Source: an optimization exercise on an open RTL-to-GDS flow (aim: small area and a short achievable clock period). Production flows keep margins and buffers that such runs may drop.
At most, simulation tests tie the RTL to the original design; equivalence was not proved.
The series may have gaps, and a smaller design here may also do less where the tests do not look.
The RTL of runs 3, 4 and 10 was laid out without a check of its function.

### design/flow/constraint.sdc
create_clock -name core_clock -period 25.0 [get_ports {clk}]
set_input_delay 5.0000 -clock core_clock [delete_from_list [all_inputs] [get_ports {clk}]]
set_output_delay 5.0000 -clock core_clock [all_outputs]
set_load 0.01 [all_outputs]
### design/flow/design.v
`timescale 1ns/10ps
module CTE ( clk, reset, op_mode, in_en, yuv_in, rgb_in, busy, out_valid, rgb_out, yuv_out);
input   clk ;
input   reset ;
input   op_mode;
input   in_en;
output  busy;
output  out_valid;
input   [7:0]   yuv_in;
output  [23:0]  rgb_out;
input   [23:0]  rgb_in;
output  [7:0]   yuv_out;
reg [1:0] cnt;
reg busy_r, valid_r;
reg [23:0] d;
reg [15:0] np;
assign busy = busy_r;
assign out_valid = valid_r;
wire [7:0] yy = d[7:0], uu = d[23:16], vv = d[15:8];
wire [12:0] zz = np[12:0];
wire [23:0] rgb;
assign rgb_out = rgb;
wire m0_0 = ~zz[12] & (zz[11] | zz[3]);
wire m0_1 = ~zz[12] & (zz[11] | zz[4]);
wire m0_2 = ~zz[12] & (zz[11] | zz[5]);
wire m0_3 = ~zz[12] & (zz[11] | zz[6]);
wire m0_4 = ~zz[12] & (zz[11] | zz[7]);
wire m0_5 = ~zz[12] & (zz[11] | zz[8]);
wire m0_6 = ~zz[12] & (zz[11] | zz[9]);
wire m0_7 = ~zz[12] & (zz[11] | zz[10]);
wire m0_8 = ~uu[0];
wire m0_9 = ~uu[1];
wire m0_10 = ~uu[2];
wire m0_11 = ~uu[3];
wire m0_12 = ~uu[4];
wire m0_13 = ~uu[5];
wire m0_14 = ~uu[6];
wire m0_15 = ~vv[0];
wire m0_16 = ~vv[1];
wire m0_17 = ~vv[2];
wire m0_18 = ~vv[3];
wire m0_19 = ~vv[4];
wire m0_20 = ~vv[5];
wire m0_21 = ~vv[6];
wire m0_22 = ~vv[7];
wire m0_23, m0_24;
CTE_ha m0_i25 (.a(yy[0]), .b(m0_10), .s(m0_23), .co(m0_24));
wire m0_25, m0_26;
CTE_ha m0_i27 (.a(yy[1]), .b(m0_11), .s(m0_25), .co(m0_26));
wire m0_27, m0_28;
CTE_ha m0_i29 (.a(yy[2]), .b(m0_12), .s(m0_27), .co(m0_28));
wire m0_29, m0_30;
CTE_ha m0_i31 (.a(yy[3]), .b(m0_13), .s(m0_29), .co(m0_30));
wire m0_31, m0_32;
CTE_ha m0_i33 (.a(yy[4]), .b(m0_14), .s(m0_31), .co(m0_32));
wire m0_33, m0_34;
CTE_ha m0_i35 (.a(yy[5]), .b(uu[7]), .s(m0_33), .co(m0_34));
wire m0_35, m0_36;
CTE_ha m0_i37 (.a(m0_15), .b(vv[2]), .s(m0_35), .co(m0_36));
wire m0_37, m0_38;
CTE_fa m0_i39 (.a(m0_16), .b(vv[3]), .c(m0_24), .s(m0_37), .co(m0_38));
wire m0_39, m0_40;
CTE_fa m0_i41 (.a(m0_17), .b(vv[4]), .c(m0_26), .s(m0_39), .co(m0_40));
wire m0_41, m0_42;
CTE_fa m0_i43 (.a(m0_18), .b(vv[5]), .c(m0_28), .s(m0_41), .co(m0_42));
wire m0_43, m0_44;
CTE_fa m0_i45 (.a(m0_19), .b(vv[6]), .c(m0_30), .s(m0_43), .co(m0_44));
wire m0_45, m0_46;
CTE_fa m0_i47 (.a(m0_20), .b(m0_22), .c(m0_32), .s(m0_45), .co(m0_46));
wire m0_47, m0_48;
CTE_fa m0_i49 (.a(yy[6]), .b(m0_21), .c(1'b1), .s(m0_47), .co(m0_48));
wire m0_49, m0_50;
CTE_ha m0_i51 (.a(m0_8), .b(vv[0]), .s(m0_49), .co(m0_50));
wire m0_51, m0_52;
CTE_fa m0_i53 (.a(m0_9), .b(vv[1]), .c(1'b1), .s(m0_51), .co(m0_52));
wire m0_53, m0_54;
CTE_fa m0_i55 (.a(1'b1), .b(m0_23), .c(m0_35), .s(m0_53), .co(m0_54));
wire m0_55, m0_56;
CTE_fa m0_i57 (.a(m0_36), .b(m0_25), .c(m0_37), .s(m0_55), .co(m0_56));
wire m0_57, m0_58;
CTE_fa m0_i59 (.a(m0_27), .b(m0_38), .c(m0_39), .s(m0_57), .co(m0_58));
wire m0_59, m0_60;
CTE_fa m0_i61 (.a(m0_29), .b(m0_40), .c(m0_41), .s(m0_59), .co(m0_60));
wire m0_61, m0_62;
CTE_fa m0_i63 (.a(m0_31), .b(m0_42), .c(m0_43), .s(m0_61), .co(m0_62));
wire m0_63, m0_64;
CTE_fa m0_i65 (.a(m0_33), .b(m0_44), .c(m0_45), .s(m0_63), .co(m0_64));
wire m0_65, m0_66;
CTE_fa m0_i67 (.a(m0_34), .b(m0_47), .c(m0_46), .s(m0_65), .co(m0_66));
wire m0_67, m0_68;
CTE_fa m0_i69 (.a(yy[7]), .b(vv[7]), .c(m0_48), .s(m0_67), .co(m0_68));
wire m0_69 = 1'b1 ^ m0_49;
wire m0_70 = 1'b1 & m0_49;
wire m0_71 = m0_50 ^ m0_51;
wire m0_72 = m0_50 & m0_51;
wire m0_73 = m0_52 ^ m0_53;
wire m0_74 = m0_52 & m0_53;
wire m0_75 = m0_54 ^ m0_55;
wire m0_76 = m0_54 & m0_55;
wire m0_77 = m0_56 ^ m0_57;
wire m0_78 = m0_56 & m0_57;
wire m0_79 = m0_58 ^ m0_59;
wire m0_80 = m0_58 & m0_59;
wire m0_81 = m0_60 ^ m0_61;
wire m0_82 = m0_60 & m0_61;
wire m0_83 = m0_62 ^ m0_63;
wire m0_84 = m0_62 & m0_63;
wire m0_85 = m0_64 ^ m0_65;
wire m0_86 = m0_64 & m0_65;
wire m0_87 = m0_66 ^ m0_67;
wire m0_88 = m0_66 & m0_67;
wire m0_89 = m0_68 ^ 1'b1;
wire m0_90 = m0_68 & 1'b1;
wire m0_91 = m0_74 | (m0_73 & m0_72);
wire m0_92 = m0_73 & m0_71;
wire m0_93 = m0_78 | (m0_77 & m0_76);
wire m0_94 = m0_77 & m0_75;
wire m0_95 = m0_82 | (m0_81 & m0_80);
wire m0_96 = m0_81 & m0_79;
wire m0_97 = m0_86 | (m0_85 & m0_84);
wire m0_98 = m0_85 & m0_83;
wire m0_99 = m0_90 | (m0_89 & m0_88);
wire m0_100 = m0_89 & m0_87;
wire m0_101 = m0_72 | (m0_71 & m0_70);
wire m0_102 = m0_91 | (m0_92 & m0_70);
wire m0_103 = m0_80 | (m0_79 & m0_93);
wire m0_104 = m0_79 & m0_94;
wire m0_105 = m0_95 | (m0_96 & m0_93);
wire m0_106 = m0_96 & m0_94;
wire m0_107 = m0_88 | (m0_87 & m0_97);
wire m0_108 = m0_87 & m0_98;
wire m0_109 = m0_99 | (m0_100 & m0_97);
wire m0_110 = m0_100 & m0_98;
wire m0_111 = m0_76 | (m0_75 & m0_102);
wire m0_112 = m0_93 | (m0_94 & m0_102);
wire m0_113 = m0_103 | (m0_104 & m0_102);
wire m0_114 = m0_105 | (m0_106 & m0_102);
wire m0_115 = 1'b1 & m0_109;
wire m0_116 = 1'b1 & m0_110;
wire m0_117 = m0_84 | (m0_83 & m0_114);
wire m0_118 = m0_97 | (m0_98 & m0_114);
wire m0_119 = m0_107 | (m0_108 & m0_114);
wire m0_120 = m0_109 | (m0_110 & m0_114);
wire m0_121 = m0_115 | (m0_116 & m0_114);
wire m0_122 = m0_71 ^ m0_70;
wire m0_123 = m0_73 ^ m0_101;
wire m0_124 = m0_75 ^ m0_102;
wire m0_125 = m0_77 ^ m0_111;
wire m0_126 = m0_79 ^ m0_112;
wire m0_127 = m0_81 ^ m0_113;
wire m0_128 = m0_83 ^ m0_114;
wire m0_129 = m0_85 ^ m0_117;
wire m0_130 = m0_87 ^ m0_118;
wire m0_131 = m0_89 ^ m0_119;
wire m0_132 = 1'b1 ^ m0_120;
wire m0_133 = ~m0_132 & (m0_131 | m0_123);
wire m0_134 = ~m0_132 & (m0_131 | m0_124);
wire m0_135 = ~m0_132 & (m0_131 | m0_125);
wire m0_136 = ~m0_132 & (m0_131 | m0_126);
wire m0_137 = ~m0_132 & (m0_131 | m0_127);
wire m0_138 = ~m0_132 & (m0_131 | m0_128);
wire m0_139 = ~m0_132 & (m0_131 | m0_129);
wire m0_140 = ~m0_132 & (m0_131 | m0_130);
wire m0_141 = ~uu[7];
wire m0_142 = yy[1] ^ uu[0];
wire m0_143 = yy[1] & uu[0];
wire m0_144 = yy[2] ^ uu[1];
wire m0_145 = yy[2] & uu[1];
wire m0_146 = yy[3] ^ uu[2];
wire m0_147 = yy[3] & uu[2];
wire m0_148 = yy[4] ^ uu[3];
wire m0_149 = yy[4] & uu[3];
wire m0_150 = yy[5] ^ uu[4];
wire m0_151 = yy[5] & uu[4];
wire m0_152 = yy[6] ^ uu[5];
wire m0_153 = yy[6] & uu[5];
wire m0_154 = yy[7] ^ uu[6];
wire m0_155 = yy[7] & uu[6];
wire m0_156 = m0_141 ^ 1'b1;
wire m0_157 = m0_141 & 1'b1;
wire m0_158 = m0_142 & yy[0];
wire m0_159 = m0_147 | (m0_146 & m0_145);
wire m0_160 = m0_146 & m0_144;
wire m0_161 = m0_151 | (m0_150 & m0_149);
wire m0_162 = m0_150 & m0_148;
wire m0_163 = m0_155 | (m0_154 & m0_153);
wire m0_164 = m0_154 & m0_152;
wire m0_165 = 1'b1 & m0_157;
wire m0_166 = 1'b1 & m0_156;
wire m0_167 = m0_145 | (m0_144 & m0_143);
wire m0_168 = m0_144 & m0_158;
wire m0_169 = m0_159 | (m0_160 & m0_143);
wire m0_170 = m0_160 & m0_158;
wire m0_171 = m0_153 | (m0_152 & m0_161);
wire m0_172 = m0_152 & m0_162;
wire m0_173 = m0_163 | (m0_164 & m0_161);
wire m0_174 = m0_164 & m0_162;
wire m0_175 = m0_149 | (m0_148 & m0_169);
wire m0_176 = m0_148 & m0_170;
wire m0_177 = m0_161 | (m0_162 & m0_169);
wire m0_178 = m0_162 & m0_170;
wire m0_179 = m0_171 | (m0_172 & m0_169);
wire m0_180 = m0_172 & m0_170;
wire m0_181 = m0_173 | (m0_174 & m0_169);
wire m0_182 = m0_174 & m0_170;
wire m0_183 = m0_157 | (m0_156 & m0_181);
wire m0_184 = m0_156 & m0_182;
wire m0_185 = m0_165 | (m0_166 & m0_181);
wire m0_186 = m0_166 & m0_182;
wire m0_187 = m0_144 ^ m0_143;
wire m0_188 = m0_146 ^ m0_167;
wire m0_189 = m0_148 ^ m0_169;
wire m0_190 = m0_150 ^ m0_175;
wire m0_191 = m0_152 ^ m0_177;
wire m0_192 = m0_154 ^ m0_179;
wire m0_193 = m0_156 ^ m0_181;
wire m0_194 = 1'b1 ^ m0_183;
wire m0_195 = ~m0_194 & (m0_193 | yy[0]);
wire m0_196 = ~m0_194 & (m0_193 | m0_142);
wire m0_197 = ~m0_194 & (m0_193 | m0_187);
wire m0_198 = ~m0_194 & (m0_193 | m0_188);
wire m0_199 = ~m0_194 & (m0_193 | m0_189);
wire m0_200 = ~m0_194 & (m0_193 | m0_190);
wire m0_201 = ~m0_194 & (m0_193 | m0_191);
wire m0_202 = ~m0_194 & (m0_193 | m0_192);
assign rgb = {m0_7, m0_6, m0_5, m0_4, m0_3, m0_2, m0_1, m0_0, m0_140, m0_139, m0_138, m0_137, m0_136, m0_135, m0_134, m0_133, m0_202, m0_201, m0_200, m0_199, m0_198, m0_197, m0_196, m0_195};
wire [7:0] ir = rgb_in[23:16], ig = rgb_in[15:8], ib = rgb_in[7:0];
wire [7:0] dr = d[23:16], dg = d[15:8], db = d[7:0];
wire sz = ((cnt == 2'd3) & ~(busy_r & valid_r)) | ((cnt == 2'd0) & busy_r);
wire su = (cnt == 2'd0) & ~busy_r, sy = cnt[0] & ~sz, sv = (cnt == 2'd2);
wire [15:0] na;
wire [7:0] q;
assign yuv_out = q;
wire ea_0 = (su & ir[0]) | (sv & dr[0]);
wire ea_1 = (su & ir[1]) | (sv & dr[1]) | (sy & dr[0]);
wire ea_2 = (su & ir[2]) | (sv & dr[2]) | (sy & dr[1]);
wire ea_3 = (su & ir[3]) | (sv & dr[3]) | (sy & dr[2]);
wire ea_4 = (su & ir[4]) | (sv & dr[4]) | (sy & dr[3]);
wire ea_5 = (su & ir[5]) | (sv & dr[5]) | (sy & dr[4]);
wire ea_6 = (su & ir[6]) | (sv & dr[6]) | (sy & dr[5]);
wire ea_7 = (su & ir[7]) | (sv & dr[7]) | (sy & dr[6]);
wire ea_8 = (sy & dr[7]);
wire ea_9 = (su & ~ir[0]) | (sy & dr[0]);
wire ea_10 = (su & ~ir[1]) | (sy & dr[1]) | (sv & dr[0]);
wire ea_11 = (su & ~ir[2]) | (sy & dr[2]) | (sv & dr[1]);
wire ea_12 = (su & ~ir[3]) | (sy & dr[3]) | (sv & dr[2]);
wire ea_13 = (su & ~ir[4]) | (sy & dr[4]) | (sv & dr[3]);
wire ea_14 = (su & ~ir[5]) | (sy & dr[5]) | (sv & dr[4]);
wire ea_15 = (su & ~ir[6]) | (sy & dr[6]) | (sv & dr[5]);
wire ea_16 = (su & ~ir[7]) | (sy & dr[7]) | (sv & dr[6]);
wire ea_17 = (sv & dr[7]);
wire ea_18 = (sz & dg[0]);
wire ea_19 = (sz & dg[1]);
wire ea_20 = (sz & dg[2]);
wire ea_21 = (sz & dg[3]);
wire ea_22 = (sz & dg[4]);
wire ea_23 = (sz & dg[5]);
wire ea_24 = (sy & dg[0]) | (su & ~ig[0]) | (sv & ~dg[0]) | (sz & dg[6]);
wire ea_25 = (sy & dg[1]) | (su & ~ig[1]) | (sv & ~dg[1]) | (sz & ~dg[7]);
wire ea_26 = (sy & dg[2]) | (su & ~ig[2]) | (sv & ~dg[2]);
wire ea_27 = (sy & dg[3]) | (su & ~ig[3]) | (sv & ~dg[3]);
wire ea_28 = (sy & dg[4]) | (su & ~ig[4]) | (sv & ~dg[4]);
wire ea_29 = (sy & dg[5]) | (su & ~ig[5]) | (sv & ~dg[5]);
wire ea_30 = (sy & dg[6]) | (su & ~ig[6]) | (sv & ~dg[6]);
wire ea_31 = (sy & dg[7]) | (su & ~ig[7]) | (sv & ~dg[7]);
wire ea_32 = (su & ig[0]) | ((sy|sz) & dg[0]);
wire ea_33 = (su & ig[1]) | ((sy|sz) & dg[1]);
wire ea_34 = (su & ig[2]) | ((sy|sz) & dg[2]);
wire ea_35 = (su & ig[3]) | ((sy|sz) & dg[3]);
wire ea_36 = (su & ig[4]) | ((sy|sz) & dg[4]);
wire ea_37 = (su & ig[5]) | ((sy|sz) & dg[5]);
wire ea_38 = (su & ig[6]) | ((sy|sz) & dg[6]);
wire ea_39 = (su & ig[7]) | (sy & dg[7]) | (sz & ~dg[7]);
wire ea_40 = (su & ig[0]) | (sz & dg[0]);
wire ea_41 = (su & ig[1]) | (sz & dg[1]);
wire ea_42 = (su & ig[2]) | (sz & dg[2]);
wire ea_43 = (su & ig[3]) | (sz & dg[3]) | (sy & dg[0]);
wire ea_44 = (su & ig[4]) | (sz & dg[4]) | (sy & dg[1]);
wire ea_45 = (su & ig[5]) | (sz & dg[5]) | (sy & dg[2]);
wire ea_46 = (su & ig[6]) | (sz & dg[6]) | (sy & dg[3]);
wire ea_47 = (su & ig[7]) | (sz & ~dg[7]) | (sy & dg[4]);
wire ea_48 = (sy & dg[5]);
wire ea_49 = (sy & dg[6]);
wire ea_50 = (sy & dg[7]);
wire ea_51 = (su & ib[0]) | ((sy|sz) & db[0]) | (sv & ~db[0]);
wire ea_52 = (su & ib[1]) | ((sy|sz) & db[1]) | (sv & ~db[1]);
wire ea_53 = (su & ib[2]) | ((sy|sz) & db[2]) | (sv & ~db[2]);
wire ea_54 = (su & ib[3]) | ((sy|sz) & db[3]) | (sv & ~db[3]);
wire ea_55 = (su & ib[4]) | ((sy|sz) & db[4]) | (sv & ~db[4]);
wire ea_56 = (su & ib[5]) | ((sy|sz) & db[5]) | (sv & ~db[5]);
wire ea_57 = (su & ib[6]) | ((sy|sz) & db[6]) | (sv & ~db[6]);
wire ea_58 = (su & ib[7]) | ((sy|sz) & db[7]) | (sv & ~db[7]);
wire ea_59 = (su & ib[0]) | (sy & db[0]);
wire ea_60 = (su & ib[1]) | (sy & db[1]);
wire ea_61 = (su & ib[2]) | (sy & db[2]);
wire ea_62 = (su & ib[3]) | (sy & db[3]);
wire ea_63 = (su & ib[4]) | (sy & db[4]);
wire ea_64 = (su & ib[5]) | (sy & db[5]);
wire ea_65 = (su & ib[6]) | (sy & db[6]);
wire ea_66 = (su & ib[7]) | (sy & db[7]);
wire ea_67 = (sy & db[0]);
wire ea_68 = (sy & db[1]);
wire ea_69 = (sy & db[2]);
wire ea_70 = (sy & db[3]);
wire ea_71 = (sy & db[4]);
wire ea_72 = (sy & db[5]);
wire ea_73 = (su & ib[0]) | (sy & db[6]);
wire ea_74 = (su & ib[1]) | (sy & db[7]);
wire ea_75 = (su & ib[2]);
wire ea_76 = (su & ib[3]);
wire ea_77 = (su & ib[4]);
wire ea_78 = (su & ib[5]);
wire ea_79 = (su & ib[6]);
wire ea_80 = (su & ib[7]);
wire ea_81 = su|sy|sv;
wire ea_82 = su|sy|sv;
wire ea_83 = sz;
wire ea_84 = sv;
wire ea_85 = su|sy|sv;
wire ea_86 = su;
wire ea_87 = sy;
wire ea_88 = sy|sz;
wire ea_89 = su|sv|sz;
wire ea_90 = su|sy|sv;
wire ea_91 = sv|sz;
wire ea_92 = su|sy|sz;
wire ea_93 = su|sz;
wire ea_94 = su|sy|sz;
wire ea_95 = su|sz;
wire ea_96, ea_97;
CTE_fa ea_i98 (.a(ea_0), .b(ea_21), .c(ea_32), .s(ea_96), .co(ea_97));
wire ea_98, ea_99;
CTE_fa ea_i100 (.a(ea_1), .b(ea_22), .c(ea_33), .s(ea_98), .co(ea_99));
wire ea_100, ea_101;
CTE_ha ea_i102 (.a(ea_42), .b(ea_52), .s(ea_100), .co(ea_101));
wire ea_102, ea_103;
CTE_fa ea_i104 (.a(ea_2), .b(ea_9), .c(ea_23), .s(ea_102), .co(ea_103));
wire ea_104, ea_105;
CTE_fa ea_i106 (.a(ea_34), .b(ea_43), .c(ea_53), .s(ea_104), .co(ea_105));
wire ea_106, ea_107;
CTE_ha ea_i108 (.a(ea_62), .b(ea_72), .s(ea_106), .co(ea_107));
wire ea_108, ea_109;
CTE_fa ea_i110 (.a(ea_3), .b(ea_10), .c(ea_24), .s(ea_108), .co(ea_109));
wire ea_110, ea_111;
CTE_fa ea_i112 (.a(ea_35), .b(ea_44), .c(ea_54), .s(ea_110), .co(ea_111));
wire ea_112, ea_113;
CTE_fa ea_i114 (.a(ea_63), .b(ea_73), .c(ea_87), .s(ea_112), .co(ea_113));
wire ea_114, ea_115;
CTE_fa ea_i116 (.a(ea_4), .b(ea_11), .c(ea_25), .s(ea_114), .co(ea_115));
wire ea_116, ea_117;
CTE_fa ea_i118 (.a(ea_36), .b(ea_45), .c(ea_55), .s(ea_116), .co(ea_117));
wire ea_118, ea_119;
CTE_fa ea_i120 (.a(ea_64), .b(ea_74), .c(ea_88), .s(ea_118), .co(ea_119));
wire ea_120, ea_121;
CTE_fa ea_i122 (.a(ea_5), .b(ea_12), .c(ea_26), .s(ea_120), .co(ea_121));
wire ea_122, ea_123;
CTE_fa ea_i124 (.a(ea_37), .b(ea_46), .c(ea_56), .s(ea_122), .co(ea_123));
wire ea_124, ea_125;
CTE_fa ea_i126 (.a(ea_65), .b(ea_75), .c(ea_89), .s(ea_124), .co(ea_125));
wire ea_126, ea_127;
CTE_fa ea_i128 (.a(ea_6), .b(ea_13), .c(ea_27), .s(ea_126), .co(ea_127));
wire ea_128, ea_129;
CTE_fa ea_i130 (.a(ea_38), .b(ea_47), .c(ea_57), .s(ea_128), .co(ea_129));
wire ea_130, ea_131;
CTE_fa ea_i132 (.a(ea_66), .b(ea_76), .c(ea_90), .s(ea_130), .co(ea_131));
wire ea_132, ea_133;
CTE_fa ea_i134 (.a(ea_7), .b(ea_14), .c(ea_28), .s(ea_132), .co(ea_133));
wire ea_134, ea_135;
CTE_fa ea_i136 (.a(ea_39), .b(ea_48), .c(ea_58), .s(ea_134), .co(ea_135));
wire ea_136, ea_137;
CTE_fa ea_i138 (.a(ea_8), .b(ea_15), .c(ea_29), .s(ea_136), .co(ea_137));
wire ea_138, ea_139;
CTE_ha ea_i140 (.a(ea_20), .b(ea_40), .s(ea_138), .co(ea_139));
wire ea_140, ea_141;
CTE_fa ea_i142 (.a(ea_41), .b(ea_51), .c(ea_60), .s(ea_140), .co(ea_141));
wire ea_142, ea_143;
CTE_ha ea_i144 (.a(ea_70), .b(ea_84), .s(ea_142), .co(ea_143));
wire ea_144, ea_145;
CTE_fa ea_i146 (.a(ea_61), .b(ea_71), .c(ea_85), .s(ea_144), .co(ea_145));
wire ea_146, ea_147;
CTE_fa ea_i148 (.a(ea_97), .b(ea_98), .c(ea_100), .s(ea_146), .co(ea_147));
wire ea_148, ea_149;
CTE_fa ea_i150 (.a(ea_86), .b(ea_99), .c(ea_101), .s(ea_148), .co(ea_149));
wire ea_150, ea_151;
CTE_fa ea_i152 (.a(ea_102), .b(ea_104), .c(ea_106), .s(ea_150), .co(ea_151));
wire ea_152, ea_153;
CTE_fa ea_i154 (.a(ea_103), .b(ea_105), .c(ea_107), .s(ea_152), .co(ea_153));
wire ea_154, ea_155;
CTE_fa ea_i156 (.a(ea_108), .b(ea_110), .c(ea_112), .s(ea_154), .co(ea_155));
wire ea_156, ea_157;
CTE_fa ea_i158 (.a(ea_109), .b(ea_111), .c(ea_113), .s(ea_156), .co(ea_157));
wire ea_158, ea_159;
CTE_fa ea_i160 (.a(ea_114), .b(ea_116), .c(ea_118), .s(ea_158), .co(ea_159));
wire ea_160, ea_161;
CTE_fa ea_i162 (.a(ea_115), .b(ea_117), .c(ea_119), .s(ea_160), .co(ea_161));
wire ea_162, ea_163;
CTE_fa ea_i164 (.a(ea_120), .b(ea_122), .c(ea_124), .s(ea_162), .co(ea_163));
wire ea_164, ea_165;
CTE_fa ea_i166 (.a(ea_121), .b(ea_123), .c(ea_125), .s(ea_164), .co(ea_165));
wire ea_166, ea_167;
CTE_fa ea_i168 (.a(ea_126), .b(ea_128), .c(ea_130), .s(ea_166), .co(ea_167));
wire ea_168, ea_169;
CTE_fa ea_i170 (.a(ea_77), .b(ea_127), .c(ea_129), .s(ea_168), .co(ea_169));
wire ea_170, ea_171;
CTE_fa ea_i172 (.a(ea_131), .b(ea_132), .c(ea_134), .s(ea_170), .co(ea_171));
wire ea_172, ea_173;
CTE_fa ea_i174 (.a(ea_49), .b(ea_78), .c(ea_91), .s(ea_172), .co(ea_173));
wire ea_174, ea_175;
CTE_fa ea_i176 (.a(ea_133), .b(ea_135), .c(ea_136), .s(ea_174), .co(ea_175));
wire ea_176, ea_177;
CTE_fa ea_i178 (.a(ea_16), .b(ea_30), .c(ea_50), .s(ea_176), .co(ea_177));
wire ea_178, ea_179;
CTE_fa ea_i180 (.a(ea_79), .b(ea_92), .c(ea_137), .s(ea_178), .co(ea_179));
wire ea_180, ea_181;
CTE_fa ea_i182 (.a(ea_17), .b(ea_31), .c(ea_80), .s(ea_180), .co(ea_181));
wire ea_182, ea_183;
CTE_ha ea_i184 (.a(ea_59), .b(ea_69), .s(ea_182), .co(ea_183));
wire ea_184, ea_185;
CTE_fa ea_i186 (.a(ea_139), .b(ea_96), .c(ea_140), .s(ea_184), .co(ea_185));
wire ea_186, ea_187;
CTE_fa ea_i188 (.a(ea_141), .b(ea_143), .c(ea_144), .s(ea_186), .co(ea_187));
wire ea_188, ea_189;
CTE_fa ea_i190 (.a(ea_145), .b(ea_147), .c(ea_148), .s(ea_188), .co(ea_189));
wire ea_190, ea_191;
CTE_fa ea_i192 (.a(ea_149), .b(ea_151), .c(ea_152), .s(ea_190), .co(ea_191));
wire ea_192, ea_193;
CTE_fa ea_i194 (.a(ea_153), .b(ea_155), .c(ea_156), .s(ea_192), .co(ea_193));
wire ea_194, ea_195;
CTE_fa ea_i196 (.a(ea_157), .b(ea_159), .c(ea_160), .s(ea_194), .co(ea_195));
wire ea_196, ea_197;
CTE_fa ea_i198 (.a(ea_161), .b(ea_163), .c(ea_164), .s(ea_196), .co(ea_197));
wire ea_198, ea_199;
CTE_fa ea_i200 (.a(ea_165), .b(ea_167), .c(ea_168), .s(ea_198), .co(ea_199));
wire ea_200, ea_201;
CTE_fa ea_i202 (.a(ea_172), .b(ea_169), .c(ea_171), .s(ea_200), .co(ea_201));
wire ea_202, ea_203;
CTE_fa ea_i204 (.a(ea_173), .b(ea_176), .c(ea_175), .s(ea_202), .co(ea_203));
wire ea_204, ea_205;
CTE_fa ea_i206 (.a(ea_93), .b(ea_177), .c(ea_180), .s(ea_204), .co(ea_205));
wire ea_206, ea_207;
CTE_ha ea_i208 (.a(ea_18), .b(ea_67), .s(ea_206), .co(ea_207));
wire ea_208, ea_209;
CTE_fa ea_i210 (.a(ea_19), .b(ea_68), .c(ea_82), .s(ea_208), .co(ea_209));
wire ea_210, ea_211;
CTE_fa ea_i212 (.a(ea_83), .b(ea_138), .c(ea_182), .s(ea_210), .co(ea_211));
wire ea_212, ea_213;
CTE_fa ea_i214 (.a(ea_183), .b(ea_142), .c(ea_184), .s(ea_212), .co(ea_213));
wire ea_214, ea_215;
CTE_fa ea_i216 (.a(ea_185), .b(ea_146), .c(ea_186), .s(ea_214), .co(ea_215));
wire ea_216, ea_217;
CTE_fa ea_i218 (.a(ea_187), .b(ea_150), .c(ea_188), .s(ea_216), .co(ea_217));
wire ea_218, ea_219;
CTE_fa ea_i220 (.a(ea_154), .b(ea_189), .c(ea_190), .s(ea_218), .co(ea_219));
wire ea_220, ea_221;
CTE_fa ea_i222 (.a(ea_158), .b(ea_191), .c(ea_192), .s(ea_220), .co(ea_221));
wire ea_222, ea_223;
CTE_fa ea_i224 (.a(ea_162), .b(ea_193), .c(ea_194), .s(ea_222), .co(ea_223));
wire ea_224, ea_225;
CTE_fa ea_i226 (.a(ea_166), .b(ea_195), .c(ea_196), .s(ea_224), .co(ea_225));
wire ea_226, ea_227;
CTE_fa ea_i228 (.a(ea_170), .b(ea_197), .c(ea_198), .s(ea_226), .co(ea_227));
wire ea_228, ea_229;
CTE_fa ea_i230 (.a(ea_174), .b(ea_199), .c(ea_200), .s(ea_228), .co(ea_229));
wire ea_230, ea_231;
CTE_fa ea_i232 (.a(ea_178), .b(ea_201), .c(ea_202), .s(ea_230), .co(ea_231));
wire ea_232, ea_233;
CTE_fa ea_i234 (.a(ea_179), .b(ea_204), .c(ea_203), .s(ea_232), .co(ea_233));
wire ea_234, ea_235;
CTE_fa ea_i236 (.a(ea_94), .b(ea_181), .c(ea_205), .s(ea_234), .co(ea_235));
wire ea_236 = ea_81 ^ ea_206;
wire ea_237 = ea_81 & ea_206;
wire ea_238 = ea_207 ^ ea_208;
wire ea_239 = ea_207 & ea_208;
wire ea_240 = ea_209 ^ ea_210;
wire ea_241 = ea_209 & ea_210;
wire ea_242 = ea_211 ^ ea_212;
wire ea_243 = ea_211 & ea_212;
wire ea_244 = ea_213 ^ ea_214;
wire ea_245 = ea_213 & ea_214;
wire ea_246 = ea_215 ^ ea_216;
wire ea_247 = ea_215 & ea_216;
wire ea_248 = ea_217 ^ ea_218;
wire ea_249 = ea_217 & ea_218;
wire ea_250 = ea_219 ^ ea_220;
wire ea_251 = ea_219 & ea_220;
wire ea_252 = ea_221 ^ ea_222;
wire ea_253 = ea_221 & ea_222;
wire ea_254 = ea_223 ^ ea_224;
wire ea_255 = ea_223 & ea_224;
wire ea_256 = ea_225 ^ ea_226;
wire ea_257 = ea_225 & ea_226;
wire ea_258 = ea_227 ^ ea_228;
wire ea_259 = ea_227 & ea_228;
wire ea_260 = ea_229 ^ ea_230;
wire ea_261 = ea_229 & ea_230;
wire ea_262 = ea_231 ^ ea_232;
wire ea_263 = ea_231 & ea_232;
wire ea_264 = ea_233 ^ ea_234;
wire ea_265 = ea_233 & ea_234;
wire ea_266 = ea_235 ^ ea_95;
wire ea_267 = ea_235 & ea_95;
wire ea_268 = ea_239 | (ea_238 & ea_237);
wire ea_269 = ea_238 & ea_236;
wire ea_270 = ea_241 | (ea_240 & ea_239);
wire ea_271 = ea_240 & ea_238;
wire ea_272 = ea_243 | (ea_242 & ea_241);
wire ea_273 = ea_242 & ea_240;
wire ea_274 = ea_245 | (ea_244 & ea_243);
wire ea_275 = ea_244 & ea_242;
wire ea_276 = ea_247 | (ea_246 & ea_245);
wire ea_277 = ea_246 & ea_244;
wire ea_278 = ea_249 | (ea_248 & ea_247);
wire ea_279 = ea_248 & ea_246;
wire ea_280 = ea_251 | (ea_250 & ea_249);
wire ea_281 = ea_250 & ea_248;
wire ea_282 = ea_253 | (ea_252 & ea_251);
wire ea_283 = ea_252 & ea_250;
wire ea_284 = ea_255 | (ea_254 & ea_253);
wire ea_285 = ea_254 & ea_252;
wire ea_286 = ea_257 | (ea_256 & ea_255);
wire ea_287 = ea_256 & ea_254;
wire ea_288 = ea_259 | (ea_258 & ea_257);
wire ea_289 = ea_258 & ea_256;
wire ea_290 = ea_261 | (ea_260 & ea_259);
wire ea_291 = ea_260 & ea_258;
wire ea_292 = ea_263 | (ea_262 & ea_261);
wire ea_293 = ea_262 & ea_260;
wire ea_294 = ea_265 | (ea_264 & ea_263);
wire ea_295 = ea_264 & ea_262;
wire ea_296 = ea_267 | (ea_266 & ea_265);
wire ea_297 = ea_266 & ea_264;
wire ea_298 = ea_270 | (ea_271 & ea_237);
wire ea_299 = ea_271 & ea_236;
wire ea_300 = ea_272 | (ea_273 & ea_268);
wire ea_301 = ea_273 & ea_269;
wire ea_302 = ea_274 | (ea_275 & ea_270);
wire ea_303 = ea_275 & ea_271;
wire ea_304 = ea_276 | (ea_277 & ea_272);
wire ea_305 = ea_277 & ea_273;
wire ea_306 = ea_278 | (ea_279 & ea_274);
wire ea_307 = ea_279 & ea_275;
wire ea_308 = ea_280 | (ea_281 & ea_276);
wire ea_309 = ea_281 & ea_277;
wire ea_310 = ea_282 | (ea_283 & ea_278);
wire ea_311 = ea_283 & ea_279;
wire ea_312 = ea_284 | (ea_285 & ea_280);
wire ea_313 = ea_285 & ea_281;
wire ea_314 = ea_286 | (ea_287 & ea_282);
wire ea_315 = ea_287 & ea_283;
wire ea_316 = ea_288 | (ea_289 & ea_284);
wire ea_317 = ea_289 & ea_285;
wire ea_318 = ea_290 | (ea_291 & ea_286);
wire ea_319 = ea_291 & ea_287;
wire ea_320 = ea_292 | (ea_293 & ea_288);
wire ea_321 = ea_293 & ea_289;
wire ea_322 = ea_294 | (ea_295 & ea_290);
wire ea_323 = ea_295 & ea_291;
wire ea_324 = ea_296 | (ea_297 & ea_292);
wire ea_325 = ea_297 & ea_293;
wire ea_326 = ea_302 | (ea_303 & ea_237);
wire ea_327 = ea_303 & ea_236;
wire ea_328 = ea_304 | (ea_305 & ea_268);
wire ea_329 = ea_305 & ea_269;
wire ea_330 = ea_306 | (ea_307 & ea_298);
wire ea_331 = ea_307 & ea_299;
wire ea_332 = ea_308 | (ea_309 & ea_300);
wire ea_333 = ea_309 & ea_301;
wire ea_334 = ea_310 | (ea_311 & ea_302);
wire ea_335 = ea_311 & ea_303;
wire ea_336 = ea_312 | (ea_313 & ea_304);
wire ea_337 = ea_313 & ea_305;
wire ea_338 = ea_314 | (ea_315 & ea_306);
wire ea_339 = ea_315 & ea_307;
wire ea_340 = ea_316 | (ea_317 & ea_308);
wire ea_341 = ea_317 & ea_309;
wire ea_342 = ea_318 | (ea_319 & ea_310);
wire ea_343 = ea_319 & ea_311;
wire ea_344 = ea_320 | (ea_321 & ea_312);
wire ea_345 = ea_321 & ea_313;
wire ea_346 = ea_322 | (ea_323 & ea_314);
wire ea_347 = ea_323 & ea_315;
wire ea_348 = ea_324 | (ea_325 & ea_316);
wire ea_349 = ea_325 & ea_317;
wire ea_350 = ea_334 | (ea_335 & ea_237);
wire ea_351 = ea_335 & ea_236;
wire ea_352 = ea_336 | (ea_337 & ea_268);
wire ea_353 = ea_337 & ea_269;
wire ea_354 = ea_338 | (ea_339 & ea_298);
wire ea_355 = ea_339 & ea_299;
wire ea_356 = ea_340 | (ea_341 & ea_300);
wire ea_357 = ea_341 & ea_301;
wire ea_358 = ea_342 | (ea_343 & ea_326);
wire ea_359 = ea_343 & ea_327;
wire ea_360 = ea_344 | (ea_345 & ea_328);
wire ea_361 = ea_345 & ea_329;
wire ea_362 = ea_346 | (ea_347 & ea_330);
wire ea_363 = ea_347 & ea_331;
wire ea_364 = ea_348 | (ea_349 & ea_332);
wire ea_365 = ea_349 & ea_333;
wire ea_366 = ea_238 ^ ea_237;
wire ea_367 = ea_240 ^ ea_268;
wire ea_368 = ea_242 ^ ea_298;
wire ea_369 = ea_244 ^ ea_300;
wire ea_370 = ea_246 ^ ea_326;
wire ea_371 = ea_248 ^ ea_328;
wire ea_372 = ea_250 ^ ea_330;
wire ea_373 = ea_252 ^ ea_332;
wire ea_374 = ea_254 ^ ea_350;
wire ea_375 = ea_256 ^ ea_352;
wire ea_376 = ea_258 ^ ea_354;
wire ea_377 = ea_260 ^ ea_356;
wire ea_378 = ea_262 ^ ea_358;
wire ea_379 = ea_264 ^ ea_360;
wire ea_380 = ea_266 ^ ea_362;
assign na = {ea_380, ea_379, ea_378, ea_377, ea_376, ea_375, ea_374, ea_373, ea_372, ea_371, ea_370, ea_369, ea_368, ea_367, ea_366, ea_236};
wire eb_n236 = np[0];
wire eb_n366 = np[1];
wire eb_n367 = np[2];
wire eb_n368 = np[3];
wire eb_n369 = np[4];
wire eb_n370 = np[5];
wire eb_n371 = np[6];
wire eb_n372 = np[7];
wire eb_n373 = np[8];
wire eb_n374 = np[9];
wire eb_n375 = np[10];
wire eb_n376 = np[11];
wire eb_n377 = np[12];
wire eb_n378 = np[13];
wire eb_n379 = np[14];
wire eb_n380 = np[15];
wire eb_0, eb_1;
CTE_ha eb_i2 (.a(eb_n236), .b(eb_n366), .s(eb_0), .co(eb_1));
wire eb_2, eb_3;
CTE_fa eb_i4 (.a(eb_n366), .b(eb_n367), .c(eb_n371), .s(eb_2), .co(eb_3));
wire eb_4, eb_5;
CTE_fa eb_i6 (.a(eb_n367), .b(eb_n368), .c(eb_n372), .s(eb_4), .co(eb_5));
wire eb_6, eb_7;
CTE_fa eb_i8 (.a(eb_n368), .b(eb_n369), .c(eb_n373), .s(eb_6), .co(eb_7));
wire eb_8, eb_9;
CTE_ha eb_i10 (.a(eb_n369), .b(eb_n370), .s(eb_8), .co(eb_9));
wire eb_10, eb_11;
CTE_ha eb_i12 (.a(eb_n368), .b(eb_n369), .s(eb_10), .co(eb_11));
wire eb_12, eb_13;
CTE_fa eb_i14 (.a(eb_n236), .b(eb_n369), .c(eb_n370), .s(eb_12), .co(eb_13));
wire eb_14, eb_15;
CTE_ha eb_i16 (.a(eb_n372), .b(eb_n375), .s(eb_14), .co(eb_15));
wire eb_16, eb_17;
CTE_fa eb_i18 (.a(eb_0), .b(eb_n370), .c(eb_n371), .s(eb_16), .co(eb_17));
wire eb_18, eb_19;
CTE_fa eb_i20 (.a(eb_n373), .b(eb_n376), .c(eb_n377), .s(eb_18), .co(eb_19));
wire eb_20, eb_21;
CTE_fa eb_i22 (.a(eb_1), .b(eb_n372), .c(eb_n374), .s(eb_20), .co(eb_21));
wire eb_22, eb_23;
CTE_fa eb_i24 (.a(eb_n377), .b(eb_n378), .c(eb_2), .s(eb_22), .co(eb_23));
wire eb_24, eb_25;
CTE_fa eb_i26 (.a(eb_n373), .b(eb_3), .c(eb_n375), .s(eb_24), .co(eb_25));
wire eb_26, eb_27;
CTE_fa eb_i28 (.a(eb_n378), .b(eb_n379), .c(eb_4), .s(eb_26), .co(eb_27));
wire eb_28, eb_29;
CTE_fa eb_i30 (.a(eb_5), .b(eb_n374), .c(eb_n376), .s(eb_28), .co(eb_29));
wire eb_30, eb_31;
CTE_fa eb_i32 (.a(eb_n379), .b(eb_n380), .c(eb_6), .s(eb_30), .co(eb_31));
wire eb_32, eb_33;
CTE_fa eb_i34 (.a(eb_8), .b(eb_7), .c(eb_n374), .s(eb_32), .co(eb_33));
wire eb_34, eb_35;
CTE_fa eb_i36 (.a(eb_n375), .b(eb_n377), .c(eb_n380), .s(eb_34), .co(eb_35));
wire eb_36, eb_37;
CTE_fa eb_i38 (.a(eb_n370), .b(eb_9), .c(eb_n371), .s(eb_36), .co(eb_37));
wire eb_38, eb_39;
CTE_fa eb_i40 (.a(eb_n375), .b(eb_n376), .c(eb_n378), .s(eb_38), .co(eb_39));
wire eb_40, eb_41;
CTE_fa eb_i42 (.a(eb_n371), .b(eb_n372), .c(eb_n376), .s(eb_40), .co(eb_41));
wire eb_42, eb_43;
CTE_ha eb_i44 (.a(eb_n377), .b(eb_n379), .s(eb_42), .co(eb_43));
wire eb_44, eb_45;
CTE_fa eb_i46 (.a(eb_n372), .b(eb_n373), .c(eb_n377), .s(eb_44), .co(eb_45));
wire eb_46, eb_47;
CTE_ha eb_i48 (.a(eb_n378), .b(eb_n380), .s(eb_46), .co(eb_47));
wire eb_48, eb_49;
CTE_fa eb_i50 (.a(eb_n373), .b(eb_n374), .c(eb_n378), .s(eb_48), .co(eb_49));
wire eb_50, eb_51;
CTE_ha eb_i52 (.a(eb_n374), .b(eb_n375), .s(eb_50), .co(eb_51));
wire eb_52, eb_53;
CTE_ha eb_i54 (.a(eb_10), .b(eb_n371), .s(eb_52), .co(eb_53));
wire eb_54, eb_55;
CTE_fa eb_i56 (.a(eb_11), .b(eb_12), .c(eb_n376), .s(eb_54), .co(eb_55));
wire eb_56, eb_57;
CTE_fa eb_i58 (.a(eb_13), .b(eb_16), .c(eb_15), .s(eb_56), .co(eb_57));
wire eb_58, eb_59;
CTE_fa eb_i60 (.a(eb_17), .b(eb_19), .c(eb_20), .s(eb_58), .co(eb_59));
wire eb_60, eb_61;
CTE_fa eb_i62 (.a(eb_21), .b(eb_23), .c(eb_24), .s(eb_60), .co(eb_61));
wire eb_62, eb_63;
CTE_fa eb_i64 (.a(eb_25), .b(eb_27), .c(eb_28), .s(eb_62), .co(eb_63));
wire eb_64, eb_65;
CTE_fa eb_i66 (.a(eb_29), .b(eb_31), .c(eb_32), .s(eb_64), .co(eb_65));
wire eb_66, eb_67;
CTE_fa eb_i68 (.a(eb_36), .b(eb_33), .c(eb_35), .s(eb_66), .co(eb_67));
wire eb_68, eb_69;
CTE_fa eb_i70 (.a(eb_37), .b(eb_39), .c(eb_40), .s(eb_68), .co(eb_69));
wire eb_70, eb_71;
CTE_fa eb_i72 (.a(eb_41), .b(eb_43), .c(eb_44), .s(eb_70), .co(eb_71));
wire eb_72, eb_73;
CTE_fa eb_i74 (.a(eb_n379), .b(eb_45), .c(eb_47), .s(eb_72), .co(eb_73));
wire eb_74, eb_75;
CTE_fa eb_i76 (.a(eb_n379), .b(eb_n380), .c(eb_49), .s(eb_74), .co(eb_75));
wire eb_76, eb_77;
CTE_fa eb_i78 (.a(eb_n375), .b(eb_n376), .c(eb_n380), .s(eb_76), .co(eb_77));
wire eb_78, eb_79;
CTE_ha eb_i80 (.a(eb_n374), .b(eb_n375), .s(eb_78), .co(eb_79));
wire eb_80, eb_81;
CTE_fa eb_i82 (.a(eb_53), .b(eb_14), .c(eb_54), .s(eb_80), .co(eb_81));
wire eb_82, eb_83;
CTE_fa eb_i84 (.a(eb_55), .b(eb_18), .c(eb_56), .s(eb_82), .co(eb_83));
wire eb_84, eb_85;
CTE_fa eb_i86 (.a(eb_22), .b(eb_57), .c(eb_58), .s(eb_84), .co(eb_85));
wire eb_86, eb_87;
CTE_fa eb_i88 (.a(eb_26), .b(eb_59), .c(eb_60), .s(eb_86), .co(eb_87));
wire eb_88, eb_89;
CTE_fa eb_i90 (.a(eb_30), .b(eb_61), .c(eb_62), .s(eb_88), .co(eb_89));
wire eb_90, eb_91;
CTE_fa eb_i92 (.a(eb_34), .b(eb_63), .c(eb_64), .s(eb_90), .co(eb_91));
wire eb_92, eb_93;
CTE_fa eb_i94 (.a(eb_38), .b(eb_65), .c(eb_66), .s(eb_92), .co(eb_93));
wire eb_94, eb_95;
CTE_fa eb_i96 (.a(eb_42), .b(eb_67), .c(eb_68), .s(eb_94), .co(eb_95));
wire eb_96, eb_97;
CTE_fa eb_i98 (.a(eb_46), .b(eb_69), .c(eb_70), .s(eb_96), .co(eb_97));
wire eb_98, eb_99;
CTE_fa eb_i100 (.a(eb_48), .b(eb_71), .c(eb_72), .s(eb_98), .co(eb_99));
wire eb_100, eb_101;
CTE_fa eb_i102 (.a(eb_50), .b(eb_73), .c(eb_74), .s(eb_100), .co(eb_101));
wire eb_102, eb_103;
CTE_fa eb_i104 (.a(eb_51), .b(eb_76), .c(eb_75), .s(eb_102), .co(eb_103));
wire eb_104, eb_105;
CTE_fa eb_i106 (.a(eb_n376), .b(eb_n377), .c(eb_77), .s(eb_104), .co(eb_105));
wire eb_106, eb_107;
CTE_ha eb_i108 (.a(eb_n377), .b(eb_n378), .s(eb_106), .co(eb_107));
wire eb_108, eb_109;
CTE_ha eb_i110 (.a(eb_n378), .b(eb_n379), .s(eb_108), .co(eb_109));
wire eb_110, eb_111;
CTE_ha eb_i112 (.a(eb_n379), .b(eb_n380), .s(eb_110), .co(eb_111));
wire eb_112 = eb_52 ^ eb_78;
wire eb_113 = eb_52 & eb_78;
wire eb_114 = eb_79 ^ eb_80;
wire eb_115 = eb_79 & eb_80;
wire eb_116 = eb_81 ^ eb_82;
wire eb_117 = eb_81 & eb_82;
wire eb_118 = eb_83 ^ eb_84;
wire eb_119 = eb_83 & eb_84;
wire eb_120 = eb_85 ^ eb_86;
wire eb_121 = eb_85 & eb_86;
wire eb_122 = eb_87 ^ eb_88;
wire eb_123 = eb_87 & eb_88;
wire eb_124 = eb_89 ^ eb_90;
wire eb_125 = eb_89 & eb_90;
wire eb_126 = eb_91 ^ eb_92;
wire eb_127 = eb_91 & eb_92;
wire eb_128 = eb_93 ^ eb_94;
wire eb_129 = eb_93 & eb_94;
wire eb_130 = eb_95 ^ eb_96;
wire eb_131 = eb_95 & eb_96;
wire eb_132 = eb_97 ^ eb_98;
wire eb_133 = eb_97 & eb_98;
wire eb_134 = eb_99 ^ eb_100;
wire eb_135 = eb_99 & eb_100;
wire eb_136 = eb_101 ^ eb_102;
wire eb_137 = eb_101 & eb_102;
wire eb_138 = eb_103 ^ eb_104;
wire eb_139 = eb_103 & eb_104;
wire eb_140 = eb_105 ^ eb_106;
wire eb_141 = eb_105 & eb_106;
wire eb_142 = eb_107 ^ eb_108;
wire eb_143 = eb_107 & eb_108;
wire eb_144 = eb_109 ^ eb_110;
wire eb_145 = eb_109 & eb_110;
wire eb_146 = eb_111 ^ eb_n380;
wire eb_147 = eb_111 & eb_n380;
wire eb_148 = eb_115 | (eb_114 & eb_113);
wire eb_149 = eb_114 & eb_112;
wire eb_150 = eb_117 | (eb_116 & eb_115);
wire eb_151 = eb_116 & eb_114;
wire eb_152 = eb_119 | (eb_118 & eb_117);
wire eb_153 = eb_118 & eb_116;
wire eb_154 = eb_121 | (eb_120 & eb_119);
wire eb_155 = eb_120 & eb_118;
wire eb_156 = eb_123 | (eb_122 & eb_121);
wire eb_157 = eb_122 & eb_120;
wire eb_158 = eb_125 | (eb_124 & eb_123);
wire eb_159 = eb_124 & eb_122;
wire eb_160 = eb_127 | (eb_126 & eb_125);
wire eb_161 = eb_126 & eb_124;
wire eb_162 = eb_129 | (eb_128 & eb_127);
wire eb_163 = eb_128 & eb_126;
wire eb_164 = eb_131 | (eb_130 & eb_129);
wire eb_165 = eb_130 & eb_128;
wire eb_166 = eb_133 | (eb_132 & eb_131);
wire eb_167 = eb_132 & eb_130;
wire eb_168 = eb_135 | (eb_134 & eb_133);
wire eb_169 = eb_134 & eb_132;
wire eb_170 = eb_137 | (eb_136 & eb_135);
wire eb_171 = eb_136 & eb_134;
wire eb_172 = eb_139 | (eb_138 & eb_137);
wire eb_173 = eb_138 & eb_136;
wire eb_174 = eb_141 | (eb_140 & eb_139);
wire eb_175 = eb_140 & eb_138;
wire eb_176 = eb_143 | (eb_142 & eb_141);
wire eb_177 = eb_142 & eb_140;
wire eb_178 = eb_145 | (eb_144 & eb_143);
wire eb_179 = eb_144 & eb_142;
wire eb_180 = eb_147 | (eb_146 & eb_145);
wire eb_181 = eb_146 & eb_144;
wire eb_182 = eb_150 | (eb_151 & eb_113);
wire eb_183 = eb_151 & eb_112;
wire eb_184 = eb_152 | (eb_153 & eb_148);
wire eb_185 = eb_153 & eb_149;
wire eb_186 = eb_154 | (eb_155 & eb_150);
wire eb_187 = eb_155 & eb_151;
wire eb_188 = eb_156 | (eb_157 & eb_152);
wire eb_189 = eb_157 & eb_153;
wire eb_190 = eb_158 | (eb_159 & eb_154);
wire eb_191 = eb_159 & eb_155;
wire eb_192 = eb_160 | (eb_161 & eb_156);
wire eb_193 = eb_161 & eb_157;
wire eb_194 = eb_162 | (eb_163 & eb_158);
wire eb_195 = eb_163 & eb_159;
wire eb_196 = eb_164 | (eb_165 & eb_160);
wire eb_197 = eb_165 & eb_161;
wire eb_198 = eb_166 | (eb_167 & eb_162);
wire eb_199 = eb_167 & eb_163;
wire eb_200 = eb_168 | (eb_169 & eb_164);
wire eb_201 = eb_169 & eb_165;
wire eb_202 = eb_170 | (eb_171 & eb_166);
wire eb_203 = eb_171 & eb_167;
wire eb_204 = eb_172 | (eb_173 & eb_168);
wire eb_205 = eb_173 & eb_169;
wire eb_206 = eb_174 | (eb_175 & eb_170);
wire eb_207 = eb_175 & eb_171;
wire eb_208 = eb_176 | (eb_177 & eb_172);
wire eb_209 = eb_177 & eb_173;
wire eb_210 = eb_178 | (eb_179 & eb_174);
wire eb_211 = eb_179 & eb_175;
wire eb_212 = eb_180 | (eb_181 & eb_176);
wire eb_213 = eb_181 & eb_177;
wire eb_214 = eb_186 | (eb_187 & eb_113);
wire eb_215 = eb_187 & eb_112;
wire eb_216 = eb_188 | (eb_189 & eb_148);
wire eb_217 = eb_189 & eb_149;
wire eb_218 = eb_190 | (eb_191 & eb_182);
wire eb_219 = eb_191 & eb_183;
wire eb_220 = eb_192 | (eb_193 & eb_184);
wire eb_221 = eb_193 & eb_185;
wire eb_222 = eb_194 | (eb_195 & eb_186);
wire eb_223 = eb_195 & eb_187;
wire eb_224 = eb_196 | (eb_197 & eb_188);
wire eb_225 = eb_197 & eb_189;
wire eb_226 = eb_198 | (eb_199 & eb_190);
wire eb_227 = eb_199 & eb_191;
wire eb_228 = eb_200 | (eb_201 & eb_192);
wire eb_229 = eb_201 & eb_193;
wire eb_230 = eb_202 | (eb_203 & eb_194);
wire eb_231 = eb_203 & eb_195;
wire eb_232 = eb_204 | (eb_205 & eb_196);
wire eb_233 = eb_205 & eb_197;
wire eb_234 = eb_206 | (eb_207 & eb_198);
wire eb_235 = eb_207 & eb_199;
wire eb_236 = eb_208 | (eb_209 & eb_200);
wire eb_237 = eb_209 & eb_201;
wire eb_238 = eb_210 | (eb_211 & eb_202);
wire eb_239 = eb_211 & eb_203;
wire eb_240 = eb_212 | (eb_213 & eb_204);
wire eb_241 = eb_213 & eb_205;
wire eb_242 = eb_222 | (eb_223 & eb_113);
wire eb_243 = eb_223 & eb_112;
wire eb_244 = eb_224 | (eb_225 & eb_148);
wire eb_245 = eb_225 & eb_149;
wire eb_246 = eb_226 | (eb_227 & eb_182);
wire eb_247 = eb_227 & eb_183;
wire eb_248 = eb_228 | (eb_229 & eb_184);
wire eb_249 = eb_229 & eb_185;
wire eb_250 = eb_230 | (eb_231 & eb_214);
wire eb_251 = eb_231 & eb_215;
wire eb_252 = eb_232 | (eb_233 & eb_216);
wire eb_253 = eb_233 & eb_217;
wire eb_254 = eb_234 | (eb_235 & eb_218);
wire eb_255 = eb_235 & eb_219;
wire eb_256 = eb_236 | (eb_237 & eb_220);
wire eb_257 = eb_237 & eb_221;
wire eb_258 = eb_238 | (eb_239 & eb_222);
wire eb_259 = eb_239 & eb_223;
wire eb_260 = eb_240 | (eb_241 & eb_224);
wire eb_261 = eb_241 & eb_225;
wire eb_262 = eb_258 | (eb_259 & eb_113);
wire eb_263 = eb_259 & eb_112;
wire eb_264 = eb_260 | (eb_261 & eb_148);
wire eb_265 = eb_261 & eb_149;
wire eb_266 = eb_114 ^ eb_113;
wire eb_267 = eb_116 ^ eb_148;
wire eb_268 = eb_118 ^ eb_182;
wire eb_269 = eb_120 ^ eb_184;
wire eb_270 = eb_122 ^ eb_214;
wire eb_271 = eb_124 ^ eb_216;
wire eb_272 = eb_126 ^ eb_218;
wire eb_273 = eb_128 ^ eb_220;
wire eb_274 = eb_130 ^ eb_242;
wire eb_275 = eb_132 ^ eb_244;
wire eb_276 = eb_134 ^ eb_246;
wire eb_277 = eb_136 ^ eb_248;
wire eb_278 = eb_138 ^ eb_250;
wire eb_279 = eb_140 ^ eb_252;
wire eb_280 = eb_142 ^ eb_254;
wire eb_281 = eb_144 ^ eb_256;
wire eb_282 = eb_146 ^ eb_262;
assign q = {~eb_282, eb_281, eb_280, eb_279, eb_278, eb_277, eb_276, eb_275};
always @(posedge clk or posedge reset) begin
    if (reset) begin
        cnt <= 2'd0;
        busy_r <= 1'b0;
        valid_r <= 1'b0;
    end else if (op_mode) begin
        if (in_en) begin
            cnt <= cnt + 2'd1;
            busy_r <= ~cnt[0];
            valid_r <= 1'b1;
        end
    end else begin
        if (busy_r && valid_r) begin
            busy_r <= 1'b0;
            valid_r <= 1'b0;
        end else if (busy_r && cnt == 2'd0) begin
            valid_r <= 1'b1;
        end else if (busy_r) begin
            busy_r <= 1'b0;
            valid_r <= 1'b1;
        end else if (in_en) begin
            cnt <= cnt + 2'd1;
            if (cnt[1]) busy_r <= 1'b1;
            if (cnt == 2'd3) valid_r <= 1'b0;
        end
    end
end
always @(posedge clk) begin
    if (in_en || sz) np <= na;
    if (op_mode) begin
        if (in_en && !cnt[0]) d <= rgb_in;
    end else if (in_en && !busy_r) begin
        if (cnt == 2'd0) d[23:16] <= yuv_in;
        if (cnt == 2'd2) d[15:8] <= yuv_in;
        if (cnt[0]) d[7:0] <= yuv_in;
    end
end
endmodule
module CTE_fa (a, b, c, s, co);
input a, b, c; output s, co;
assign s = a ^ b ^ c;
assign co = (a & b) | (a & c) | (b & c);
endmodule
module CTE_ha (a, b, s, co);
input a, b; output s, co;
assign s = a ^ b;
assign co = a & b;
endmodule
### design/flow/flow/run.sh
#!/bin/bash
# Standard layout (standard.sh: standard synthesis and ORFS flow), with the
# port buffers made from buf_2 instead of the default delay buffer.
set -euo pipefail
bash standard.sh "BUFFER_PORTS_ARGS=-buffer_cell sky130_fd_sc_hd__buf_2" "SETUP_SLACK_MARGIN=15.8" finish > standard_flow.log 2>&1
### design/flow/standard.sh
#!/bin/bash
# synth_recipe.tcl (not shown) runs the flow's synth.tcl, then flattens the netlist and writes it again
# the make line also repeats each setting of config.mk as NAME=value (left out here)
make -C /OpenROAD-flow-scripts/flow DESIGN_CONFIG=/design/flow/config.mk WORK_HOME=/design/flow/orfs CLKGATE_MAP_FILE= SYNTH_SCRIPT=/design/flow/synth_recipe.tcl "${@:-finish}"
### design/flow/config.mk
export PLATFORM = sky130hd
export DESIGN_NAME = CTE
export DESIGN_NICKNAME = CTE
export VERILOG_FILES = /design/flow/design.v
export SDC_FILE = /design/flow/constraint.sdc
export NUM_CORES = 4
export LEC_CHECK = 0
export CAP_MARGIN = 20
export CORE_MARGIN = 2
export CORE_UTILIZATION = 40
export SLEW_MARGIN = 20
export SYNTH_HIERARCHICAL = 1
Fig. 1: run 1, congestion heat map
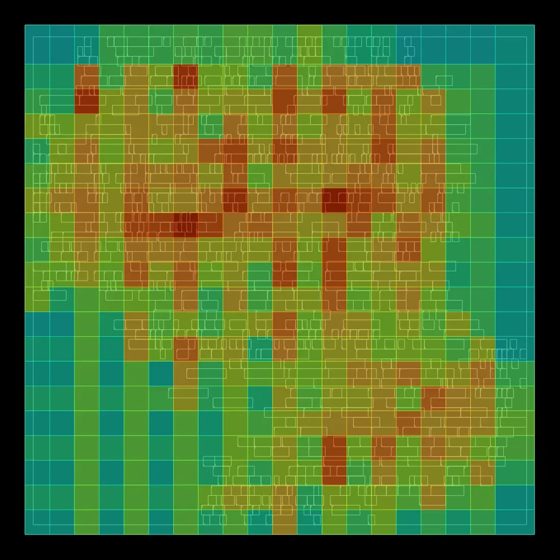
M1 GR Usage: 26.9%
GRT busiest layer: met2
Final Core Density: 44.5%
GRT met3 Usage: 2.42%
met2 Usage GRT: 28.8%

Fig. 2: run 1, layout detail
Bar = 5 um. Window x 97 to 117, y 97 to 117 um. Cells in grey, sequential cells in the stronger grey; small squares are vias.
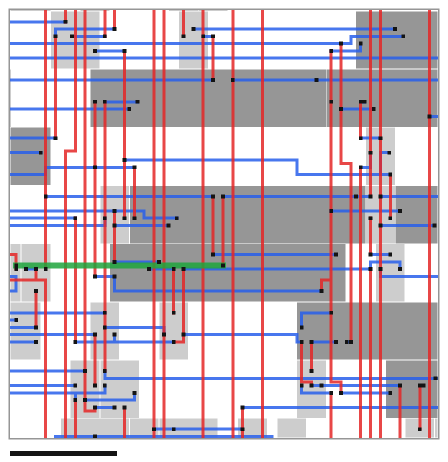
Key: met2 = red; met3 = green; met1 = blue
Netlist names of flops here include d (4). 17 logic cells have their middle in the window. Sequential cells in the window: 4. Most frequent: nand2_1 (10), edfxtp_1 (4), o21ai_1 (2).

==> results.sh, run 1 <==
export IMPL_status="no timing/DRC/antenna violations"
export IMPL_grt_pass1_vias=5447
export IMPL_fin_crit_sh_pct=36.4
export IMPL_drc_errors=0
export IMPL_layout_nets=1023
export IMPL_synth_cell_types=55
export IMPL_synth_edf_count=40
export IMPL_ant_nets=0
export IMPL_layout_drive_gt1_share_pct=14.6
export IMPL_dpl_hpwl_um=14400
export IMPL_setup_worst_path_end_class="output port"
export IMPL_cts_htree_levels=2
export IMPL_ys_seq_area_share_pct=17.1
export IMPL_tritoncts="done"
export IMPL_rows=50
export IMPL_ys_ff_latch=44
export IMPL_setup_tns_final_ns=0
export IMPL_min_period_ns=9.10
export IMPL_tightest_slew_ns=1.05
export IMPL_crit_fanout=3
export IMPL_ios=70
export IMPL_final_hold_violation_count=0
export IMPL_overflow=0
export IMPL_setup_worst_path_end="yuv_out[4]"
export IMPL_synth_area_leaders="fa_1, edfxtp_1, ha_1, nand2_1, buf_4"
export IMPL_yosysTopAreaCell="fa_1"
export IMPL_wl_per_cell_um=17.1
export IMPL_synth_main_ff_cell="edfxtp_1"
export IMPL_fin_skew_ns=0.00291
export IMPL_critPathKind="register to output port"
export IMPL_cts_sinks=44
export IMPL_area_delta_synth_final_pct=9.13
export IMPL_drt_initial_drc_count=431
export IMPL_drv_slew=0
export IMPL_fin_cells=1017
export IMPL_rsz0062_at_grt="yes"
export IMPL_max_cap_viol_count=0
export IMPL_root_buffer="clkbuf_16"
export IMPL_grt_usage_pct=17.9
export IMPL_r2r_cells=16
export IMPL_worstSetupStartpoint="np[8]"
export IMPL_post_drt_via_cell_ratio=5.37
export IMPL_core_um2=18700
export IMPL_cts_buffer_depth=2
export IMPL_syn_area_per_cell_um2=10.3
export IMPL_hold_buffers=0
export IMPL_fmax_ghz=0.110
export IMPL_cp_start_kind="register"
export IMPL_grt_max_degree=41
export IMPL_ys_warn_count=7
export IMPL_reg2reg_to="np[13]"
export IMPL_start_util_pct=40.7
export IMPL_clk_latency_ns=0.29
export IMPL_n_antenna_cell=0
export IMPL_first_pass_iters=5
export IMPL_syn_instance_count=738
export IMPL_num_vias=5461
export IMPL_required_ns=20.00
export IMPL_antenna_found_initial=0
export IMPL_hold_path_class="register to register"
export IMPL_slew_headroom_pct=29.7
export IMPL_r2r_setup_slack_ns=18.82
export IMPL_synth_most_common_cell="fa_1"
export IMPL_synth_async_reset_ratio_pct=9.09
export IMPL_yosys_area_top_type_share_pct=33.6
export IMPL_grt_pass1_wl_um=28500
export IMPL_clk_pin_slew_worst_paths_ns=0.07
export IMPL_die_area_um2=20200
export IMPL_finalSetupViolations=0
export IMPL_globalplace_congestion=0.851
export IMPL_worstPathArrival_ns=4.10
export IMPL_numCtsBuffers=5
export IMPL_worst_r2r_startpoint="cnt[0]"
export IMPL_min_from="cnt[0]"
export IMPL_placedCellCount=992
export IMPL_synth_area_um2=7620
export IMPL_drt_wl_total_um=17300
export IMPL_ys_top_cells_by_count="fa_1, nand2_1, ha_1, edfxtp_1, a21oi_1"
Fig. 3: run 1, ports around the boundary
Bar = 50 um. Pins as bars across the die edge, other pins in grey.
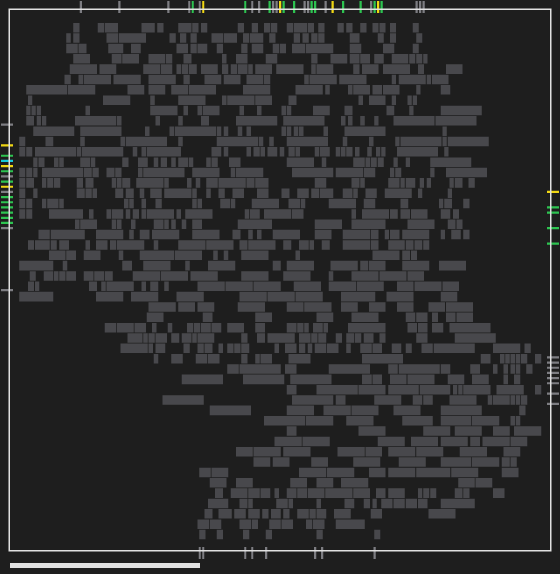
Key: rgb_in = green [pins 24, direction input, edge 11 north, 9 west, 4 east]; reset = cyan [pins 1, direction input, edge west]; yuv_in = yellow [pins 8, direction input, edge 4 north, 3 west, 1 east]
All pins by edge: 31 north, 18 west, 13 east, 8 south.
Die W: 142 um
Die Ht: 142 um
Port Buffers: 69

run 1: modules after synthesis, one instance, submodules excluded:
module / area (um2) / flops+latches
CTE: 4830 / 44
CTE_fa: 20.0 / 0
CTE_ha: 12.5 / 0
run 1: how the worst min path moves through the flow:
stage / endpoint / slack (ns) / cells after the start
final: cnt[0] / 0.60 / 1
after global routing: cnt[1] / 0.65 / 1
after CTS: cnt[0] / 0.59 / 1
after detailed placement: cnt[0] / 0.58 / 1
after global placement: cnt[0] / 0.58 / 1
after floorplan: cnt[0] / 0.53 / 1
run 1: cells in the final DEF (no fill, tap or decap), drive strengths merged, types with 9 or more instances in the layout:
cell | netlist | routed
a21oi | 39 | 39
nor2 | 33 | 33
ha | 77 | 77
and2 | 14 | 14
nand3 | 9 | 9
edfxtp | 40 | 40
xnor2 | 18 | 18
buf | 31 | 88
inv | 39 | 39
fa | 128 | 128
o211ai | 15 | 15
nand2b | 17 | 17
a21o | 22 | 22
nand2 | 115 | 115
o21ai | 13 | 13
xor2 | 14 | 14
run 1: routing by layer:
metal / part of all wire, % / vias up / track usage [%] / wire, um
li1: - / 2609 / - / -
met1: 48 / 2710 / 26.9 / 8350
met2: 47 / 133 / 28.8 / 8180
met3: 4.2 / 9 / 2.42 / 735
met4: 0.42 / 0 / 1.84 / 72
met5: 0 / - / 0 / 0
run 1: logic make-up (layout without fill, tap and decap cells):
group | Yosys count | after routing | synth area share [%]
AO/OA/AOI/OAI | 139 | 139 | 13.0
XOR/XNOR | 32 | 32 | 3.68
adder cells (fa/ha/maj) | 212 | 212 | 47.2
buffers and inverters | 93 | 136 | 6.11
flip-flops | 44 | 44 | 17.1
multiplexers | 2 | 2 | 0.295
other | 1 | 3 | 0.0492
AND/OR/NAND/NOR | 215 | 215 | 12.6
run 1: per-stage QoR:
step                util (%)  hold WS [ns]  setup WS, ns  instance area [um2]
floorplan                  -         0.529         16.25                 7630
global placement        42.6         0.578         15.99                 7970
detailed placement      42.6         0.583         15.90                 7970
CTS                     43.8         0.592         15.78                 8190
global route            44.5         0.650         15.72                 8320
finish                  44.5         0.598         15.90                 8320
run 1: layout make-up:
type | instances | area (um2)
Fill cell | 1792 | 10400
Multi-Input combinational cell | 603 | 5930
Sequential cell | 44 | 1300
Timing Repair Buffer | 88 | 500
Tap cell | 234 | 293
Inverter | 40 | 150
Clock buffer | 6 | 129
Clock inverter | 2 | 11.3
run 1: state kept, by name, indices dropped and copies added, names as in the netlist:
name,flops
d,24
valid_r,1
busy_r,1
np,16
cnt,2
run 1: critical path: stages (launching register included):
cell	delay, ns
edfxtp_1	0.43
fa_2	0.41
fa_1	0.53
fa_1	0.44
fa_1	0.51
ha_4	0.30
nand4_1	0.12
a21oi_2	0.18
o21ai_2	0.10
buf_4	0.15
o211ai_1	0.21
buf_4	0.16
xor2_1	0.13
buf_2	0.14
run 1: what timing repair did:
item / 4_1_cts / 5_1_grt
resized for setup: 4 / 10
pin swaps: 1 / 12
setup buffers: 9 / 8
endpoints found under the setup margin: 3 / 6
hold endpoints to repair: 0 / 0
Fig. 4: run 1, top view of the die
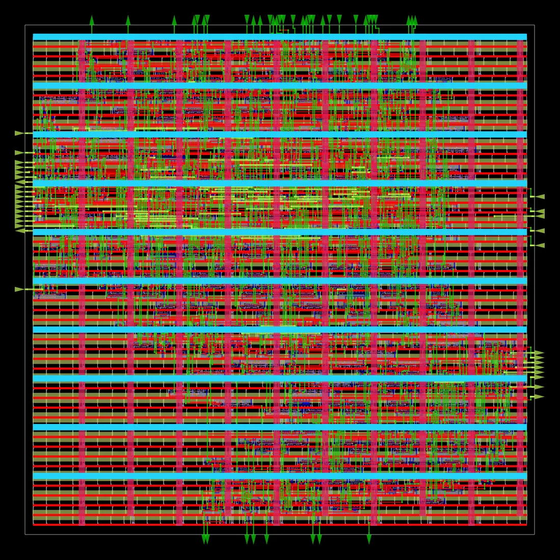

==> run 1 -> run 2 <==
==> design/flow/flow/run.sh (replaced) <==
#!/bin/bash
# Standard layout (standard.sh: standard synthesis and ORFS flow), with the
# port buffers made from buf_2 instead of the default delay buffer.
set -euo pipefail
bash standard.sh "BUFFER_PORTS_ARGS=-buffer_cell sky130_fd_sc_hd__buf_2" "SETUP_SLACK_MARGIN=16.1" finish > standard_flow.log 2>&1
Fig. 5: run 2, top view of the die
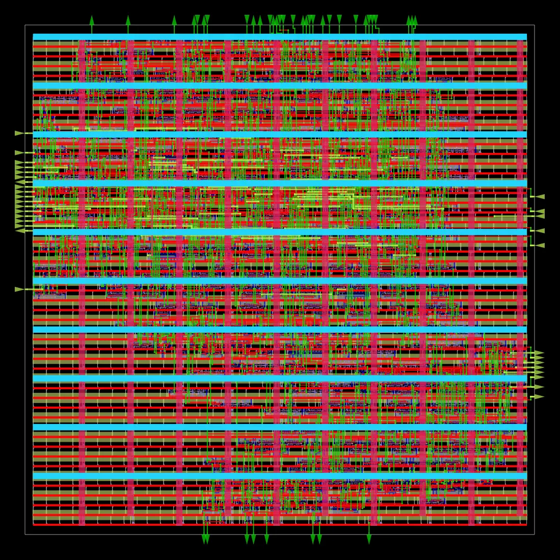
fin cells: 1,026
Core Rows: 50

Fig. 6: run 2, clock wires, drivers and flops
Bar = 50 um.
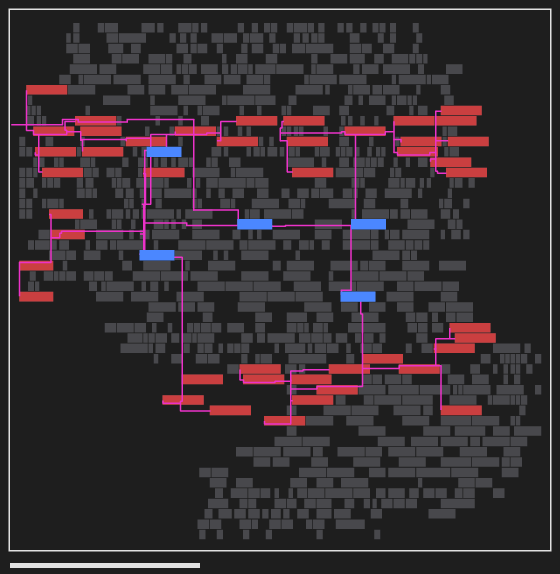
Key: cells driving clock nets = blue [count 5]; flip-flops = red [count 44]; clock wires = magenta [length 739 um]
There are 6 routed clock nets.

Fig. 7: run 2, layout detail
Bar = 5 um. Window x 97 to 117, y 97 to 117 um. Cells in grey, sequential cells in the stronger grey; small squares are vias.
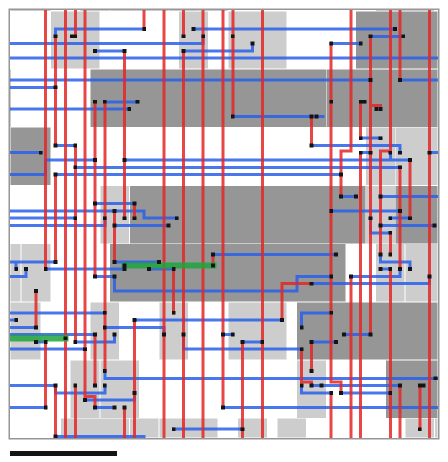
Key: met2 = red; met3 = green; met1 = blue
Netlist names of flops here include d (4). 21 logic cells have their middle in the window. Most frequent: nand2_1 (10), edfxtp_1 (4), buf_4 (4). Sequential cells in the window: 4.

==> run 2 against run 1 <==
  * Worst setup slack got worse by 0.036 ns
  * Fmax decreased by 0.40%
  * Critical endpoint unchanged
  * Still clean on timing, DRC and antenna
  * Non-clock buffer count increased by 9
  * Area after synthesis unchanged
==> results.sh, run 2 <==
export IMPL_min_period_ns=9.13
export IMPL_ys_top_cells_by_count="fa_1, nand2_1, ha_1, edfxtp_1, a21oi_1"
export IMPL_n_antenna_cell=0
export IMPL_worst_r2r_startpoint="cnt[0]"
export IMPL_synth_area_leaders="fa_1, edfxtp_1, ha_1, nand2_1, buf_4"
export IMPL_first_pass_iters=6
export IMPL_hold_path_class="register to register"
export IMPL_final_cell_mix="fa_1, nand2_1, ha_1, buf_2, edfxtp_1"
export IMPL_synth_main_ff_cell="edfxtp_1"
export IMPL_slowest_delay_ns=0.54
export IMPL_drv_slew=0
export IMPL_numCtsBuffers=5
export IMPL_yosys_area_top_type_share_pct=33.6
export IMPL_area_delta_synth_final_pct=10.9
export IMPL_drt_initial_drc_count=342
export IMPL_layout_drive_gt1_share_pct=17.8
export IMPL_ios=70
export IMPL_top_regs="d: 24 flops, np: 16 flops, cnt: 2 flops"
export IMPL_synth_async_reset_ratio_pct=9.09
export IMPL_yosysTopAreaCell="fa_1"
export IMPL_cp_start_kind="register"
export IMPL_wl_per_cell_um=17.0
export IMPL_cts_htree_levels=2
export IMPL_hold_buffers=0
export IMPL_final_hold_violation_count=0
export IMPL_ant_nets=0
export IMPL_slew_headroom_pct=29.5
export IMPL_layout_nets=1032
export IMPL_r2r_cells=14
export IMPL_cts_sinks=44
export IMPL_wl_met1_um=8300
export IMPL_crit_fanout=3
export IMPL_finalSetupViolations=0
export IMPL_synth_area_um2=7620
export IMPL_num_vias=5491
export IMPL_status="no timing/DRC/antenna violations"
export IMPL_globalplace_congestion=0.851
export IMPL_clk_pin_slew_worst_paths_ns=0.07
export IMPL_required_ns=20.00
export IMPL_setup_worst_path_end_class="output port"
export IMPL_regMostFlops="d"
export IMPL_final_area_um2=8450
export IMPL_slowest_stage="fa_2"
export IMPL_fp_dieH_um=142
export IMPL_drt_wl_total_um=17400
export IMPL_antenna_found_initial=0
export IMPL_min_from="cnt[0]"
export IMPL_worstPathCellList="fa_2 > fa_2 > fa_1 > fa_1 > ha_4 > nand4_1 > a21oi_2 > o21ai_2 > buf_6 > o211ai_1 > buf_4 > xor2_1 > buf_2"
export IMPL_fin_crit_sh_pct=36.5
export IMPL_placed_area_um2=7970
export IMPL_wl_met2_um=8260
export IMPL_layout_commonest_cell="fa_1"
export IMPL_min_to="cnt[0]"
export IMPL_post_drt_via_cell_ratio=5.35
export IMPL_max_cap_viol_count=0
export IMPL_tightest_slew_ns=1.06
export IMPL_drc_errors=0
export IMPL_rsz0062_at_grt="yes"
export IMPL_cts_buffer_depth=2
export IMPL_overflow=0
export IMPL_syn_area_per_cell_um2=10.3
export IMPL_grt_max_degree=41
export IMPL_fin_skew_ns=0.00230
export IMPL_wl_met3_um=805
export IMPL_root_buffer="clkbuf_16"
export IMPL_start_util_pct=40.7
export IMPL_syn_instance_count=738
export IMPL_worstPathArrival_ns=4.13
export IMPL_dpl_hpwl_um=14400
export IMPL_grt_pass1_wl_um=28500
export IMPL_setup_tns_final_ns=0
export IMPL_top_layer="met4"
export IMPL_synth_edf_count=40
export IMPL_min_path_cells=1
export IMPL_ys_ff_latch=44
export IMPL_critPathKind="register to output port"
export IMPL_ys_seq_area_share_pct=17.1
export IMPL_ys_warn_count=7
export IMPL_grt_pass1_vias=5464
export IMPL_portBuffers=69
export IMPL_fmax_ghz=0.109
export IMPL_grt_usage_pct=17.9
export IMPL_synth_cell_types=55
export IMPL_die_x_um=142
export IMPL_core_um2=18700
export IMPL_die_area_um2=20200
export IMPL_tritoncts="done"
export IMPL_clk_latency_ns=0.29
export IMPL_reg2reg_to="np[12]"
[run 2: kinds of logic after synthesis]
logic type | Yosys count | synth area share, %
other cells | 1 | 0.0492
mux | 2 | 0.295
xor+xnor | 32 | 3.68
flops | 44 | 17.1
simple gates | 215 | 12.6
buf+inv | 93 | 6.11
compound gates | 139 | 13.0
fa+ha+maj | 212 | 47.2
[run 2: timing repair]
action	CTS	global route
endpoints found under the setup margin	8	18
cloned	0	0
setup buffers	11	15
gates resized for setup	15	20
pin swaps	12	12
[run 2: routing by layer]
layer	GRT usage, %	vias up
met3	2.42	7
met2	28.8	129
li1	-	2617
met5	0	-
met1	26.9	2738
met4	1.84	0
[run 2: worst max-delay path, delay by kind of cell, from the launching register on]
| family | cells | cell delay, ns |
|---|---|---|
| adder cells (fa/ha/maj) | 5 | 2.20 |
| AO/OA/AOI/OAI | 3 | 0.51 |
| AND/OR/NAND/NOR | 1 | 0.10 |
| buffers and inverters | 3 | 0.42 |
| flip-flops | 1 | 0.47 |
| XOR/XNOR | 1 | 0.14 |
[run 2: modules after synthesis (local to each module, per instance)]
module,area (um2),cells
CTE_fa,20.0,1
CTE_ha,12.5,1
CTE,4830,589
[run 2: layout make-up]
type	instances	area, um2
clock inverters	2	11.3
flip-flops and latches	44	1300
fillers	1786	10300
clock buffers	6	129
repair buffers	97	559
well taps	234	293
inverters	40	150
multi-input cells	603	6010
[run 2: metrics by stage]
step | util (%) | cells | setup slack, ns | hold slack, ns
after CTS | 44.1 | 1011 | 15.89 | 0.592
after global placement | 42.6 | 992 | 15.99 | 0.578
after detailed placement | 42.6 | 992 | 15.90 | 0.583
after global routing | 45.2 | 1026 | 15.73 | 0.650
after floorplan | - | 740 | 16.25 | 0.529
final | 45.2 | 1026 | 15.87 | 0.589
[run 2: worst max-delay path by stage]
stage / cells after the start / start / slack, ns / to
2_1_floorplan: 11 / np[7] / 16.25 / yuv_out[7]
3_3_place_gp: 12 / np[7] / 15.99 / yuv_out[7]
3_5_place_dp: 12 / np[8] / 15.90 / yuv_out[7]
4_1_cts: 13 / np[8] / 15.89 / yuv_out[5]
5_1_grt: 13 / np[3] / 15.73 / yuv_out[4]
6_report: 13 / np[3] / 15.87 / yuv_out[4]
Fig. 8: run 2, ports around the boundary
Bar = 50 um. Pins as bars across the die edge, other pins in grey.
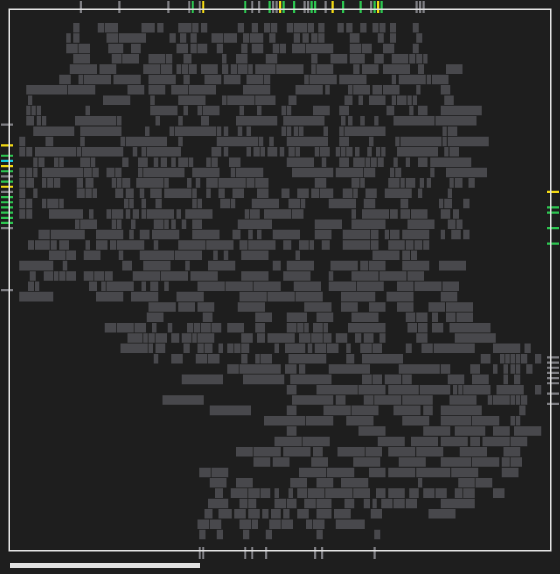

==> run 2 -> run 3 <==
--- a/design/flow/design.v
+++ b/design/flow/design.v
@@ -67,14 +67,14 @@
 CTE_fa m0_i45 (.a(m0_19), .b(vv[6]), .c(m0_30), .s(m0_43), .co(m0_44));
 wire m0_45, m0_46;
 CTE_fa m0_i47 (.a(m0_20), .b(m0_22), .c(m0_32), .s(m0_45), .co(m0_46));
-wire m0_47, m0_48;
-CTE_fa m0_i49 (.a(yy[6]), .b(m0_21), .c(1'b1), .s(m0_47), .co(m0_48));
+wire m0_47 = ~(yy[6] ^ m0_21);
+wire m0_48 = yy[6] | m0_21;
 wire m0_49, m0_50;
 CTE_ha m0_i51 (.a(m0_8), .b(vv[0]), .s(m0_49), .co(m0_50));
-wire m0_51, m0_52;
-CTE_fa m0_i53 (.a(m0_9), .b(vv[1]), .c(1'b1), .s(m0_51), .co(m0_52));
-wire m0_53, m0_54;
-CTE_fa m0_i55 (.a(1'b1), .b(m0_23), .c(m0_35), .s(m0_53), .co(m0_54));
+wire m0_51 = ~(m0_9 ^ vv[1]);
+wire m0_52 = m0_9 | vv[1];
+wire m0_53 = ~(m0_23 ^ m0_35);
+wire m0_54 = m0_23 | m0_35;
 wire m0_55, m0_56;
 CTE_fa m0_i57 (.a(m0_36), .b(m0_25), .c(m0_37), .s(m0_55), .co(m0_56));
 wire m0_57, m0_58;
@@ -501,194 +501,160 @@
 wire ea_267 = ea_235 & ea_95;
 wire ea_268 = ea_239 | (ea_238 & ea_237);
 wire ea_269 = ea_238 & ea_236;
-wire ea_270 = ea_241 | (ea_240 & ea_239);
-wire ea_271 = ea_240 & ea_238;
-wire ea_272 = ea_243 | (ea_242 & ea_241);
-wire ea_273 = ea_242 & ea_240;
-wire ea_274 = ea_245 | (ea_244 & ea_243);
-wire ea_275 = ea_244 & ea_242;
-wire ea_276 = ea_247 | (ea_246 & ea_245);
-wire ea_277 = ea_246 & ea_244;
-wire ea_278 = ea_249 | (ea_248 & ea_247);
-wire ea_279 = ea_248 & ea_246;
-wire ea_280 = ea_251 | (ea_250 & ea_249);
-wire ea_281 = ea_250 & ea_248;
-wire ea_282 = ea_253 | (ea_252 & ea_251);
-wire ea_283 = ea_252 & ea_250;
-wire ea_284 = ea_255 | (ea_254 & ea_253);
-wire ea_285 = ea_254 & ea_252;
-wire ea_286 = ea_257 | (ea_256 & ea_255);
-wire ea_287 = ea_256 & ea_254;
-wire ea_288 = ea_259 | (ea_258 & ea_257);
-wire ea_289 = ea_258 & ea_256;
-wire ea_290 = ea_261 | (ea_260 & ea_259);
-wire ea_291 = ea_260 & ea_258;
-wire ea_292 = ea_263 | (ea_262 & ea_261);
-wire ea_293 = ea_262 & ea_260;
-wire ea_294 = ea_265 | (ea_264 & ea_263);
-wire ea_295 = ea_264 & ea_262;
-wire ea_296 = ea_267 | (ea_266 & ea_265);
-wire ea_297 = ea_266 & ea_264;
-wire ea_298 = ea_270 | (ea_271 & ea_237);
-wire ea_299 = ea_271 & ea_236;
-wire ea_300 = ea_272 | (ea_273 & ea_268);
-wire ea_301 = ea_273 & ea_269;
-wire ea_302 = ea_274 | (ea_275 & ea_270);
-wire ea_303 = ea_275 & ea_271;
-wire ea_304 = ea_276 | (ea_277 & ea_272);
-wire ea_305 = ea_277 & ea_273;
-wire ea_306 = ea_278 | (ea_279 & ea_274);
-wire ea_307 = ea_279 & ea_275;
-wire ea_308 = ea_280 | (ea_281 & ea_276);
-wire ea_309 = ea_281 & ea_277;
-wire ea_310 = ea_282 | (ea_283 & ea_278);
-wire ea_311 = ea_283 & ea_279;
-wire ea_312 = ea_284 | (ea_285 & ea_280);
-wire ea_313 = ea_285 & ea_281;
-wire ea_314 = ea_286 | (ea_287 & ea_282);
-wire ea_315 = ea_287 & ea_283;
-wire ea_316 = ea_288 | (ea_289 & ea_284);
-wire ea_317 = ea_289 & ea_285;
-wire ea_318 = ea_290 | (ea_291 & ea_286);
-wire ea_319 = ea_291 & ea_287;
-wire ea_320 = ea_292 | (ea_293 & ea_288);
-wire ea_321 = ea_293 & ea_289;
-wire ea_322 = ea_294 | (ea_295 & ea_290);
-wire ea_323 = ea_295 & ea_291;
-wire ea_324 = ea_296 | (ea_297 & ea_292);
-wire ea_325 = ea_297 & ea_293;
-wire ea_326 = ea_302 | (ea_303 & ea_237);
-wire ea_327 = ea_303 & ea_236;
-wire ea_328 = ea_304 | (ea_305 & ea_268);
-wire ea_329 = ea_305 & ea_269;
-wire ea_330 = ea_306 | (ea_307 & ea_298);
-wire ea_331 = ea_307 & ea_299;
-wire ea_332 = ea_308 | (ea_309 & ea_300);
-wire ea_333 = ea_309 & ea_301;
-wire ea_334 = ea_310 | (ea_311 & ea_302);
-wire ea_335 = ea_311 & ea_303;
-wire ea_336 = ea_312 | (ea_313 & ea_304);
-wire ea_337 = ea_313 & ea_305;
-wire ea_338 = ea_314 | (ea_315 & ea_306);
-wire ea_339 = ea_315 & ea_307;
-wire ea_340 = ea_316 | (ea_317 & ea_308);
-wire ea_341 = ea_317 & ea_309;
-wire ea_342 = ea_318 | (ea_319 & ea_310);
-wire ea_343 = ea_319 & ea_311;
-wire ea_344 = ea_320 | (ea_321 & ea_312);
-wire ea_345 = ea_321 & ea_313;
-wire ea_346 = ea_322 | (ea_323 & ea_314);
-wire ea_347 = ea_323 & ea_315;
-wire ea_348 = ea_324 | (ea_325 & ea_316);
-wire ea_349 = ea_325 & ea_317;
-wire ea_350 = ea_334 | (ea_335 & ea_237);
-wire ea_351 = ea_335 & ea_236;
-wire ea_352 = ea_336 | (ea_337 & ea_268);
-wire ea_353 = ea_337 & ea_269;
-wire ea_354 = ea_338 | (ea_339 & ea_298);
-wire ea_355 = ea_339 & ea_299;
-wire ea_356 = ea_340 | (ea_341 & ea_300);
-wire ea_357 = ea_341 & ea_301;
-wire ea_358 = ea_342 | (ea_343 & ea_326);
-wire ea_359 = ea_343 & ea_327;
-wire ea_360 = ea_344 | (ea_345 & ea_328);
-wire ea_361 = ea_345 & ea_329;
-wire ea_362 = ea_346 | (ea_347 & ea_330);
-wire ea_363 = ea_347 & ea_331;
-wire ea_364 = ea_348 | (ea_349 & ea_332);
-wire ea_365 = ea_349 & ea_333;
-wire ea_366 = ea_238 ^ ea_237;
-wire ea_367 = ea_240 ^ ea_268;
-wire ea_368 = ea_242 ^ ea_298;
-wire ea_369 = ea_244 ^ ea_300;
-wire ea_370 = ea_246 ^ ea_326;
-wire ea_371 = ea_248 ^ ea_328;
-wire ea_372 = ea_250 ^ ea_330;
-wire ea_373 = ea_252 ^ ea_332;
-wire ea_374 = ea_254 ^ ea_350;
-wire ea_375 = ea_256 ^ ea_352;
-wire ea_376 = ea_258 ^ ea_354;
-wire ea_377 = ea_260 ^ ea_356;
-wire ea_378 = ea_262 ^ ea_358;
-wire ea_379 = ea_264 ^ ea_360;
-wire ea_380 = ea_266 ^ ea_362;
-assign na = {ea_380, ea_379, ea_378, ea_377, ea_376, ea_375, ea_374, ea_373, ea_372, ea_371, ea_370, ea_369, ea_368, ea_367, ea_366, ea_236};
+wire ea_270 = ea_243 | (ea_242 & ea_241);
+wire ea_271 = ea_242 & ea_240;
+wire ea_272 = ea_247 | (ea_246 & ea_245);
+wire ea_273 = ea_246 & ea_244;
+wire ea_274 = ea_251 | (ea_250 & ea_249);
+wire ea_275 = ea_250 & ea_248;
+wire ea_276 = ea_255 | (ea_254 & ea_253);
+wire ea_277 = ea_254 & ea_252;
+wire ea_278 = ea_259 | (ea_258 & ea_257);
+wire ea_279 = ea_258 & ea_256;
+wire ea_280 = ea_263 | (ea_262 & ea_261);
+wire ea_281 = ea_262 & ea_260;
+wire ea_282 = ea_267 | (ea_266 & ea_265);
+wire ea_283 = ea_266 & ea_264;
+wire ea_284 = ea_241 | (ea_240 & ea_268);
+wire ea_285 = ea_240 & ea_269;
+wire ea_286 = ea_270 | (ea_271 & ea_268);
+wire ea_287 = ea_271 & ea_269;
+wire ea_288 = ea_249 | (ea_248 & ea_272);
+wire ea_289 = ea_248 & ea_273;
+wire ea_290 = ea_274 | (ea_275 & ea_272);
+wire ea_291 = ea_275 & ea_273;
+wire ea_292 = ea_257 | (ea_256 & ea_276);
+wire ea_293 = ea_256 & ea_277;
+wire ea_294 = ea_278 | (ea_279 & ea_276);
+wire ea_295 = ea_279 & ea_277;
+wire ea_296 = ea_265 | (ea_264 & ea_280);
+wire ea_297 = ea_264 & ea_281;
+wire ea_298 = ea_282 | (ea_283 & ea_280);
+wire ea_299 = ea_283 & ea_281;
+wire ea_300 = ea_245 | (ea_244 & ea_286);
+wire ea_301 = ea_244 & ea_287;
+wire ea_302 = ea_272 | (ea_273 & ea_286);
+wire ea_303 = ea_273 & ea_287;
+wire ea_304 = ea_288 | (ea_289 & ea_286);
+wire ea_305 = ea_289 & ea_287;
+wire ea_306 = ea_290 | (ea_291 & ea_286);
+wire ea_307 = ea_291 & ea_287;
+wire ea_308 = ea_261 | (ea_260 & ea_294);
+wire ea_309 = ea_260 & ea_295;
+wire ea_310 = ea_280 | (ea_281 & ea_294);
+wire ea_311 = ea_281 & ea_295;
+wire ea_312 = ea_296 | (ea_297 & ea_294);
+wire ea_313 = ea_297 & ea_295;
+wire ea_314 = ea_298 | (ea_299 & ea_294);
+wire ea_315 = ea_299 & ea_295;
+wire ea_316 = ea_253 | (ea_252 & ea_306);
+wire ea_317 = ea_252 & ea_307;
+wire ea_318 = ea_276 | (ea_277 & ea_306);
+wire ea_319 = ea_277 & ea_307;
+wire ea_320 = ea_292 | (ea_293 & ea_306);
+wire ea_321 = ea_293 & ea_307;
+wire ea_322 = ea_294 | (ea_295 & ea_306);
+wire ea_323 = ea_295 & ea_307;
+wire ea_324 = ea_308 | (ea_309 & ea_306);
+wire ea_325 = ea_309 & ea_307;
+wire ea_326 = ea_310 | (ea_311 & ea_306);
+wire ea_327 = ea_311 & ea_307;
+wire ea_328 = ea_312 | (ea_313 & ea_306);
+wire ea_329 = ea_313 & ea_307;
+wire ea_330 = ea_314 | (ea_315 & ea_306);
+wire ea_331 = ea_315 & ea_307;
+wire ea_332 = ea_238 ^ ea_237;
+wire ea_333 = ea_240 ^ ea_268;
+wire ea_334 = ea_242 ^ ea_284;
+wire ea_335 = ea_244 ^ ea_286;
+wire ea_336 = ea_246 ^ ea_300;
+wire ea_337 = ea_248 ^ ea_302;
+wire ea_338 = ea_250 ^ ea_304;
+wire ea_339 = ea_252 ^ ea_306;
+wire ea_340 = ea_254 ^ ea_316;
+wire ea_341 = ea_256 ^ ea_318;
+wire ea_342 = ea_258 ^ ea_320;
+wire ea_343 = ea_260 ^ ea_322;
+wire ea_344 = ea_262 ^ ea_324;
+wire ea_345 = ea_264 ^ ea_326;
+wire ea_346 = ea_266 ^ ea_328;
+assign na = {ea_346, ea_345, ea_344, ea_343, ea_342, ea_341, ea_340, ea_339, ea_338, ea_337, ea_336, ea_335, ea_334, ea_333, ea_332, ea_236};
 wire eb_n236 = np[0];
-wire eb_n366 = np[1];
-wire eb_n367 = np[2];
-wire eb_n368 = np[3];
-wire eb_n369 = np[4];
-wire eb_n370 = np[5];
-wire eb_n371 = np[6];
-wire eb_n372 = np[7];
-wire eb_n373 = np[8];
-wire eb_n374 = np[9];
-wire eb_n375 = np[10];
-wire eb_n376 = np[11];
-wire eb_n377 = np[12];
-wire eb_n378 = np[13];
-wire eb_n379 = np[14];
-wire eb_n380 = np[15];
+wire eb_n332 = np[1];
+wire eb_n333 = np[2];
+wire eb_n334 = np[3];
+wire eb_n335 = np[4];
+wire eb_n336 = np[5];
+wire eb_n337 = np[6];
+wire eb_n338 = np[7];
+wire eb_n339 = np[8];
+wire eb_n340 = np[9];
+wire eb_n341 = np[10];
+wire eb_n342 = np[11];
+wire eb_n343 = np[12];
+wire eb_n344 = np[13];
+wire eb_n345 = np[14];
+wire eb_n346 = np[15];
 wire eb_0, eb_1;
-CTE_ha eb_i2 (.a(eb_n236), .b(eb_n366), .s(eb_0), .co(eb_1));
+CTE_ha eb_i2 (.a(eb_n236), .b(eb_n332), .s(eb_0), .co(eb_1));
 wire eb_2, eb_3;
-CTE_fa eb_i4 (.a(eb_n366), .b(eb_n367), .c(eb_n371), .s(eb_2), .co(eb_3));
+CTE_fa eb_i4 (.a(eb_n332), .b(eb_n333), .c(eb_n337), .s(eb_2), .co(eb_3));
 wire eb_4, eb_5;
-CTE_fa eb_i6 (.a(eb_n367), .b(eb_n368), .c(eb_n372), .s(eb_4), .co(eb_5));
+CTE_fa eb_i6 (.a(eb_n333), .b(eb_n334), .c(eb_n338), .s(eb_4), .co(eb_5));
 wire eb_6, eb_7;
-CTE_fa eb_i8 (.a(eb_n368), .b(eb_n369), .c(eb_n373), .s(eb_6), .co(eb_7));
+CTE_fa eb_i8 (.a(eb_n334), .b(eb_n335), .c(eb_n339), .s(eb_6), .co(eb_7));
 wire eb_8, eb_9;
-CTE_ha eb_i10 (.a(eb_n369), .b(eb_n370), .s(eb_8), .co(eb_9));
+CTE_ha eb_i10 (.a(eb_n335), .b(eb_n336), .s(eb_8), .co(eb_9));
 wire eb_10, eb_11;
-CTE_ha eb_i12 (.a(eb_n368), .b(eb_n369), .s(eb_10), .co(eb_11));
+CTE_ha eb_i12 (.a(eb_n334), .b(eb_n335), .s(eb_10), .co(eb_11));
 wire eb_12, eb_13;
-CTE_fa eb_i14 (.a(eb_n236), .b(eb_n369), .c(eb_n370), .s(eb_12), .co(eb_13));
+CTE_fa eb_i14 (.a(eb_n236), .b(eb_n335), .c(eb_n336), .s(eb_12), .co(eb_13));
 wire eb_14, eb_15;
-CTE_ha eb_i16 (.a(eb_n372), .b(eb_n375), .s(eb_14), .co(eb_15));
+CTE_ha eb_i16 (.a(eb_n338), .b(eb_n341), .s(eb_14), .co(eb_15));
 wire eb_16, eb_17;
-CTE_fa eb_i18 (.a(eb_0), .b(eb_n370), .c(eb_n371), .s(eb_16), .co(eb_17));
+CTE_fa eb_i18 (.a(eb_0), .b(eb_n336), .c(eb_n337), .s(eb_16), .co(eb_17));
 wire eb_18, eb_19;
-CTE_fa eb_i20 (.a(eb_n373), .b(eb_n376), .c(eb_n377), .s(eb_18), .co(eb_19));
+CTE_fa eb_i20 (.a(eb_n339), .b(eb_n342), .c(eb_n343), .s(eb_18), .co(eb_19));
 wire eb_20, eb_21;
-CTE_fa eb_i22 (.a(eb_1), .b(eb_n372), .c(eb_n374), .s(eb_20), .co(eb_21));
+CTE_fa eb_i22 (.a(eb_1), .b(eb_n338), .c(eb_2), .s(eb_20), .co(eb_21));
 wire eb_22, eb_23;
-CTE_fa eb_i24 (.a(eb_n377), .b(eb_n378), .c(eb_2), .s(eb_22), .co(eb_23));
+CTE_fa eb_i24 (.a(eb_n340), .b(eb_n343), .c(eb_n344), .s(eb_22), .co(eb_23));
 wire eb_24, eb_25;
-CTE_fa eb_i26 (.a(eb_n373), .b(eb_3), .c(eb_n375), .s(eb_24), .co(eb_25));
+CTE_fa eb_i26 (.a(eb_3), .b(eb_n339), .c(eb_n341), .s(eb_24), .co(eb_25));
 wire eb_26, eb_27;
-CTE_fa eb_i28 (.a(eb_n378), .b(eb_n379), .c(eb_4), .s(eb_26), .co(eb_27));
+CTE_fa eb_i28 (.a(eb_n344), .b(eb_n345), .c(eb_4), .s(eb_26), .co(eb_27));
 wire eb_28, eb_29;
-CTE_fa eb_i30 (.a(eb_5), .b(eb_n374), .c(eb_n376), .s(eb_28), .co(eb_29));
+CTE_fa eb_i30 (.a(eb_5), .b(eb_n340), .c(eb_n342), .s(eb_28), .co(eb_29));
 wire eb_30, eb_31;
-CTE_fa eb_i32 (.a(eb_n379), .b(eb_n380), .c(eb_6), .s(eb_30), .co(eb_31));
+CTE_fa eb_i32 (.a(eb_n345), .b(eb_n346), .c(eb_6), .s(eb_30), .co(eb_31));
 wire eb_32, eb_33;
-CTE_fa eb_i34 (.a(eb_8), .b(eb_7), .c(eb_n374), .s(eb_32), .co(eb_33));
+CTE_fa eb_i34 (.a(eb_8), .b(eb_7), .c(eb_n340), .s(eb_32), .co(eb_33));
 wire eb_34, eb_35;
-CTE_fa eb_i36 (.a(eb_n375), .b(eb_n377), .c(eb_n380), .s(eb_34), .co(eb_35));
+CTE_fa eb_i36 (.a(eb_n341), .b(eb_n343), .c(eb_n346), .s(eb_34), .co(eb_35));
 wire eb_36, eb_37;
-CTE_fa eb_i38 (.a(eb_n370), .b(eb_9), .c(eb_n371), .s(eb_36), .co(eb_37));
+CTE_fa eb_i38 (.a(eb_n336), .b(eb_n337), .c(eb_9), .s(eb_36), .co(eb_37));
 wire eb_38, eb_39;
-CTE_fa eb_i40 (.a(eb_n375), .b(eb_n376), .c(eb_n378), .s(eb_38), .co(eb_39));
+CTE_fa eb_i40 (.a(eb_n341), .b(eb_n342), .c(eb_n344), .s(eb_38), .co(eb_39));
 wire eb_40, eb_41;
-CTE_fa eb_i42 (.a(eb_n371), .b(eb_n372), .c(eb_n376), .s(eb_40), .co(eb_41));
+CTE_fa eb_i42 (.a(eb_n337), .b(eb_n338), .c(eb_n342), .s(eb_40), .co(eb_41));
 wire eb_42, eb_43;
-CTE_ha eb_i44 (.a(eb_n377), .b(eb_n379), .s(eb_42), .co(eb_43));
+CTE_ha eb_i44 (.a(eb_n343), .b(eb_n345), .s(eb_42), .co(eb_43));
 wire eb_44, eb_45;
-CTE_fa eb_i46 (.a(eb_n372), .b(eb_n373), .c(eb_n377), .s(eb_44), .co(eb_45));
+CTE_fa eb_i46 (.a(eb_n338), .b(eb_n339), .c(eb_n343), .s(eb_44), .co(eb_45));
 wire eb_46, eb_47;
-CTE_ha eb_i48 (.a(eb_n378), .b(eb_n380), .s(eb_46), .co(eb_47));
+CTE_ha eb_i48 (.a(eb_n344), .b(eb_n346), .s(eb_46), .co(eb_47));
 wire eb_48, eb_49;
-CTE_fa eb_i50 (.a(eb_n373), .b(eb_n374), .c(eb_n378), .s(eb_48), .co(eb_49));
+CTE_fa eb_i50 (.a(eb_n339), .b(eb_n340), .c(eb_n344), .s(eb_48), .co(eb_49));
 wire eb_50, eb_51;
-CTE_ha eb_i52 (.a(eb_n374), .b(eb_n375), .s(eb_50), .co(eb_51));
+CTE_ha eb_i52 (.a(eb_n340), .b(eb_n341), .s(eb_50), .co(eb_51));
 wire eb_52, eb_53;
-CTE_ha eb_i54 (.a(eb_10), .b(eb_n371), .s(eb_52), .co(eb_53));
+CTE_ha eb_i54 (.a(eb_n337), .b(eb_10), .s(eb_52), .co(eb_53));
 wire eb_54, eb_55;
-CTE_fa eb_i56 (.a(eb_11), .b(eb_12), .c(eb_n376), .s(eb_54), .co(eb_55));
+CTE_fa eb_i56 (.a(eb_11), .b(eb_12), .c(eb_n342), .s(eb_54), .co(eb_55));
 wire eb_56, eb_57;
 CTE_fa eb_i58 (.a(eb_13), .b(eb_16), .c(eb_15), .s(eb_56), .co(eb_57));
 wire eb_58, eb_59;
-CTE_fa eb_i60 (.a(eb_17), .b(eb_19), .c(eb_20), .s(eb_58), .co(eb_59));
+CTE_fa eb_i60 (.a(eb_17), .b(eb_20), .c(eb_19), .s(eb_58), .co(eb_59));
 wire eb_60, eb_61;
 CTE_fa eb_i62 (.a(eb_21), .b(eb_23), .c(eb_24), .s(eb_60), .co(eb_61));
 wire eb_62, eb_63;
@@ -702,13 +668,13 @@
 wire eb_70, eb_71;
 CTE_fa eb_i72 (.a(eb_41), .b(eb_43), .c(eb_44), .s(eb_70), .co(eb_71));
 wire eb_72, eb_73;
-CTE_fa eb_i74 (.a(eb_n379), .b(eb_45), .c(eb_47), .s(eb_72), .co(eb_73));
+CTE_fa eb_i74 (.a(eb_n345), .b(eb_45), .c(eb_47), .s(eb_72), .co(eb_73));
 wire eb_74, eb_75;
-CTE_fa eb_i76 (.a(eb_n379), .b(eb_n380), .c(eb_49), .s(eb_74), .co(eb_75));
+CTE_fa eb_i76 (.a(eb_n345), .b(eb_n346), .c(eb_49), .s(eb_74), .co(eb_75));
 wire eb_76, eb_77;
-CTE_fa eb_i78 (.a(eb_n375), .b(eb_n376), .c(eb_n380), .s(eb_76), .co(eb_77));
+CTE_fa eb_i78 (.a(eb_n341), .b(eb_n342), .c(eb_n346), .s(eb_76), .co(eb_77));
 wire eb_78, eb_79;
-CTE_ha eb_i80 (.a(eb_n374), .b(eb_n375), .s(eb_78), .co(eb_79));
+CTE_ha eb_i80 (.a(eb_52), .b(eb_n340), .s(eb_78), .co(eb_79));
 wire eb_80, eb_81;
 CTE_fa eb_i82 (.a(eb_53), .b(eb_14), .c(eb_54), .s(eb_80), .co(eb_81));
 wire eb_82, eb_83;
@@ -734,15 +700,15 @@
 wire eb_102, eb_103;
 CTE_fa eb_i104 (.a(eb_51), .b(eb_76), .c(eb_75), .s(eb_102), .co(eb_103));
 wire eb_104, eb_105;
-CTE_fa eb_i106 (.a(eb_n376), .b(eb_n377), .c(eb_77), .s(eb_104), .co(eb_105));
+CTE_fa eb_i106 (.a(eb_n342), .b(eb_n343), .c(eb_77), .s(eb_104), .co(eb_105));
 wire eb_106, eb_107;
-CTE_ha eb_i108 (.a(eb_n377), .b(eb_n378), .s(eb_106), .co(eb_107));
+CTE_ha eb_i108 (.a(eb_n343), .b(eb_n344), .s(eb_106), .co(eb_107));
 wire eb_108, eb_109;
-CTE_ha eb_i110 (.a(eb_n378), .b(eb_n379), .s(eb_108), .co(eb_109));
+CTE_ha eb_i110 (.a(eb_n344), .b(eb_n345), .s(eb_108), .co(eb_109));
 wire eb_110, eb_111;
-CTE_ha eb_i112 (.a(eb_n379), .b(eb_n380), .s(eb_110), .co(eb_111));
-wire eb_112 = eb_52 ^ eb_78;
-wire eb_113 = eb_52 & eb_78;
+CTE_ha eb_i112 (.a(eb_n345), .b(eb_n346), .s(eb_110), .co(eb_111));
+wire eb_112 = eb_n341 ^ eb_78;
+wire eb_113 = eb_n341 & eb_78;
 wire eb_114 = eb_79 ^ eb_80;
 wire eb_115 = eb_79 & eb_80;
 wire eb_116 = eb_81 ^ eb_82;
@@ -775,8 +741,8 @@
 wire eb_143 = eb_107 & eb_108;
 wire eb_144 = eb_109 ^ eb_110;
 wire eb_145 = eb_109 & eb_110;
-wire eb_146 = eb_111 ^ eb_n380;
-wire eb_147 = eb_111 & eb_n380;
+wire eb_146 = eb_111 ^ eb_n346;
+wire eb_147 = eb_111 & eb_n346;
 wire eb_148 = eb_115 | (eb_114 & eb_113);
 wire eb_149 = eb_114 & eb_112;
 wire eb_150 = eb_117 | (eb_116 & eb_115);
==> design/flow/flow/run.sh (replaced) <==
#!/bin/bash
# Standard layout (standard.sh: standard synthesis and ORFS flow), with the
# port buffers made from buf_2 instead of the default delay buffer.
set -euo pipefail
bash standard.sh "BUFFER_PORTS_ARGS=-buffer_cell sky130_fd_sc_hd__buf_2" finish > standard_flow.log 2>&1
Fig. 9: run 3, ports around the boundary
Bar = 50 um. Pins as bars across the die edge, other pins in grey.
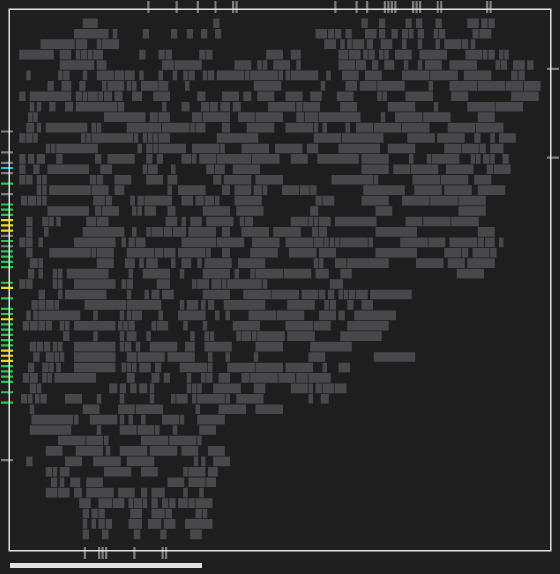
Key: reset = cyan [pins 1, direction input, edge west]; rgb_in = green [pins 24, direction input, edge west]; yuv_in = yellow [pins 8, direction input, edge west]
All pins by edge: 41 west, 20 north, 7 south, 2 east.
Die Ht: 141 um
Die W: 141 um

Fig. 10: run 3, clock wires, drivers and flops
Bar = 50 um.
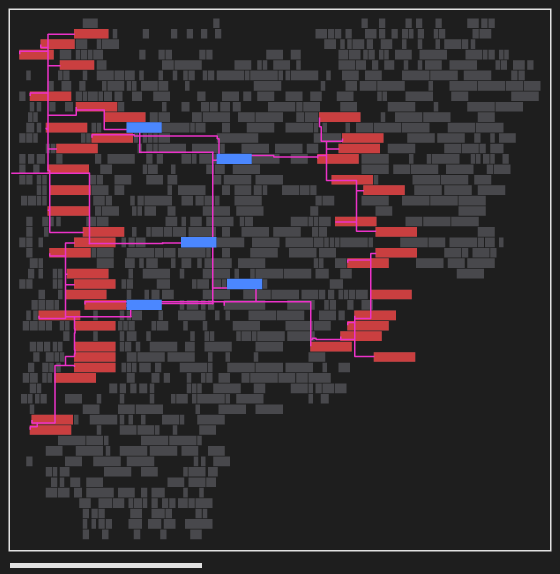

Fig. 11: run 3, port wiring
Bar = 50 um.
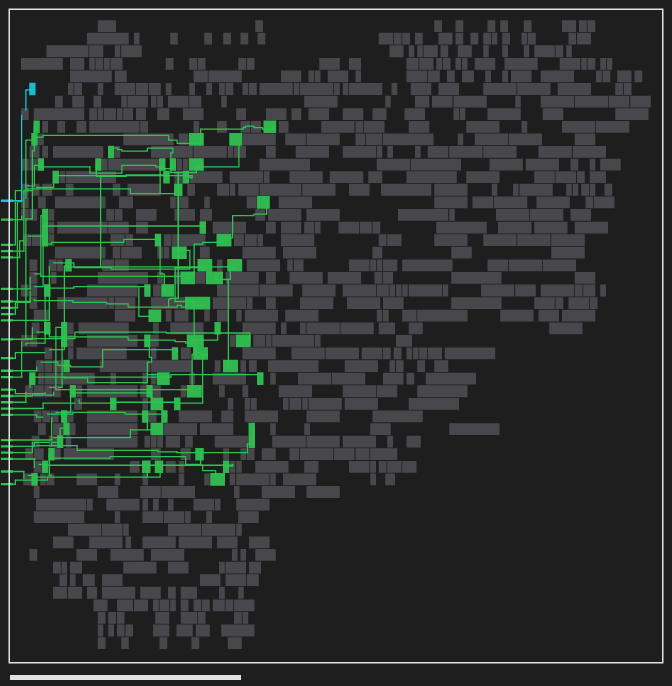
Key: rgb_in = green [bits 24, direction input, edge west, end cells 70, buffers 24, wire 1,590 um]; reset = cyan [bits 1, direction input, edge west, end cells 1, buffers 1, wire 26.1 um]

==> run 3 against run 2 <==
  * Still clean
  * Area after synthesis is 1.7% lower
  * Critical path depth unchanged
  * Final area fell by 5.2%
  * Worst setup slack lost 0.58 ns
  * Critical endpoint is now yuv_out[7]
==> results.sh, run 3 <==
export IMPL_worstPathCellList="fa_1 > fa_1 > fa_1 > fa_1 > ha_1 > nor3_1 > a22oi_1 > a221o_1 > a21oi_1 > nand2_1 > a221oi_1 > xnor2_1 > buf_2"
export IMPL_ys_top_cells_by_count="fa_1, nand2_1, ha_1, inv_1"
export IMPL_grt_max_degree=41
export IMPL_crit_top_cell="fa_1"
export IMPL_yosysTopAreaCell="fa_1"
export IMPL_syn_area_per_cell_um2=10.1
export IMPL_layout_commonest_cell="fa_1"
export IMPL_r2r_cells=14
export IMPL_ys_seq_area_share_pct=17.4
export IMPL_fin_skew_ns=0.00374
export IMPL_worst_r2r_startpoint="cnt[0]"
export IMPL_grt_usage_pct=18.3
export IMPL_top_regs="d: 24 flops, np: 16 flops, cnt: 2 flops"
export IMPL_grt_pass1_wl_um=28300
export IMPL_final_hold_violation_count=0
export IMPL_root_buffer="clkbuf_16"
export IMPL_core_um2=18500
export IMPL_min_path_cells=1
export IMPL_synth_edf_count=40
export IMPL_synth_async_reset_ratio_pct=9.09
export IMPL_drc_errors=0
export IMPL_min_from="cnt[1]"
export IMPL_first_pass_iters=5
export IMPL_r2r_setup_slack_ns=18.75
export IMPL_required_ns=20.00
export IMPL_worstSetupStartpoint="np[6]"
export IMPL_setup_worst_path_end_class="output port"
export IMPL_synth_area_leaders="fa_1, edfxtp_1, ha_1, nand2_1, buf_4"
export IMPL_min_to="cnt[1]"
export IMPL_post_cts_repair_setup_buffers=0
export IMPL_dpl_hpwl_um=15000
export IMPL_ios=70
export IMPL_final_cell_mix="fa_1, nand2_1, ha_1, buf_2, inv_1"
export IMPL_cp_start_kind="register"
export IMPL_placed_area_um2=7820
export IMPL_synth_main_ff_cell="edfxtp_1"
export IMPL_n_antenna_cell=0
export IMPL_wl_per_cell_um=17.5
export IMPL_slowest_delay_ns=0.55
export IMPL_post_drt_via_cell_ratio=5.22
export IMPL_synth_most_common_cell="fa_1"
export IMPL_whs_ns=0.608
export IMPL_setup_tns_final_ns=0
export IMPL_grt_pass1_vias=5367
export IMPL_tightest_slew_ns=0.808
export IMPL_drt_initial_drc_count=275
export IMPL_hold_buffers=0
export IMPL_syn_instance_count=740
export IMPL_crit_fanout=6
export IMPL_reg2reg_to="np[15]"
export IMPL_hold_path_class="register to register"
export IMPL_slew_headroom_pct=46.0
export IMPL_critPathKind="register to output port"
export IMPL_regMostFlops="d"
export IMPL_tritoncts="done"
export IMPL_num_vias=5222
export IMPL_ant_nets=0
export IMPL_yosys_area_top_type_share_pct=34.2
export IMPL_portBuffers=69
export IMPL_ys_ff_latch=44
export IMPL_cts_sinks=44
export IMPL_slowest_stage="fa_1"
export IMPL_final_area_um2=8010
export IMPL_area_delta_synth_final_pct=6.98
export IMPL_rsz0062_at_grt="no"
export IMPL_min_period_ns=9.71
export IMPL_drt_wl_total_um=17500
export IMPL_drv_slew=0
export IMPL_status="no timing/DRC/antenna violations"
export IMPL_worst_path_dominant_cell_family="adder cells"
export IMPL_overflow=0
export IMPL_fmax_ghz=0.103
export IMPL_layout_nets=1008
export IMPL_max_cap_viol_count=0
export IMPL_fin_crit_sh_pct=38.8
export IMPL_synth_area_um2=7490
export IMPL_largest_reg_flops=24
export IMPL_path_buf_inv=1
export IMPL_clk_pin_slew_worst_paths_ns=0.06
export IMPL_antenna_found_initial=0
export IMPL_clk_latency_ns=0.29
export IMPL_numCtsBuffers=5
export IMPL_layout_drive_gt1_share_pct=11.0
export IMPL_finalSetupViolations=0
==> run 3: cell types whose count changed in the layout (fill, tap and decap cells not counted), sizes merged, moves of 5 or more <==
cell	change
nand2	+5
nor2	+7
inv	+22
xor2	-6
xnor2	+5
a21o	-9
buf	-27
==> run 3: logic make-up (layout without fill, tap and decap cells) <==
kind of cell	Yosys count	count (layout)	share of synthesized area [%]
xor gates and xnor gates	31	31	3.63
AOI/OAI and AO/OA	118	118	10.8
DFF	44	44	17.4
buffers and inverters	114	140	7.27
adders and majority gates	211	211	48.0
muxes	1	1	0.150
and+or+nand+nor	221	221	12.9
==> run 3: how the worst max path moves through the flow <==
stage,slack [ns],cells past startpoint,end
6_report,15.29,13,yuv_out[7]
5_1_grt,14.95,13,yuv_out[7]
4_1_cts,15.27,13,yuv_out[7]
3_5_place_dp,15.57,13,yuv_out[7]
3_3_place_gp,15.66,13,yuv_out[7]
2_1_floorplan,16.02,12,yuv_out[7]
==> run 3: stage by stage <==
stage | util (%) | cells
finish | 43.3 | 1000
global placement | 42.2 | 992
detailed placement | 42.2 | 992
global route | 43.3 | 1000
CTS | 43.3 | 1000
floorplan | - | 740
==> run 3: Yosys stat by module (local to each module, per instance) <==
module | cell area, um2 | flops+latches | cells
CTE | 4760 | 44 | 594
CTE_fa | 20.0 | 0 | 1
CTE_ha | 12.5 | 0 | 1
==> run 3: metal layers <==
metal | track usage (%) | wire, um | vias to the layer above
li1 | - | - | 2506
met4 | 5.68 | 603 | 0
met3 | 1.94 | 928 | 30
met1 | 25.0 | 7730 | 2521
met5 | 0 | 0 | -
met2 | 30.9 | 8280 | 165
==> run 3: worst reg2reg max path: cells and delay by family (launching register included) <==
kind,cells,cell delay [ns]
flops,1,0.45
fa+ha+maj,6,2.76
compound gates,3,1.05
xor+xnor,1,0.11
buf+inv,2,1.08
simple gates,2,0.55
==> run 3: final cells by class <==
cell class	instances	area [um2]
Clock inverter	2	60.1
Inverter	62	233
Multi-Input combinational cell	582	5640
Tap cell	234	293
Fill cell	1831	10500
Timing Repair Buffer	70	353
Sequential cell	44	1300
Clock buffer	6	129
Fig. 12: run 3, top view of the die
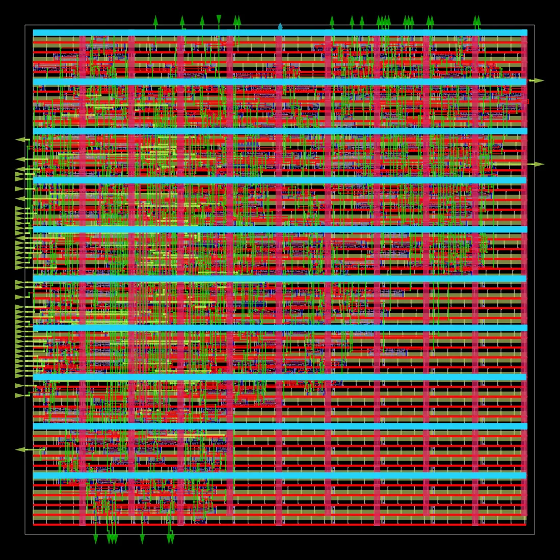

==> run 3 -> run 4 <==
--- a/design/flow/design.v
+++ b/design/flow/design.v
@@ -745,140 +745,92 @@
 wire eb_147 = eb_111 & eb_n346;
 wire eb_148 = eb_115 | (eb_114 & eb_113);
 wire eb_149 = eb_114 & eb_112;
-wire eb_150 = eb_117 | (eb_116 & eb_115);
-wire eb_151 = eb_116 & eb_114;
-wire eb_152 = eb_119 | (eb_118 & eb_117);
-wire eb_153 = eb_118 & eb_116;
-wire eb_154 = eb_121 | (eb_120 & eb_119);
-wire eb_155 = eb_120 & eb_118;
-wire eb_156 = eb_123 | (eb_122 & eb_121);
-wire eb_157 = eb_122 & eb_120;
-wire eb_158 = eb_125 | (eb_124 & eb_123);
-wire eb_159 = eb_124 & eb_122;
-wire eb_160 = eb_127 | (eb_126 & eb_125);
-wire eb_161 = eb_126 & eb_124;
-wire eb_162 = eb_129 | (eb_128 & eb_127);
-wire eb_163 = eb_128 & eb_126;
-wire eb_164 = eb_131 | (eb_130 & eb_129);
-wire eb_165 = eb_130 & eb_128;
-wire eb_166 = eb_133 | (eb_132 & eb_131);
-wire eb_167 = eb_132 & eb_130;
-wire eb_168 = eb_135 | (eb_134 & eb_133);
-wire eb_169 = eb_134 & eb_132;
-wire eb_170 = eb_137 | (eb_136 & eb_135);
-wire eb_171 = eb_136 & eb_134;
-wire eb_172 = eb_139 | (eb_138 & eb_137);
-wire eb_173 = eb_138 & eb_136;
-wire eb_174 = eb_141 | (eb_140 & eb_139);
-wire eb_175 = eb_140 & eb_138;
-wire eb_176 = eb_143 | (eb_142 & eb_141);
-wire eb_177 = eb_142 & eb_140;
-wire eb_178 = eb_145 | (eb_144 & eb_143);
-wire eb_179 = eb_144 & eb_142;
-wire eb_180 = eb_147 | (eb_146 & eb_145);
-wire eb_181 = eb_146 & eb_144;
-wire eb_182 = eb_150 | (eb_151 & eb_113);
-wire eb_183 = eb_151 & eb_112;
-wire eb_184 = eb_152 | (eb_153 & eb_148);
-wire eb_185 = eb_153 & eb_149;
-wire eb_186 = eb_154 | (eb_155 & eb_150);
-wire eb_187 = eb_155 & eb_151;
-wire eb_188 = eb_156 | (eb_157 & eb_152);
-wire eb_189 = eb_157 & eb_153;
-wire eb_190 = eb_158 | (eb_159 & eb_154);
-wire eb_191 = eb_159 & eb_155;
-wire eb_192 = eb_160 | (eb_161 & eb_156);
-wire eb_193 = eb_161 & eb_157;
-wire eb_194 = eb_162 | (eb_163 & eb_158);
-wire eb_195 = eb_163 & eb_159;
-wire eb_196 = eb_164 | (eb_165 & eb_160);
-wire eb_197 = eb_165 & eb_161;
-wire eb_198 = eb_166 | (eb_167 & eb_162);
-wire eb_199 = eb_167 & eb_163;
-wire eb_200 = eb_168 | (eb_169 & eb_164);
-wire eb_201 = eb_169 & eb_165;
-wire eb_202 = eb_170 | (eb_171 & eb_166);
-wire eb_203 = eb_171 & eb_167;
-wire eb_204 = eb_172 | (eb_173 & eb_168);
-wire eb_205 = eb_173 & eb_169;
-wire eb_206 = eb_174 | (eb_175 & eb_170);
-wire eb_207 = eb_175 & eb_171;
-wire eb_208 = eb_176 | (eb_177 & eb_172);
-wire eb_209 = eb_177 & eb_173;
-wire eb_210 = eb_178 | (eb_179 & eb_174);
-wire eb_211 = eb_179 & eb_175;
-wire eb_212 = eb_180 | (eb_181 & eb_176);
-wire eb_213 = eb_181 & eb_177;
-wire eb_214 = eb_186 | (eb_187 & eb_113);
-wire eb_215 = eb_187 & eb_112;
-wire eb_216 = eb_188 | (eb_189 & eb_148);
-wire eb_217 = eb_189 & eb_149;
-wire eb_218 = eb_190 | (eb_191 & eb_182);
-wire eb_219 = eb_191 & eb_183;
-wire eb_220 = eb_192 | (eb_193 & eb_184);
-wire eb_221 = eb_193 & eb_185;
-wire eb_222 = eb_194 | (eb_195 & eb_186);
-wire eb_223 = eb_195 & eb_187;
-wire eb_224 = eb_196 | (eb_197 & eb_188);
-wire eb_225 = eb_197 & eb_189;
-wire eb_226 = eb_198 | (eb_199 & eb_190);
-wire eb_227 = eb_199 & eb_191;
-wire eb_228 = eb_200 | (eb_201 & eb_192);
-wire eb_229 = eb_201 & eb_193;
-wire eb_230 = eb_202 | (eb_203 & eb_194);
-wire eb_231 = eb_203 & eb_195;
-wire eb_232 = eb_204 | (eb_205 & eb_196);
-wire eb_233 = eb_205 & eb_197;
-wire eb_234 = eb_206 | (eb_207 & eb_198);
-wire eb_235 = eb_207 & eb_199;
-wire eb_236 = eb_208 | (eb_209 & eb_200);
-wire eb_237 = eb_209 & eb_201;
-wire eb_238 = eb_210 | (eb_211 & eb_202);
-wire eb_239 = eb_211 & eb_203;
-wire eb_240 = eb_212 | (eb_213 & eb_204);
-wire eb_241 = eb_213 & eb_205;
-wire eb_242 = eb_222 | (eb_223 & eb_113);
-wire eb_243 = eb_223 & eb_112;
-wire eb_244 = eb_224 | (eb_225 & eb_148);
-wire eb_245 = eb_225 & eb_149;
-wire eb_246 = eb_226 | (eb_227 & eb_182);
-wire eb_247 = eb_227 & eb_183;
-wire eb_248 = eb_228 | (eb_229 & eb_184);
-wire eb_249 = eb_229 & eb_185;
-wire eb_250 = eb_230 | (eb_231 & eb_214);
-wire eb_251 = eb_231 & eb_215;
-wire eb_252 = eb_232 | (eb_233 & eb_216);
-wire eb_253 = eb_233 & eb_217;
-wire eb_254 = eb_234 | (eb_235 & eb_218);
-wire eb_255 = eb_235 & eb_219;
-wire eb_256 = eb_236 | (eb_237 & eb_220);
-wire eb_257 = eb_237 & eb_221;
-wire eb_258 = eb_238 | (eb_239 & eb_222);
-wire eb_259 = eb_239 & eb_223;
-wire eb_260 = eb_240 | (eb_241 & eb_224);
-wire eb_261 = eb_241 & eb_225;
-wire eb_262 = eb_258 | (eb_259 & eb_113);
-wire eb_263 = eb_259 & eb_112;
-wire eb_264 = eb_260 | (eb_261 & eb_148);
-wire eb_265 = eb_261 & eb_149;
-wire eb_266 = eb_114 ^ eb_113;
-wire eb_267 = eb_116 ^ eb_148;
-wire eb_268 = eb_118 ^ eb_182;
-wire eb_269 = eb_120 ^ eb_184;
-wire eb_270 = eb_122 ^ eb_214;
-wire eb_271 = eb_124 ^ eb_216;
-wire eb_272 = eb_126 ^ eb_218;
-wire eb_273 = eb_128 ^ eb_220;
-wire eb_274 = eb_130 ^ eb_242;
-wire eb_275 = eb_132 ^ eb_244;
-wire eb_276 = eb_134 ^ eb_246;
-wire eb_277 = eb_136 ^ eb_248;
-wire eb_278 = eb_138 ^ eb_250;
-wire eb_279 = eb_140 ^ eb_252;
-wire eb_280 = eb_142 ^ eb_254;
-wire eb_281 = eb_144 ^ eb_256;
-wire eb_282 = eb_146 ^ eb_262;
-assign q = {~eb_282, eb_281, eb_280, eb_279, eb_278, eb_277, eb_276, eb_275};
+wire eb_150 = eb_119 | (eb_118 & eb_117);
+wire eb_151 = eb_118 & eb_116;
+wire eb_152 = eb_123 | (eb_122 & eb_121);
+wire eb_153 = eb_122 & eb_120;
+wire eb_154 = eb_127 | (eb_126 & eb_125);
+wire eb_155 = eb_126 & eb_124;
+wire eb_156 = eb_131 | (eb_130 & eb_129);
+wire eb_157 = eb_130 & eb_128;
+wire eb_158 = eb_135 | (eb_134 & eb_133);
+wire eb_159 = eb_134 & eb_132;
+wire eb_160 = eb_139 | (eb_138 & eb_137);
+wire eb_161 = eb_138 & eb_136;
+wire eb_162 = eb_143 | (eb_142 & eb_141);
+wire eb_163 = eb_142 & eb_140;
+wire eb_164 = eb_147 | (eb_146 & eb_145);
+wire eb_165 = eb_146 & eb_144;
+wire eb_166 = eb_117 | (eb_116 & eb_148);
+wire eb_167 = eb_116 & eb_149;
+wire eb_168 = eb_150 | (eb_151 & eb_148);
+wire eb_169 = eb_151 & eb_149;
+wire eb_170 = eb_125 | (eb_124 & eb_152);
+wire eb_171 = eb_124 & eb_153;
+wire eb_172 = eb_154 | (eb_155 & eb_152);
+wire eb_173 = eb_155 & eb_153;
+wire eb_174 = eb_133 | (eb_132 & eb_156);
+wire eb_175 = eb_132 & eb_157;
+wire eb_176 = eb_158 | (eb_159 & eb_156);
+wire eb_177 = eb_159 & eb_157;
+wire eb_178 = eb_141 | (eb_140 & eb_160);
+wire eb_179 = eb_140 & eb_161;
+wire eb_180 = eb_162 | (eb_163 & eb_160);
+wire eb_181 = eb_163 & eb_161;
+wire eb_182 = eb_121 | (eb_120 & eb_168);
+wire eb_183 = eb_120 & eb_169;
+wire eb_184 = eb_152 | (eb_153 & eb_168);
+wire eb_185 = eb_153 & eb_169;
+wire eb_186 = eb_170 | (eb_171 & eb_168);
+wire eb_187 = eb_171 & eb_169;
+wire eb_188 = eb_172 | (eb_173 & eb_168);
+wire eb_189 = eb_173 & eb_169;
+wire eb_190 = eb_137 | (eb_136 & eb_176);
+wire eb_191 = eb_136 & eb_177;
+wire eb_192 = eb_160 | (eb_161 & eb_176);
+wire eb_193 = eb_161 & eb_177;
+wire eb_194 = eb_178 | (eb_179 & eb_176);
+wire eb_195 = eb_179 & eb_177;
+wire eb_196 = eb_180 | (eb_181 & eb_176);
+wire eb_197 = eb_181 & eb_177;
+wire eb_198 = eb_129 | (eb_128 & eb_188);
+wire eb_199 = eb_128 & eb_189;
+wire eb_200 = eb_156 | (eb_157 & eb_188);
+wire eb_201 = eb_157 & eb_189;
+wire eb_202 = eb_174 | (eb_175 & eb_188);
+wire eb_203 = eb_175 & eb_189;
+wire eb_204 = eb_176 | (eb_177 & eb_188);
+wire eb_205 = eb_177 & eb_189;
+wire eb_206 = eb_190 | (eb_191 & eb_188);
+wire eb_207 = eb_191 & eb_189;
+wire eb_208 = eb_192 | (eb_193 & eb_188);
+wire eb_209 = eb_193 & eb_189;
+wire eb_210 = eb_194 | (eb_195 & eb_188);
+wire eb_211 = eb_195 & eb_189;
+wire eb_212 = eb_196 | (eb_197 & eb_188);
+wire eb_213 = eb_197 & eb_189;
+wire eb_214 = eb_145 | (eb_144 & eb_212);
+wire eb_215 = eb_144 & eb_213;
+wire eb_216 = eb_164 | (eb_165 & eb_212);
+wire eb_217 = eb_165 & eb_213;
+wire eb_218 = eb_114 ^ eb_113;
+wire eb_219 = eb_116 ^ eb_148;
+wire eb_220 = eb_118 ^ eb_166;
+wire eb_221 = eb_120 ^ eb_168;
+wire eb_222 = eb_122 ^ eb_182;
+wire eb_223 = eb_124 ^ eb_184;
+wire eb_224 = eb_126 ^ eb_186;
+wire eb_225 = eb_128 ^ eb_188;
+wire eb_226 = eb_130 ^ eb_198;
+wire eb_227 = eb_132 ^ eb_200;
+wire eb_228 = eb_134 ^ eb_202;
+wire eb_229 = eb_136 ^ eb_204;
+wire eb_230 = eb_138 ^ eb_206;
+wire eb_231 = eb_140 ^ eb_208;
+wire eb_232 = eb_142 ^ eb_210;
+wire eb_233 = eb_144 ^ eb_212;
+wire eb_234 = eb_146 ^ eb_214;
+assign q = {~eb_234, eb_233, eb_232, eb_231, eb_230, eb_229, eb_228, eb_227};
 always @(posedge clk or posedge reset) begin
     if (reset) begin
         cnt <= 2'd0;
Fig. 13: run 4, top view of the die
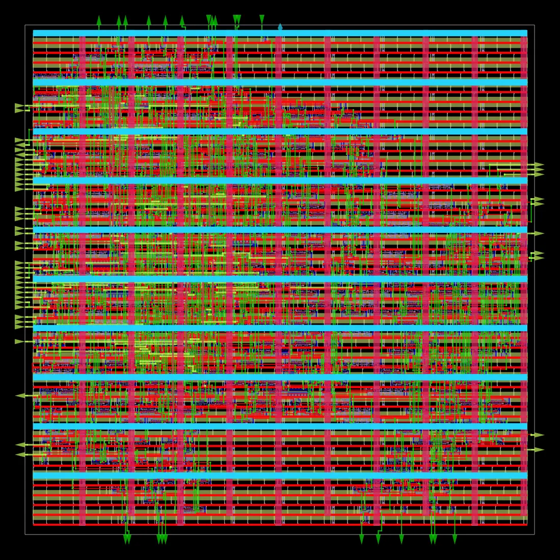
Die W: 141 um
Die ar.: 19,900 um2
I/O pin cnt: 70
Final Core Density: 43.1%

Fig. 14: run 4, port wiring
Bar = 50 um.
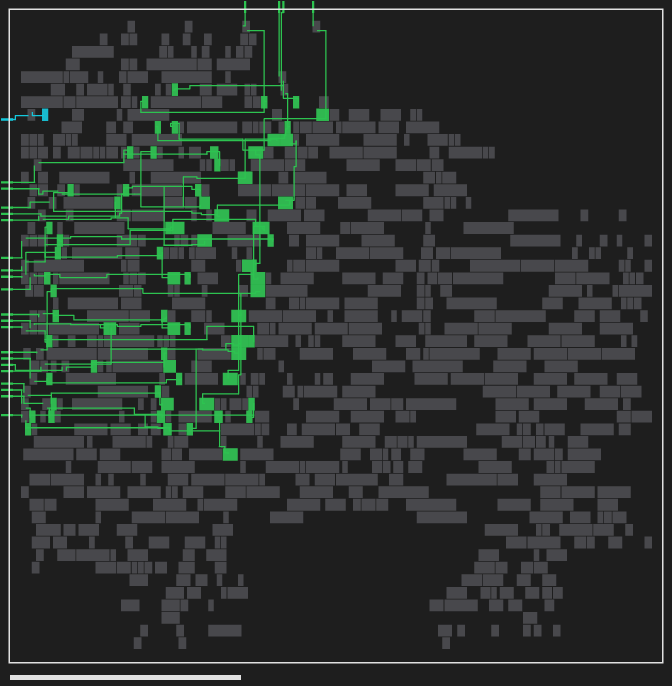
Key: rgb_in = green [bits 24, direction input, edge 20 west, 4 north, end cells 70, buffers 24, wire 1,480 um]; reset = cyan [bits 1, direction input, edge west, end cells 1, buffers 1, wire 7.50 um]

Fig. 15: run 4, clock wires, drivers and flops
Bar = 50 um.
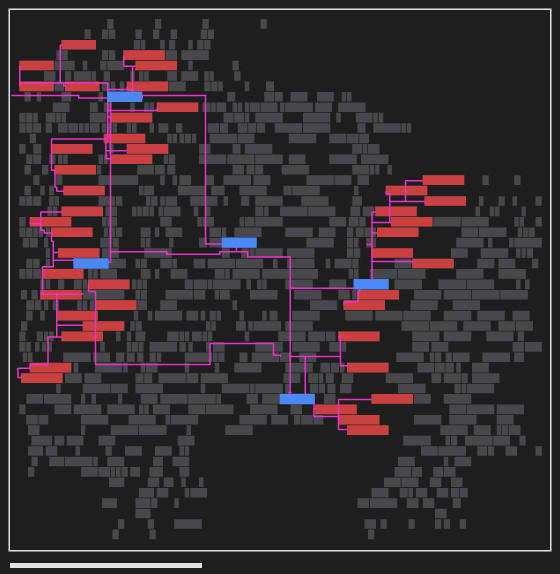
Key: clock wires = magenta [length 731 um]; flip-flops = red [count 44]; cells driving clock nets = blue [count 5]
There are 6 routed clock nets.
final clock skew: 0.0127 ns
Worst-Skew Late Latency: 0.31 ns

==> run 4 against run 3 <==
  * Non-clock buffer count did not move
  * Worst setup slack got worse by 0.069 ns
==> results.sh, run 4 <==
export IMPL_area_delta_synth_final_pct=6.72
export IMPL_overflow=0
export IMPL_dpl_hpwl_um=14900
export IMPL_placed_area_um2=7840
export IMPL_reg2reg_to="np[13]"
export IMPL_portBuffers=69
export IMPL_synth_compound_area_share_pct=10.9
export IMPL_root_buffer="clkbuf_16"
export IMPL_slew_headroom_pct=28.9
export IMPL_min_to="cnt[0]"
export IMPL_synth_edf_count=40
export IMPL_drt_initial_drc_count=286
export IMPL_tritoncts="done"
export IMPL_worstPathArrival_ns=4.78
export IMPL_finalWorstSetupSlack_ns=15.22
export IMPL_numCtsBuffers=5
export IMPL_grtUsageMet2_pct=32.5
export IMPL_synth_cell_types=55
export IMPL_multiInputGateArea_um2=5660
export IMPL_setup_tns_final_ns=0
export IMPL_finalSetupViolations=0
export IMPL_tightest_slew_ns=1.07
export IMPL_fmax_ghz=0.102
export IMPL_min_from="cnt[0]"
export IMPL_layout_commonest_cell="fa_1"
export IMPL_synth_most_common_cell="fa_1"
export IMPL_grt_pass1_vias=5541
export IMPL_grt_met3_usage_pct=2.28
export IMPL_synth_area_um2=7500
export IMPL_preCtsSetupSlack_ns=15.51
export IMPL_antenna_found_initial=0
export IMPL_cts_sinks=44
export IMPL_layout_drive_gt1_share_pct=12.3
export IMPL_fin_cells=988
export IMPL_ys_seq_area_share_pct=17.3
export IMPL_critPathKind="register to output port"
export IMPL_core_um2=18600
export IMPL_synthSimpleGateAreaFrac_pct=12.7
export IMPL_wl_per_cell_um=17.7
export IMPL_largest_reg_flops=24
export IMPL_hold_buffers=0
export IMPL_cts_buffer_depth=2
export IMPL_yosys_area_share_xor_xnor_pct=3.27
export IMPL_layout_nets=996
export IMPL_crit_fanout=6
export IMPL_rsz0062_at_grt="no"
export IMPL_regMostFlops="d"
export IMPL_worst_r2r_startpoint="cnt[0]"
export IMPL_max_cap_viol_count=0
export IMPL_final_hold_violation_count=0
export IMPL_cp_start_kind="register"
export IMPL_synthAdderAreaFrac_pct=48.5
export IMPL_globalplace_congestion=0.903
export IMPL_start_util_pct=40.4
export IMPL_drc_errors=0
export IMPL_grt_max_degree=41
export IMPL_first_pass_iters=5
export IMPL_synth_top_family_by_area="adder cells"
export IMPL_yosys_area_top_type_share_pct=34.4
export IMPL_post_cts_repair_setup_buffers=0
export IMPL_synth_main_ff_cell="edfxtp_1"
export IMPL_post_cts_resized=0
export IMPL_drt_wl_total_um=17500
export IMPL_syn_instance_count=728
export IMPL_cts_htree_levels=2
export IMPL_busiest_layer="met2"
export IMPL_grt_pass1_wl_um=28800
export IMPL_yosysTopAreaCell="fa_1"
export IMPL_yosys_mux_area_fraction_pct=0.150
export IMPL_status="no timing/DRC/antenna violations"
export IMPL_r2r_cells=16
export IMPL_met1_usage_pct=24.6
export IMPL_final_cell_mix="fa_1, nand2_1, ha_1, buf_2, inv_1"
export IMPL_ant_nets=0
export IMPL_ys_ff_latch=44
export IMPL_drv_slew=0
export IMPL_required_ns=20.00
export IMPL_ys_warn_count=7
export IMPL_synth_area_leaders="fa_1, edfxtp_1, ha_1, nand2_1, buf_4"
export IMPL_min_path_cells=1
export IMPL_setup_worst_path_end_class="output port"
export IMPL_r2r_setup_slack_ns=18.43
export IMPL_fin_crit_sh_pct=39.1
export IMPL_ys_top_cells_by_count="fa_1, nand2_1, ha_1, inv_1, edfxtp_1"
export IMPL_hold_path_class="register to register"
export IMPL_grt_usage_pct=18.7
export IMPL_synth_async_reset_ratio_pct=9.09
-- run 4: cell count changes after synthesis, moves of 4 or more --
cell,delta
nand3_1,-5
maj3_1,-4
nand2_1,-8
a21oi_1,-11
maj3_2,+7
o21a_1,+6
-- run 4: final cells by class --
cell class                      instances  area share [%]
Multi-Input combinational cell        571            70.7
Tap cell                              234            3.66
Timing Repair Buffer                   70            4.41
Clock buffer                            5            1.56
Inverter                               61            2.86
Clock inverter                          3           0.578
Sequential cell                        44            16.2
-- run 4: worst max-delay path by stage --
stage,startpoint,endpoint,slack (ns)
2_1_floorplan,np[8],yuv_out[7],15.81
3_3_place_gp,np[8],yuv_out[7],15.57
3_5_place_dp,np[8],yuv_out[7],15.51
4_1_cts,np[7],yuv_out[7],15.18
5_1_grt,np[8],yuv_out[7],14.92
6_report,np[7],yuv_out[7],15.22
-- run 4: cell families (layout without fill, tap and decap cells) --
kind of cell    after synthesis  after routing
xor+xnor                     28             28
simple gates                213            213
compound gates              115            115
flops                        44             44
buf+inv                     113            139
fa+ha+maj                   214            214
mux                           1              1
-- run 4: metrics by stage --
stage / utilization (%)
after CTS: 43.1
after detailed placement: 42.2
after floorplan: -
after global routing: 43.1
final: 43.1
after global placement: 42.2
-- run 4: per-layer routing --
metal | up-vias | wire length, um
li1 | 2471 | -
met1 | 2585 | 7540
met2 | 159 | 8730
met3 | 22 | 850
met4 | 0 | 405
met5 | - | 0
-- run 4: Yosys stat by module (local to each module, per instance) --
module	flops+latches	area, um2	cells inside	times used
CTE_fa	0	20.0	1	120
CTE	44	4780	582	1
CTE_ha	0	12.5	1	26
-- run 4: worst max-delay path, stage by stage (launching register included) --
cell and delay [ns]:
edfxtp_1 0.54, fa_1 0.46, fa_1 0.46, fa_1 0.45, fa_1 0.47, ha_1 0.31, a211oi_1 0.20, o21ai_0 0.12
o211ai_1 0.13, a21oi_1 0.16, nand2b_1 0.22, a211o_1 0.28, fa_1 0.38, xnor2_1 0.15, buf_2 0.14
Fig. 16: run 4, congestion heat map
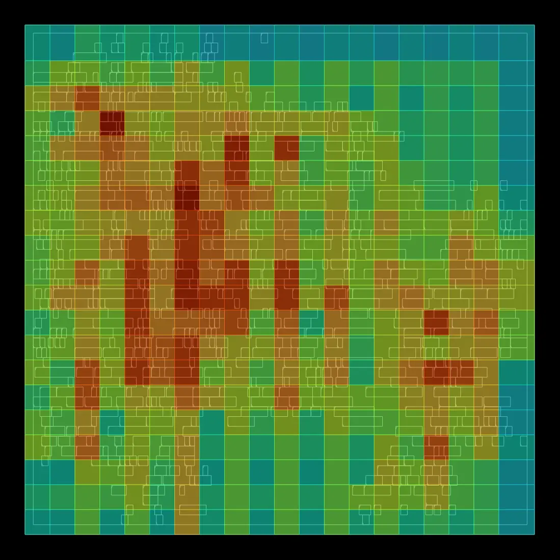

## Run 5: files that changed since run 4, shown whole
==> design/flow/design.v <==
`timescale 1ns/10ps
module CTE ( clk, reset, op_mode, in_en, yuv_in, rgb_in, busy, out_valid, rgb_out, yuv_out);
input   clk ;
input   reset ;
input   op_mode;
input   in_en;
output  busy;
output  out_valid;
input   [7:0]   yuv_in;
output  [23:0]  rgb_out;
input   [23:0]  rgb_in;
output  [7:0]   yuv_out;
reg [1:0] cnt;
reg busy_r, valid_r;
reg [23:0] d;
reg [18:0] np;
assign busy = busy_r;
assign out_valid = valid_r;
wire [7:0] yy = d[7:0], uu = d[23:16], vv = d[15:8];
wire [12:0] zz = np[12:0];
wire [23:0] rgb;
assign rgb_out = rgb;
wire m0_0 = ~zz[12] & (zz[11] | zz[3]);
wire m0_1 = ~zz[12] & (zz[11] | zz[4]);
wire m0_2 = ~zz[12] & (zz[11] | zz[5]);
wire m0_3 = ~zz[12] & (zz[11] | zz[6]);
wire m0_4 = ~zz[12] & (zz[11] | zz[7]);
wire m0_5 = ~zz[12] & (zz[11] | zz[8]);
wire m0_6 = ~zz[12] & (zz[11] | zz[9]);
wire m0_7 = ~zz[12] & (zz[11] | zz[10]);
wire m0_8 = ~uu[0];
wire m0_9 = ~uu[1];
wire m0_10 = ~uu[2];
wire m0_11 = ~uu[3];
wire m0_12 = ~uu[4];
wire m0_13 = ~uu[5];
wire m0_14 = ~uu[6];
wire m0_15 = ~vv[0];
wire m0_16 = ~vv[1];
wire m0_17 = ~vv[2];
wire m0_18 = ~vv[3];
wire m0_19 = ~vv[4];
wire m0_20 = ~vv[5];
wire m0_21 = ~vv[6];
wire m0_22 = ~vv[7];
wire m0_23, m0_24;
CTE_ha m0_i25 (.a(yy[0]), .b(m0_10), .s(m0_23), .co(m0_24));
wire m0_25, m0_26;
CTE_ha m0_i27 (.a(yy[1]), .b(m0_11), .s(m0_25), .co(m0_26));
wire m0_27, m0_28;
CTE_ha m0_i29 (.a(yy[2]), .b(m0_12), .s(m0_27), .co(m0_28));
wire m0_29, m0_30;
CTE_ha m0_i31 (.a(yy[3]), .b(m0_13), .s(m0_29), .co(m0_30));
wire m0_31, m0_32;
CTE_ha m0_i33 (.a(yy[4]), .b(m0_14), .s(m0_31), .co(m0_32));
wire m0_33, m0_34;
CTE_ha m0_i35 (.a(yy[5]), .b(uu[7]), .s(m0_33), .co(m0_34));
wire m0_35, m0_36;
CTE_ha m0_i37 (.a(m0_15), .b(vv[2]), .s(m0_35), .co(m0_36));
wire m0_37, m0_38;
CTE_fa m0_i39 (.a(m0_16), .b(vv[3]), .c(m0_24), .s(m0_37), .co(m0_38));
wire m0_39, m0_40;
CTE_fa m0_i41 (.a(m0_17), .b(vv[4]), .c(m0_26), .s(m0_39), .co(m0_40));
wire m0_41, m0_42;
CTE_fa m0_i43 (.a(m0_18), .b(vv[5]), .c(m0_28), .s(m0_41), .co(m0_42));
wire m0_43, m0_44;
CTE_fa m0_i45 (.a(m0_19), .b(vv[6]), .c(m0_30), .s(m0_43), .co(m0_44));
wire m0_45, m0_46;
CTE_fa m0_i47 (.a(m0_20), .b(m0_22), .c(m0_32), .s(m0_45), .co(m0_46));
wire m0_47 = ~(yy[6] ^ m0_21);
wire m0_48 = yy[6] | m0_21;
wire m0_49, m0_50;
CTE_ha m0_i51 (.a(m0_8), .b(vv[0]), .s(m0_49), .co(m0_50));
wire m0_51 = ~(m0_9 ^ vv[1]);
wire m0_52 = m0_9 | vv[1];
wire m0_53 = ~(m0_23 ^ m0_35);
wire m0_54 = m0_23 | m0_35;
wire m0_55, m0_56;
CTE_fa m0_i57 (.a(m0_36), .b(m0_25), .c(m0_37), .s(m0_55), .co(m0_56));
wire m0_57, m0_58;
CTE_fa m0_i59 (.a(m0_27), .b(m0_38), .c(m0_39), .s(m0_57), .co(m0_58));
wire m0_59, m0_60;
CTE_fa m0_i61 (.a(m0_29), .b(m0_40), .c(m0_41), .s(m0_59), .co(m0_60));
wire m0_61, m0_62;
CTE_fa m0_i63 (.a(m0_31), .b(m0_42), .c(m0_43), .s(m0_61), .co(m0_62));
wire m0_63, m0_64;
CTE_fa m0_i65 (.a(m0_33), .b(m0_44), .c(m0_45), .s(m0_63), .co(m0_64));
wire m0_65, m0_66;
CTE_fa m0_i67 (.a(m0_34), .b(m0_47), .c(m0_46), .s(m0_65), .co(m0_66));
wire m0_67, m0_68;
CTE_fa m0_i69 (.a(yy[7]), .b(vv[7]), .c(m0_48), .s(m0_67), .co(m0_68));
wire m0_69 = 1'b1 ^ m0_49;
wire m0_70 = 1'b1 & m0_49;
wire m0_71 = m0_50 ^ m0_51;
wire m0_72 = m0_50 & m0_51;
wire m0_73 = m0_52 ^ m0_53;
wire m0_74 = m0_52 & m0_53;
wire m0_75 = m0_54 ^ m0_55;
wire m0_76 = m0_54 & m0_55;
wire m0_77 = m0_56 ^ m0_57;
wire m0_78 = m0_56 & m0_57;
wire m0_79 = m0_58 ^ m0_59;
wire m0_80 = m0_58 & m0_59;
wire m0_81 = m0_60 ^ m0_61;
wire m0_82 = m0_60 & m0_61;
wire m0_83 = m0_62 ^ m0_63;
wire m0_84 = m0_62 & m0_63;
wire m0_85 = m0_64 ^ m0_65;
wire m0_86 = m0_64 & m0_65;
wire m0_87 = m0_66 ^ m0_67;
wire m0_88 = m0_66 & m0_67;
wire m0_89 = m0_68 ^ 1'b1;
wire m0_90 = m0_68 & 1'b1;
wire m0_91 = m0_74 | (m0_73 & m0_72);
wire m0_92 = m0_73 & m0_71;
wire m0_93 = m0_78 | (m0_77 & m0_76);
wire m0_94 = m0_77 & m0_75;
wire m0_95 = m0_82 | (m0_81 & m0_80);
wire m0_96 = m0_81 & m0_79;
wire m0_97 = m0_86 | (m0_85 & m0_84);
wire m0_98 = m0_85 & m0_83;
wire m0_99 = m0_90 | (m0_89 & m0_88);
wire m0_100 = m0_89 & m0_87;
wire m0_101 = m0_72 | (m0_71 & m0_70);
wire m0_102 = m0_91 | (m0_92 & m0_70);
wire m0_103 = m0_80 | (m0_79 & m0_93);
wire m0_104 = m0_79 & m0_94;
wire m0_105 = m0_95 | (m0_96 & m0_93);
wire m0_106 = m0_96 & m0_94;
wire m0_107 = m0_88 | (m0_87 & m0_97);
wire m0_108 = m0_87 & m0_98;
wire m0_109 = m0_99 | (m0_100 & m0_97);
wire m0_110 = m0_100 & m0_98;
wire m0_111 = m0_76 | (m0_75 & m0_102);
wire m0_112 = m0_93 | (m0_94 & m0_102);
wire m0_113 = m0_103 | (m0_104 & m0_102);
wire m0_114 = m0_105 | (m0_106 & m0_102);
wire m0_115 = 1'b1 & m0_109;
wire m0_116 = 1'b1 & m0_110;
wire m0_117 = m0_84 | (m0_83 & m0_114);
wire m0_118 = m0_97 | (m0_98 & m0_114);
wire m0_119 = m0_107 | (m0_108 & m0_114);
wire m0_120 = m0_109 | (m0_110 & m0_114);
wire m0_121 = m0_115 | (m0_116 & m0_114);
wire m0_122 = m0_71 ^ m0_70;
wire m0_123 = m0_73 ^ m0_101;
wire m0_124 = m0_75 ^ m0_102;
wire m0_125 = m0_77 ^ m0_111;
wire m0_126 = m0_79 ^ m0_112;
wire m0_127 = m0_81 ^ m0_113;
wire m0_128 = m0_83 ^ m0_114;
wire m0_129 = m0_85 ^ m0_117;
wire m0_130 = m0_87 ^ m0_118;
wire m0_131 = m0_89 ^ m0_119;
wire m0_132 = 1'b1 ^ m0_120;
wire m0_133 = ~m0_132 & (m0_131 | m0_123);
wire m0_134 = ~m0_132 & (m0_131 | m0_124);
wire m0_135 = ~m0_132 & (m0_131 | m0_125);
wire m0_136 = ~m0_132 & (m0_131 | m0_126);
wire m0_137 = ~m0_132 & (m0_131 | m0_127);
wire m0_138 = ~m0_132 & (m0_131 | m0_128);
wire m0_139 = ~m0_132 & (m0_131 | m0_129);
wire m0_140 = ~m0_132 & (m0_131 | m0_130);
wire m0_141 = ~uu[7];
wire m0_142 = yy[1] ^ uu[0];
wire m0_143 = yy[1] & uu[0];
wire m0_144 = yy[2] ^ uu[1];
wire m0_145 = yy[2] & uu[1];
wire m0_146 = yy[3] ^ uu[2];
wire m0_147 = yy[3] & uu[2];
wire m0_148 = yy[4] ^ uu[3];
wire m0_149 = yy[4] & uu[3];
wire m0_150 = yy[5] ^ uu[4];
wire m0_151 = yy[5] & uu[4];
wire m0_152 = yy[6] ^ uu[5];
wire m0_153 = yy[6] & uu[5];
wire m0_154 = yy[7] ^ uu[6];
wire m0_155 = yy[7] & uu[6];
wire m0_156 = m0_141 ^ 1'b1;
wire m0_157 = m0_141 & 1'b1;
wire m0_158 = m0_142 & yy[0];
wire m0_159 = m0_147 | (m0_146 & m0_145);
wire m0_160 = m0_146 & m0_144;
wire m0_161 = m0_151 | (m0_150 & m0_149);
wire m0_162 = m0_150 & m0_148;
wire m0_163 = m0_155 | (m0_154 & m0_153);
wire m0_164 = m0_154 & m0_152;
wire m0_165 = 1'b1 & m0_157;
wire m0_166 = 1'b1 & m0_156;
wire m0_167 = m0_145 | (m0_144 & m0_143);
wire m0_168 = m0_144 & m0_158;
wire m0_169 = m0_159 | (m0_160 & m0_143);
wire m0_170 = m0_160 & m0_158;
wire m0_171 = m0_153 | (m0_152 & m0_161);
wire m0_172 = m0_152 & m0_162;
wire m0_173 = m0_163 | (m0_164 & m0_161);
wire m0_174 = m0_164 & m0_162;
wire m0_175 = m0_149 | (m0_148 & m0_169);
wire m0_176 = m0_148 & m0_170;
wire m0_177 = m0_161 | (m0_162 & m0_169);
wire m0_178 = m0_162 & m0_170;
wire m0_179 = m0_171 | (m0_172 & m0_169);
wire m0_180 = m0_172 & m0_170;
wire m0_181 = m0_173 | (m0_174 & m0_169);
wire m0_182 = m0_174 & m0_170;
wire m0_183 = m0_157 | (m0_156 & m0_181);
wire m0_184 = m0_156 & m0_182;
wire m0_185 = m0_165 | (m0_166 & m0_181);
wire m0_186 = m0_166 & m0_182;
wire m0_187 = m0_144 ^ m0_143;
wire m0_188 = m0_146 ^ m0_167;
wire m0_189 = m0_148 ^ m0_169;
wire m0_190 = m0_150 ^ m0_175;
wire m0_191 = m0_152 ^ m0_177;
wire m0_192 = m0_154 ^ m0_179;
wire m0_193 = m0_156 ^ m0_181;
wire m0_194 = 1'b1 ^ m0_183;
wire m0_195 = ~m0_194 & (m0_193 | yy[0]);
wire m0_196 = ~m0_194 & (m0_193 | m0_142);
wire m0_197 = ~m0_194 & (m0_193 | m0_187);
wire m0_198 = ~m0_194 & (m0_193 | m0_188);
wire m0_199 = ~m0_194 & (m0_193 | m0_189);
wire m0_200 = ~m0_194 & (m0_193 | m0_190);
wire m0_201 = ~m0_194 & (m0_193 | m0_191);
wire m0_202 = ~m0_194 & (m0_193 | m0_192);
assign rgb = {m0_7, m0_6, m0_5, m0_4, m0_3, m0_2, m0_1, m0_0, m0_140, m0_139, m0_138, m0_137, m0_136, m0_135, m0_134, m0_133, m0_202, m0_201, m0_200, m0_199, m0_198, m0_197, m0_196, m0_195};
wire [7:0] ir = rgb_in[23:16], ig = rgb_in[15:8], ib = rgb_in[7:0];
wire [7:0] dr = d[23:16], dg = d[15:8], db = d[7:0];
wire sz = ((cnt == 2'd3) & ~(busy_r & valid_r)) | ((cnt == 2'd0) & busy_r);
wire su = (cnt == 2'd0) & ~busy_r, sy = cnt[0] & ~sz, sv = (cnt == 2'd2);
wire [18:0] na;
wire [7:0] q;
assign yuv_out = q;
wire ea_0 = (su & ir[0]) | (sv & ~dr[0]);
wire ea_1 = (su & ir[1]) | (sv & ~dr[1]);
wire ea_2 = (su & ir[2]) | (sv & ~dr[2]);
wire ea_3 = (su & ir[3]) | (sv & ~dr[3]);
wire ea_4 = (su & ir[4]) | (sv & ~dr[4]);
wire ea_5 = (su & ir[5]) | (sv & ~dr[5]);
wire ea_6 = (su & ir[6]) | (sv & ~dr[6]);
wire ea_7 = (su & ir[7]) | (sv & ~dr[7]);
wire ea_8 = (su & ir[0]) | (sv & dr[0]);
wire ea_9 = (su & ir[1]) | (sv & dr[1]);
wire ea_10 = (su & ir[2]) | (sv & dr[2]);
wire ea_11 = (su & ir[3]) | (sv & dr[3]);
wire ea_12 = (su & ir[4]) | (sv & dr[4]);
wire ea_13 = (su & ir[5]) | (sv & dr[5]);
wire ea_14 = (su & ir[6]) | (sv & dr[6]);
wire ea_15 = (su & ir[7]) | (sv & dr[7]);
wire ea_16 = (su & ~ir[0]) | ((sy|sv) & dr[0]);
wire ea_17 = (su & ~ir[1]) | ((sy|sv) & dr[1]);
wire ea_18 = (su & ~ir[2]) | ((sy|sv) & dr[2]);
wire ea_19 = (su & ~ir[3]) | ((sy|sv) & dr[3]);
wire ea_20 = (su & ~ir[4]) | ((sy|sv) & dr[4]);
wire ea_21 = (su & ~ir[5]) | ((sy|sv) & dr[5]);
wire ea_22 = (su & ~ir[6]) | ((sy|sv) & dr[6]);
wire ea_23 = (su & ~ir[7]) | ((sy|sv) & dr[7]);
wire ea_24 = ((sy|sv) & ~dr[0]);
wire ea_25 = ((sy|sv) & ~dr[1]);
wire ea_26 = ((sy|sv) & ~dr[2]);
wire ea_27 = ((sy|sv) & ~dr[3]);
wire ea_28 = ((sy|sv) & ~dr[4]);
wire ea_29 = ((sy|sv) & ~dr[5]);
wire ea_30 = ((sy|sv) & ~dr[6]);
wire ea_31 = ((sy|sv) & ~dr[7]);
wire ea_32 = (su & ~ig[0]) | (sz & ~dg[0]);
wire ea_33 = (su & ~ig[1]) | (sz & ~dg[1]) | (sy & dg[0]);
wire ea_34 = (su & ~ig[2]) | (sz & ~dg[2]) | (sy & dg[1]);
wire ea_35 = (su & ~ig[3]) | (sz & ~dg[3]) | (sy & dg[2]);
wire ea_36 = (su & ~ig[4]) | (sz & ~dg[4]) | (sy & dg[3]) | (sv & ~dg[0]);
wire ea_37 = (su & ~ig[5]) | (sz & ~dg[5]) | (sy & dg[4]) | (sv & ~dg[1]);
wire ea_38 = (su & ~ig[6]) | (sz & ~dg[6]) | (sy & dg[5]) | (sv & ~dg[2]);
wire ea_39 = (su & ~ig[7]) | (sz & dg[7]) | (sy & dg[6]) | (sv & ~dg[3]);
wire ea_40 = (sy & dg[7]) | (sv & ~dg[4]);
wire ea_41 = (sv & ~dg[5]);
wire ea_42 = (sv & ~dg[6]);
wire ea_43 = (sv & ~dg[7]);
wire ea_44 = (sz & dg[0]);
wire ea_45 = (sz & dg[1]);
wire ea_46 = (sz & dg[2]);
wire ea_47 = (sz & dg[3]);
wire ea_48 = (su & ~ig[0]) | (sv & ~dg[0]) | (sz & dg[4]);
wire ea_49 = (su & ~ig[1]) | (sv & ~dg[1]) | (sy & dg[0]) | (sz & dg[5]);
wire ea_50 = (su & ~ig[2]) | (sv & ~dg[2]) | (sy & dg[1]) | (sz & dg[6]);
wire ea_51 = (su & ~ig[3]) | (sv & ~dg[3]) | (sy & dg[2]) | (sz & ~dg[7]);
wire ea_52 = (su & ~ig[4]) | (sv & ~dg[4]) | (sy & dg[3]);
wire ea_53 = (su & ~ig[5]) | (sv & ~dg[5]) | (sy & dg[4]);
wire ea_54 = (su & ~ig[6]) | (sv & ~dg[6]) | (sy & dg[5]);
wire ea_55 = (su & ~ig[7]) | (sv & ~dg[7]) | (sy & dg[6]);
wire ea_56 = (sy & dg[7]);
wire ea_57 = (sz & dg[0]);
wire ea_58 = (sz & dg[1]);
wire ea_59 = (sz & dg[2]);
wire ea_60 = (sz & dg[3]);
wire ea_61 = (sz & dg[4]);
wire ea_62 = (sz & dg[5]);
wire ea_63 = (sz & dg[6]);
wire ea_64 = (sz & ~dg[7]);
wire ea_65 = (sy & db[0]);
wire ea_66 = (sy & db[1]);
wire ea_67 = (su & ~ib[0]) | (sy & db[2]);
wire ea_68 = (su & ~ib[1]) | (sy & db[3]) | (sv & ~db[0]) | (sz & db[0]);
wire ea_69 = (su & ~ib[2]) | (sy & db[4]) | (sv & ~db[1]) | (sz & db[1]);
wire ea_70 = (su & ~ib[3]) | (sy & db[5]) | (sv & ~db[2]) | (sz & db[2]);
wire ea_71 = (su & ~ib[4]) | (sy & db[6]) | (sv & ~db[3]) | (sz & db[3]);
wire ea_72 = (su & ~ib[5]) | (sy & db[7]) | (sv & ~db[4]) | (sz & db[4]);
wire ea_73 = (su & ~ib[6]) | (sv & ~db[5]) | (sz & db[5]);
wire ea_74 = (su & ~ib[7]) | (sv & ~db[6]) | (sz & db[6]);
wire ea_75 = (sv & ~db[7]) | (sz & db[7]);
wire ea_76 = (sv & ~db[0]);
wire ea_77 = (sy & db[0]) | (sv & ~db[1]);
wire ea_78 = (su & ib[0]) | (sy & db[1]) | (sv & ~db[2]);
wire ea_79 = (su & ib[1]) | (sy & db[2]) | (sv & ~db[3]);
wire ea_80 = (su & ib[2]) | (sy & db[3]) | (sv & ~db[4]);
wire ea_81 = (su & ib[3]) | (sy & db[4]) | (sv & ~db[5]);
wire ea_82 = (su & ib[4]) | (sy & db[5]) | (sv & ~db[6]);
wire ea_83 = (su & ib[5]) | (sy & db[6]) | (sv & ~db[7]);
wire ea_84 = (su & ib[6]) | (sy & db[7]);
wire ea_85 = (su & ib[7]);
wire ea_86 = (su & ib[0]);
wire ea_87 = (su & ib[1]);
wire ea_88 = (su & ib[2]);
wire ea_89 = (su & ib[3]);
wire ea_90 = (su & ib[4]);
wire ea_91 = (su & ib[5]);
wire ea_92 = (su & ib[6]);
wire ea_93 = (su & ib[7]);
wire ea_94 = su|sy|sv;
wire ea_95 = su|sy|sv;
wire ea_96 = su|sy|sv;
wire ea_97 = sy|sv|sz;
wire ea_98 = sv;
wire ea_99 = su|sy;
wire ea_100 = sv|sz;
wire ea_101 = sv|sz;
wire ea_102 = sy|sv;
wire ea_103 = sy|sv|sz;
wire ea_104 = su|sy|sv;
wire ea_105 = su|sv|sz;
wire ea_106 = sz;
wire ea_107 = sz;
wire ea_108 = su|sy|sz;
wire ea_109 = su|sy|sz;
wire ea_110 = su|sz;
wire ea_111 = su|sz;
wire ea_112, ea_113;
CTE_ha ea_i114 (.a(ea_5), .b(ea_9), .s(ea_112), .co(ea_113));
wire ea_114, ea_115;
CTE_fa ea_i116 (.a(ea_6), .b(ea_10), .c(ea_17), .s(ea_114), .co(ea_115));
wire ea_116, ea_117;
CTE_fa ea_i118 (.a(ea_7), .b(ea_11), .c(ea_18), .s(ea_116), .co(ea_117));
wire ea_118, ea_119;
CTE_ha ea_i120 (.a(ea_1), .b(ea_24), .s(ea_118), .co(ea_119));
wire ea_120, ea_121;
CTE_fa ea_i122 (.a(ea_2), .b(ea_25), .c(ea_35), .s(ea_120), .co(ea_121));
wire ea_122, ea_123;
CTE_ha ea_i124 (.a(ea_45), .b(ea_62), .s(ea_122), .co(ea_123));
wire ea_124, ea_125;
CTE_fa ea_i126 (.a(ea_3), .b(ea_26), .c(ea_36), .s(ea_124), .co(ea_125));
wire ea_126, ea_127;
CTE_ha ea_i128 (.a(ea_46), .b(ea_63), .s(ea_126), .co(ea_127));
wire ea_128, ea_129;
CTE_fa ea_i130 (.a(ea_4), .b(ea_8), .c(ea_27), .s(ea_128), .co(ea_129));
wire ea_130, ea_131;
CTE_fa ea_i132 (.a(ea_37), .b(ea_47), .c(ea_64), .s(ea_130), .co(ea_131));
wire ea_132, ea_133;
CTE_ha ea_i134 (.a(ea_72), .b(ea_78), .s(ea_132), .co(ea_133));
wire ea_134, ea_135;
CTE_fa ea_i136 (.a(ea_16), .b(ea_28), .c(ea_38), .s(ea_134), .co(ea_135));
wire ea_136, ea_137;
CTE_fa ea_i138 (.a(ea_48), .b(ea_73), .c(ea_79), .s(ea_136), .co(ea_137));
wire ea_138, ea_139;
CTE_fa ea_i140 (.a(ea_86), .b(ea_101), .c(ea_112), .s(ea_138), .co(ea_139));
wire ea_140, ea_141;
CTE_fa ea_i142 (.a(ea_29), .b(ea_39), .c(ea_49), .s(ea_140), .co(ea_141));
wire ea_142, ea_143;
CTE_fa ea_i144 (.a(ea_74), .b(ea_80), .c(ea_87), .s(ea_142), .co(ea_143));
wire ea_144, ea_145;
CTE_fa ea_i146 (.a(ea_102), .b(ea_113), .c(ea_114), .s(ea_144), .co(ea_145));
wire ea_146, ea_147;
CTE_fa ea_i148 (.a(ea_30), .b(ea_40), .c(ea_50), .s(ea_146), .co(ea_147));
wire ea_148, ea_149;
CTE_fa ea_i150 (.a(ea_75), .b(ea_81), .c(ea_88), .s(ea_148), .co(ea_149));
wire ea_150, ea_151;
CTE_fa ea_i152 (.a(ea_103), .b(ea_115), .c(ea_116), .s(ea_150), .co(ea_151));
wire ea_152, ea_153;
CTE_fa ea_i154 (.a(ea_12), .b(ea_19), .c(ea_31), .s(ea_152), .co(ea_153));
wire ea_154, ea_155;
CTE_fa ea_i156 (.a(ea_41), .b(ea_51), .c(ea_82), .s(ea_154), .co(ea_155));
wire ea_156, ea_157;
CTE_fa ea_i158 (.a(ea_89), .b(ea_104), .c(ea_117), .s(ea_156), .co(ea_157));
wire ea_158, ea_159;
CTE_fa ea_i160 (.a(ea_13), .b(ea_20), .c(ea_42), .s(ea_158), .co(ea_159));
wire ea_160, ea_161;
CTE_fa ea_i162 (.a(ea_52), .b(ea_83), .c(ea_90), .s(ea_160), .co(ea_161));
wire ea_162, ea_163;
CTE_fa ea_i164 (.a(ea_14), .b(ea_21), .c(ea_43), .s(ea_162), .co(ea_163));
wire ea_164, ea_165;
CTE_ha ea_i166 (.a(ea_53), .b(ea_84), .s(ea_164), .co(ea_165));
wire ea_166, ea_167;
CTE_fa ea_i168 (.a(ea_15), .b(ea_22), .c(ea_54), .s(ea_166), .co(ea_167));
wire ea_168, ea_169;
CTE_ha ea_i170 (.a(ea_0), .b(ea_33), .s(ea_168), .co(ea_169));
wire ea_170, ea_171;
CTE_fa ea_i172 (.a(ea_34), .b(ea_44), .c(ea_61), .s(ea_170), .co(ea_171));
wire ea_172, ea_173;
CTE_ha ea_i174 (.a(ea_69), .b(ea_98), .s(ea_172), .co(ea_173));
wire ea_174, ea_175;
CTE_fa ea_i176 (.a(ea_70), .b(ea_76), .c(ea_99), .s(ea_174), .co(ea_175));
wire ea_176, ea_177;
CTE_fa ea_i178 (.a(ea_119), .b(ea_120), .c(ea_122), .s(ea_176), .co(ea_177));
wire ea_178, ea_179;
CTE_fa ea_i180 (.a(ea_71), .b(ea_77), .c(ea_121), .s(ea_178), .co(ea_179));
wire ea_180, ea_181;
CTE_fa ea_i182 (.a(ea_123), .b(ea_124), .c(ea_126), .s(ea_180), .co(ea_181));
wire ea_182, ea_183;
CTE_fa ea_i184 (.a(ea_100), .b(ea_125), .c(ea_127), .s(ea_182), .co(ea_183));
wire ea_184, ea_185;
CTE_fa ea_i186 (.a(ea_128), .b(ea_130), .c(ea_132), .s(ea_184), .co(ea_185));
wire ea_186, ea_187;
CTE_fa ea_i188 (.a(ea_129), .b(ea_131), .c(ea_133), .s(ea_186), .co(ea_187));
wire ea_188, ea_189;
CTE_fa ea_i190 (.a(ea_134), .b(ea_136), .c(ea_138), .s(ea_188), .co(ea_189));
wire ea_190, ea_191;
CTE_fa ea_i192 (.a(ea_135), .b(ea_137), .c(ea_140), .s(ea_190), .co(ea_191));
wire ea_192, ea_193;
CTE_fa ea_i194 (.a(ea_142), .b(ea_139), .c(ea_144), .s(ea_192), .co(ea_193));
wire ea_194, ea_195;
CTE_fa ea_i196 (.a(ea_141), .b(ea_143), .c(ea_146), .s(ea_194), .co(ea_195));
wire ea_196, ea_197;
CTE_fa ea_i198 (.a(ea_148), .b(ea_145), .c(ea_150), .s(ea_196), .co(ea_197));
wire ea_198, ea_199;
CTE_fa ea_i200 (.a(ea_147), .b(ea_149), .c(ea_152), .s(ea_198), .co(ea_199));
wire ea_200, ea_201;
CTE_fa ea_i202 (.a(ea_154), .b(ea_151), .c(ea_156), .s(ea_200), .co(ea_201));
wire ea_202, ea_203;
CTE_fa ea_i204 (.a(ea_105), .b(ea_153), .c(ea_155), .s(ea_202), .co(ea_203));
wire ea_204, ea_205;
CTE_fa ea_i206 (.a(ea_158), .b(ea_160), .c(ea_157), .s(ea_204), .co(ea_205));
wire ea_206, ea_207;
CTE_fa ea_i208 (.a(ea_91), .b(ea_106), .c(ea_159), .s(ea_206), .co(ea_207));
wire ea_208, ea_209;
CTE_fa ea_i210 (.a(ea_161), .b(ea_162), .c(ea_164), .s(ea_208), .co(ea_209));
wire ea_210, ea_211;
CTE_fa ea_i212 (.a(ea_85), .b(ea_92), .c(ea_107), .s(ea_210), .co(ea_211));
wire ea_212, ea_213;
CTE_fa ea_i214 (.a(ea_163), .b(ea_165), .c(ea_166), .s(ea_212), .co(ea_213));
wire ea_214, ea_215;
CTE_fa ea_i216 (.a(ea_23), .b(ea_55), .c(ea_93), .s(ea_214), .co(ea_215));
wire ea_216, ea_217;
CTE_ha ea_i218 (.a(ea_108), .b(ea_167), .s(ea_216), .co(ea_217));
wire ea_218, ea_219;
CTE_ha ea_i220 (.a(ea_32), .b(ea_59), .s(ea_218), .co(ea_219));
wire ea_220, ea_221;
CTE_fa ea_i222 (.a(ea_60), .b(ea_68), .c(ea_97), .s(ea_220), .co(ea_221));
wire ea_222, ea_223;
CTE_fa ea_i224 (.a(ea_169), .b(ea_118), .c(ea_170), .s(ea_222), .co(ea_223));
wire ea_224, ea_225;
CTE_fa ea_i226 (.a(ea_171), .b(ea_173), .c(ea_174), .s(ea_224), .co(ea_225));
wire ea_226, ea_227;
CTE_fa ea_i228 (.a(ea_175), .b(ea_177), .c(ea_178), .s(ea_226), .co(ea_227));
wire ea_228, ea_229;
CTE_fa ea_i230 (.a(ea_179), .b(ea_181), .c(ea_182), .s(ea_228), .co(ea_229));
wire ea_230, ea_231;
CTE_fa ea_i232 (.a(ea_183), .b(ea_185), .c(ea_186), .s(ea_230), .co(ea_231));
wire ea_232, ea_233;
CTE_fa ea_i234 (.a(ea_187), .b(ea_190), .c(ea_189), .s(ea_232), .co(ea_233));
wire ea_234, ea_235;
CTE_fa ea_i236 (.a(ea_191), .b(ea_194), .c(ea_193), .s(ea_234), .co(ea_235));
wire ea_236, ea_237;
CTE_fa ea_i238 (.a(ea_195), .b(ea_198), .c(ea_197), .s(ea_236), .co(ea_237));
wire ea_238, ea_239;
CTE_fa ea_i240 (.a(ea_199), .b(ea_202), .c(ea_201), .s(ea_238), .co(ea_239));
wire ea_240, ea_241;
CTE_fa ea_i242 (.a(ea_203), .b(ea_206), .c(ea_208), .s(ea_240), .co(ea_241));
wire ea_242, ea_243;
CTE_fa ea_i244 (.a(ea_210), .b(ea_207), .c(ea_209), .s(ea_242), .co(ea_243));
wire ea_244, ea_245;
CTE_fa ea_i246 (.a(ea_211), .b(ea_214), .c(ea_213), .s(ea_244), .co(ea_245));
wire ea_246, ea_247;
CTE_fa ea_i248 (.a(ea_56), .b(ea_109), .c(ea_215), .s(ea_246), .co(ea_247));
wire ea_248, ea_249;
CTE_ha ea_i250 (.a(ea_57), .b(ea_65), .s(ea_248), .co(ea_249));
wire ea_250, ea_251;
CTE_fa ea_i252 (.a(ea_58), .b(ea_66), .c(ea_95), .s(ea_250), .co(ea_251));
wire ea_252, ea_253;
CTE_fa ea_i254 (.a(ea_67), .b(ea_96), .c(ea_218), .s(ea_252), .co(ea_253));
wire ea_254, ea_255;
CTE_fa ea_i256 (.a(ea_219), .b(ea_168), .c(ea_220), .s(ea_254), .co(ea_255));
wire ea_256, ea_257;
CTE_fa ea_i258 (.a(ea_221), .b(ea_172), .c(ea_222), .s(ea_256), .co(ea_257));
wire ea_258, ea_259;
CTE_fa ea_i260 (.a(ea_223), .b(ea_176), .c(ea_224), .s(ea_258), .co(ea_259));
wire ea_260, ea_261;
CTE_fa ea_i262 (.a(ea_225), .b(ea_180), .c(ea_226), .s(ea_260), .co(ea_261));
wire ea_262, ea_263;
CTE_fa ea_i264 (.a(ea_184), .b(ea_227), .c(ea_228), .s(ea_262), .co(ea_263));
wire ea_264, ea_265;
CTE_fa ea_i266 (.a(ea_229), .b(ea_188), .c(ea_230), .s(ea_264), .co(ea_265));
wire ea_266, ea_267;
CTE_fa ea_i268 (.a(ea_231), .b(ea_192), .c(ea_232), .s(ea_266), .co(ea_267));
wire ea_268, ea_269;
CTE_fa ea_i270 (.a(ea_196), .b(ea_233), .c(ea_234), .s(ea_268), .co(ea_269));
wire ea_270, ea_271;
CTE_fa ea_i272 (.a(ea_200), .b(ea_235), .c(ea_236), .s(ea_270), .co(ea_271));
wire ea_272, ea_273;
CTE_fa ea_i274 (.a(ea_204), .b(ea_237), .c(ea_238), .s(ea_272), .co(ea_273));
wire ea_274, ea_275;
CTE_fa ea_i276 (.a(ea_205), .b(ea_240), .c(ea_239), .s(ea_274), .co(ea_275));
wire ea_276, ea_277;
CTE_fa ea_i278 (.a(ea_212), .b(ea_241), .c(ea_242), .s(ea_276), .co(ea_277));
wire ea_278, ea_279;
CTE_fa ea_i280 (.a(ea_216), .b(ea_243), .c(ea_244), .s(ea_278), .co(ea_279));
wire ea_280, ea_281;
CTE_fa ea_i282 (.a(ea_217), .b(ea_246), .c(ea_245), .s(ea_280), .co(ea_281));
wire ea_282, ea_283;
CTE_ha ea_i284 (.a(ea_110), .b(ea_247), .s(ea_282), .co(ea_283));
wire ea_284 = ea_94 ^ ea_248;
wire ea_285 = ea_94 & ea_248;
wire ea_286 = ea_249 ^ ea_250;
wire ea_287 = ea_249 & ea_250;
wire ea_288 = ea_251 ^ ea_252;
wire ea_289 = ea_251 & ea_252;
wire ea_290 = ea_253 ^ ea_254;
wire ea_291 = ea_253 & ea_254;
wire ea_292 = ea_255 ^ ea_256;
wire ea_293 = ea_255 & ea_256;
wire ea_294 = ea_257 ^ ea_258;
wire ea_295 = ea_257 & ea_258;
wire ea_296 = ea_259 ^ ea_260;
wire ea_297 = ea_259 & ea_260;
wire ea_298 = ea_261 ^ ea_262;
wire ea_299 = ea_261 & ea_262;
wire ea_300 = ea_263 ^ ea_264;
wire ea_301 = ea_263 & ea_264;
wire ea_302 = ea_265 ^ ea_266;
wire ea_303 = ea_265 & ea_266;
wire ea_304 = ea_267 ^ ea_268;
wire ea_305 = ea_267 & ea_268;
wire ea_306 = ea_269 ^ ea_270;
wire ea_307 = ea_269 & ea_270;
wire ea_308 = ea_271 ^ ea_272;
wire ea_309 = ea_271 & ea_272;
wire ea_310 = ea_273 ^ ea_274;
wire ea_311 = ea_273 & ea_274;
wire ea_312 = ea_275 ^ ea_276;
wire ea_313 = ea_275 & ea_276;
wire ea_314 = ea_277 ^ ea_278;
wire ea_315 = ea_277 & ea_278;
wire ea_316 = ea_279 ^ ea_280;
wire ea_317 = ea_279 & ea_280;
wire ea_318 = ea_281 ^ ea_282;
wire ea_319 = ea_281 & ea_282;
wire ea_320 = ea_283 ^ ea_111;
wire ea_321 = ea_283 & ea_111;
wire ea_322 = ea_287 | (ea_286 & ea_285);
wire ea_323 = ea_286 & ea_284;
wire ea_324 = ea_289 | (ea_288 & ea_287);
wire ea_325 = ea_288 & ea_286;
wire ea_326 = ea_291 | (ea_290 & ea_289);
wire ea_327 = ea_290 & ea_288;
wire ea_328 = ea_293 | (ea_292 & ea_291);
wire ea_329 = ea_292 & ea_290;
wire ea_330 = ea_295 | (ea_294 & ea_293);
wire ea_331 = ea_294 & ea_292;
wire ea_332 = ea_297 | (ea_296 & ea_295);
wire ea_333 = ea_296 & ea_294;
wire ea_334 = ea_299 | (ea_298 & ea_297);
wire ea_335 = ea_298 & ea_296;
wire ea_336 = ea_301 | (ea_300 & ea_299);
wire ea_337 = ea_300 & ea_298;
wire ea_338 = ea_303 | (ea_302 & ea_301);
wire ea_339 = ea_302 & ea_300;
wire ea_340 = ea_305 | (ea_304 & ea_303);
wire ea_341 = ea_304 & ea_302;
wire ea_342 = ea_307 | (ea_306 & ea_305);
wire ea_343 = ea_306 & ea_304;
wire ea_344 = ea_309 | (ea_308 & ea_307);
wire ea_345 = ea_308 & ea_306;
wire ea_346 = ea_311 | (ea_310 & ea_309);
wire ea_347 = ea_310 & ea_308;
wire ea_348 = ea_313 | (ea_312 & ea_311);
wire ea_349 = ea_312 & ea_310;
wire ea_350 = ea_315 | (ea_314 & ea_313);
wire ea_351 = ea_314 & ea_312;
wire ea_352 = ea_317 | (ea_316 & ea_315);
wire ea_353 = ea_316 & ea_314;
wire ea_354 = ea_319 | (ea_318 & ea_317);
wire ea_355 = ea_318 & ea_316;
wire ea_356 = ea_321 | (ea_320 & ea_319);
wire ea_357 = ea_320 & ea_318;
wire ea_358 = ea_324 | (ea_325 & ea_285);
wire ea_359 = ea_325 & ea_284;
wire ea_360 = ea_326 | (ea_327 & ea_322);
wire ea_361 = ea_327 & ea_323;
wire ea_362 = ea_328 | (ea_329 & ea_324);
wire ea_363 = ea_329 & ea_325;
wire ea_364 = ea_330 | (ea_331 & ea_326);
wire ea_365 = ea_331 & ea_327;
wire ea_366 = ea_332 | (ea_333 & ea_328);
wire ea_367 = ea_333 & ea_329;
wire ea_368 = ea_334 | (ea_335 & ea_330);
wire ea_369 = ea_335 & ea_331;
wire ea_370 = ea_336 | (ea_337 & ea_332);
wire ea_371 = ea_337 & ea_333;
wire ea_372 = ea_338 | (ea_339 & ea_334);
wire ea_373 = ea_339 & ea_335;
wire ea_374 = ea_340 | (ea_341 & ea_336);
wire ea_375 = ea_341 & ea_337;
wire ea_376 = ea_342 | (ea_343 & ea_338);
wire ea_377 = ea_343 & ea_339;
wire ea_378 = ea_344 | (ea_345 & ea_340);
wire ea_379 = ea_345 & ea_341;
wire ea_380 = ea_346 | (ea_347 & ea_342);
wire ea_381 = ea_347 & ea_343;
wire ea_382 = ea_348 | (ea_349 & ea_344);
wire ea_383 = ea_349 & ea_345;
wire ea_384 = ea_350 | (ea_351 & ea_346);
wire ea_385 = ea_351 & ea_347;
wire ea_386 = ea_352 | (ea_353 & ea_348);
wire ea_387 = ea_353 & ea_349;
wire ea_388 = ea_354 | (ea_355 & ea_350);
wire ea_389 = ea_355 & ea_351;
wire ea_390 = ea_356 | (ea_357 & ea_352);
wire ea_391 = ea_357 & ea_353;
wire ea_392 = ea_362 | (ea_363 & ea_285);
wire ea_393 = ea_363 & ea_284;
wire ea_394 = ea_364 | (ea_365 & ea_322);
wire ea_395 = ea_365 & ea_323;
wire ea_396 = ea_366 | (ea_367 & ea_358);
wire ea_397 = ea_367 & ea_359;
wire ea_398 = ea_368 | (ea_369 & ea_360);
wire ea_399 = ea_369 & ea_361;
wire ea_400 = ea_370 | (ea_371 & ea_362);
wire ea_401 = ea_371 & ea_363;
wire ea_402 = ea_372 | (ea_373 & ea_364);
wire ea_403 = ea_373 & ea_365;
wire ea_404 = ea_374 | (ea_375 & ea_366);
wire ea_405 = ea_375 & ea_367;
wire ea_406 = ea_376 | (ea_377 & ea_368);
wire ea_407 = ea_377 & ea_369;
wire ea_408 = ea_378 | (ea_379 & ea_370);
wire ea_409 = ea_379 & ea_371;
wire ea_410 = ea_380 | (ea_381 & ea_372);
wire ea_411 = ea_381 & ea_373;
wire ea_412 = ea_382 | (ea_383 & ea_374);
wire ea_413 = ea_383 & ea_375;
wire ea_414 = ea_384 | (ea_385 & ea_376);
wire ea_415 = ea_385 & ea_377;
wire ea_416 = ea_386 | (ea_387 & ea_378);
wire ea_417 = ea_387 & ea_379;
wire ea_418 = ea_388 | (ea_389 & ea_380);
wire ea_419 = ea_389 & ea_381;
wire ea_420 = ea_390 | (ea_391 & ea_382);
wire ea_421 = ea_391 & ea_383;
wire ea_422 = ea_400 | (ea_401 & ea_285);
wire ea_423 = ea_401 & ea_284;
wire ea_424 = ea_402 | (ea_403 & ea_322);
wire ea_425 = ea_403 & ea_323;
wire ea_426 = ea_404 | (ea_405 & ea_358);
wire ea_427 = ea_405 & ea_359;
wire ea_428 = ea_406 | (ea_407 & ea_360);
wire ea_429 = ea_407 & ea_361;
wire ea_430 = ea_408 | (ea_409 & ea_392);
wire ea_431 = ea_409 & ea_393;
wire ea_432 = ea_410 | (ea_411 & ea_394);
wire ea_433 = ea_411 & ea_395;
wire ea_434 = ea_412 | (ea_413 & ea_396);
wire ea_435 = ea_413 & ea_397;
wire ea_436 = ea_414 | (ea_415 & ea_398);
wire ea_437 = ea_415 & ea_399;
wire ea_438 = ea_416 | (ea_417 & ea_400);
wire ea_439 = ea_417 & ea_401;
wire ea_440 = ea_418 | (ea_419 & ea_402);
wire ea_441 = ea_419 & ea_403;
wire ea_442 = ea_420 | (ea_421 & ea_404);
wire ea_443 = ea_421 & ea_405;
wire ea_444 = ea_438 | (ea_439 & ea_285);
wire ea_445 = ea_439 & ea_284;
wire ea_446 = ea_440 | (ea_441 & ea_322);
wire ea_447 = ea_441 & ea_323;
wire ea_448 = ea_442 | (ea_443 & ea_358);
wire ea_449 = ea_443 & ea_359;
wire ea_450 = ea_286 ^ ea_285;
wire ea_451 = ea_288 ^ ea_322;
wire ea_452 = ea_290 ^ ea_358;
wire ea_453 = ea_292 ^ ea_360;
wire ea_454 = ea_294 ^ ea_392;
wire ea_455 = ea_296 ^ ea_394;
wire ea_456 = ea_298 ^ ea_396;
wire ea_457 = ea_300 ^ ea_398;
wire ea_458 = ea_302 ^ ea_422;
wire ea_459 = ea_304 ^ ea_424;
wire ea_460 = ea_306 ^ ea_426;
wire ea_461 = ea_308 ^ ea_428;
wire ea_462 = ea_310 ^ ea_430;
wire ea_463 = ea_312 ^ ea_432;
wire ea_464 = ea_314 ^ ea_434;
wire ea_465 = ea_316 ^ ea_436;
wire ea_466 = ea_318 ^ ea_444;
wire ea_467 = ea_320 ^ ea_446;
assign na = {ea_467, ea_466, ea_465, ea_464, ea_463, ea_462, ea_461, ea_460, ea_459, ea_458, ea_457, ea_456, ea_455, ea_454, ea_453, ea_452, ea_451, ea_450, ea_284};
wire eb_n284 = np[0];
wire eb_n450 = np[1];
wire eb_n451 = np[2];
wire eb_n452 = np[3];
wire eb_n453 = np[4];
wire eb_n454 = np[5];
wire eb_n455 = np[6];
wire eb_n456 = np[7];
wire eb_n457 = np[8];
wire eb_n458 = np[9];
wire eb_n459 = np[10];
wire eb_n460 = np[11];
wire eb_n461 = np[12];
wire eb_n462 = np[13];
wire eb_n463 = np[14];
wire eb_n464 = np[15];
wire eb_n465 = np[16];
wire eb_n466 = np[17];
wire eb_n467 = np[18];
wire eb_0 = ~eb_n457;
wire eb_1 = ~eb_n458;
wire eb_2 = ~eb_n459;
wire eb_3 = ~eb_n460;
wire eb_4 = ~eb_n461;
wire eb_5 = ~eb_n462;
wire eb_6 = ~eb_n463;
wire eb_7 = ~eb_n464;
wire eb_8 = ~eb_n465;
wire eb_9 = ~eb_n466;
wire eb_10 = ~eb_n467;
wire eb_11, eb_12;
CTE_ha eb_i13 (.a(eb_0), .b(eb_3), .s(eb_11), .co(eb_12));
wire eb_13, eb_14;
CTE_fa eb_i15 (.a(eb_1), .b(eb_4), .c(eb_n451), .s(eb_13), .co(eb_14));
wire eb_15, eb_16;
CTE_fa eb_i17 (.a(eb_2), .b(eb_5), .c(eb_n452), .s(eb_15), .co(eb_16));
wire eb_17, eb_18;
CTE_fa eb_i19 (.a(eb_3), .b(eb_6), .c(eb_n453), .s(eb_17), .co(eb_18));
wire eb_19, eb_20;
CTE_fa eb_i21 (.a(eb_4), .b(eb_7), .c(eb_n454), .s(eb_19), .co(eb_20));
wire eb_21, eb_22;
CTE_fa eb_i23 (.a(eb_5), .b(eb_8), .c(eb_n455), .s(eb_21), .co(eb_22));
wire eb_23, eb_24;
CTE_fa eb_i25 (.a(eb_6), .b(eb_9), .c(eb_n456), .s(eb_23), .co(eb_24));
wire eb_25, eb_26;
CTE_fa eb_i27 (.a(eb_7), .b(eb_10), .c(eb_n457), .s(eb_25), .co(eb_26));
wire eb_27 = ~(eb_8 ^ eb_n458);
wire eb_28 = eb_8 | eb_n458;
wire eb_29 = ~(eb_9 ^ eb_n459);
wire eb_30 = eb_9 | eb_n459;
wire eb_31 = ~(eb_10 ^ eb_n460);
wire eb_32 = eb_10 | eb_n460;
wire eb_33, eb_34;
CTE_ha eb_i35 (.a(eb_11), .b(eb_n450), .s(eb_33), .co(eb_34));
wire eb_35, eb_36;
CTE_fa eb_i37 (.a(eb_12), .b(eb_13), .c(eb_n453), .s(eb_35), .co(eb_36));
wire eb_37, eb_38;
CTE_fa eb_i39 (.a(eb_14), .b(eb_15), .c(eb_n454), .s(eb_37), .co(eb_38));
wire eb_39, eb_40;
CTE_fa eb_i41 (.a(eb_16), .b(eb_17), .c(eb_n455), .s(eb_39), .co(eb_40));
wire eb_41, eb_42;
CTE_fa eb_i43 (.a(eb_18), .b(eb_n456), .c(eb_19), .s(eb_41), .co(eb_42));
wire eb_43, eb_44;
CTE_fa eb_i45 (.a(eb_20), .b(eb_n457), .c(eb_21), .s(eb_43), .co(eb_44));
wire eb_45, eb_46;
CTE_fa eb_i47 (.a(eb_22), .b(eb_n458), .c(eb_23), .s(eb_45), .co(eb_46));
wire eb_47, eb_48;
CTE_fa eb_i49 (.a(eb_24), .b(eb_25), .c(eb_n459), .s(eb_47), .co(eb_48));
wire eb_49, eb_50;
CTE_fa eb_i51 (.a(eb_26), .b(eb_n460), .c(eb_27), .s(eb_49), .co(eb_50));
wire eb_51, eb_52;
CTE_fa eb_i53 (.a(eb_28), .b(eb_n461), .c(eb_29), .s(eb_51), .co(eb_52));
wire eb_53, eb_54;
CTE_fa eb_i55 (.a(eb_n462), .b(eb_30), .c(eb_31), .s(eb_53), .co(eb_54));
wire eb_55, eb_56;
CTE_fa eb_i57 (.a(eb_n461), .b(eb_n463), .c(eb_32), .s(eb_55), .co(eb_56));
wire eb_57 = ~(eb_n462 ^ eb_n464);
wire eb_58 = eb_n462 | eb_n464;
wire eb_59 = ~(eb_n463 ^ eb_n465);
wire eb_60 = eb_n463 | eb_n465;
wire eb_61 = ~(eb_n464 ^ eb_n466);
wire eb_62 = eb_n464 | eb_n466;
wire eb_63 = ~(eb_n465 ^ eb_n467);
wire eb_64 = eb_n465 | eb_n467;
wire eb_65 = ~eb_n466;
wire eb_66 = eb_n452 ^ eb_33;
wire eb_67 = eb_n452 & eb_33;
wire eb_68 = eb_34 ^ eb_35;
wire eb_69 = eb_34 & eb_35;
wire eb_70 = eb_36 ^ eb_37;
wire eb_71 = eb_36 & eb_37;
wire eb_72 = eb_38 ^ eb_39;
wire eb_73 = eb_38 & eb_39;
wire eb_74 = eb_40 ^ eb_41;
wire eb_75 = eb_40 & eb_41;
wire eb_76 = eb_42 ^ eb_43;
wire eb_77 = eb_42 & eb_43;
wire eb_78 = eb_44 ^ eb_45;
wire eb_79 = eb_44 & eb_45;
wire eb_80 = eb_46 ^ eb_47;
wire eb_81 = eb_46 & eb_47;
wire eb_82 = eb_48 ^ eb_49;
wire eb_83 = eb_48 & eb_49;
wire eb_84 = eb_50 ^ eb_51;
wire eb_85 = eb_50 & eb_51;
wire eb_86 = eb_52 ^ eb_53;
wire eb_87 = eb_52 & eb_53;
wire eb_88 = eb_54 ^ eb_55;
wire eb_89 = eb_54 & eb_55;
wire eb_90 = eb_56 ^ eb_57;
wire eb_91 = eb_56 & eb_57;
wire eb_92 = eb_58 ^ eb_59;
wire eb_93 = eb_58 & eb_59;
wire eb_94 = eb_60 ^ eb_61;
wire eb_95 = eb_60 & eb_61;
wire eb_96 = eb_62 ^ eb_63;
wire eb_97 = eb_62 & eb_63;
wire eb_98 = eb_64 ^ eb_65;
wire eb_99 = eb_64 & eb_65;
wire eb_100 = eb_69 | (eb_68 & eb_67);
wire eb_101 = eb_68 & eb_66;
wire eb_102 = eb_71 | (eb_70 & eb_69);
wire eb_103 = eb_70 & eb_68;
wire eb_104 = eb_73 | (eb_72 & eb_71);
wire eb_105 = eb_72 & eb_70;
wire eb_106 = eb_75 | (eb_74 & eb_73);
wire eb_107 = eb_74 & eb_72;
wire eb_108 = eb_77 | (eb_76 & eb_75);
wire eb_109 = eb_76 & eb_74;
wire eb_110 = eb_79 | (eb_78 & eb_77);
wire eb_111 = eb_78 & eb_76;
wire eb_112 = eb_81 | (eb_80 & eb_79);
wire eb_113 = eb_80 & eb_78;
wire eb_114 = eb_83 | (eb_82 & eb_81);
wire eb_115 = eb_82 & eb_80;
wire eb_116 = eb_85 | (eb_84 & eb_83);
wire eb_117 = eb_84 & eb_82;
wire eb_118 = eb_87 | (eb_86 & eb_85);
wire eb_119 = eb_86 & eb_84;
wire eb_120 = eb_89 | (eb_88 & eb_87);
wire eb_121 = eb_88 & eb_86;
wire eb_122 = eb_91 | (eb_90 & eb_89);
wire eb_123 = eb_90 & eb_88;
wire eb_124 = eb_93 | (eb_92 & eb_91);
wire eb_125 = eb_92 & eb_90;
wire eb_126 = eb_95 | (eb_94 & eb_93);
wire eb_127 = eb_94 & eb_92;
wire eb_128 = eb_97 | (eb_96 & eb_95);
wire eb_129 = eb_96 & eb_94;
wire eb_130 = eb_99 | (eb_98 & eb_97);
wire eb_131 = eb_98 & eb_96;
wire eb_132 = eb_102 | (eb_103 & eb_67);
wire eb_133 = eb_103 & eb_66;
wire eb_134 = eb_104 | (eb_105 & eb_100);
wire eb_135 = eb_105 & eb_101;
wire eb_136 = eb_106 | (eb_107 & eb_102);
wire eb_137 = eb_107 & eb_103;
wire eb_138 = eb_108 | (eb_109 & eb_104);
wire eb_139 = eb_109 & eb_105;
wire eb_140 = eb_110 | (eb_111 & eb_106);
wire eb_141 = eb_111 & eb_107;
wire eb_142 = eb_112 | (eb_113 & eb_108);
wire eb_143 = eb_113 & eb_109;
wire eb_144 = eb_114 | (eb_115 & eb_110);
wire eb_145 = eb_115 & eb_111;
wire eb_146 = eb_116 | (eb_117 & eb_112);
wire eb_147 = eb_117 & eb_113;
wire eb_148 = eb_118 | (eb_119 & eb_114);
wire eb_149 = eb_119 & eb_115;
wire eb_150 = eb_120 | (eb_121 & eb_116);
wire eb_151 = eb_121 & eb_117;
wire eb_152 = eb_122 | (eb_123 & eb_118);
wire eb_153 = eb_123 & eb_119;
wire eb_154 = eb_124 | (eb_125 & eb_120);
wire eb_155 = eb_125 & eb_121;
wire eb_156 = eb_126 | (eb_127 & eb_122);
wire eb_157 = eb_127 & eb_123;
wire eb_158 = eb_128 | (eb_129 & eb_124);
wire eb_159 = eb_129 & eb_125;
wire eb_160 = eb_130 | (eb_131 & eb_126);
wire eb_161 = eb_131 & eb_127;
wire eb_162 = eb_136 | (eb_137 & eb_67);
wire eb_163 = eb_137 & eb_66;
wire eb_164 = eb_138 | (eb_139 & eb_100);
wire eb_165 = eb_139 & eb_101;
wire eb_166 = eb_140 | (eb_141 & eb_132);
wire eb_167 = eb_141 & eb_133;
wire eb_168 = eb_142 | (eb_143 & eb_134);
wire eb_169 = eb_143 & eb_135;
wire eb_170 = eb_144 | (eb_145 & eb_136);
wire eb_171 = eb_145 & eb_137;
wire eb_172 = eb_146 | (eb_147 & eb_138);
wire eb_173 = eb_147 & eb_139;
wire eb_174 = eb_148 | (eb_149 & eb_140);
wire eb_175 = eb_149 & eb_141;
wire eb_176 = eb_150 | (eb_151 & eb_142);
wire eb_177 = eb_151 & eb_143;
wire eb_178 = eb_152 | (eb_153 & eb_144);
wire eb_179 = eb_153 & eb_145;
wire eb_180 = eb_154 | (eb_155 & eb_146);
wire eb_181 = eb_155 & eb_147;
wire eb_182 = eb_156 | (eb_157 & eb_148);
wire eb_183 = eb_157 & eb_149;
wire eb_184 = eb_158 | (eb_159 & eb_150);
wire eb_185 = eb_159 & eb_151;
wire eb_186 = eb_160 | (eb_161 & eb_152);
wire eb_187 = eb_161 & eb_153;
wire eb_188 = eb_170 | (eb_171 & eb_67);
wire eb_189 = eb_171 & eb_66;
wire eb_190 = eb_172 | (eb_173 & eb_100);
wire eb_191 = eb_173 & eb_101;
wire eb_192 = eb_174 | (eb_175 & eb_132);
wire eb_193 = eb_175 & eb_133;
wire eb_194 = eb_176 | (eb_177 & eb_134);
wire eb_195 = eb_177 & eb_135;
wire eb_196 = eb_178 | (eb_179 & eb_162);
wire eb_197 = eb_179 & eb_163;
wire eb_198 = eb_180 | (eb_181 & eb_164);
wire eb_199 = eb_181 & eb_165;
wire eb_200 = eb_182 | (eb_183 & eb_166);
wire eb_201 = eb_183 & eb_167;
wire eb_202 = eb_184 | (eb_185 & eb_168);
wire eb_203 = eb_185 & eb_169;
wire eb_204 = eb_186 | (eb_187 & eb_170);
wire eb_205 = eb_187 & eb_171;
wire eb_206 = eb_204 | (eb_205 & eb_67);
wire eb_207 = eb_205 & eb_66;
wire eb_208 = eb_68 ^ eb_67;
wire eb_209 = eb_70 ^ eb_100;
wire eb_210 = eb_72 ^ eb_132;
wire eb_211 = eb_74 ^ eb_134;
wire eb_212 = eb_76 ^ eb_162;
wire eb_213 = eb_78 ^ eb_164;
wire eb_214 = eb_80 ^ eb_166;
wire eb_215 = eb_82 ^ eb_168;
wire eb_216 = eb_84 ^ eb_188;
wire eb_217 = eb_86 ^ eb_190;
wire eb_218 = eb_88 ^ eb_192;
wire eb_219 = eb_90 ^ eb_194;
wire eb_220 = eb_92 ^ eb_196;
wire eb_221 = eb_94 ^ eb_198;
wire eb_222 = eb_96 ^ eb_200;
wire eb_223 = eb_98 ^ eb_202;
assign q = {~eb_223, eb_222, eb_221, eb_220, eb_219, eb_218, eb_217, eb_216};
always @(posedge clk or posedge reset) begin
    if (reset) begin
        cnt <= 2'd0;
        busy_r <= 1'b0;
        valid_r <= 1'b0;
    end else if (op_mode) begin
        if (in_en) begin
            cnt <= cnt + 2'd1;
            busy_r <= ~cnt[0];
            valid_r <= 1'b1;
        end
    end else begin
        if (busy_r && valid_r) begin
            busy_r <= 1'b0;
            valid_r <= 1'b0;
        end else if (busy_r && cnt == 2'd0) begin
            valid_r <= 1'b1;
        end else if (busy_r) begin
            busy_r <= 1'b0;
            valid_r <= 1'b1;
        end else if (in_en) begin
            cnt <= cnt + 2'd1;
            if (cnt[1]) busy_r <= 1'b1;
            if (cnt == 2'd3) valid_r <= 1'b0;
        end
    end
end
always @(posedge clk) begin
    if (in_en || sz) np <= na;
    if (op_mode) begin
        if (in_en && !cnt[0]) d <= rgb_in;
    end else if (in_en && !busy_r) begin
        if (cnt == 2'd0) d[23:16] <= yuv_in;
        if (cnt == 2'd2) d[15:8] <= yuv_in;
        if (cnt[0]) d[7:0] <= yuv_in;
    end
end
endmodule
module CTE_fa (a, b, c, s, co);
input a, b, c; output s, co;
assign s = a ^ b ^ c;
assign co = (a & b) | (a & c) | (b & c);
endmodule
module CTE_ha (a, b, s, co);
input a, b; output s, co;
assign s = a ^ b;
assign co = a & b;
endmodule
Fig. 17: run 5, congestion heat map
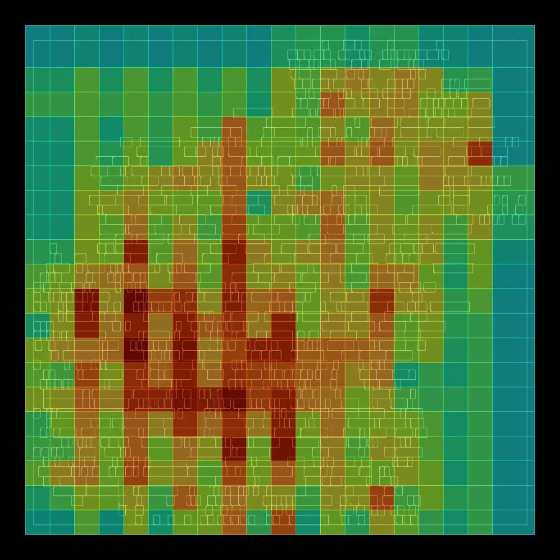
met2 Usage GRT: 32.5%
M1 GR Usage: 29.1%
routed len/inst: 18.0 um
GRT Overall Usage: 20.6%

Fig. 18: run 5, clock wires, drivers and flops
Bar = 50 um.
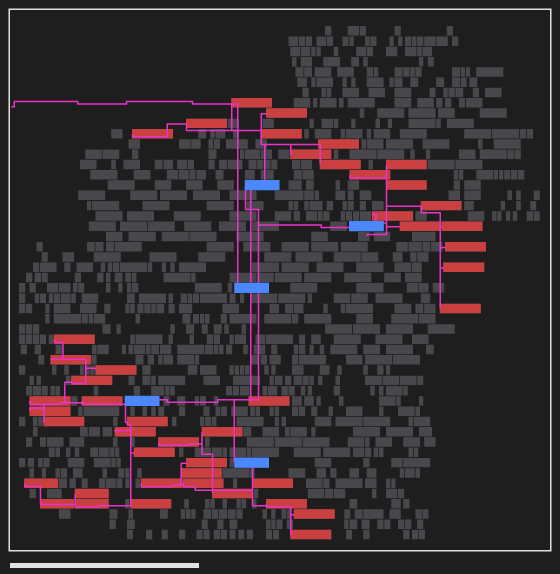
Key: flip-flops = red [count 46]; clock wires = magenta [length 748 um]; cells driving clock nets = blue [count 5]
There are 6 routed clock nets. Position of the flops: all over the die.

Fig. 19: run 5, layout detail
Bar = 5 um. Window x 97 to 117, y 97 to 117 um. Cells in grey, sequential cells in the stronger grey; small squares are vias.
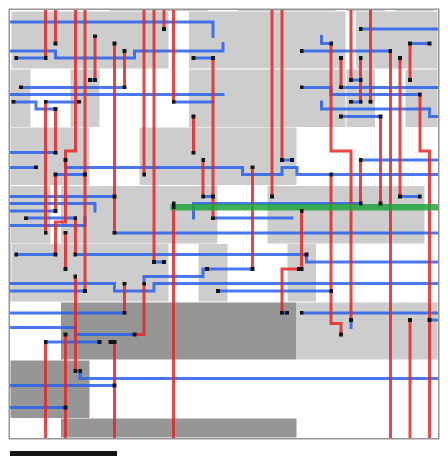
Key: met1 = blue; met2 = red; met3 = green
Most frequent: fa_1 (8), inv_1 (4), ha_1 (2). Netlist names of flops here include np (1). 16 logic cells have their middle in the window. Sequential cells in the window: 1.

==> run 5 against run 4 <==
  * Routed wire length rose by 13%
  * Hold slack improved by 0.023 ns
  * Die area rose by 2.7%
  * Utilization rose by 0.58 points
==> results.sh, run 5 <==
export IMPL_globalplace_congestion=0.963
export IMPL_grt_pass1_vias=6059
export IMPL_crit_fanout=6
export IMPL_r2r_setup_slack_ns=18.22
export IMPL_fin_skew_ns=0.0105
export IMPL_synth_area_um2=7710
export IMPL_clk_latency_ns=0.30
export IMPL_critPathKind="primary input to register"
export IMPL_finalSetupViolations=0
export IMPL_slew_headroom_pct=27.0
export IMPL_rows=50
export IMPL_start_util_pct=41.0
export IMPL_grt_max_degree=40
export IMPL_hold_buffers=0
export IMPL_cts_htree_levels=2
export IMPL_synth_area_leaders="fa_1, edfxtp_1, ha_1, nand2_1, a21oi_1"
export IMPL_layout_drive_gt1_share_pct=11.8
export IMPL_status="no timing/DRC/antenna violations"
export IMPL_finalWorstSetupSlack_ns=15.98
export IMPL_die_x_um=143
export IMPL_fin_cells=1099
export IMPL_worstPathArrival_ns=9.15
export IMPL_rsz0062_at_grt="no"
export IMPL_synth_most_common_cell="fa_1"
export IMPL_ios=70
export IMPL_syn_area_per_cell_um2=9.49
export IMPL_synth_main_ff_cell="edfxtp_1"
export IMPL_post_cts_repair_setup_buffers=0
export IMPL_top_regs="d: 24 flops, np: 18 flops, cnt: 2 flops"
export IMPL_tritoncts="done"
export IMPL_setup_worst_path_end_class="register"
export IMPL_first_pass_iters=5
export IMPL_tightest_slew_ns=1.09
export IMPL_yosys_area_top_type_share_pct=28.3
export IMPL_yosysTopAreaCell="fa_1"
export IMPL_syn_instance_count=813
export IMPL_final_cell_mix="fa_1, nand2_1, ha_1, inv_1, buf_2"
export IMPL_cp_start_kind="primary input"
export IMPL_post_drt_via_cell_ratio=5.47
export IMPL_hold_path_class="register to register"
export IMPL_regMostFlops="d"
export IMPL_clk_pin_slew_worst_paths_ns=0.07
export IMPL_worst_r2r_startpoint="cnt[0]"
export IMPL_setup_tns_final_ns=0
export IMPL_reg2reg_to="np[15]"
export IMPL_fmax_ghz=0.111
export IMPL_post_cts_resized=0
export IMPL_grt_pass1_wl_um=32200
export IMPL_core_um2=18800
export IMPL_final_hold_violation_count=0
export IMPL_ys_top_cells_by_count="fa_1, nand2_1, ha_1, inv_1, nor2_1"
export IMPL_drc_errors=0
export IMPL_drv_slew=0
export IMPL_synth_async_reset_ratio_pct=8.70
export IMPL_fp_dieH_um=143
export IMPL_setup_worst_path_end="np[15]"
export IMPL_synth_edf_count=42
export IMPL_whs_ns=0.614
export IMPL_worstSetupStartpoint="rgb_in[13]"
export IMPL_max_cap_viol_count=0
export IMPL_ys_seq_area_share_pct=17.6
export IMPL_synth_cell_types=60
export IMPL_largest_reg_flops=24
export IMPL_drt_initial_drc_count=565
export IMPL_ant_nets=0
export IMPL_required_ns=25.13
export IMPL_r2r_cells=20
export IMPL_cts_sinks=46
export IMPL_ys_warn_count=7
export IMPL_root_buffer="clkbuf_16"
export IMPL_area_delta_synth_final_pct=6.62
export IMPL_cts_buffer_depth=2
export IMPL_numCtsBuffers=5
export IMPL_layout_commonest_cell="fa_1"
export IMPL_min_period_ns=9.02
export IMPL_dpl_hpwl_um=16400
export IMPL_layout_nets=1067
export IMPL_portBuffers=69
export IMPL_n_antenna_cell=0
export IMPL_drt_wl_total_um=19800
export IMPL_antenna_found_initial=0
export IMPL_placedCellCount=1091
export IMPL_preCtsSetupSlack_ns=15.72
export IMPL_overflow=0
export IMPL_die_area_um2=20400
export IMPL_num_vias=6016
export IMPL_fin_crit_sh_pct=36.1
export IMPL_ys_ff_latch=46
## run 5: cell types whose count changed after synthesis, sizes merged, moves of 6 or more
cell	change
and2	-7
o22ai	+7
fa	-20
nand2	-18
a31oi	+6
ha	+6
maj3	-7
o21ai	+38
a22o	-6
inv	+18
a21oi	+30
o211ai	-10
nor2	+30
nand4	+6
## run 5: kinds of logic (layout without fill, tap and decap cells)
group | Yosys count | count (layout) | share of synthesized area [%]
simple gates | 225 | 225 | 13.0
fa+ha+maj | 193 | 193 | 41.9
compound gates | 185 | 185 | 15.7
buf+inv | 131 | 157 | 8.01
flops | 46 | 46 | 17.6
xor+xnor | 32 | 32 | 3.63
mux | 1 | 1 | 0.146
## run 5: critical path: stages
cell      delay [ns]
buf_2           0.10
nor2_1          0.05
a21oi_1         0.25
o211ai_1        0.22
fa_1            0.53
fa_1            0.43
fa_1            0.53
fa_1            0.41
ha_1            0.37
a21oi_1         0.19
o21bai_1        0.09
a221o_1         0.38
a31oi_4         0.22
a21oi_2         0.11
o311ai_2        0.25
## run 5: cell type report
| class | count | area (um2) |
|---|---|---|
| Clock buffer | 5 | 125 |
| Clock inverter | 3 | 25.0 |
| Fill cell | 1872 | 10600 |
| Inverter | 78 | 293 |
| Multi-Input combinational cell | 636 | 5740 |
| Sequential cell | 46 | 1360 |
| Tap cell | 260 | 325 |
| Timing Repair Buffer | 71 | 360 |
## run 5: worst min path at each step
stage	cells after the start	slack [ns]	start	to
floorplan	1	0.53	cnt[0]	cnt[0]
finish	2	0.61	valid_r	valid_r
global placement	2	0.60	valid_r	valid_r
detailed placement	2	0.61	valid_r	valid_r
CTS	2	0.62	valid_r	valid_r
global route	2	0.66	valid_r	valid_r
## run 5: metal layers
layer  routed length [um]  GRT usage, %
met3                 1520          3.35
met2                 8960          32.5
met4                  537          6.10
met1                 8800          29.1
met5                    0             0
## run 5: Yosys stat by module (local to each module, per instance)
module  flops+latches  area (um2)
CTE                46        5360
CTE_ha              0        12.5
CTE_fa              0        20.0
## run 5: per-stage QoR
stage	area (um2)	utilization [%]
after CTS	8230	43.7
after floorplan	7710	-
after global routing	8230	43.7
after global placement	8080	42.9
after detailed placement	8080	42.9
final	8230	43.7
Fig. 20: run 5, top view of the die
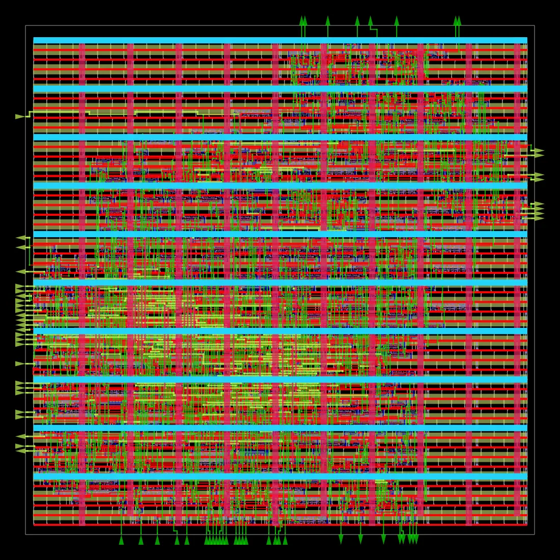

--- run 6: outline of the changes from run 5 ---
design/flow/design.v: 994 -> 994 lines; modules unchanged: 2
  CTE: edited, 983 -> 983 lines
Fig. 21: run 6, top view of the die
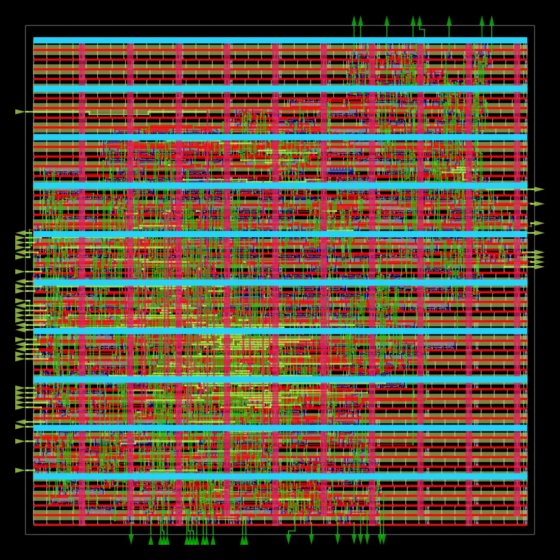
design area: 8250 um2
Final Core Density: 43.8%
Die W: 143 um
Die Ht: 143 um

Fig. 22: run 6, port wiring
Bar = 50 um.
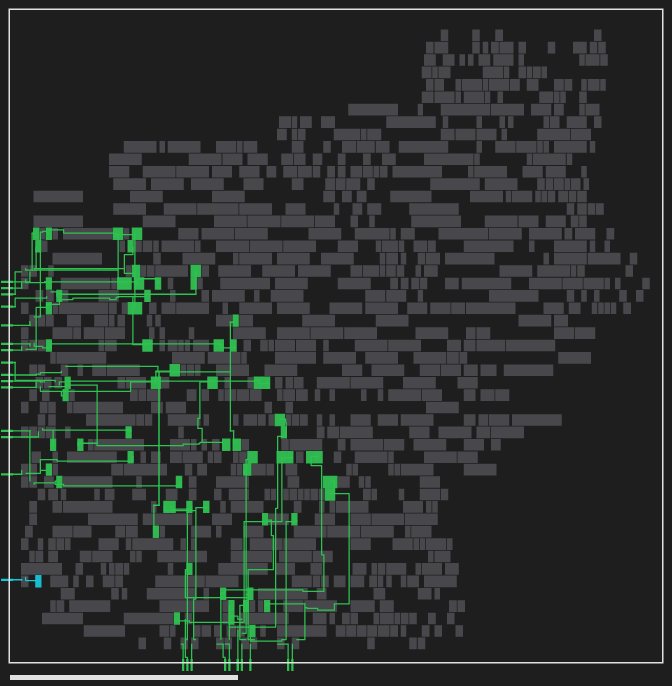
Key: reset = cyan [bits 1, direction input, edge west, end cells 1, buffers 1, wire 5.40 um]; rgb_in = green [bits 24, direction input, edge 14 west, 10 south, end cells 64, buffers 24, wire 1,290 um]

==> run 6 against run 5 <==
  * Still clean on timing, DRC and antenna
  * Critical endpoint unchanged
  * Via count shrank 1.4%
  * Global-route usage is 0.32 points lower
  * Area after synthesis is the same
  * Count of clock-buffer cells in the layout rose by 1
  * Largest cell class unchanged
==> results.sh, run 6 <==
export IMPL_final_hold_violation_count=0
export IMPL_ys_ff_latch=46
export IMPL_hold_buffers=0
export IMPL_synth_edf_count=42
export IMPL_post_drt_via_cell_ratio=5.39
export IMPL_tritoncts="done"
export IMPL_grt_max_degree=40
export IMPL_post_cts_repair_setup_buffers=0
export IMPL_die_area_um2=20400
export IMPL_yosys_area_top_type_share_pct=28.3
export IMPL_drt_initial_drc_count=452
export IMPL_final_cell_mix="fa_1, nand2_1, ha_1, inv_1, buf_2"
export IMPL_fmax_ghz=0.112
export IMPL_r2r_setup_slack_ns=18.17
export IMPL_globalplace_congestion=0.964
export IMPL_setup_tns_final_ns=0
export IMPL_root_buffer="clkbuf_16"
export IMPL_worst_r2r_startpoint="cnt[0]"
export IMPL_synth_cell_types=60
export IMPL_regMostFlops="d"
export IMPL_clk_pin_slew_worst_paths_ns=0.07
export IMPL_finalWorstSetupSlack_ns=16.10
export IMPL_n_antenna_cell=0
export IMPL_min_period_ns=8.90
export IMPL_layout_nets=1068
export IMPL_ant_nets=0
export IMPL_hold_path_class="register to register"
export IMPL_antenna_found_initial=0
export IMPL_critPathKind="primary input to register"
export IMPL_ys_top_cells_by_count="fa_1, nand2_1, ha_1, inv_1, nor2_1"
export IMPL_synth_async_reset_ratio_pct=8.70
export IMPL_numCtsBuffers=5
export IMPL_fin_skew_ns=0.00406
export IMPL_post_cts_resized=0
export IMPL_ys_warn_count=7
export IMPL_drt_wl_total_um=19400
export IMPL_ios=70
export IMPL_worstPathCellList="buf_2 > nand2_1 > o21ai_0 > fa_1 > fa_1 > fa_1 > fa_1 > fa_1 > ha_1 > nand2_1 > nor2_1 > a221o_1 > a31oi_4 > a2111o_1 > o311ai_2"
export IMPL_drc_errors=0
export IMPL_layout_drive_gt1_share_pct=11.8
export IMPL_start_util_pct=41.0
export IMPL_grt_pass1_vias=6065
export IMPL_wl_per_cell_um=17.7
export IMPL_synth_most_common_cell="fa_1"
export IMPL_cp_start_kind="primary input"
export IMPL_area_delta_synth_final_pct=6.93
export IMPL_ys_seq_area_share_pct=17.6
export IMPL_multiInputGateArea_um2=5740
export IMPL_cts_buffer_depth=2
export IMPL_syn_area_per_cell_um2=9.49
export IMPL_worst_path_dominant_cell_family="adder cells"
export IMPL_dpl_hpwl_um=16300
export IMPL_n_fill_cell=1827
export IMPL_synth_main_ff_cell="edfxtp_1"
export IMPL_reg2reg_to="np[15]"
export IMPL_grt_usage_pct=20.2
export IMPL_regArea_um2=1360
export IMPL_grt_pass1_wl_um=31500
export IMPL_yosysTopAreaCell="fa_1"
export IMPL_slew_headroom_pct=33.2
export IMPL_overflow=0
export IMPL_crit_fanout=4
export IMPL_cts_htree_levels=2
export IMPL_syn_instance_count=813
export IMPL_clk_latency_ns=0.30
export IMPL_finalSetupViolations=0
export IMPL_core_um2=18800
export IMPL_min_from="valid_r"
export IMPL_first_pass_iters=6
export IMPL_worstPathArrival_ns=9.03
export IMPL_num_vias=5933
export IMPL_r2r_cells=20
export IMPL_path_buf_inv=1
export IMPL_top_regs="d: 24 flops, np: 18 flops, cnt: 2 flops"
export IMPL_crit_top_cell="fa_1"
export IMPL_rows=50
export IMPL_cts_sinks=46
export IMPL_status="no timing/DRC/antenna violations"
export IMPL_max_cap_viol_count=0
export IMPL_required_ns=25.13
export IMPL_slowest_stage="fa_1"
export IMPL_min_path_cells=2
export IMPL_largest_reg_flops=24
export IMPL_synth_area_um2=7710
export IMPL_drv_slew=0
export IMPL_portBuffers=69
export IMPL_preCtsSetupSlack_ns=15.83
export IMPL_tightest_slew_ns=1.00
export IMPL_setup_worst_path_end_class="register"
export IMPL_rsz0062_at_grt="no"
export IMPL_fin_crit_sh_pct=35.6
export IMPL_layout_commonest_cell="fa_1"
export IMPL_synth_area_leaders="fa_1, edfxtp_1, ha_1, nand2_1, a21oi_1"
export IMPL_slowest_delay_ns=0.57
export IMPL_min_to="valid_r"
Fig. 23: run 6, clock wires, drivers and flops
Bar = 50 um.
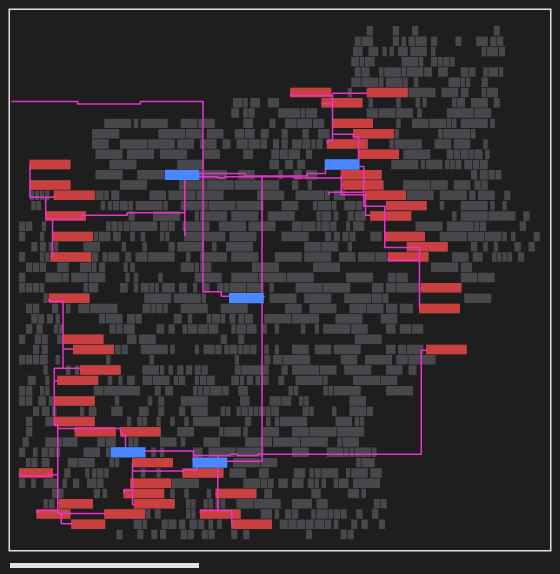
Key: flip-flops = red [count 46]; clock wires = magenta [length 837 um]; cells driving clock nets = blue [count 5]
There are 6 routed clock nets. Position of the flops: all over the die.

[run 6: cell types whose count changed in the layout (fill, tap and decap cells not counted)]
| cell | delta |
|---|---|
| clkbuf_1 | +1 |
| buf_4 | +1 |
| inv_6 | -1 |
| bufinv_16 | +1 |
| clkinv_4 | -1 |
[run 6: routing by layer]
metal  share of wire, %  vias to the layer above  track usage, %
met5                  0                        -               0
met4                3.8                        0            7.71
met3                7.2                       52            3.86
met2                 45                      258            33.2
met1                 43                     2815            26.6
li1                   -                     2808               -
[run 6: worst register-to-register path: cells and delay by family, from the launching register on]
kind	cells	cell delay, ns
adder cells (fa/ha/maj)	7	3.09
AND/OR/NAND/NOR	5	1.46
AO/OA/AOI/OAI	5	0.92
buffers and inverters	3	0.67
flip-flops	1	0.51
[run 6: logic make-up (layout without fill, tap and decap cells)]
group / after synthesis / after routing / share of synthesized area, %
AO/OA/AOI/OAI: 185 / 185 / 15.7
XOR/XNOR: 32 / 32 / 3.63
adder cells (fa/ha/maj): 193 / 193 / 41.9
buffers and inverters: 131 / 158 / 8.01
flip-flops: 46 / 46 / 17.6
multiplexers: 1 / 1 / 0.146
AND/OR/NAND/NOR: 225 / 225 / 13.0
[run 6: how the worst max path moves through the flow]
stage	start	to	slack [ns]	depth (start not counted)
6_report	rgb_in[22]	np[15]	16.10	15
3_5_place_dp	rgb_in[22]	np[15]	15.83	15
2_1_floorplan	rgb_in[22]	np[15]	16.16	14
5_1_grt	np[12]	yuv_out[1]	15.90	11
4_1_cts	np[12]	yuv_out[1]	16.13	11
3_3_place_gp	rgb_in[22]	np[15]	15.86	15
[run 6: area by class of cell]
class,instances,share of cell area [%]
flip-flops and latches,46,16.5
clock inverters,2,0.455
inverters,78,3.55
multi-input cells,636,69.5
clock buffers,6,1.56
repair buffers,72,4.46
well taps,260,3.94
[run 6: modules after synthesis (local to each module, per instance)]
module | copies in the design | cells | flops+latches
CTE_fa | 104 | 1 | 0
CTE | 1 | 687 | 46
CTE_ha | 22 | 1 | 0
[run 6: metrics by stage]
| stage | instance area [um2] | hold slack [ns] | util [%] | std cells |
|---|---|---|---|---|
| after floorplan | 7710 | 0.533 | - | 813 |
| after global placement | 8080 | 0.598 | 42.9 | 1092 |
| after detailed placement | 8080 | 0.599 | 42.9 | 1092 |
| after CTS | 8250 | 0.609 | 43.8 | 1100 |
| after global routing | 8250 | 0.640 | 43.8 | 1100 |
| final | 8250 | 0.608 | 43.8 | 1100 |
Fig. 24: run 6, layout detail
Bar = 5 um. Window x 97 to 117, y 97 to 117 um. Cells in grey, sequential cells in the stronger grey; small squares are vias.
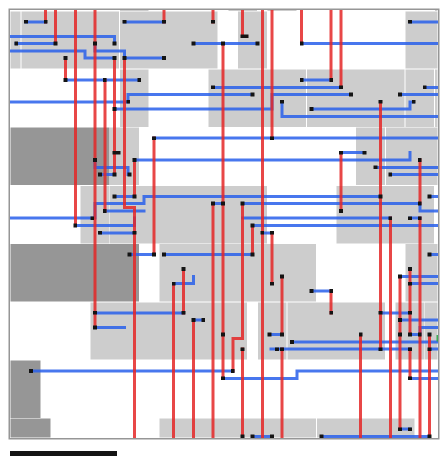

==> run 6 -> run 7 <==
==> design/flow/flow/run.sh (replaced) <==
#!/bin/bash
# Standard layout (standard.sh: standard synthesis and ORFS flow), with the
# port buffers made from buf_1 instead of the default delay buffer, and timing repair aiming 16.25 ns above zero slack.
set -euo pipefail
bash standard.sh "BUFFER_PORTS_ARGS=-buffer_cell sky130_fd_sc_hd__buf_1" "SETUP_SLACK_MARGIN=16.25" finish > standard_flow.log 2>&1
Fig. 25: run 7, layout detail
Bar = 5 um. Window x 97 to 117, y 97 to 117 um. Cells in grey, sequential cells in the stronger grey; small squares are vias.
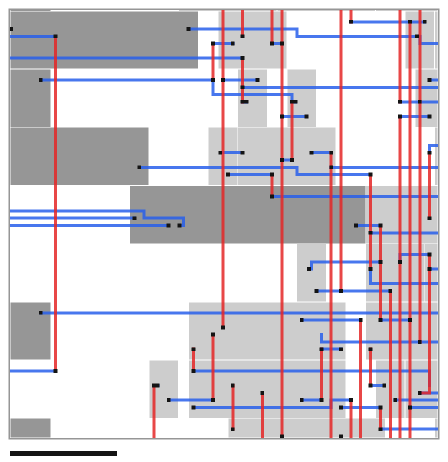
Key: met1 = blue; met2 = red
Netlist names of flops here include np (3). Sequential cells in the window: 3. Most frequent: inv_1 (7), edfxtp_1 (3). 17 logic cells have their middle in the window.

Fig. 26: run 7, congestion heat map
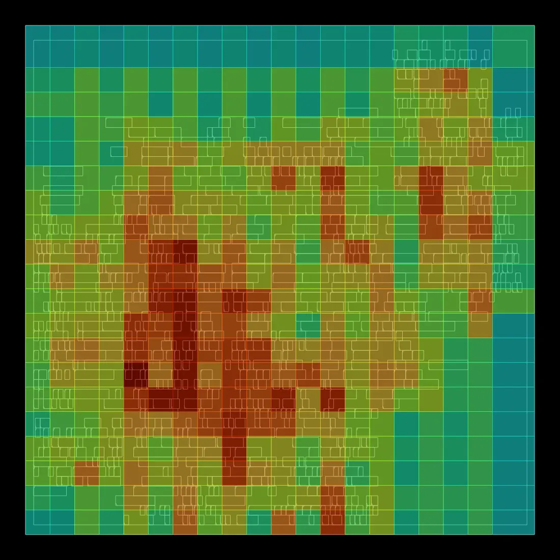
Final Core Density: 45.1%
GRT met3 Usage: 3.66%
routed len/inst: 17.8 um
M1 GR Usage: 27.5%

Fig. 27: run 7, port wiring
Bar = 50 um.
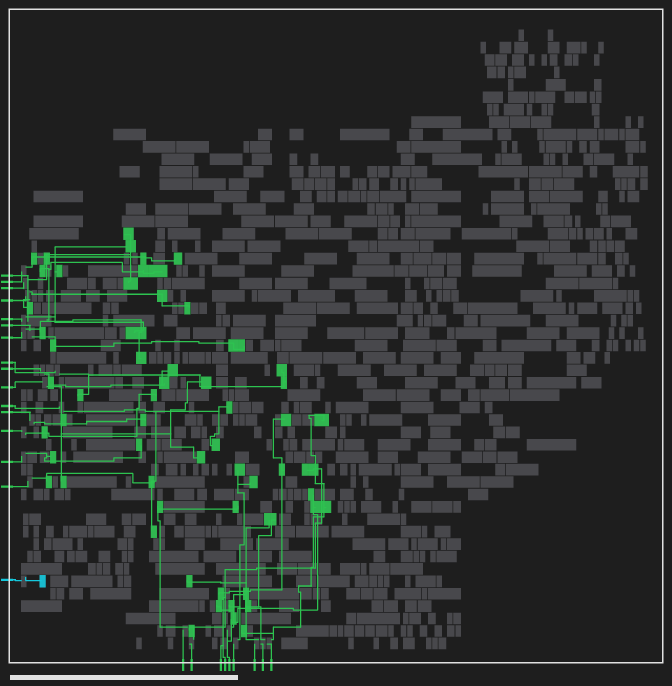
Key: reset = cyan [bits 1, direction input, edge west, end cells 1, buffers 1, wire 6.30 um]; rgb_in = green [bits 24, direction input, edge 15 west, 9 south, end cells 64, buffers 24, wire 1,290 um]

==> run 7 against run 6 <==
  * Still clean
  * Synthesized cell count is the same
  * Register-to-register slack gained 0.06 ns
  * Area after synthesis is the same
==> results.sh, run 7 <==
export IMPL_setup_worst_path_end_class="register"
export IMPL_final_cell_mix="fa_1, nand2_1, ha_1, inv_1, nor2_1"
export IMPL_antenna_found_initial=0
export IMPL_start_util_pct=41.0
export IMPL_die_area_um2=20400
export IMPL_crit_fanout=4
export IMPL_status="no timing/DRC/antenna violations"
export IMPL_synth_most_common_cell="fa_1"
export IMPL_final_hold_violation_count=0
export IMPL_drc_errors=0
export IMPL_regMostFlops="d"
export IMPL_worstPathArrival_ns=8.94
export IMPL_top_regs="d: 24 flops, np: 18 flops, cnt: 2 flops"
export IMPL_layout_drive_gt1_share_pct=10.4
export IMPL_rows=50
export IMPL_max_cap_viol_count=0
export IMPL_clk_pin_slew_worst_paths_ns=0.08
export IMPL_num_vias=6115
export IMPL_hold_path_class="register to register"
export IMPL_drv_slew=0
export IMPL_area_delta_synth_final_pct=10.1
export IMPL_grt_pass1_wl_um=32200
export IMPL_synth_area_um2=7710
export IMPL_globalplace_congestion=0.942
export IMPL_overflow=0
export IMPL_tritoncts="done"
export IMPL_ios=70
export IMPL_synth_main_ff_cell="edfxtp_1"
export IMPL_hold_buffers=0
export IMPL_finalSetupViolations=0
export IMPL_portBuffers=69
export IMPL_cp_start_kind="primary input"
export IMPL_synth_cell_types=60
export IMPL_first_pass_iters=6
export IMPL_root_buffer="clkbuf_16"
export IMPL_clk_latency_ns=0.31
export IMPL_drt_wl_total_um=20000
export IMPL_required_ns=25.13
export IMPL_grt_max_degree=40
export IMPL_setup_tns_final_ns=0
export IMPL_synth_edf_count=42
export IMPL_synth_area_leaders="fa_1, edfxtp_1, ha_1, nand2_1, a21oi_1"
export IMPL_yosys_area_top_type_share_pct=28.3
export IMPL_grt_pass1_vias=6136
export IMPL_cts_sinks=46
export IMPL_largest_reg_flops=24
export IMPL_n_antenna_cell=0
export IMPL_min_period_ns=8.82
export IMPL_ys_warn_count=7
export IMPL_ant_nets=0
export IMPL_fp_dieH_um=143
export IMPL_fin_skew_ns=0.0178
export IMPL_cts_htree_levels=2
export IMPL_ys_top_cells_by_count="fa_1, nand2_1, ha_1, inv_1, nor2_1"
export IMPL_ys_ff_latch=46
export IMPL_yosysTopAreaCell="fa_1"
export IMPL_synth_async_reset_ratio_pct=8.70
export IMPL_drt_initial_drc_count=613
export IMPL_ys_seq_area_share_pct=17.6
export IMPL_slew_headroom_pct=17.8
export IMPL_whs_ns=0.606
export IMPL_syn_instance_count=813
export IMPL_post_drt_via_cell_ratio=5.45
export IMPL_critPathKind="primary input to register"
export IMPL_numCtsBuffers=5
export IMPL_fmax_ghz=0.113
export IMPL_cts_buffer_depth=2
export IMPL_dpl_hpwl_um=16500
export IMPL_fin_crit_sh_pct=35.3
export IMPL_layout_commonest_cell="fa_1"
export IMPL_rsz0062_at_grt="yes"
export IMPL_core_um2=18800
export IMPL_die_x_um=143
export IMPL_tightest_slew_ns=1.23
export IMPL_layout_nets=1091
export IMPL_syn_area_per_cell_um2=9.49
export IMPL_grt_usage_pct=20.4
run 7: cell counts after synthesis:
No cell type changed its count.
run 7: kinds of logic after synthesis:
| logic type | Yosys count | synth area share [%] |
|---|---|---|
| compound gates | 185 | 15.7 |
| xor+xnor | 32 | 3.63 |
| fa+ha+maj | 193 | 41.9 |
| buf+inv | 131 | 8.01 |
| flops | 46 | 17.6 |
| mux | 1 | 0.146 |
| simple gates | 225 | 13.0 |
run 7: final cells by class:
type | instances | area (um2)
Clock buffer | 5 | 125
Clock inverter | 3 | 21.3
Fill cell | 1806 | 10300
Inverter | 78 | 293
Multi-Input combinational cell | 636 | 5890
Sequential cell | 46 | 1360
Tap cell | 260 | 325
Timing Repair Buffer | 95 | 473
run 7: worst max-delay path, cell delays in order:
cell	delay [ns]
buf_1	0.13
nor2_1	0.08
a21oi_2	0.21
o211ai_1	0.19
fa_2	0.43
fa_1	0.52
fa_1	0.45
fa_1	0.57
ha_4	0.23
inv_2	0.06
o21bai_1	0.07
a221o_1	0.38
a31oi_4	0.25
a21oi_4	0.10
o311ai_2	0.28
run 7: routing by layer:
layer  wire (um)  track usage [%]  share of wire [%]  vias to the layer above
li1            -                -                  -                     2856
met1        8760             27.5                 44                     2925
met2        9250             33.6                 46                      280
met3        1450             3.66                7.2                       54
met4         591             6.31                2.9                        0
met5           0                0                  0                        -
run 7: worst paths after layout:
| check | end | slack [ns] | start | cells past startpoint |
|---|---|---|---|---|
| worst max-delay path | np[15] | 16.18 | rgb_in[14] | 15 |
| worst min-delay path | cnt[0] | 0.61 | cnt[0] | 1 |
| worst max register to register | np[15] | 18.23 | cnt[0] | 20 |
| worst min register to register | cnt[0] | 0.61 | cnt[0] | 1 |
| max in group asynchronous | cnt[0] | 20.31 | reset | 2 |
| min in group asynchronous | valid_r | 4.54 | reset | 2 |
run 7: what timing repair did:
item	in CTS	in global routing
pin swaps	1	15
gates resized for setup	5	47
setup buffers	5	18
cloned	0	0
setup endpoints to repair	7	20
run 7: metrics by stage:
step / cell area, um2 / setup WS [ns] / cells / utilization (%)
4_1_cts: 8210 / 16.23 / 1105 / 43.6
2_1_floorplan: 7730 / 16.26 / 813 / -
5_1_grt: 8490 / 16.10 / 1123 / 45.1
6_report: 8490 / 16.18 / 1123 / 45.1
3_3_place_gp: 8010 / 15.86 / 1092 / 42.6
3_5_place_dp: 8010 / 15.84 / 1092 / 42.6
run 7: per-module statistics from Yosys (local to each module, per instance):
module	cells inside	flops+latches	area, um2
CTE_fa	1	0	20.0
CTE	687	46	5360
CTE_ha	1	0	12.5
Fig. 28: run 7, top view of the die
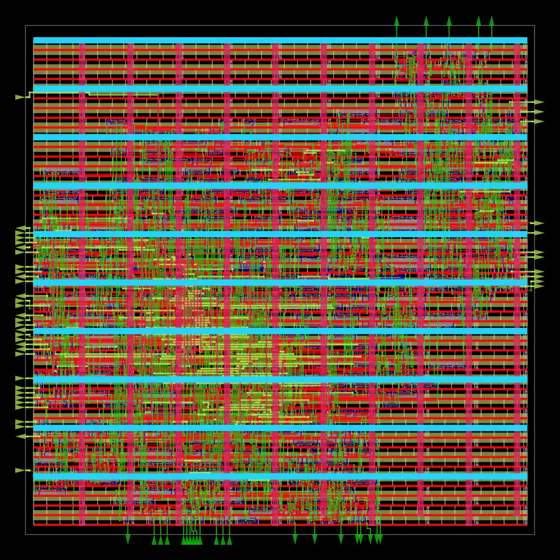

==> run 7 -> run 8 <==
==> design/flow/flow/run.sh (replaced) <==
#!/bin/bash
# Standard layout (standard.sh: standard synthesis and ORFS flow), with the
# port buffers made from buf_1 instead of the default delay buffer.
set -euo pipefail
bash standard.sh "BUFFER_PORTS_ARGS=-buffer_cell sky130_fd_sc_hd__buf_1" finish > standard_flow.log 2>&1
Fig. 29: run 8, top view of the die
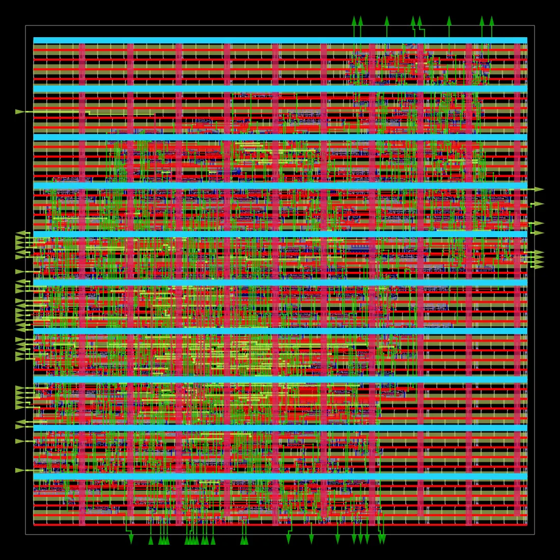
final wirelength: 19,400 um
design area: 8140 um2
Die ar.: 20,400 um2
fin cells: 1,101
Final Core Density: 43.2%

Fig. 30: run 8, clock wires, drivers and flops
Bar = 50 um.
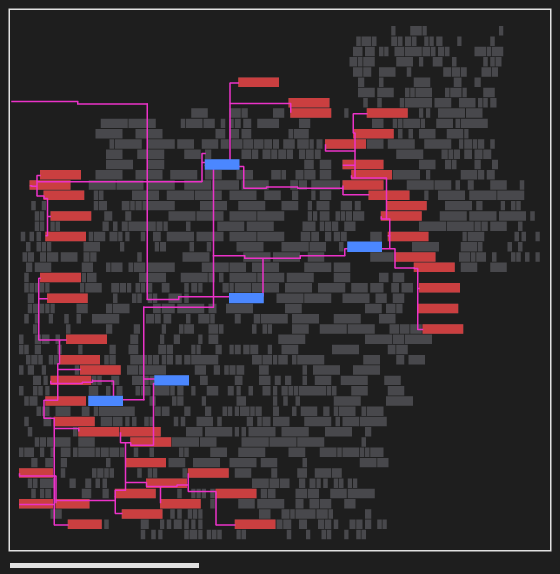
Key: flip-flops = red [count 46]; clock wires = magenta [length 798 um]; cells driving clock nets = blue [count 5]
There are 6 routed clock nets. Position of the flops: all over the die.
Worst-Skew Late Latency: 0.30 ns
final clock skew: 0.00961 ns

Fig. 31: run 8, layout detail
Bar = 5 um. Window x 97 to 117, y 97 to 117 um. Cells in grey, sequential cells in the stronger grey; small squares are vias.
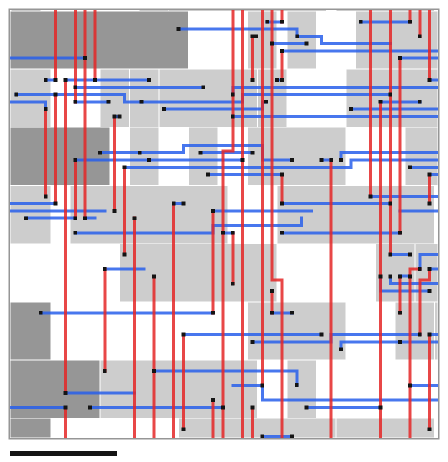
Key: met2 = red; met1 = blue
Most frequent: inv_1 (8), fa_1 (5), ha_1 (4). Netlist names of flops here include np (1). 22 logic cells have their middle in the window. Sequential cells in the window: 1.

==> run 8 against run 7 <==
  * Cell count shrank 2.0%
  * Die area unchanged
  * Final area down 4.1%
  * Count of clock-buffer cells in the layout up 1
  * Critical path depth stayed put
==> results.sh, run 8 <==
export IMPL_status="no timing/DRC/antenna violations"
export IMPL_syn_instance_count=813
export IMPL_slew_headroom_pct=32.9
export IMPL_worst_r2r_startpoint="cnt[0]"
export IMPL_min_path_cells=2
export IMPL_placedCellCount=1093
export IMPL_root_buffer="clkbuf_16"
export IMPL_min_to="valid_r"
export IMPL_cts_htree_levels=2
export IMPL_cts_sinks=46
export IMPL_drc_errors=0
export IMPL_largest_reg_flops=24
export IMPL_ys_warn_count=7
export IMPL_final_cell_mix="fa_1, nand2_1, ha_1, inv_1, buf_1"
export IMPL_synth_cell_types=60
export IMPL_grt_max_degree=40
export IMPL_tritoncts="done"
export IMPL_globalplace_congestion=0.949
export IMPL_regMostFlops="d"
export IMPL_worstPathArrival_ns=9.03
export IMPL_die_x_um=143
export IMPL_dpl_hpwl_um=16400
export IMPL_post_cts_resized=0
export IMPL_overflow=0
export IMPL_hold_path_class="register to register"
export IMPL_drt_initial_drc_count=354
export IMPL_syn_area_per_cell_um2=9.49
export IMPL_synth_async_reset_ratio_pct=8.70
export IMPL_grt_usage_pct=20.3
export IMPL_tightest_slew_ns=1.01
export IMPL_fin_crit_sh_pct=35.6
export IMPL_ys_seq_area_share_pct=17.6
export IMPL_placed_area_um2=8000
export IMPL_setup_worst_path_end_class="register"
export IMPL_layout_commonest_cell="fa_1"
export IMPL_drv_slew=0
export IMPL_yosys_area_top_type_share_pct=28.3
export IMPL_r2r_setup_slack_ns=18.22
export IMPL_post_cts_repair_setup_buffers=0
export IMPL_grt_pass1_vias=6141
export IMPL_rows=50
export IMPL_setup_tns_final_ns=0
export IMPL_numCtsBuffers=5
export IMPL_reg2reg_to="np[15]"
export IMPL_antenna_found_initial=0
export IMPL_start_util_pct=41.0
export IMPL_ys_ff_latch=46
export IMPL_finalSetupViolations=0
export IMPL_num_vias=5963
export IMPL_layout_nets=1069
export IMPL_critPathKind="primary input to register"
export IMPL_first_pass_iters=6
export IMPL_crit_fanout=5
export IMPL_min_from="valid_r"
export IMPL_portBuffers=69
export IMPL_ant_nets=0
export IMPL_required_ns=25.12
export IMPL_area_delta_synth_final_pct=5.53
export IMPL_final_hold_violation_count=0
export IMPL_cts_buffer_depth=2
export IMPL_post_drt_via_cell_ratio=5.42
export IMPL_min_period_ns=8.91
export IMPL_synth_main_ff_cell="edfxtp_1"
export IMPL_yosysTopAreaCell="fa_1"
export IMPL_top_regs="d: 24 flops, np: 18 flops, cnt: 2 flops"
export IMPL_n_antenna_cell=0
export IMPL_clk_pin_slew_worst_paths_ns=0.07
export IMPL_cp_start_kind="primary input"
export IMPL_ios=70
export IMPL_wl_per_cell_um=17.6
export IMPL_hold_buffers=0
export IMPL_synth_edf_count=42
export IMPL_core_um2=18800
export IMPL_fmax_ghz=0.112
export IMPL_synth_most_common_cell="fa_1"
export IMPL_layout_drive_gt1_share_pct=3.57
export IMPL_rsz0062_at_grt="no"
export IMPL_ys_top_cells_by_count="fa_1, nand2_1, ha_1, inv_1, nor2_1"
export IMPL_max_cap_viol_count=0
export IMPL_fp_dieH_um=143
export IMPL_r2r_cells=20
export IMPL_synth_area_um2=7710
export IMPL_grt_pass1_wl_um=31800
export IMPL_synth_area_leaders="fa_1, edfxtp_1, ha_1, nand2_1, a21oi_1"
run 8: cell count changes in the layout (fill, tap and decap cells not counted), moves of 3 or more:
cell	previous run	this run
inv_2	7	2
buf_4	25	4
ha_1	80	84
inv_1	71	76
o21ai_2	4	0
buf_1	65	69
fa_1	105	109
a21oi_2	7	2
fa_2	4	0
o21ai_1	5	0
clkbuf_2	3	0
o21ai_0	39	48
a21oi_1	51	57
run 8: final cells by class:
| cell class | count | area, um2 |
|---|---|---|
| Clock buffer | 6 | 129 |
| Clock inverter | 2 | 8.76 |
| Fill cell | 1897 | 10700 |
| Inverter | 78 | 293 |
| Multi-Input combinational cell | 636 | 5740 |
| Sequential cell | 46 | 1360 |
| Tap cell | 260 | 325 |
| Timing Repair Buffer | 73 | 289 |
run 8: cells by family after synthesis:
family / Yosys count / synth area share, %
AND/OR/NAND/NOR: 225 / 13.0
flip-flops: 46 / 17.6
buffers and inverters: 131 / 8.01
multiplexers: 1 / 0.146
adder cells (fa/ha/maj): 193 / 41.9
AO/OA/AOI/OAI: 185 / 15.7
XOR/XNOR: 32 / 3.63
run 8: per-module statistics from Yosys, one instance, submodules excluded:
module  cell area [um2]  times used  flip-flops and latches
CTE_ha             12.5          22                       0
CTE                5360           1                      46
CTE_fa             20.0         104                       0
run 8: per-stage QoR:
step	hold WS [ns]	worst slack, ns
after floorplan	0.533	16.16
after global placement	0.600	15.86
after detailed placement	0.617	15.81
after CTS	0.628	16.11
after global routing	0.676	15.85
final	0.619	16.09
run 8: critical path, stage by stage:
cell and delay (ns):
buf_1 0.10, nor2_1 0.06, a21oi_1 0.29, o211ai_1 0.21, fa_1 0.51, fa_1 0.42
fa_1 0.54, fa_1 0.41, ha_1 0.35, inv_1 0.11, o21bai_1 0.07, a221o_1 0.38
a31oi_4 0.22, a21oi_2 0.11, o311ai_2 0.26
run 8: worst max path at each step:
| stage | slack, ns | cells after the start | endpoint | startpoint |
|---|---|---|---|---|
| floorplan | 16.16 | 14 | np[15] | rgb_in[22] |
| global placement | 15.86 | 15 | np[15] | rgb_in[22] |
| detailed placement | 15.81 | 15 | np[15] | rgb_in[22] |
| CTS | 16.11 | 11 | yuv_out[1] | np[12] |
| global route | 15.85 | 11 | yuv_out[1] | np[12] |
| finish | 16.09 | 15 | np[15] | rgb_in[14] |
run 8: per-layer routing:
metal | GRT usage, % | vias to the layer above | share of wire, %
met5 | 0 | - | 0
met3 | 3.92 | 44 | 6.2
met4 | 6.25 | 0 | 3.1
met2 | 34.1 | 229 | 46
li1 | - | 2815 | -
met1 | 26.6 | 2875 | 44
Fig. 32: run 8, congestion heat map
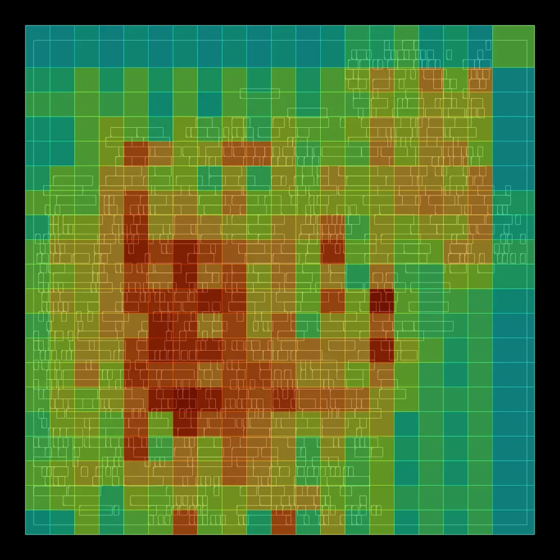

==> run 8 -> run 9 <==
--- a/design/flow/config.mk
+++ b/design/flow/config.mk
@@ -8,5 +8,6 @@
 export CAP_MARGIN = 20
 export CORE_MARGIN = 2
 export CORE_UTILIZATION = 40
+export CTS_BUF_LIST = sky130_fd_sc_hd__clkbuf_8
 export SLEW_MARGIN = 20
 export SYNTH_HIERARCHICAL = 1
Fig. 33: run 9, congestion heat map
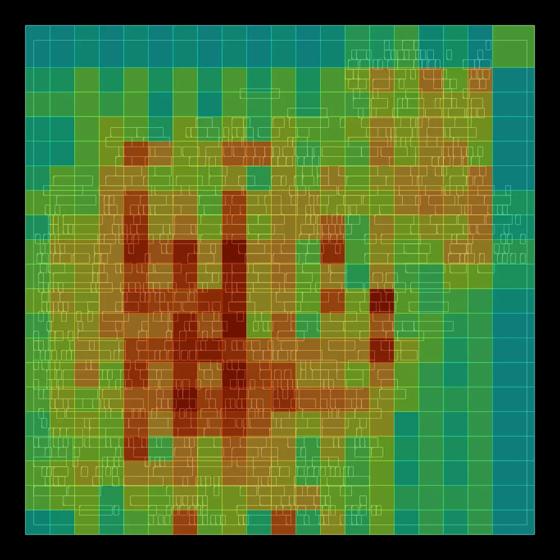
met2 Usage GRT: 34.3%
Final Core Density: 42.9%
M1 GR Usage: 26.6%

Fig. 34: run 9, port wiring
Bar = 50 um.
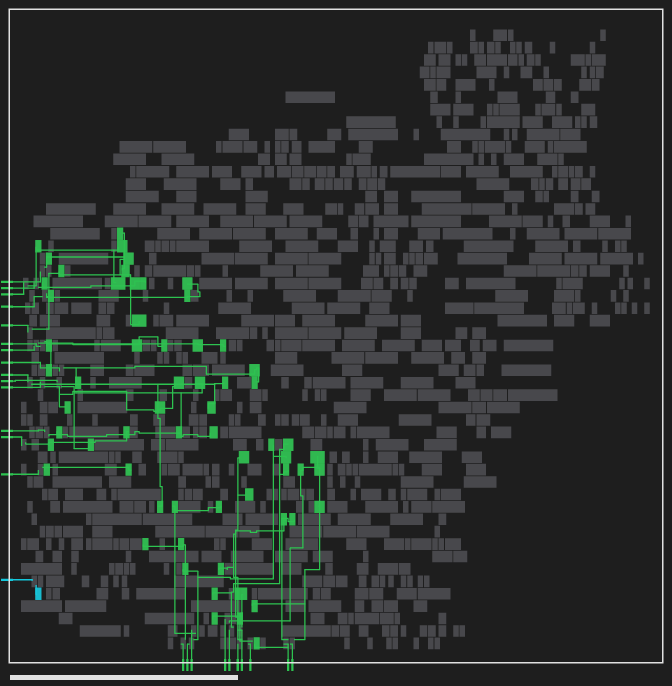
Key: reset = cyan [bits 1, direction input, edge west, end cells 1, buffers 1, wire 6.80 um]; rgb_in = green [bits 24, direction input, edge 14 west, 10 south, end cells 64, buffers 24, wire 1,200 um]

Fig. 35: run 9, top view of the die
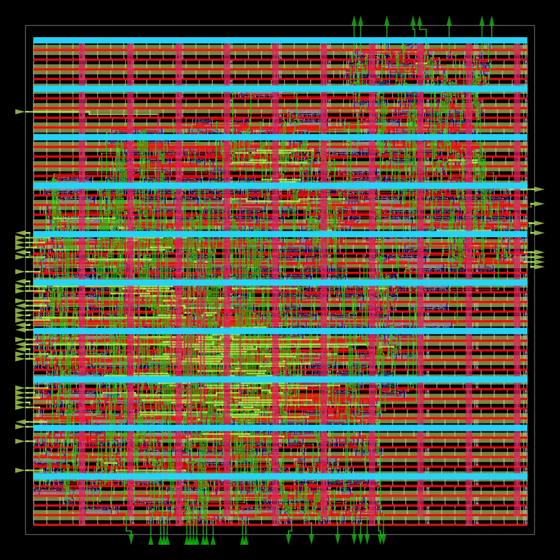
final wirelength: 19,400 um
design area: 8090 um2

==> run 9 against run 8 <==
  * Critical endpoint unchanged
  * Routed wire length rose by 0.19%
  * Largest cell class unchanged
  * Still clean
  * Critical path type unchanged
  * Highest routed layer unchanged
  * Hold slack better by 0.0031 ns
  * Area after synthesis is the same
==> results.sh, run 9 <==
export IMPL_ys_warn_count=7
export IMPL_synth_most_common_cell="fa_1"
export IMPL_cp_start_kind="primary input"
export IMPL_wl_per_cell_um=17.7
export IMPL_layout_nets=1069
export IMPL_whs_ns=0.622
export IMPL_worstPathArrival_ns=9.03
export IMPL_path_buf_inv=1
export IMPL_tritoncts="done"
export IMPL_fin_crit_sh_pct=35.5
export IMPL_overflow=0
export IMPL_post_drt_via_cell_ratio=5.42
export IMPL_largest_reg_flops=24
export IMPL_hold_path_class="register to register"
export IMPL_hold_buffers=0
export IMPL_required_ns=25.16
export IMPL_min_period_ns=8.88
export IMPL_rows=50
export IMPL_fmax_ghz=0.113
export IMPL_drv_slew=0
export IMPL_rsz0062_at_grt="no"
export IMPL_antenna_found_initial=0
export IMPL_ys_seq_area_share_pct=17.6
export IMPL_crit_fanout=4
export IMPL_n_fill_cell=1900
export IMPL_final_hold_violation_count=0
export IMPL_busiest_layer="met2"
export IMPL_synth_edf_count=42
export IMPL_synth_async_reset_ratio_pct=8.70
export IMPL_n_antenna_cell=0
export IMPL_final_cell_mix="fa_1, nand2_1, ha_1, inv_1, buf_1"
export IMPL_post_cts_repair_setup_buffers=0
export IMPL_slowest_stage="fa_1"
export IMPL_top_regs="d: 24 flops, np: 18 flops, cnt: 2 flops"
export IMPL_status="no timing/DRC/antenna violations"
export IMPL_synth_area_um2=7710
export IMPL_first_pass_iters=5
export IMPL_slew_headroom_pct=34.1
export IMPL_synth_cell_types=60
export IMPL_ant_nets=0
export IMPL_r2r_setup_slack_ns=18.21
export IMPL_ys_ff_latch=46
export IMPL_post_cts_resized=0
export IMPL_fin_skew_ns=0.0133
export IMPL_dpl_hpwl_um=16400
export IMPL_globalplace_congestion=0.949
export IMPL_grt_met3_usage_pct=3.72
export IMPL_cts_htree_levels=2
export IMPL_yosys_area_top_type_share_pct=28.3
export IMPL_worstPathCellList="buf_1 > nand2_1 > o21ai_0 > fa_1 > fa_1 > fa_1 > fa_1 > fa_1 > ha_1 > nand2_1 > nor2_1 > a221o_1 > a31oi_4 > a2111o_1 > o311ai_2"
export IMPL_tightest_slew_ns=0.988
export IMPL_ys_top_cells_by_count="fa_1, nand2_1, ha_1, inv_1, nor2_1"
export IMPL_crit_top_cell="fa_1"
export IMPL_grt_max_degree=40
export IMPL_num_vias=5966
export IMPL_core_um2=18800
export IMPL_finalSetupViolations=0
export IMPL_clk_latency_ns=0.33
export IMPL_cts_sinks=46
export IMPL_yosysTopAreaCell="fa_1"
export IMPL_start_util_pct=41.0
export IMPL_grt_pass1_wl_um=31800
export IMPL_layout_commonest_cell="fa_1"
export IMPL_portBuffers=69
export IMPL_drc_errors=0
export IMPL_setup_tns_final_ns=0
export IMPL_synth_main_ff_cell="edfxtp_1"
export IMPL_area_delta_synth_final_pct=4.80
export IMPL_grt_pass1_vias=6141
export IMPL_syn_instance_count=813
export IMPL_setup_worst_path_end_class="register"
export IMPL_critPathKind="primary input to register"
export IMPL_die_area_um2=20400
export IMPL_layout_drive_gt1_share_pct=3.57
export IMPL_drt_initial_drc_count=455
export IMPL_ios=70
export IMPL_regMostFlops="d"
export IMPL_fp_dieH_um=143
export IMPL_numCtsBuffers=5
export IMPL_slowest_delay_ns=0.57
export IMPL_syn_area_per_cell_um2=9.49
export IMPL_die_x_um=143
export IMPL_synth_area_leaders="fa_1, edfxtp_1, ha_1, nand2_1, a21oi_1"
export IMPL_grt_usage_pct=20.2
export IMPL_root_buffer="clkbuf_8"
export IMPL_max_cap_viol_count=0
export IMPL_cts_buffer_depth=2
export IMPL_worst_path_dominant_cell_family="adder cells"
export IMPL_clk_pin_slew_worst_paths_ns=0.09
## run 9: stage by stage
stage               setup WS, ns  area, um2  cells
floorplan                  16.16       7710    813
global placement           15.86       8000   1093
detailed placement         15.81       8000   1093
CTS                        16.08       8090   1101
global route               15.82       8090   1101
finish                     16.12       8090   1101
## run 9: kinds of logic after synthesis
logic type | Yosys count | synth area share, %
AND/OR/NAND/NOR | 225 | 13.0
adder cells (fa/ha/maj) | 193 | 41.9
AO/OA/AOI/OAI | 185 | 15.7
buffers and inverters | 131 | 8.01
flip-flops | 46 | 17.6
XOR/XNOR | 32 | 3.63
multiplexers | 1 | 0.146
## run 9: worst min-delay path: cells and delay by family (launching register included)
kind                   cells  cell delay (ns)
AO/OA/AOI/OAI              1             0.05
flip-flops                 1             0.46
buffers and inverters      1             0.08
## run 9: layout make-up
class / instances / area [um2] / share of cell area [%]
multi-input combinational: 636 / 5740 / 70.9
tap: 260 / 325 / 4.02
sequential: 46 / 1360 / 16.8
inverter: 78 / 293 / 3.62
clock buffer: 5 / 68.8 / 0.851
clock inverter: 3 / 12.5 / 0.155
timing repair buffer: 73 / 289 / 3.57
## run 9: Yosys stat by module, one instance, submodules excluded
module	cell area, um2	copies in the design
CTE_ha	12.5	22
CTE	5360	1
CTE_fa	20.0	104
## run 9: metal layers
metal  vias up  part of all wire (%)
met5         -                     0
met4         0                   2.4
met3        31                   7.4
met2       250                    47
met1      2870                    43
li1       2815                     -
## run 9: worst paths after layout
path | start | to | depth (start not counted)
worst max-delay path | rgb_in[22] | np[15] | 15
worst min-delay path | valid_r | valid_r | 2
worst max register to register | cnt[0] | np[15] | 20
worst min register to register | valid_r | valid_r | 2
max in group asynchronous | reset | busy_r | 2
min in group asynchronous | reset | valid_r | 2
Fig. 36: run 9, layout detail
Bar = 5 um. Window x 97 to 117, y 97 to 117 um. Cells in grey, sequential cells in the stronger grey; small squares are vias.
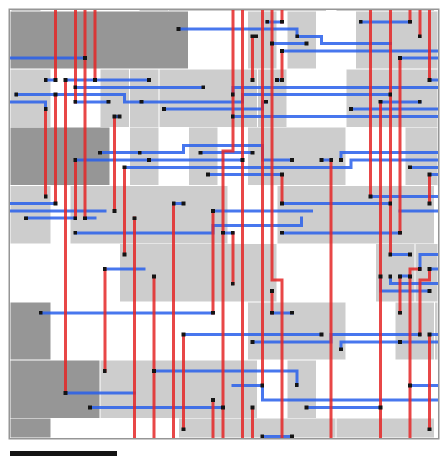

==> run 9 -> run 10 <==
--- a/design/flow/design.v
+++ b/design/flow/design.v
@@ -121,109 +121,101 @@
 wire m0_98 = m0_85 & m0_83;
 wire m0_99 = m0_90 | (m0_89 & m0_88);
 wire m0_100 = m0_89 & m0_87;
-wire m0_101 = m0_72 | (m0_71 & m0_70);
-wire m0_102 = m0_91 | (m0_92 & m0_70);
-wire m0_103 = m0_80 | (m0_79 & m0_93);
-wire m0_104 = m0_79 & m0_94;
-wire m0_105 = m0_95 | (m0_96 & m0_93);
-wire m0_106 = m0_96 & m0_94;
-wire m0_107 = m0_88 | (m0_87 & m0_97);
-wire m0_108 = m0_87 & m0_98;
-wire m0_109 = m0_99 | (m0_100 & m0_97);
-wire m0_110 = m0_100 & m0_98;
-wire m0_111 = m0_76 | (m0_75 & m0_102);
-wire m0_112 = m0_93 | (m0_94 & m0_102);
-wire m0_113 = m0_103 | (m0_104 & m0_102);
-wire m0_114 = m0_105 | (m0_106 & m0_102);
-wire m0_115 = 1'b1 & m0_109;
-wire m0_116 = 1'b1 & m0_110;
-wire m0_117 = m0_84 | (m0_83 & m0_114);
-wire m0_118 = m0_97 | (m0_98 & m0_114);
-wire m0_119 = m0_107 | (m0_108 & m0_114);
-wire m0_120 = m0_109 | (m0_110 & m0_114);
-wire m0_121 = m0_115 | (m0_116 & m0_114);
-wire m0_122 = m0_71 ^ m0_70;
-wire m0_123 = m0_73 ^ m0_101;
-wire m0_124 = m0_75 ^ m0_102;
-wire m0_125 = m0_77 ^ m0_111;
-wire m0_126 = m0_79 ^ m0_112;
-wire m0_127 = m0_81 ^ m0_113;
-wire m0_128 = m0_83 ^ m0_114;
-wire m0_129 = m0_85 ^ m0_117;
-wire m0_130 = m0_87 ^ m0_118;
-wire m0_131 = m0_89 ^ m0_119;
-wire m0_132 = 1'b1 ^ m0_120;
-wire m0_133 = ~m0_132 & (m0_131 | m0_123);
-wire m0_134 = ~m0_132 & (m0_131 | m0_124);
-wire m0_135 = ~m0_132 & (m0_131 | m0_125);
-wire m0_136 = ~m0_132 & (m0_131 | m0_126);
-wire m0_137 = ~m0_132 & (m0_131 | m0_127);
-wire m0_138 = ~m0_132 & (m0_131 | m0_128);
-wire m0_139 = ~m0_132 & (m0_131 | m0_129);
-wire m0_140 = ~m0_132 & (m0_131 | m0_130);
-wire m0_141 = ~uu[7];
-wire m0_142 = yy[1] ^ uu[0];
-wire m0_143 = yy[1] & uu[0];
-wire m0_144 = yy[2] ^ uu[1];
-wire m0_145 = yy[2] & uu[1];
-wire m0_146 = yy[3] ^ uu[2];
-wire m0_147 = yy[3] & uu[2];
-wire m0_148 = yy[4] ^ uu[3];
-wire m0_149 = yy[4] & uu[3];
-wire m0_150 = yy[5] ^ uu[4];
-wire m0_151 = yy[5] & uu[4];
-wire m0_152 = yy[6] ^ uu[5];
-wire m0_153 = yy[6] & uu[5];
-wire m0_154 = yy[7] ^ uu[6];
-wire m0_155 = yy[7] & uu[6];
-wire m0_156 = m0_141 ^ 1'b1;
-wire m0_157 = m0_141 & 1'b1;
-wire m0_158 = m0_142 & yy[0];
-wire m0_159 = m0_147 | (m0_146 & m0_145);
-wire m0_160 = m0_146 & m0_144;
-wire m0_161 = m0_151 | (m0_150 & m0_149);
-wire m0_162 = m0_150 & m0_148;
-wire m0_163 = m0_155 | (m0_154 & m0_153);
-wire m0_164 = m0_154 & m0_152;
-wire m0_165 = 1'b1 & m0_157;
-wire m0_166 = 1'b1 & m0_156;
-wire m0_167 = m0_145 | (m0_144 & m0_143);
-wire m0_168 = m0_144 & m0_158;
-wire m0_169 = m0_159 | (m0_160 & m0_143);
-wire m0_170 = m0_160 & m0_158;
-wire m0_171 = m0_153 | (m0_152 & m0_161);
-wire m0_172 = m0_152 & m0_162;
-wire m0_173 = m0_163 | (m0_164 & m0_161);
-wire m0_174 = m0_164 & m0_162;
-wire m0_175 = m0_149 | (m0_148 & m0_169);
-wire m0_176 = m0_148 & m0_170;
-wire m0_177 = m0_161 | (m0_162 & m0_169);
-wire m0_178 = m0_162 & m0_170;
-wire m0_179 = m0_171 | (m0_172 & m0_169);
-wire m0_180 = m0_172 & m0_170;
-wire m0_181 = m0_173 | (m0_174 & m0_169);
-wire m0_182 = m0_174 & m0_170;
-wire m0_183 = m0_157 | (m0_156 & m0_181);
-wire m0_184 = m0_156 & m0_182;
-wire m0_185 = m0_165 | (m0_166 & m0_181);
-wire m0_186 = m0_166 & m0_182;
-wire m0_187 = m0_144 ^ m0_143;
-wire m0_188 = m0_146 ^ m0_167;
-wire m0_189 = m0_148 ^ m0_169;
-wire m0_190 = m0_150 ^ m0_175;
-wire m0_191 = m0_152 ^ m0_177;
-wire m0_192 = m0_154 ^ m0_179;
-wire m0_193 = m0_156 ^ m0_181;
-wire m0_194 = 1'b1 ^ m0_183;
-wire m0_195 = ~m0_194 & (m0_193 | yy[0]);
-wire m0_196 = ~m0_194 & (m0_193 | m0_142);
-wire m0_197 = ~m0_194 & (m0_193 | m0_187);
-wire m0_198 = ~m0_194 & (m0_193 | m0_188);
-wire m0_199 = ~m0_194 & (m0_193 | m0_189);
-wire m0_200 = ~m0_194 & (m0_193 | m0_190);
-wire m0_201 = ~m0_194 & (m0_193 | m0_191);
-wire m0_202 = ~m0_194 & (m0_193 | m0_192);
-assign rgb = {m0_7, m0_6, m0_5, m0_4, m0_3, m0_2, m0_1, m0_0, m0_140, m0_139, m0_138, m0_137, m0_136, m0_135, m0_134, m0_133, m0_202, m0_201, m0_200, m0_199, m0_198, m0_197, m0_196, m0_195};
+wire m0_101 = m0_91 | (m0_92 & m0_70);
+wire m0_102 = m0_95 | (m0_96 & m0_93);
+wire m0_103 = m0_96 & m0_94;
+wire m0_104 = m0_99 | (m0_100 & m0_97);
+wire m0_105 = m0_100 & m0_98;
+wire m0_106 = m0_102 | (m0_103 & m0_101);
+wire m0_107 = m0_104 | (m0_105 & m0_106);
+wire m0_108 = m0_93 | (m0_94 & m0_101);
+wire m0_109 = m0_97 | (m0_98 & m0_106);
+wire m0_110 = m0_72 | (m0_71 & m0_70);
+wire m0_111 = m0_76 | (m0_75 & m0_101);
+wire m0_112 = m0_80 | (m0_79 & m0_108);
+wire m0_113 = m0_84 | (m0_83 & m0_106);
+wire m0_114 = m0_88 | (m0_87 & m0_109);
+wire m0_115 = 1'b1 & m0_107;
+wire m0_116 = m0_71 ^ m0_70;
+wire m0_117 = m0_73 ^ m0_110;
+wire m0_118 = m0_75 ^ m0_101;
+wire m0_119 = m0_77 ^ m0_111;
+wire m0_120 = m0_79 ^ m0_108;
+wire m0_121 = m0_81 ^ m0_112;
+wire m0_122 = m0_83 ^ m0_106;
+wire m0_123 = m0_85 ^ m0_113;
+wire m0_124 = m0_87 ^ m0_109;
+wire m0_125 = m0_89 ^ m0_114;
+wire m0_126 = 1'b1 ^ m0_107;
+wire m0_127 = ~m0_126 & (m0_125 | m0_117);
+wire m0_128 = ~m0_126 & (m0_125 | m0_118);
+wire m0_129 = ~m0_126 & (m0_125 | m0_119);
+wire m0_130 = ~m0_126 & (m0_125 | m0_120);
+wire m0_131 = ~m0_126 & (m0_125 | m0_121);
+wire m0_132 = ~m0_126 & (m0_125 | m0_122);
+wire m0_133 = ~m0_126 & (m0_125 | m0_123);
+wire m0_134 = ~m0_126 & (m0_125 | m0_124);
+wire m0_135 = ~uu[7];
+wire m0_136 = yy[1] ^ uu[0];
+wire m0_137 = yy[1] & uu[0];
+wire m0_138 = yy[2] ^ uu[1];
+wire m0_139 = yy[2] & uu[1];
+wire m0_140 = yy[3] ^ uu[2];
+wire m0_141 = yy[3] & uu[2];
+wire m0_142 = yy[4] ^ uu[3];
+wire m0_143 = yy[4] & uu[3];
+wire m0_144 = yy[5] ^ uu[4];
+wire m0_145 = yy[5] & uu[4];
+wire m0_146 = yy[6] ^ uu[5];
+wire m0_147 = yy[6] & uu[5];
+wire m0_148 = yy[7] ^ uu[6];
+wire m0_149 = yy[7] & uu[6];
+wire m0_150 = m0_135 ^ 1'b1;
+wire m0_151 = m0_135 & 1'b1;
+wire m0_152 = m0_136 & yy[0];
+wire m0_153 = m0_141 | (m0_140 & m0_139);
+wire m0_154 = m0_140 & m0_138;
+wire m0_155 = m0_145 | (m0_144 & m0_143);
+wire m0_156 = m0_144 & m0_142;
+wire m0_157 = m0_149 | (m0_148 & m0_147);
+wire m0_158 = m0_148 & m0_146;
+wire m0_159 = 1'b1 & m0_151;
+wire m0_160 = 1'b1 & m0_150;
+wire m0_161 = m0_153 | (m0_154 & m0_137);
+wire m0_162 = m0_154 & m0_152;
+wire m0_163 = m0_157 | (m0_158 & m0_155);
+wire m0_164 = m0_158 & m0_156;
+wire m0_165 = m0_163 | (m0_164 & m0_161);
+wire m0_166 = m0_164 & m0_162;
+wire m0_167 = m0_155 | (m0_156 & m0_161);
+wire m0_168 = m0_156 & m0_162;
+wire m0_169 = m0_159 | (m0_160 & m0_165);
+wire m0_170 = m0_160 & m0_166;
+wire m0_171 = m0_139 | (m0_138 & m0_137);
+wire m0_172 = m0_138 & m0_152;
+wire m0_173 = m0_143 | (m0_142 & m0_161);
+wire m0_174 = m0_142 & m0_162;
+wire m0_175 = m0_147 | (m0_146 & m0_167);
+wire m0_176 = m0_146 & m0_168;
+wire m0_177 = m0_151 | (m0_150 & m0_165);
+wire m0_178 = m0_150 & m0_166;
+wire m0_179 = m0_138 ^ m0_137;
+wire m0_180 = m0_140 ^ m0_171;
+wire m0_181 = m0_142 ^ m0_161;
+wire m0_182 = m0_144 ^ m0_173;
+wire m0_183 = m0_146 ^ m0_167;
+wire m0_184 = m0_148 ^ m0_175;
+wire m0_185 = m0_150 ^ m0_165;
+wire m0_186 = 1'b1 ^ m0_177;
+wire m0_187 = ~m0_186 & (m0_185 | yy[0]);
+wire m0_188 = ~m0_186 & (m0_185 | m0_136);
+wire m0_189 = ~m0_186 & (m0_185 | m0_179);
+wire m0_190 = ~m0_186 & (m0_185 | m0_180);
+wire m0_191 = ~m0_186 & (m0_185 | m0_181);
+wire m0_192 = ~m0_186 & (m0_185 | m0_182);
+wire m0_193 = ~m0_186 & (m0_185 | m0_183);
+wire m0_194 = ~m0_186 & (m0_185 | m0_184);
+assign rgb = {m0_7, m0_6, m0_5, m0_4, m0_3, m0_2, m0_1, m0_0, m0_134, m0_133, m0_132, m0_131, m0_130, m0_129, m0_128, m0_127, m0_194, m0_193, m0_192, m0_191, m0_190, m0_189, m0_188, m0_187};
 wire [7:0] ir = rgb_in[23:16], ig = rgb_in[15:8], ib = rgb_in[7:0];
 wire [7:0] dr = d[23:16], dg = d[15:8], db = d[7:0];
 wire sz = ((cnt == 2'd3) & ~(busy_r & valid_r)) | ((cnt == 2'd0) & busy_r);
Fig. 37: run 10, layout detail
Bar = 5 um. Window x 97 to 117, y 97 to 117 um. Cells in grey, sequential cells in the stronger grey; small squares are vias.
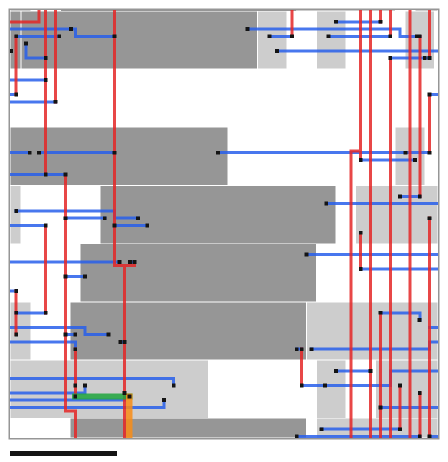
Key: met3 = green; met2 = red; met1 = blue; met4 = orange
Sequential cells in the window: 5. 13 logic cells have their middle in the window. Netlist names of flops here include np (5). Most frequent: inv_1 (5), edfxtp_1 (5).

Fig. 38: run 10, port wiring
Bar = 50 um.
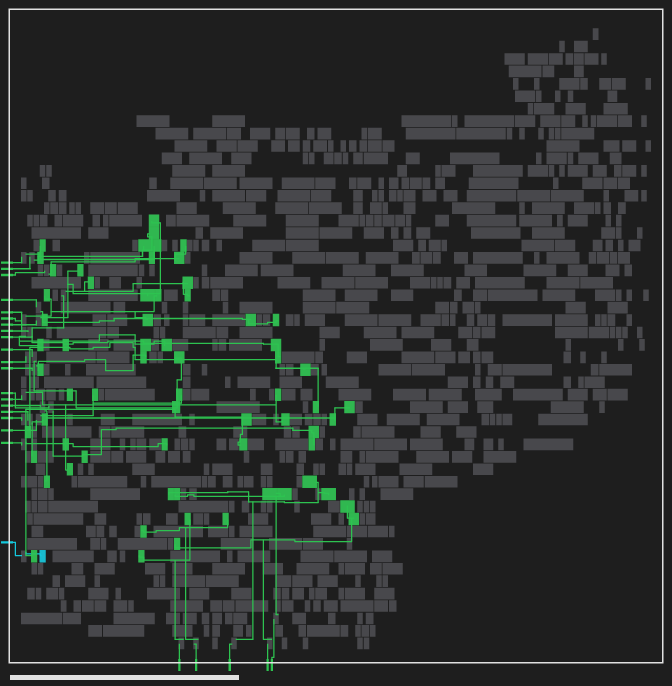
Key: rgb_in = green [bits 24, direction input, edge 19 west, 5 south, end cells 66, buffers 24, wire 1,440 um]; reset = cyan [bits 1, direction input, edge west, end cells 1, buffers 1, wire 9.00 um]

==> run 10 against run 9 <==
  * Still clean
  * Hold slack gained 0.011 ns
  * Routed wire length grew 1.1%
  * Sequential share of layout area grew 0.094 points
  * First-iteration DRC count shrank 24%
  * Global-route usage grew 0.095 points
  * Highest routed layer unchanged
==> results.sh, run 10 <==
export IMPL_status="no timing/DRC/antenna violations"
export IMPL_area_delta_synth_final_pct=4.59
export IMPL_critPathKind="register to output port"
export IMPL_drt_wl_total_um=19700
export IMPL_ys_top_cells_by_count="fa_1, nand2_1, ha_1, inv_1, a21oi_1"
export IMPL_slowest_stage="xor2_1"
export IMPL_r2r_cells=20
export IMPL_syn_instance_count=792
export IMPL_wl_met3_um=1410
export IMPL_synth_area_um2=7690
export IMPL_placedCellCount=1045
export IMPL_drt_initial_drc_count=348
export IMPL_num_vias=5813
export IMPL_tritoncts="done"
export IMPL_setup_worst_path_end_class="output port"
export IMPL_globalplace_congestion=0.903
export IMPL_worstPathCellList="inv_1 > ha_1 > fa_1 > fa_1 > ha_1 > a41o_1 > a21oi_1 > o31ai_1 > a21o_1 > a21o_1 > fa_1 > xor2_1 > nand2b_1 > a21oi_1 > a311oi_1 > buf_1"
export IMPL_layout_drive_gt1_share_pct=3.17
export IMPL_grt_usage_pct=20.3
export IMPL_preCtsSetupSlack_ns=15.54
export IMPL_tightest_slew_ns=0.831
export IMPL_min_period_ns=9.73
export IMPL_ys_seq_area_share_pct=17.7
export IMPL_synth_area_leaders="fa_1, edfxtp_1, ha_1, nand2_1, a21oi_1"
export IMPL_synth_cell_types=56
export IMPL_cts_sinks=46
export IMPL_min_path_cells=1
export IMPL_yosysTopAreaCell="fa_1"
export IMPL_crit_cells=16
export IMPL_whs_ns=0.633
export IMPL_finalSetupViolations=0
export IMPL_final_cell_mix="fa_1, nand2_1, ha_1, inv_1, buf_1"
export IMPL_post_cts_resized=0
export IMPL_antenna_found_initial=0
export IMPL_wl_met1_um=8510
export IMPL_synth_most_common_cell="fa_1"
export IMPL_syn_area_per_cell_um2=9.71
export IMPL_post_cts_repair_setup_buffers=0
export IMPL_fin_skew_ns=0.0259
export IMPL_placed_area_um2=7950
export IMPL_synth_main_ff_cell="edfxtp_1"
export IMPL_slew_headroom_pct=44.6
export IMPL_path_buf_inv=2
export IMPL_hold_path_class="register to register"
export IMPL_numCtsBuffers=5
export IMPL_rows=50
export IMPL_layout_nets=1050
export IMPL_top_layer="met4"
export IMPL_slowest_delay_ns=0.55
export IMPL_drc_errors=0
export IMPL_grt_pass1_wl_um=31300
export IMPL_ant_nets=0
export IMPL_post_drt_via_cell_ratio=5.52
export IMPL_worst_path_dominant_cell_family="adder cells"
export IMPL_wl_met2_um=9070
export IMPL_fin_cells=1053
export IMPL_top_regs="d: 24 flops, np: 18 flops, cnt: 2 flops"
export IMPL_clk_latency_ns=0.33
export IMPL_clk_pin_slew_worst_paths_ns=0.11
export IMPL_setup_tns_final_ns=0
export IMPL_fmax_ghz=0.103
export IMPL_ys_ff_latch=46
export IMPL_max_cap_viol_count=0
export IMPL_synth_async_reset_ratio_pct=8.70
Fig. 39: run 10, ports around the boundary
Bar = 50 um. Pins as bars across the die edge, other pins in grey.
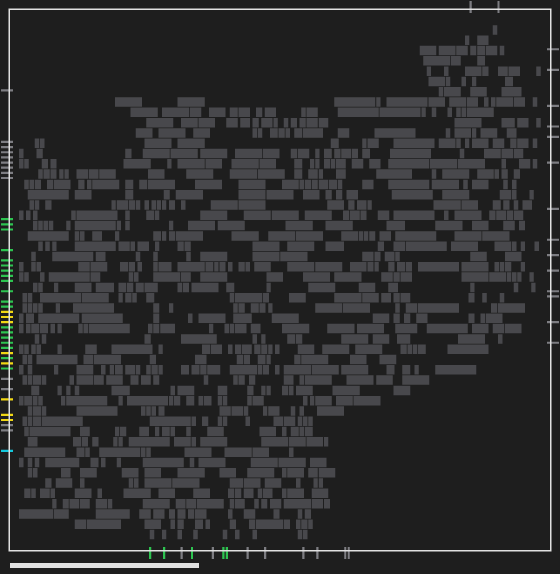
Key: rgb_in = green [pins 24, direction input, edge 19 west, 5 south]; reset = cyan [pins 1, direction input, edge west]; yuv_in = yellow [pins 8, direction input, edge west]
Die Ht: 143 um
Die W: 143 um

run 10: cell type report:
cell class	instances	area (um2)
Tap cell	234	293
Sequential cell	46	1360
Timing Repair Buffer	74	297
Inverter	76	285
Clock inverter	3	23.8
Fill cell	1889	10700
Clock buffer	5	68.8
Multi-Input combinational cell	615	5710
run 10: final timing paths:
path / startpoint / to / slack [ns]
min reg2reg: cnt[1] / cnt[1] / 0.63
max in group asynchronous: reset / busy_r / 20.34
max reg2reg: cnt[0] / np[17] / 17.99
min: cnt[1] / cnt[1] / 0.63
max: d[21] / rgb_out[14] / 15.27
min in group asynchronous: reset / cnt[1] / 4.50
run 10: cells by family after synthesis:
group | synth area share [%]
fa+ha+maj | 42.8
flops | 17.7
compound gates | 16.3
xor+xnor | 3.87
simple gates | 11.2
mux | 0.146
buf+inv | 7.99
run 10: per-layer routing:
metal	vias up	GRT usage [%]
met3	35	3.79
li1	2748	-
met4	0	6.88
met5	-	0
met2	243	33.8
met1	2787	26.8
run 10: modules after synthesis, one instance, submodules excluded:
module / cells inside / cell area, um2 / times used / flip-flops and latches
CTE: 666 / 5330 / 1 / 46
CTE_ha: 1 / 12.5 / 22 / 0
CTE_fa: 1 / 20.0 / 104 / 0

## Gallery

Clock wires, drivers and flops.
Bar = 50 um.
Plate I
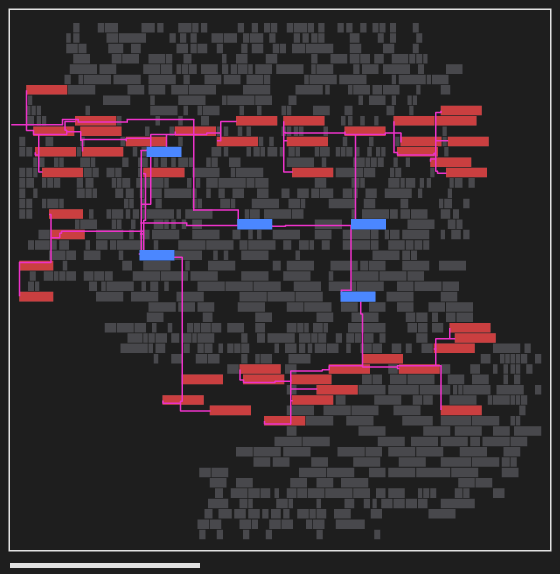
Plate II
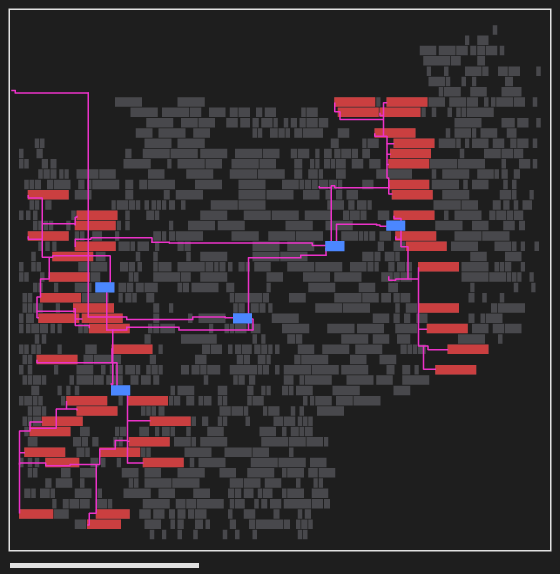
Plate II is run 10.
Plate I is run 1.

Key to Plate I:
Key: flip-flops = red [count 44]; clock wires = magenta [length 726 um]; cells driving clock nets = blue [count 5]
There are 6 routed clock nets.

separate check: timing with driven ports:
In the flow no input, the clock included, has a driving cell. The finished layouts below were timed again as built, in two steps.
Step 1 sets driving cells, clkbuf_16 on the clock port and buf_2 on the other inputs (assumed; they add their load-dependent delay and slew).
Step 2, shift: input delay + t, output delay - t, t = (earliest + latest rising clock arrival at the registers) / 2. This alone moves slack from input paths to output paths.
a / b / c = no drivers / after step 1 / after step 2; a / b = the first two.
| run | t (ns) | setup WS [ns] | worst setup path at the end | clock arrival spread, ns |
|---|---|---|---|---|
| run 1 | 0.328 | 15.904 / 15.866 / 15.930 | input to register | 0.003 / 0.003 |
| run 2 | 0.329 | 15.867 / 15.829 / 16.013 | input to register | 0.003 / 0.003 |
| run 3 | 0.321 | 15.292 / 15.259 / 15.580 | register to output | 0.004 / 0.004 |
| run 4 | 0.342 | 15.223 / 15.183 / 15.525 | register to output | 0.013 / 0.013 |
| run 5 | 0.335 | 15.976 / 15.994 / 15.659 | input to register | 0.011 / 0.010 |
| run 6 | 0.337 | 16.099 / 16.104 / 15.782 | input to register | 0.004 / 0.004 |
| run 7 | 0.337 | 16.184 / 16.203 / 15.866 | input to register | 0.018 / 0.018 |
| run 8 | 0.336 | 16.092 / 16.109 / 15.773 | input to register | 0.010 / 0.010 |
| run 9 | 0.358 | 16.121 / 16.087 / 15.778 | input to register | 0.013 / 0.014 |
| run 10 | 0.358 | 15.275 / 15.236 / 15.516 | input to register | 0.028 / 0.027 |
After both steps setup and hold are still met in every run listed. The setup slack of run 9, which loses most, moves by -0.034 ns with the drivers and by -0.343 ns with both steps.
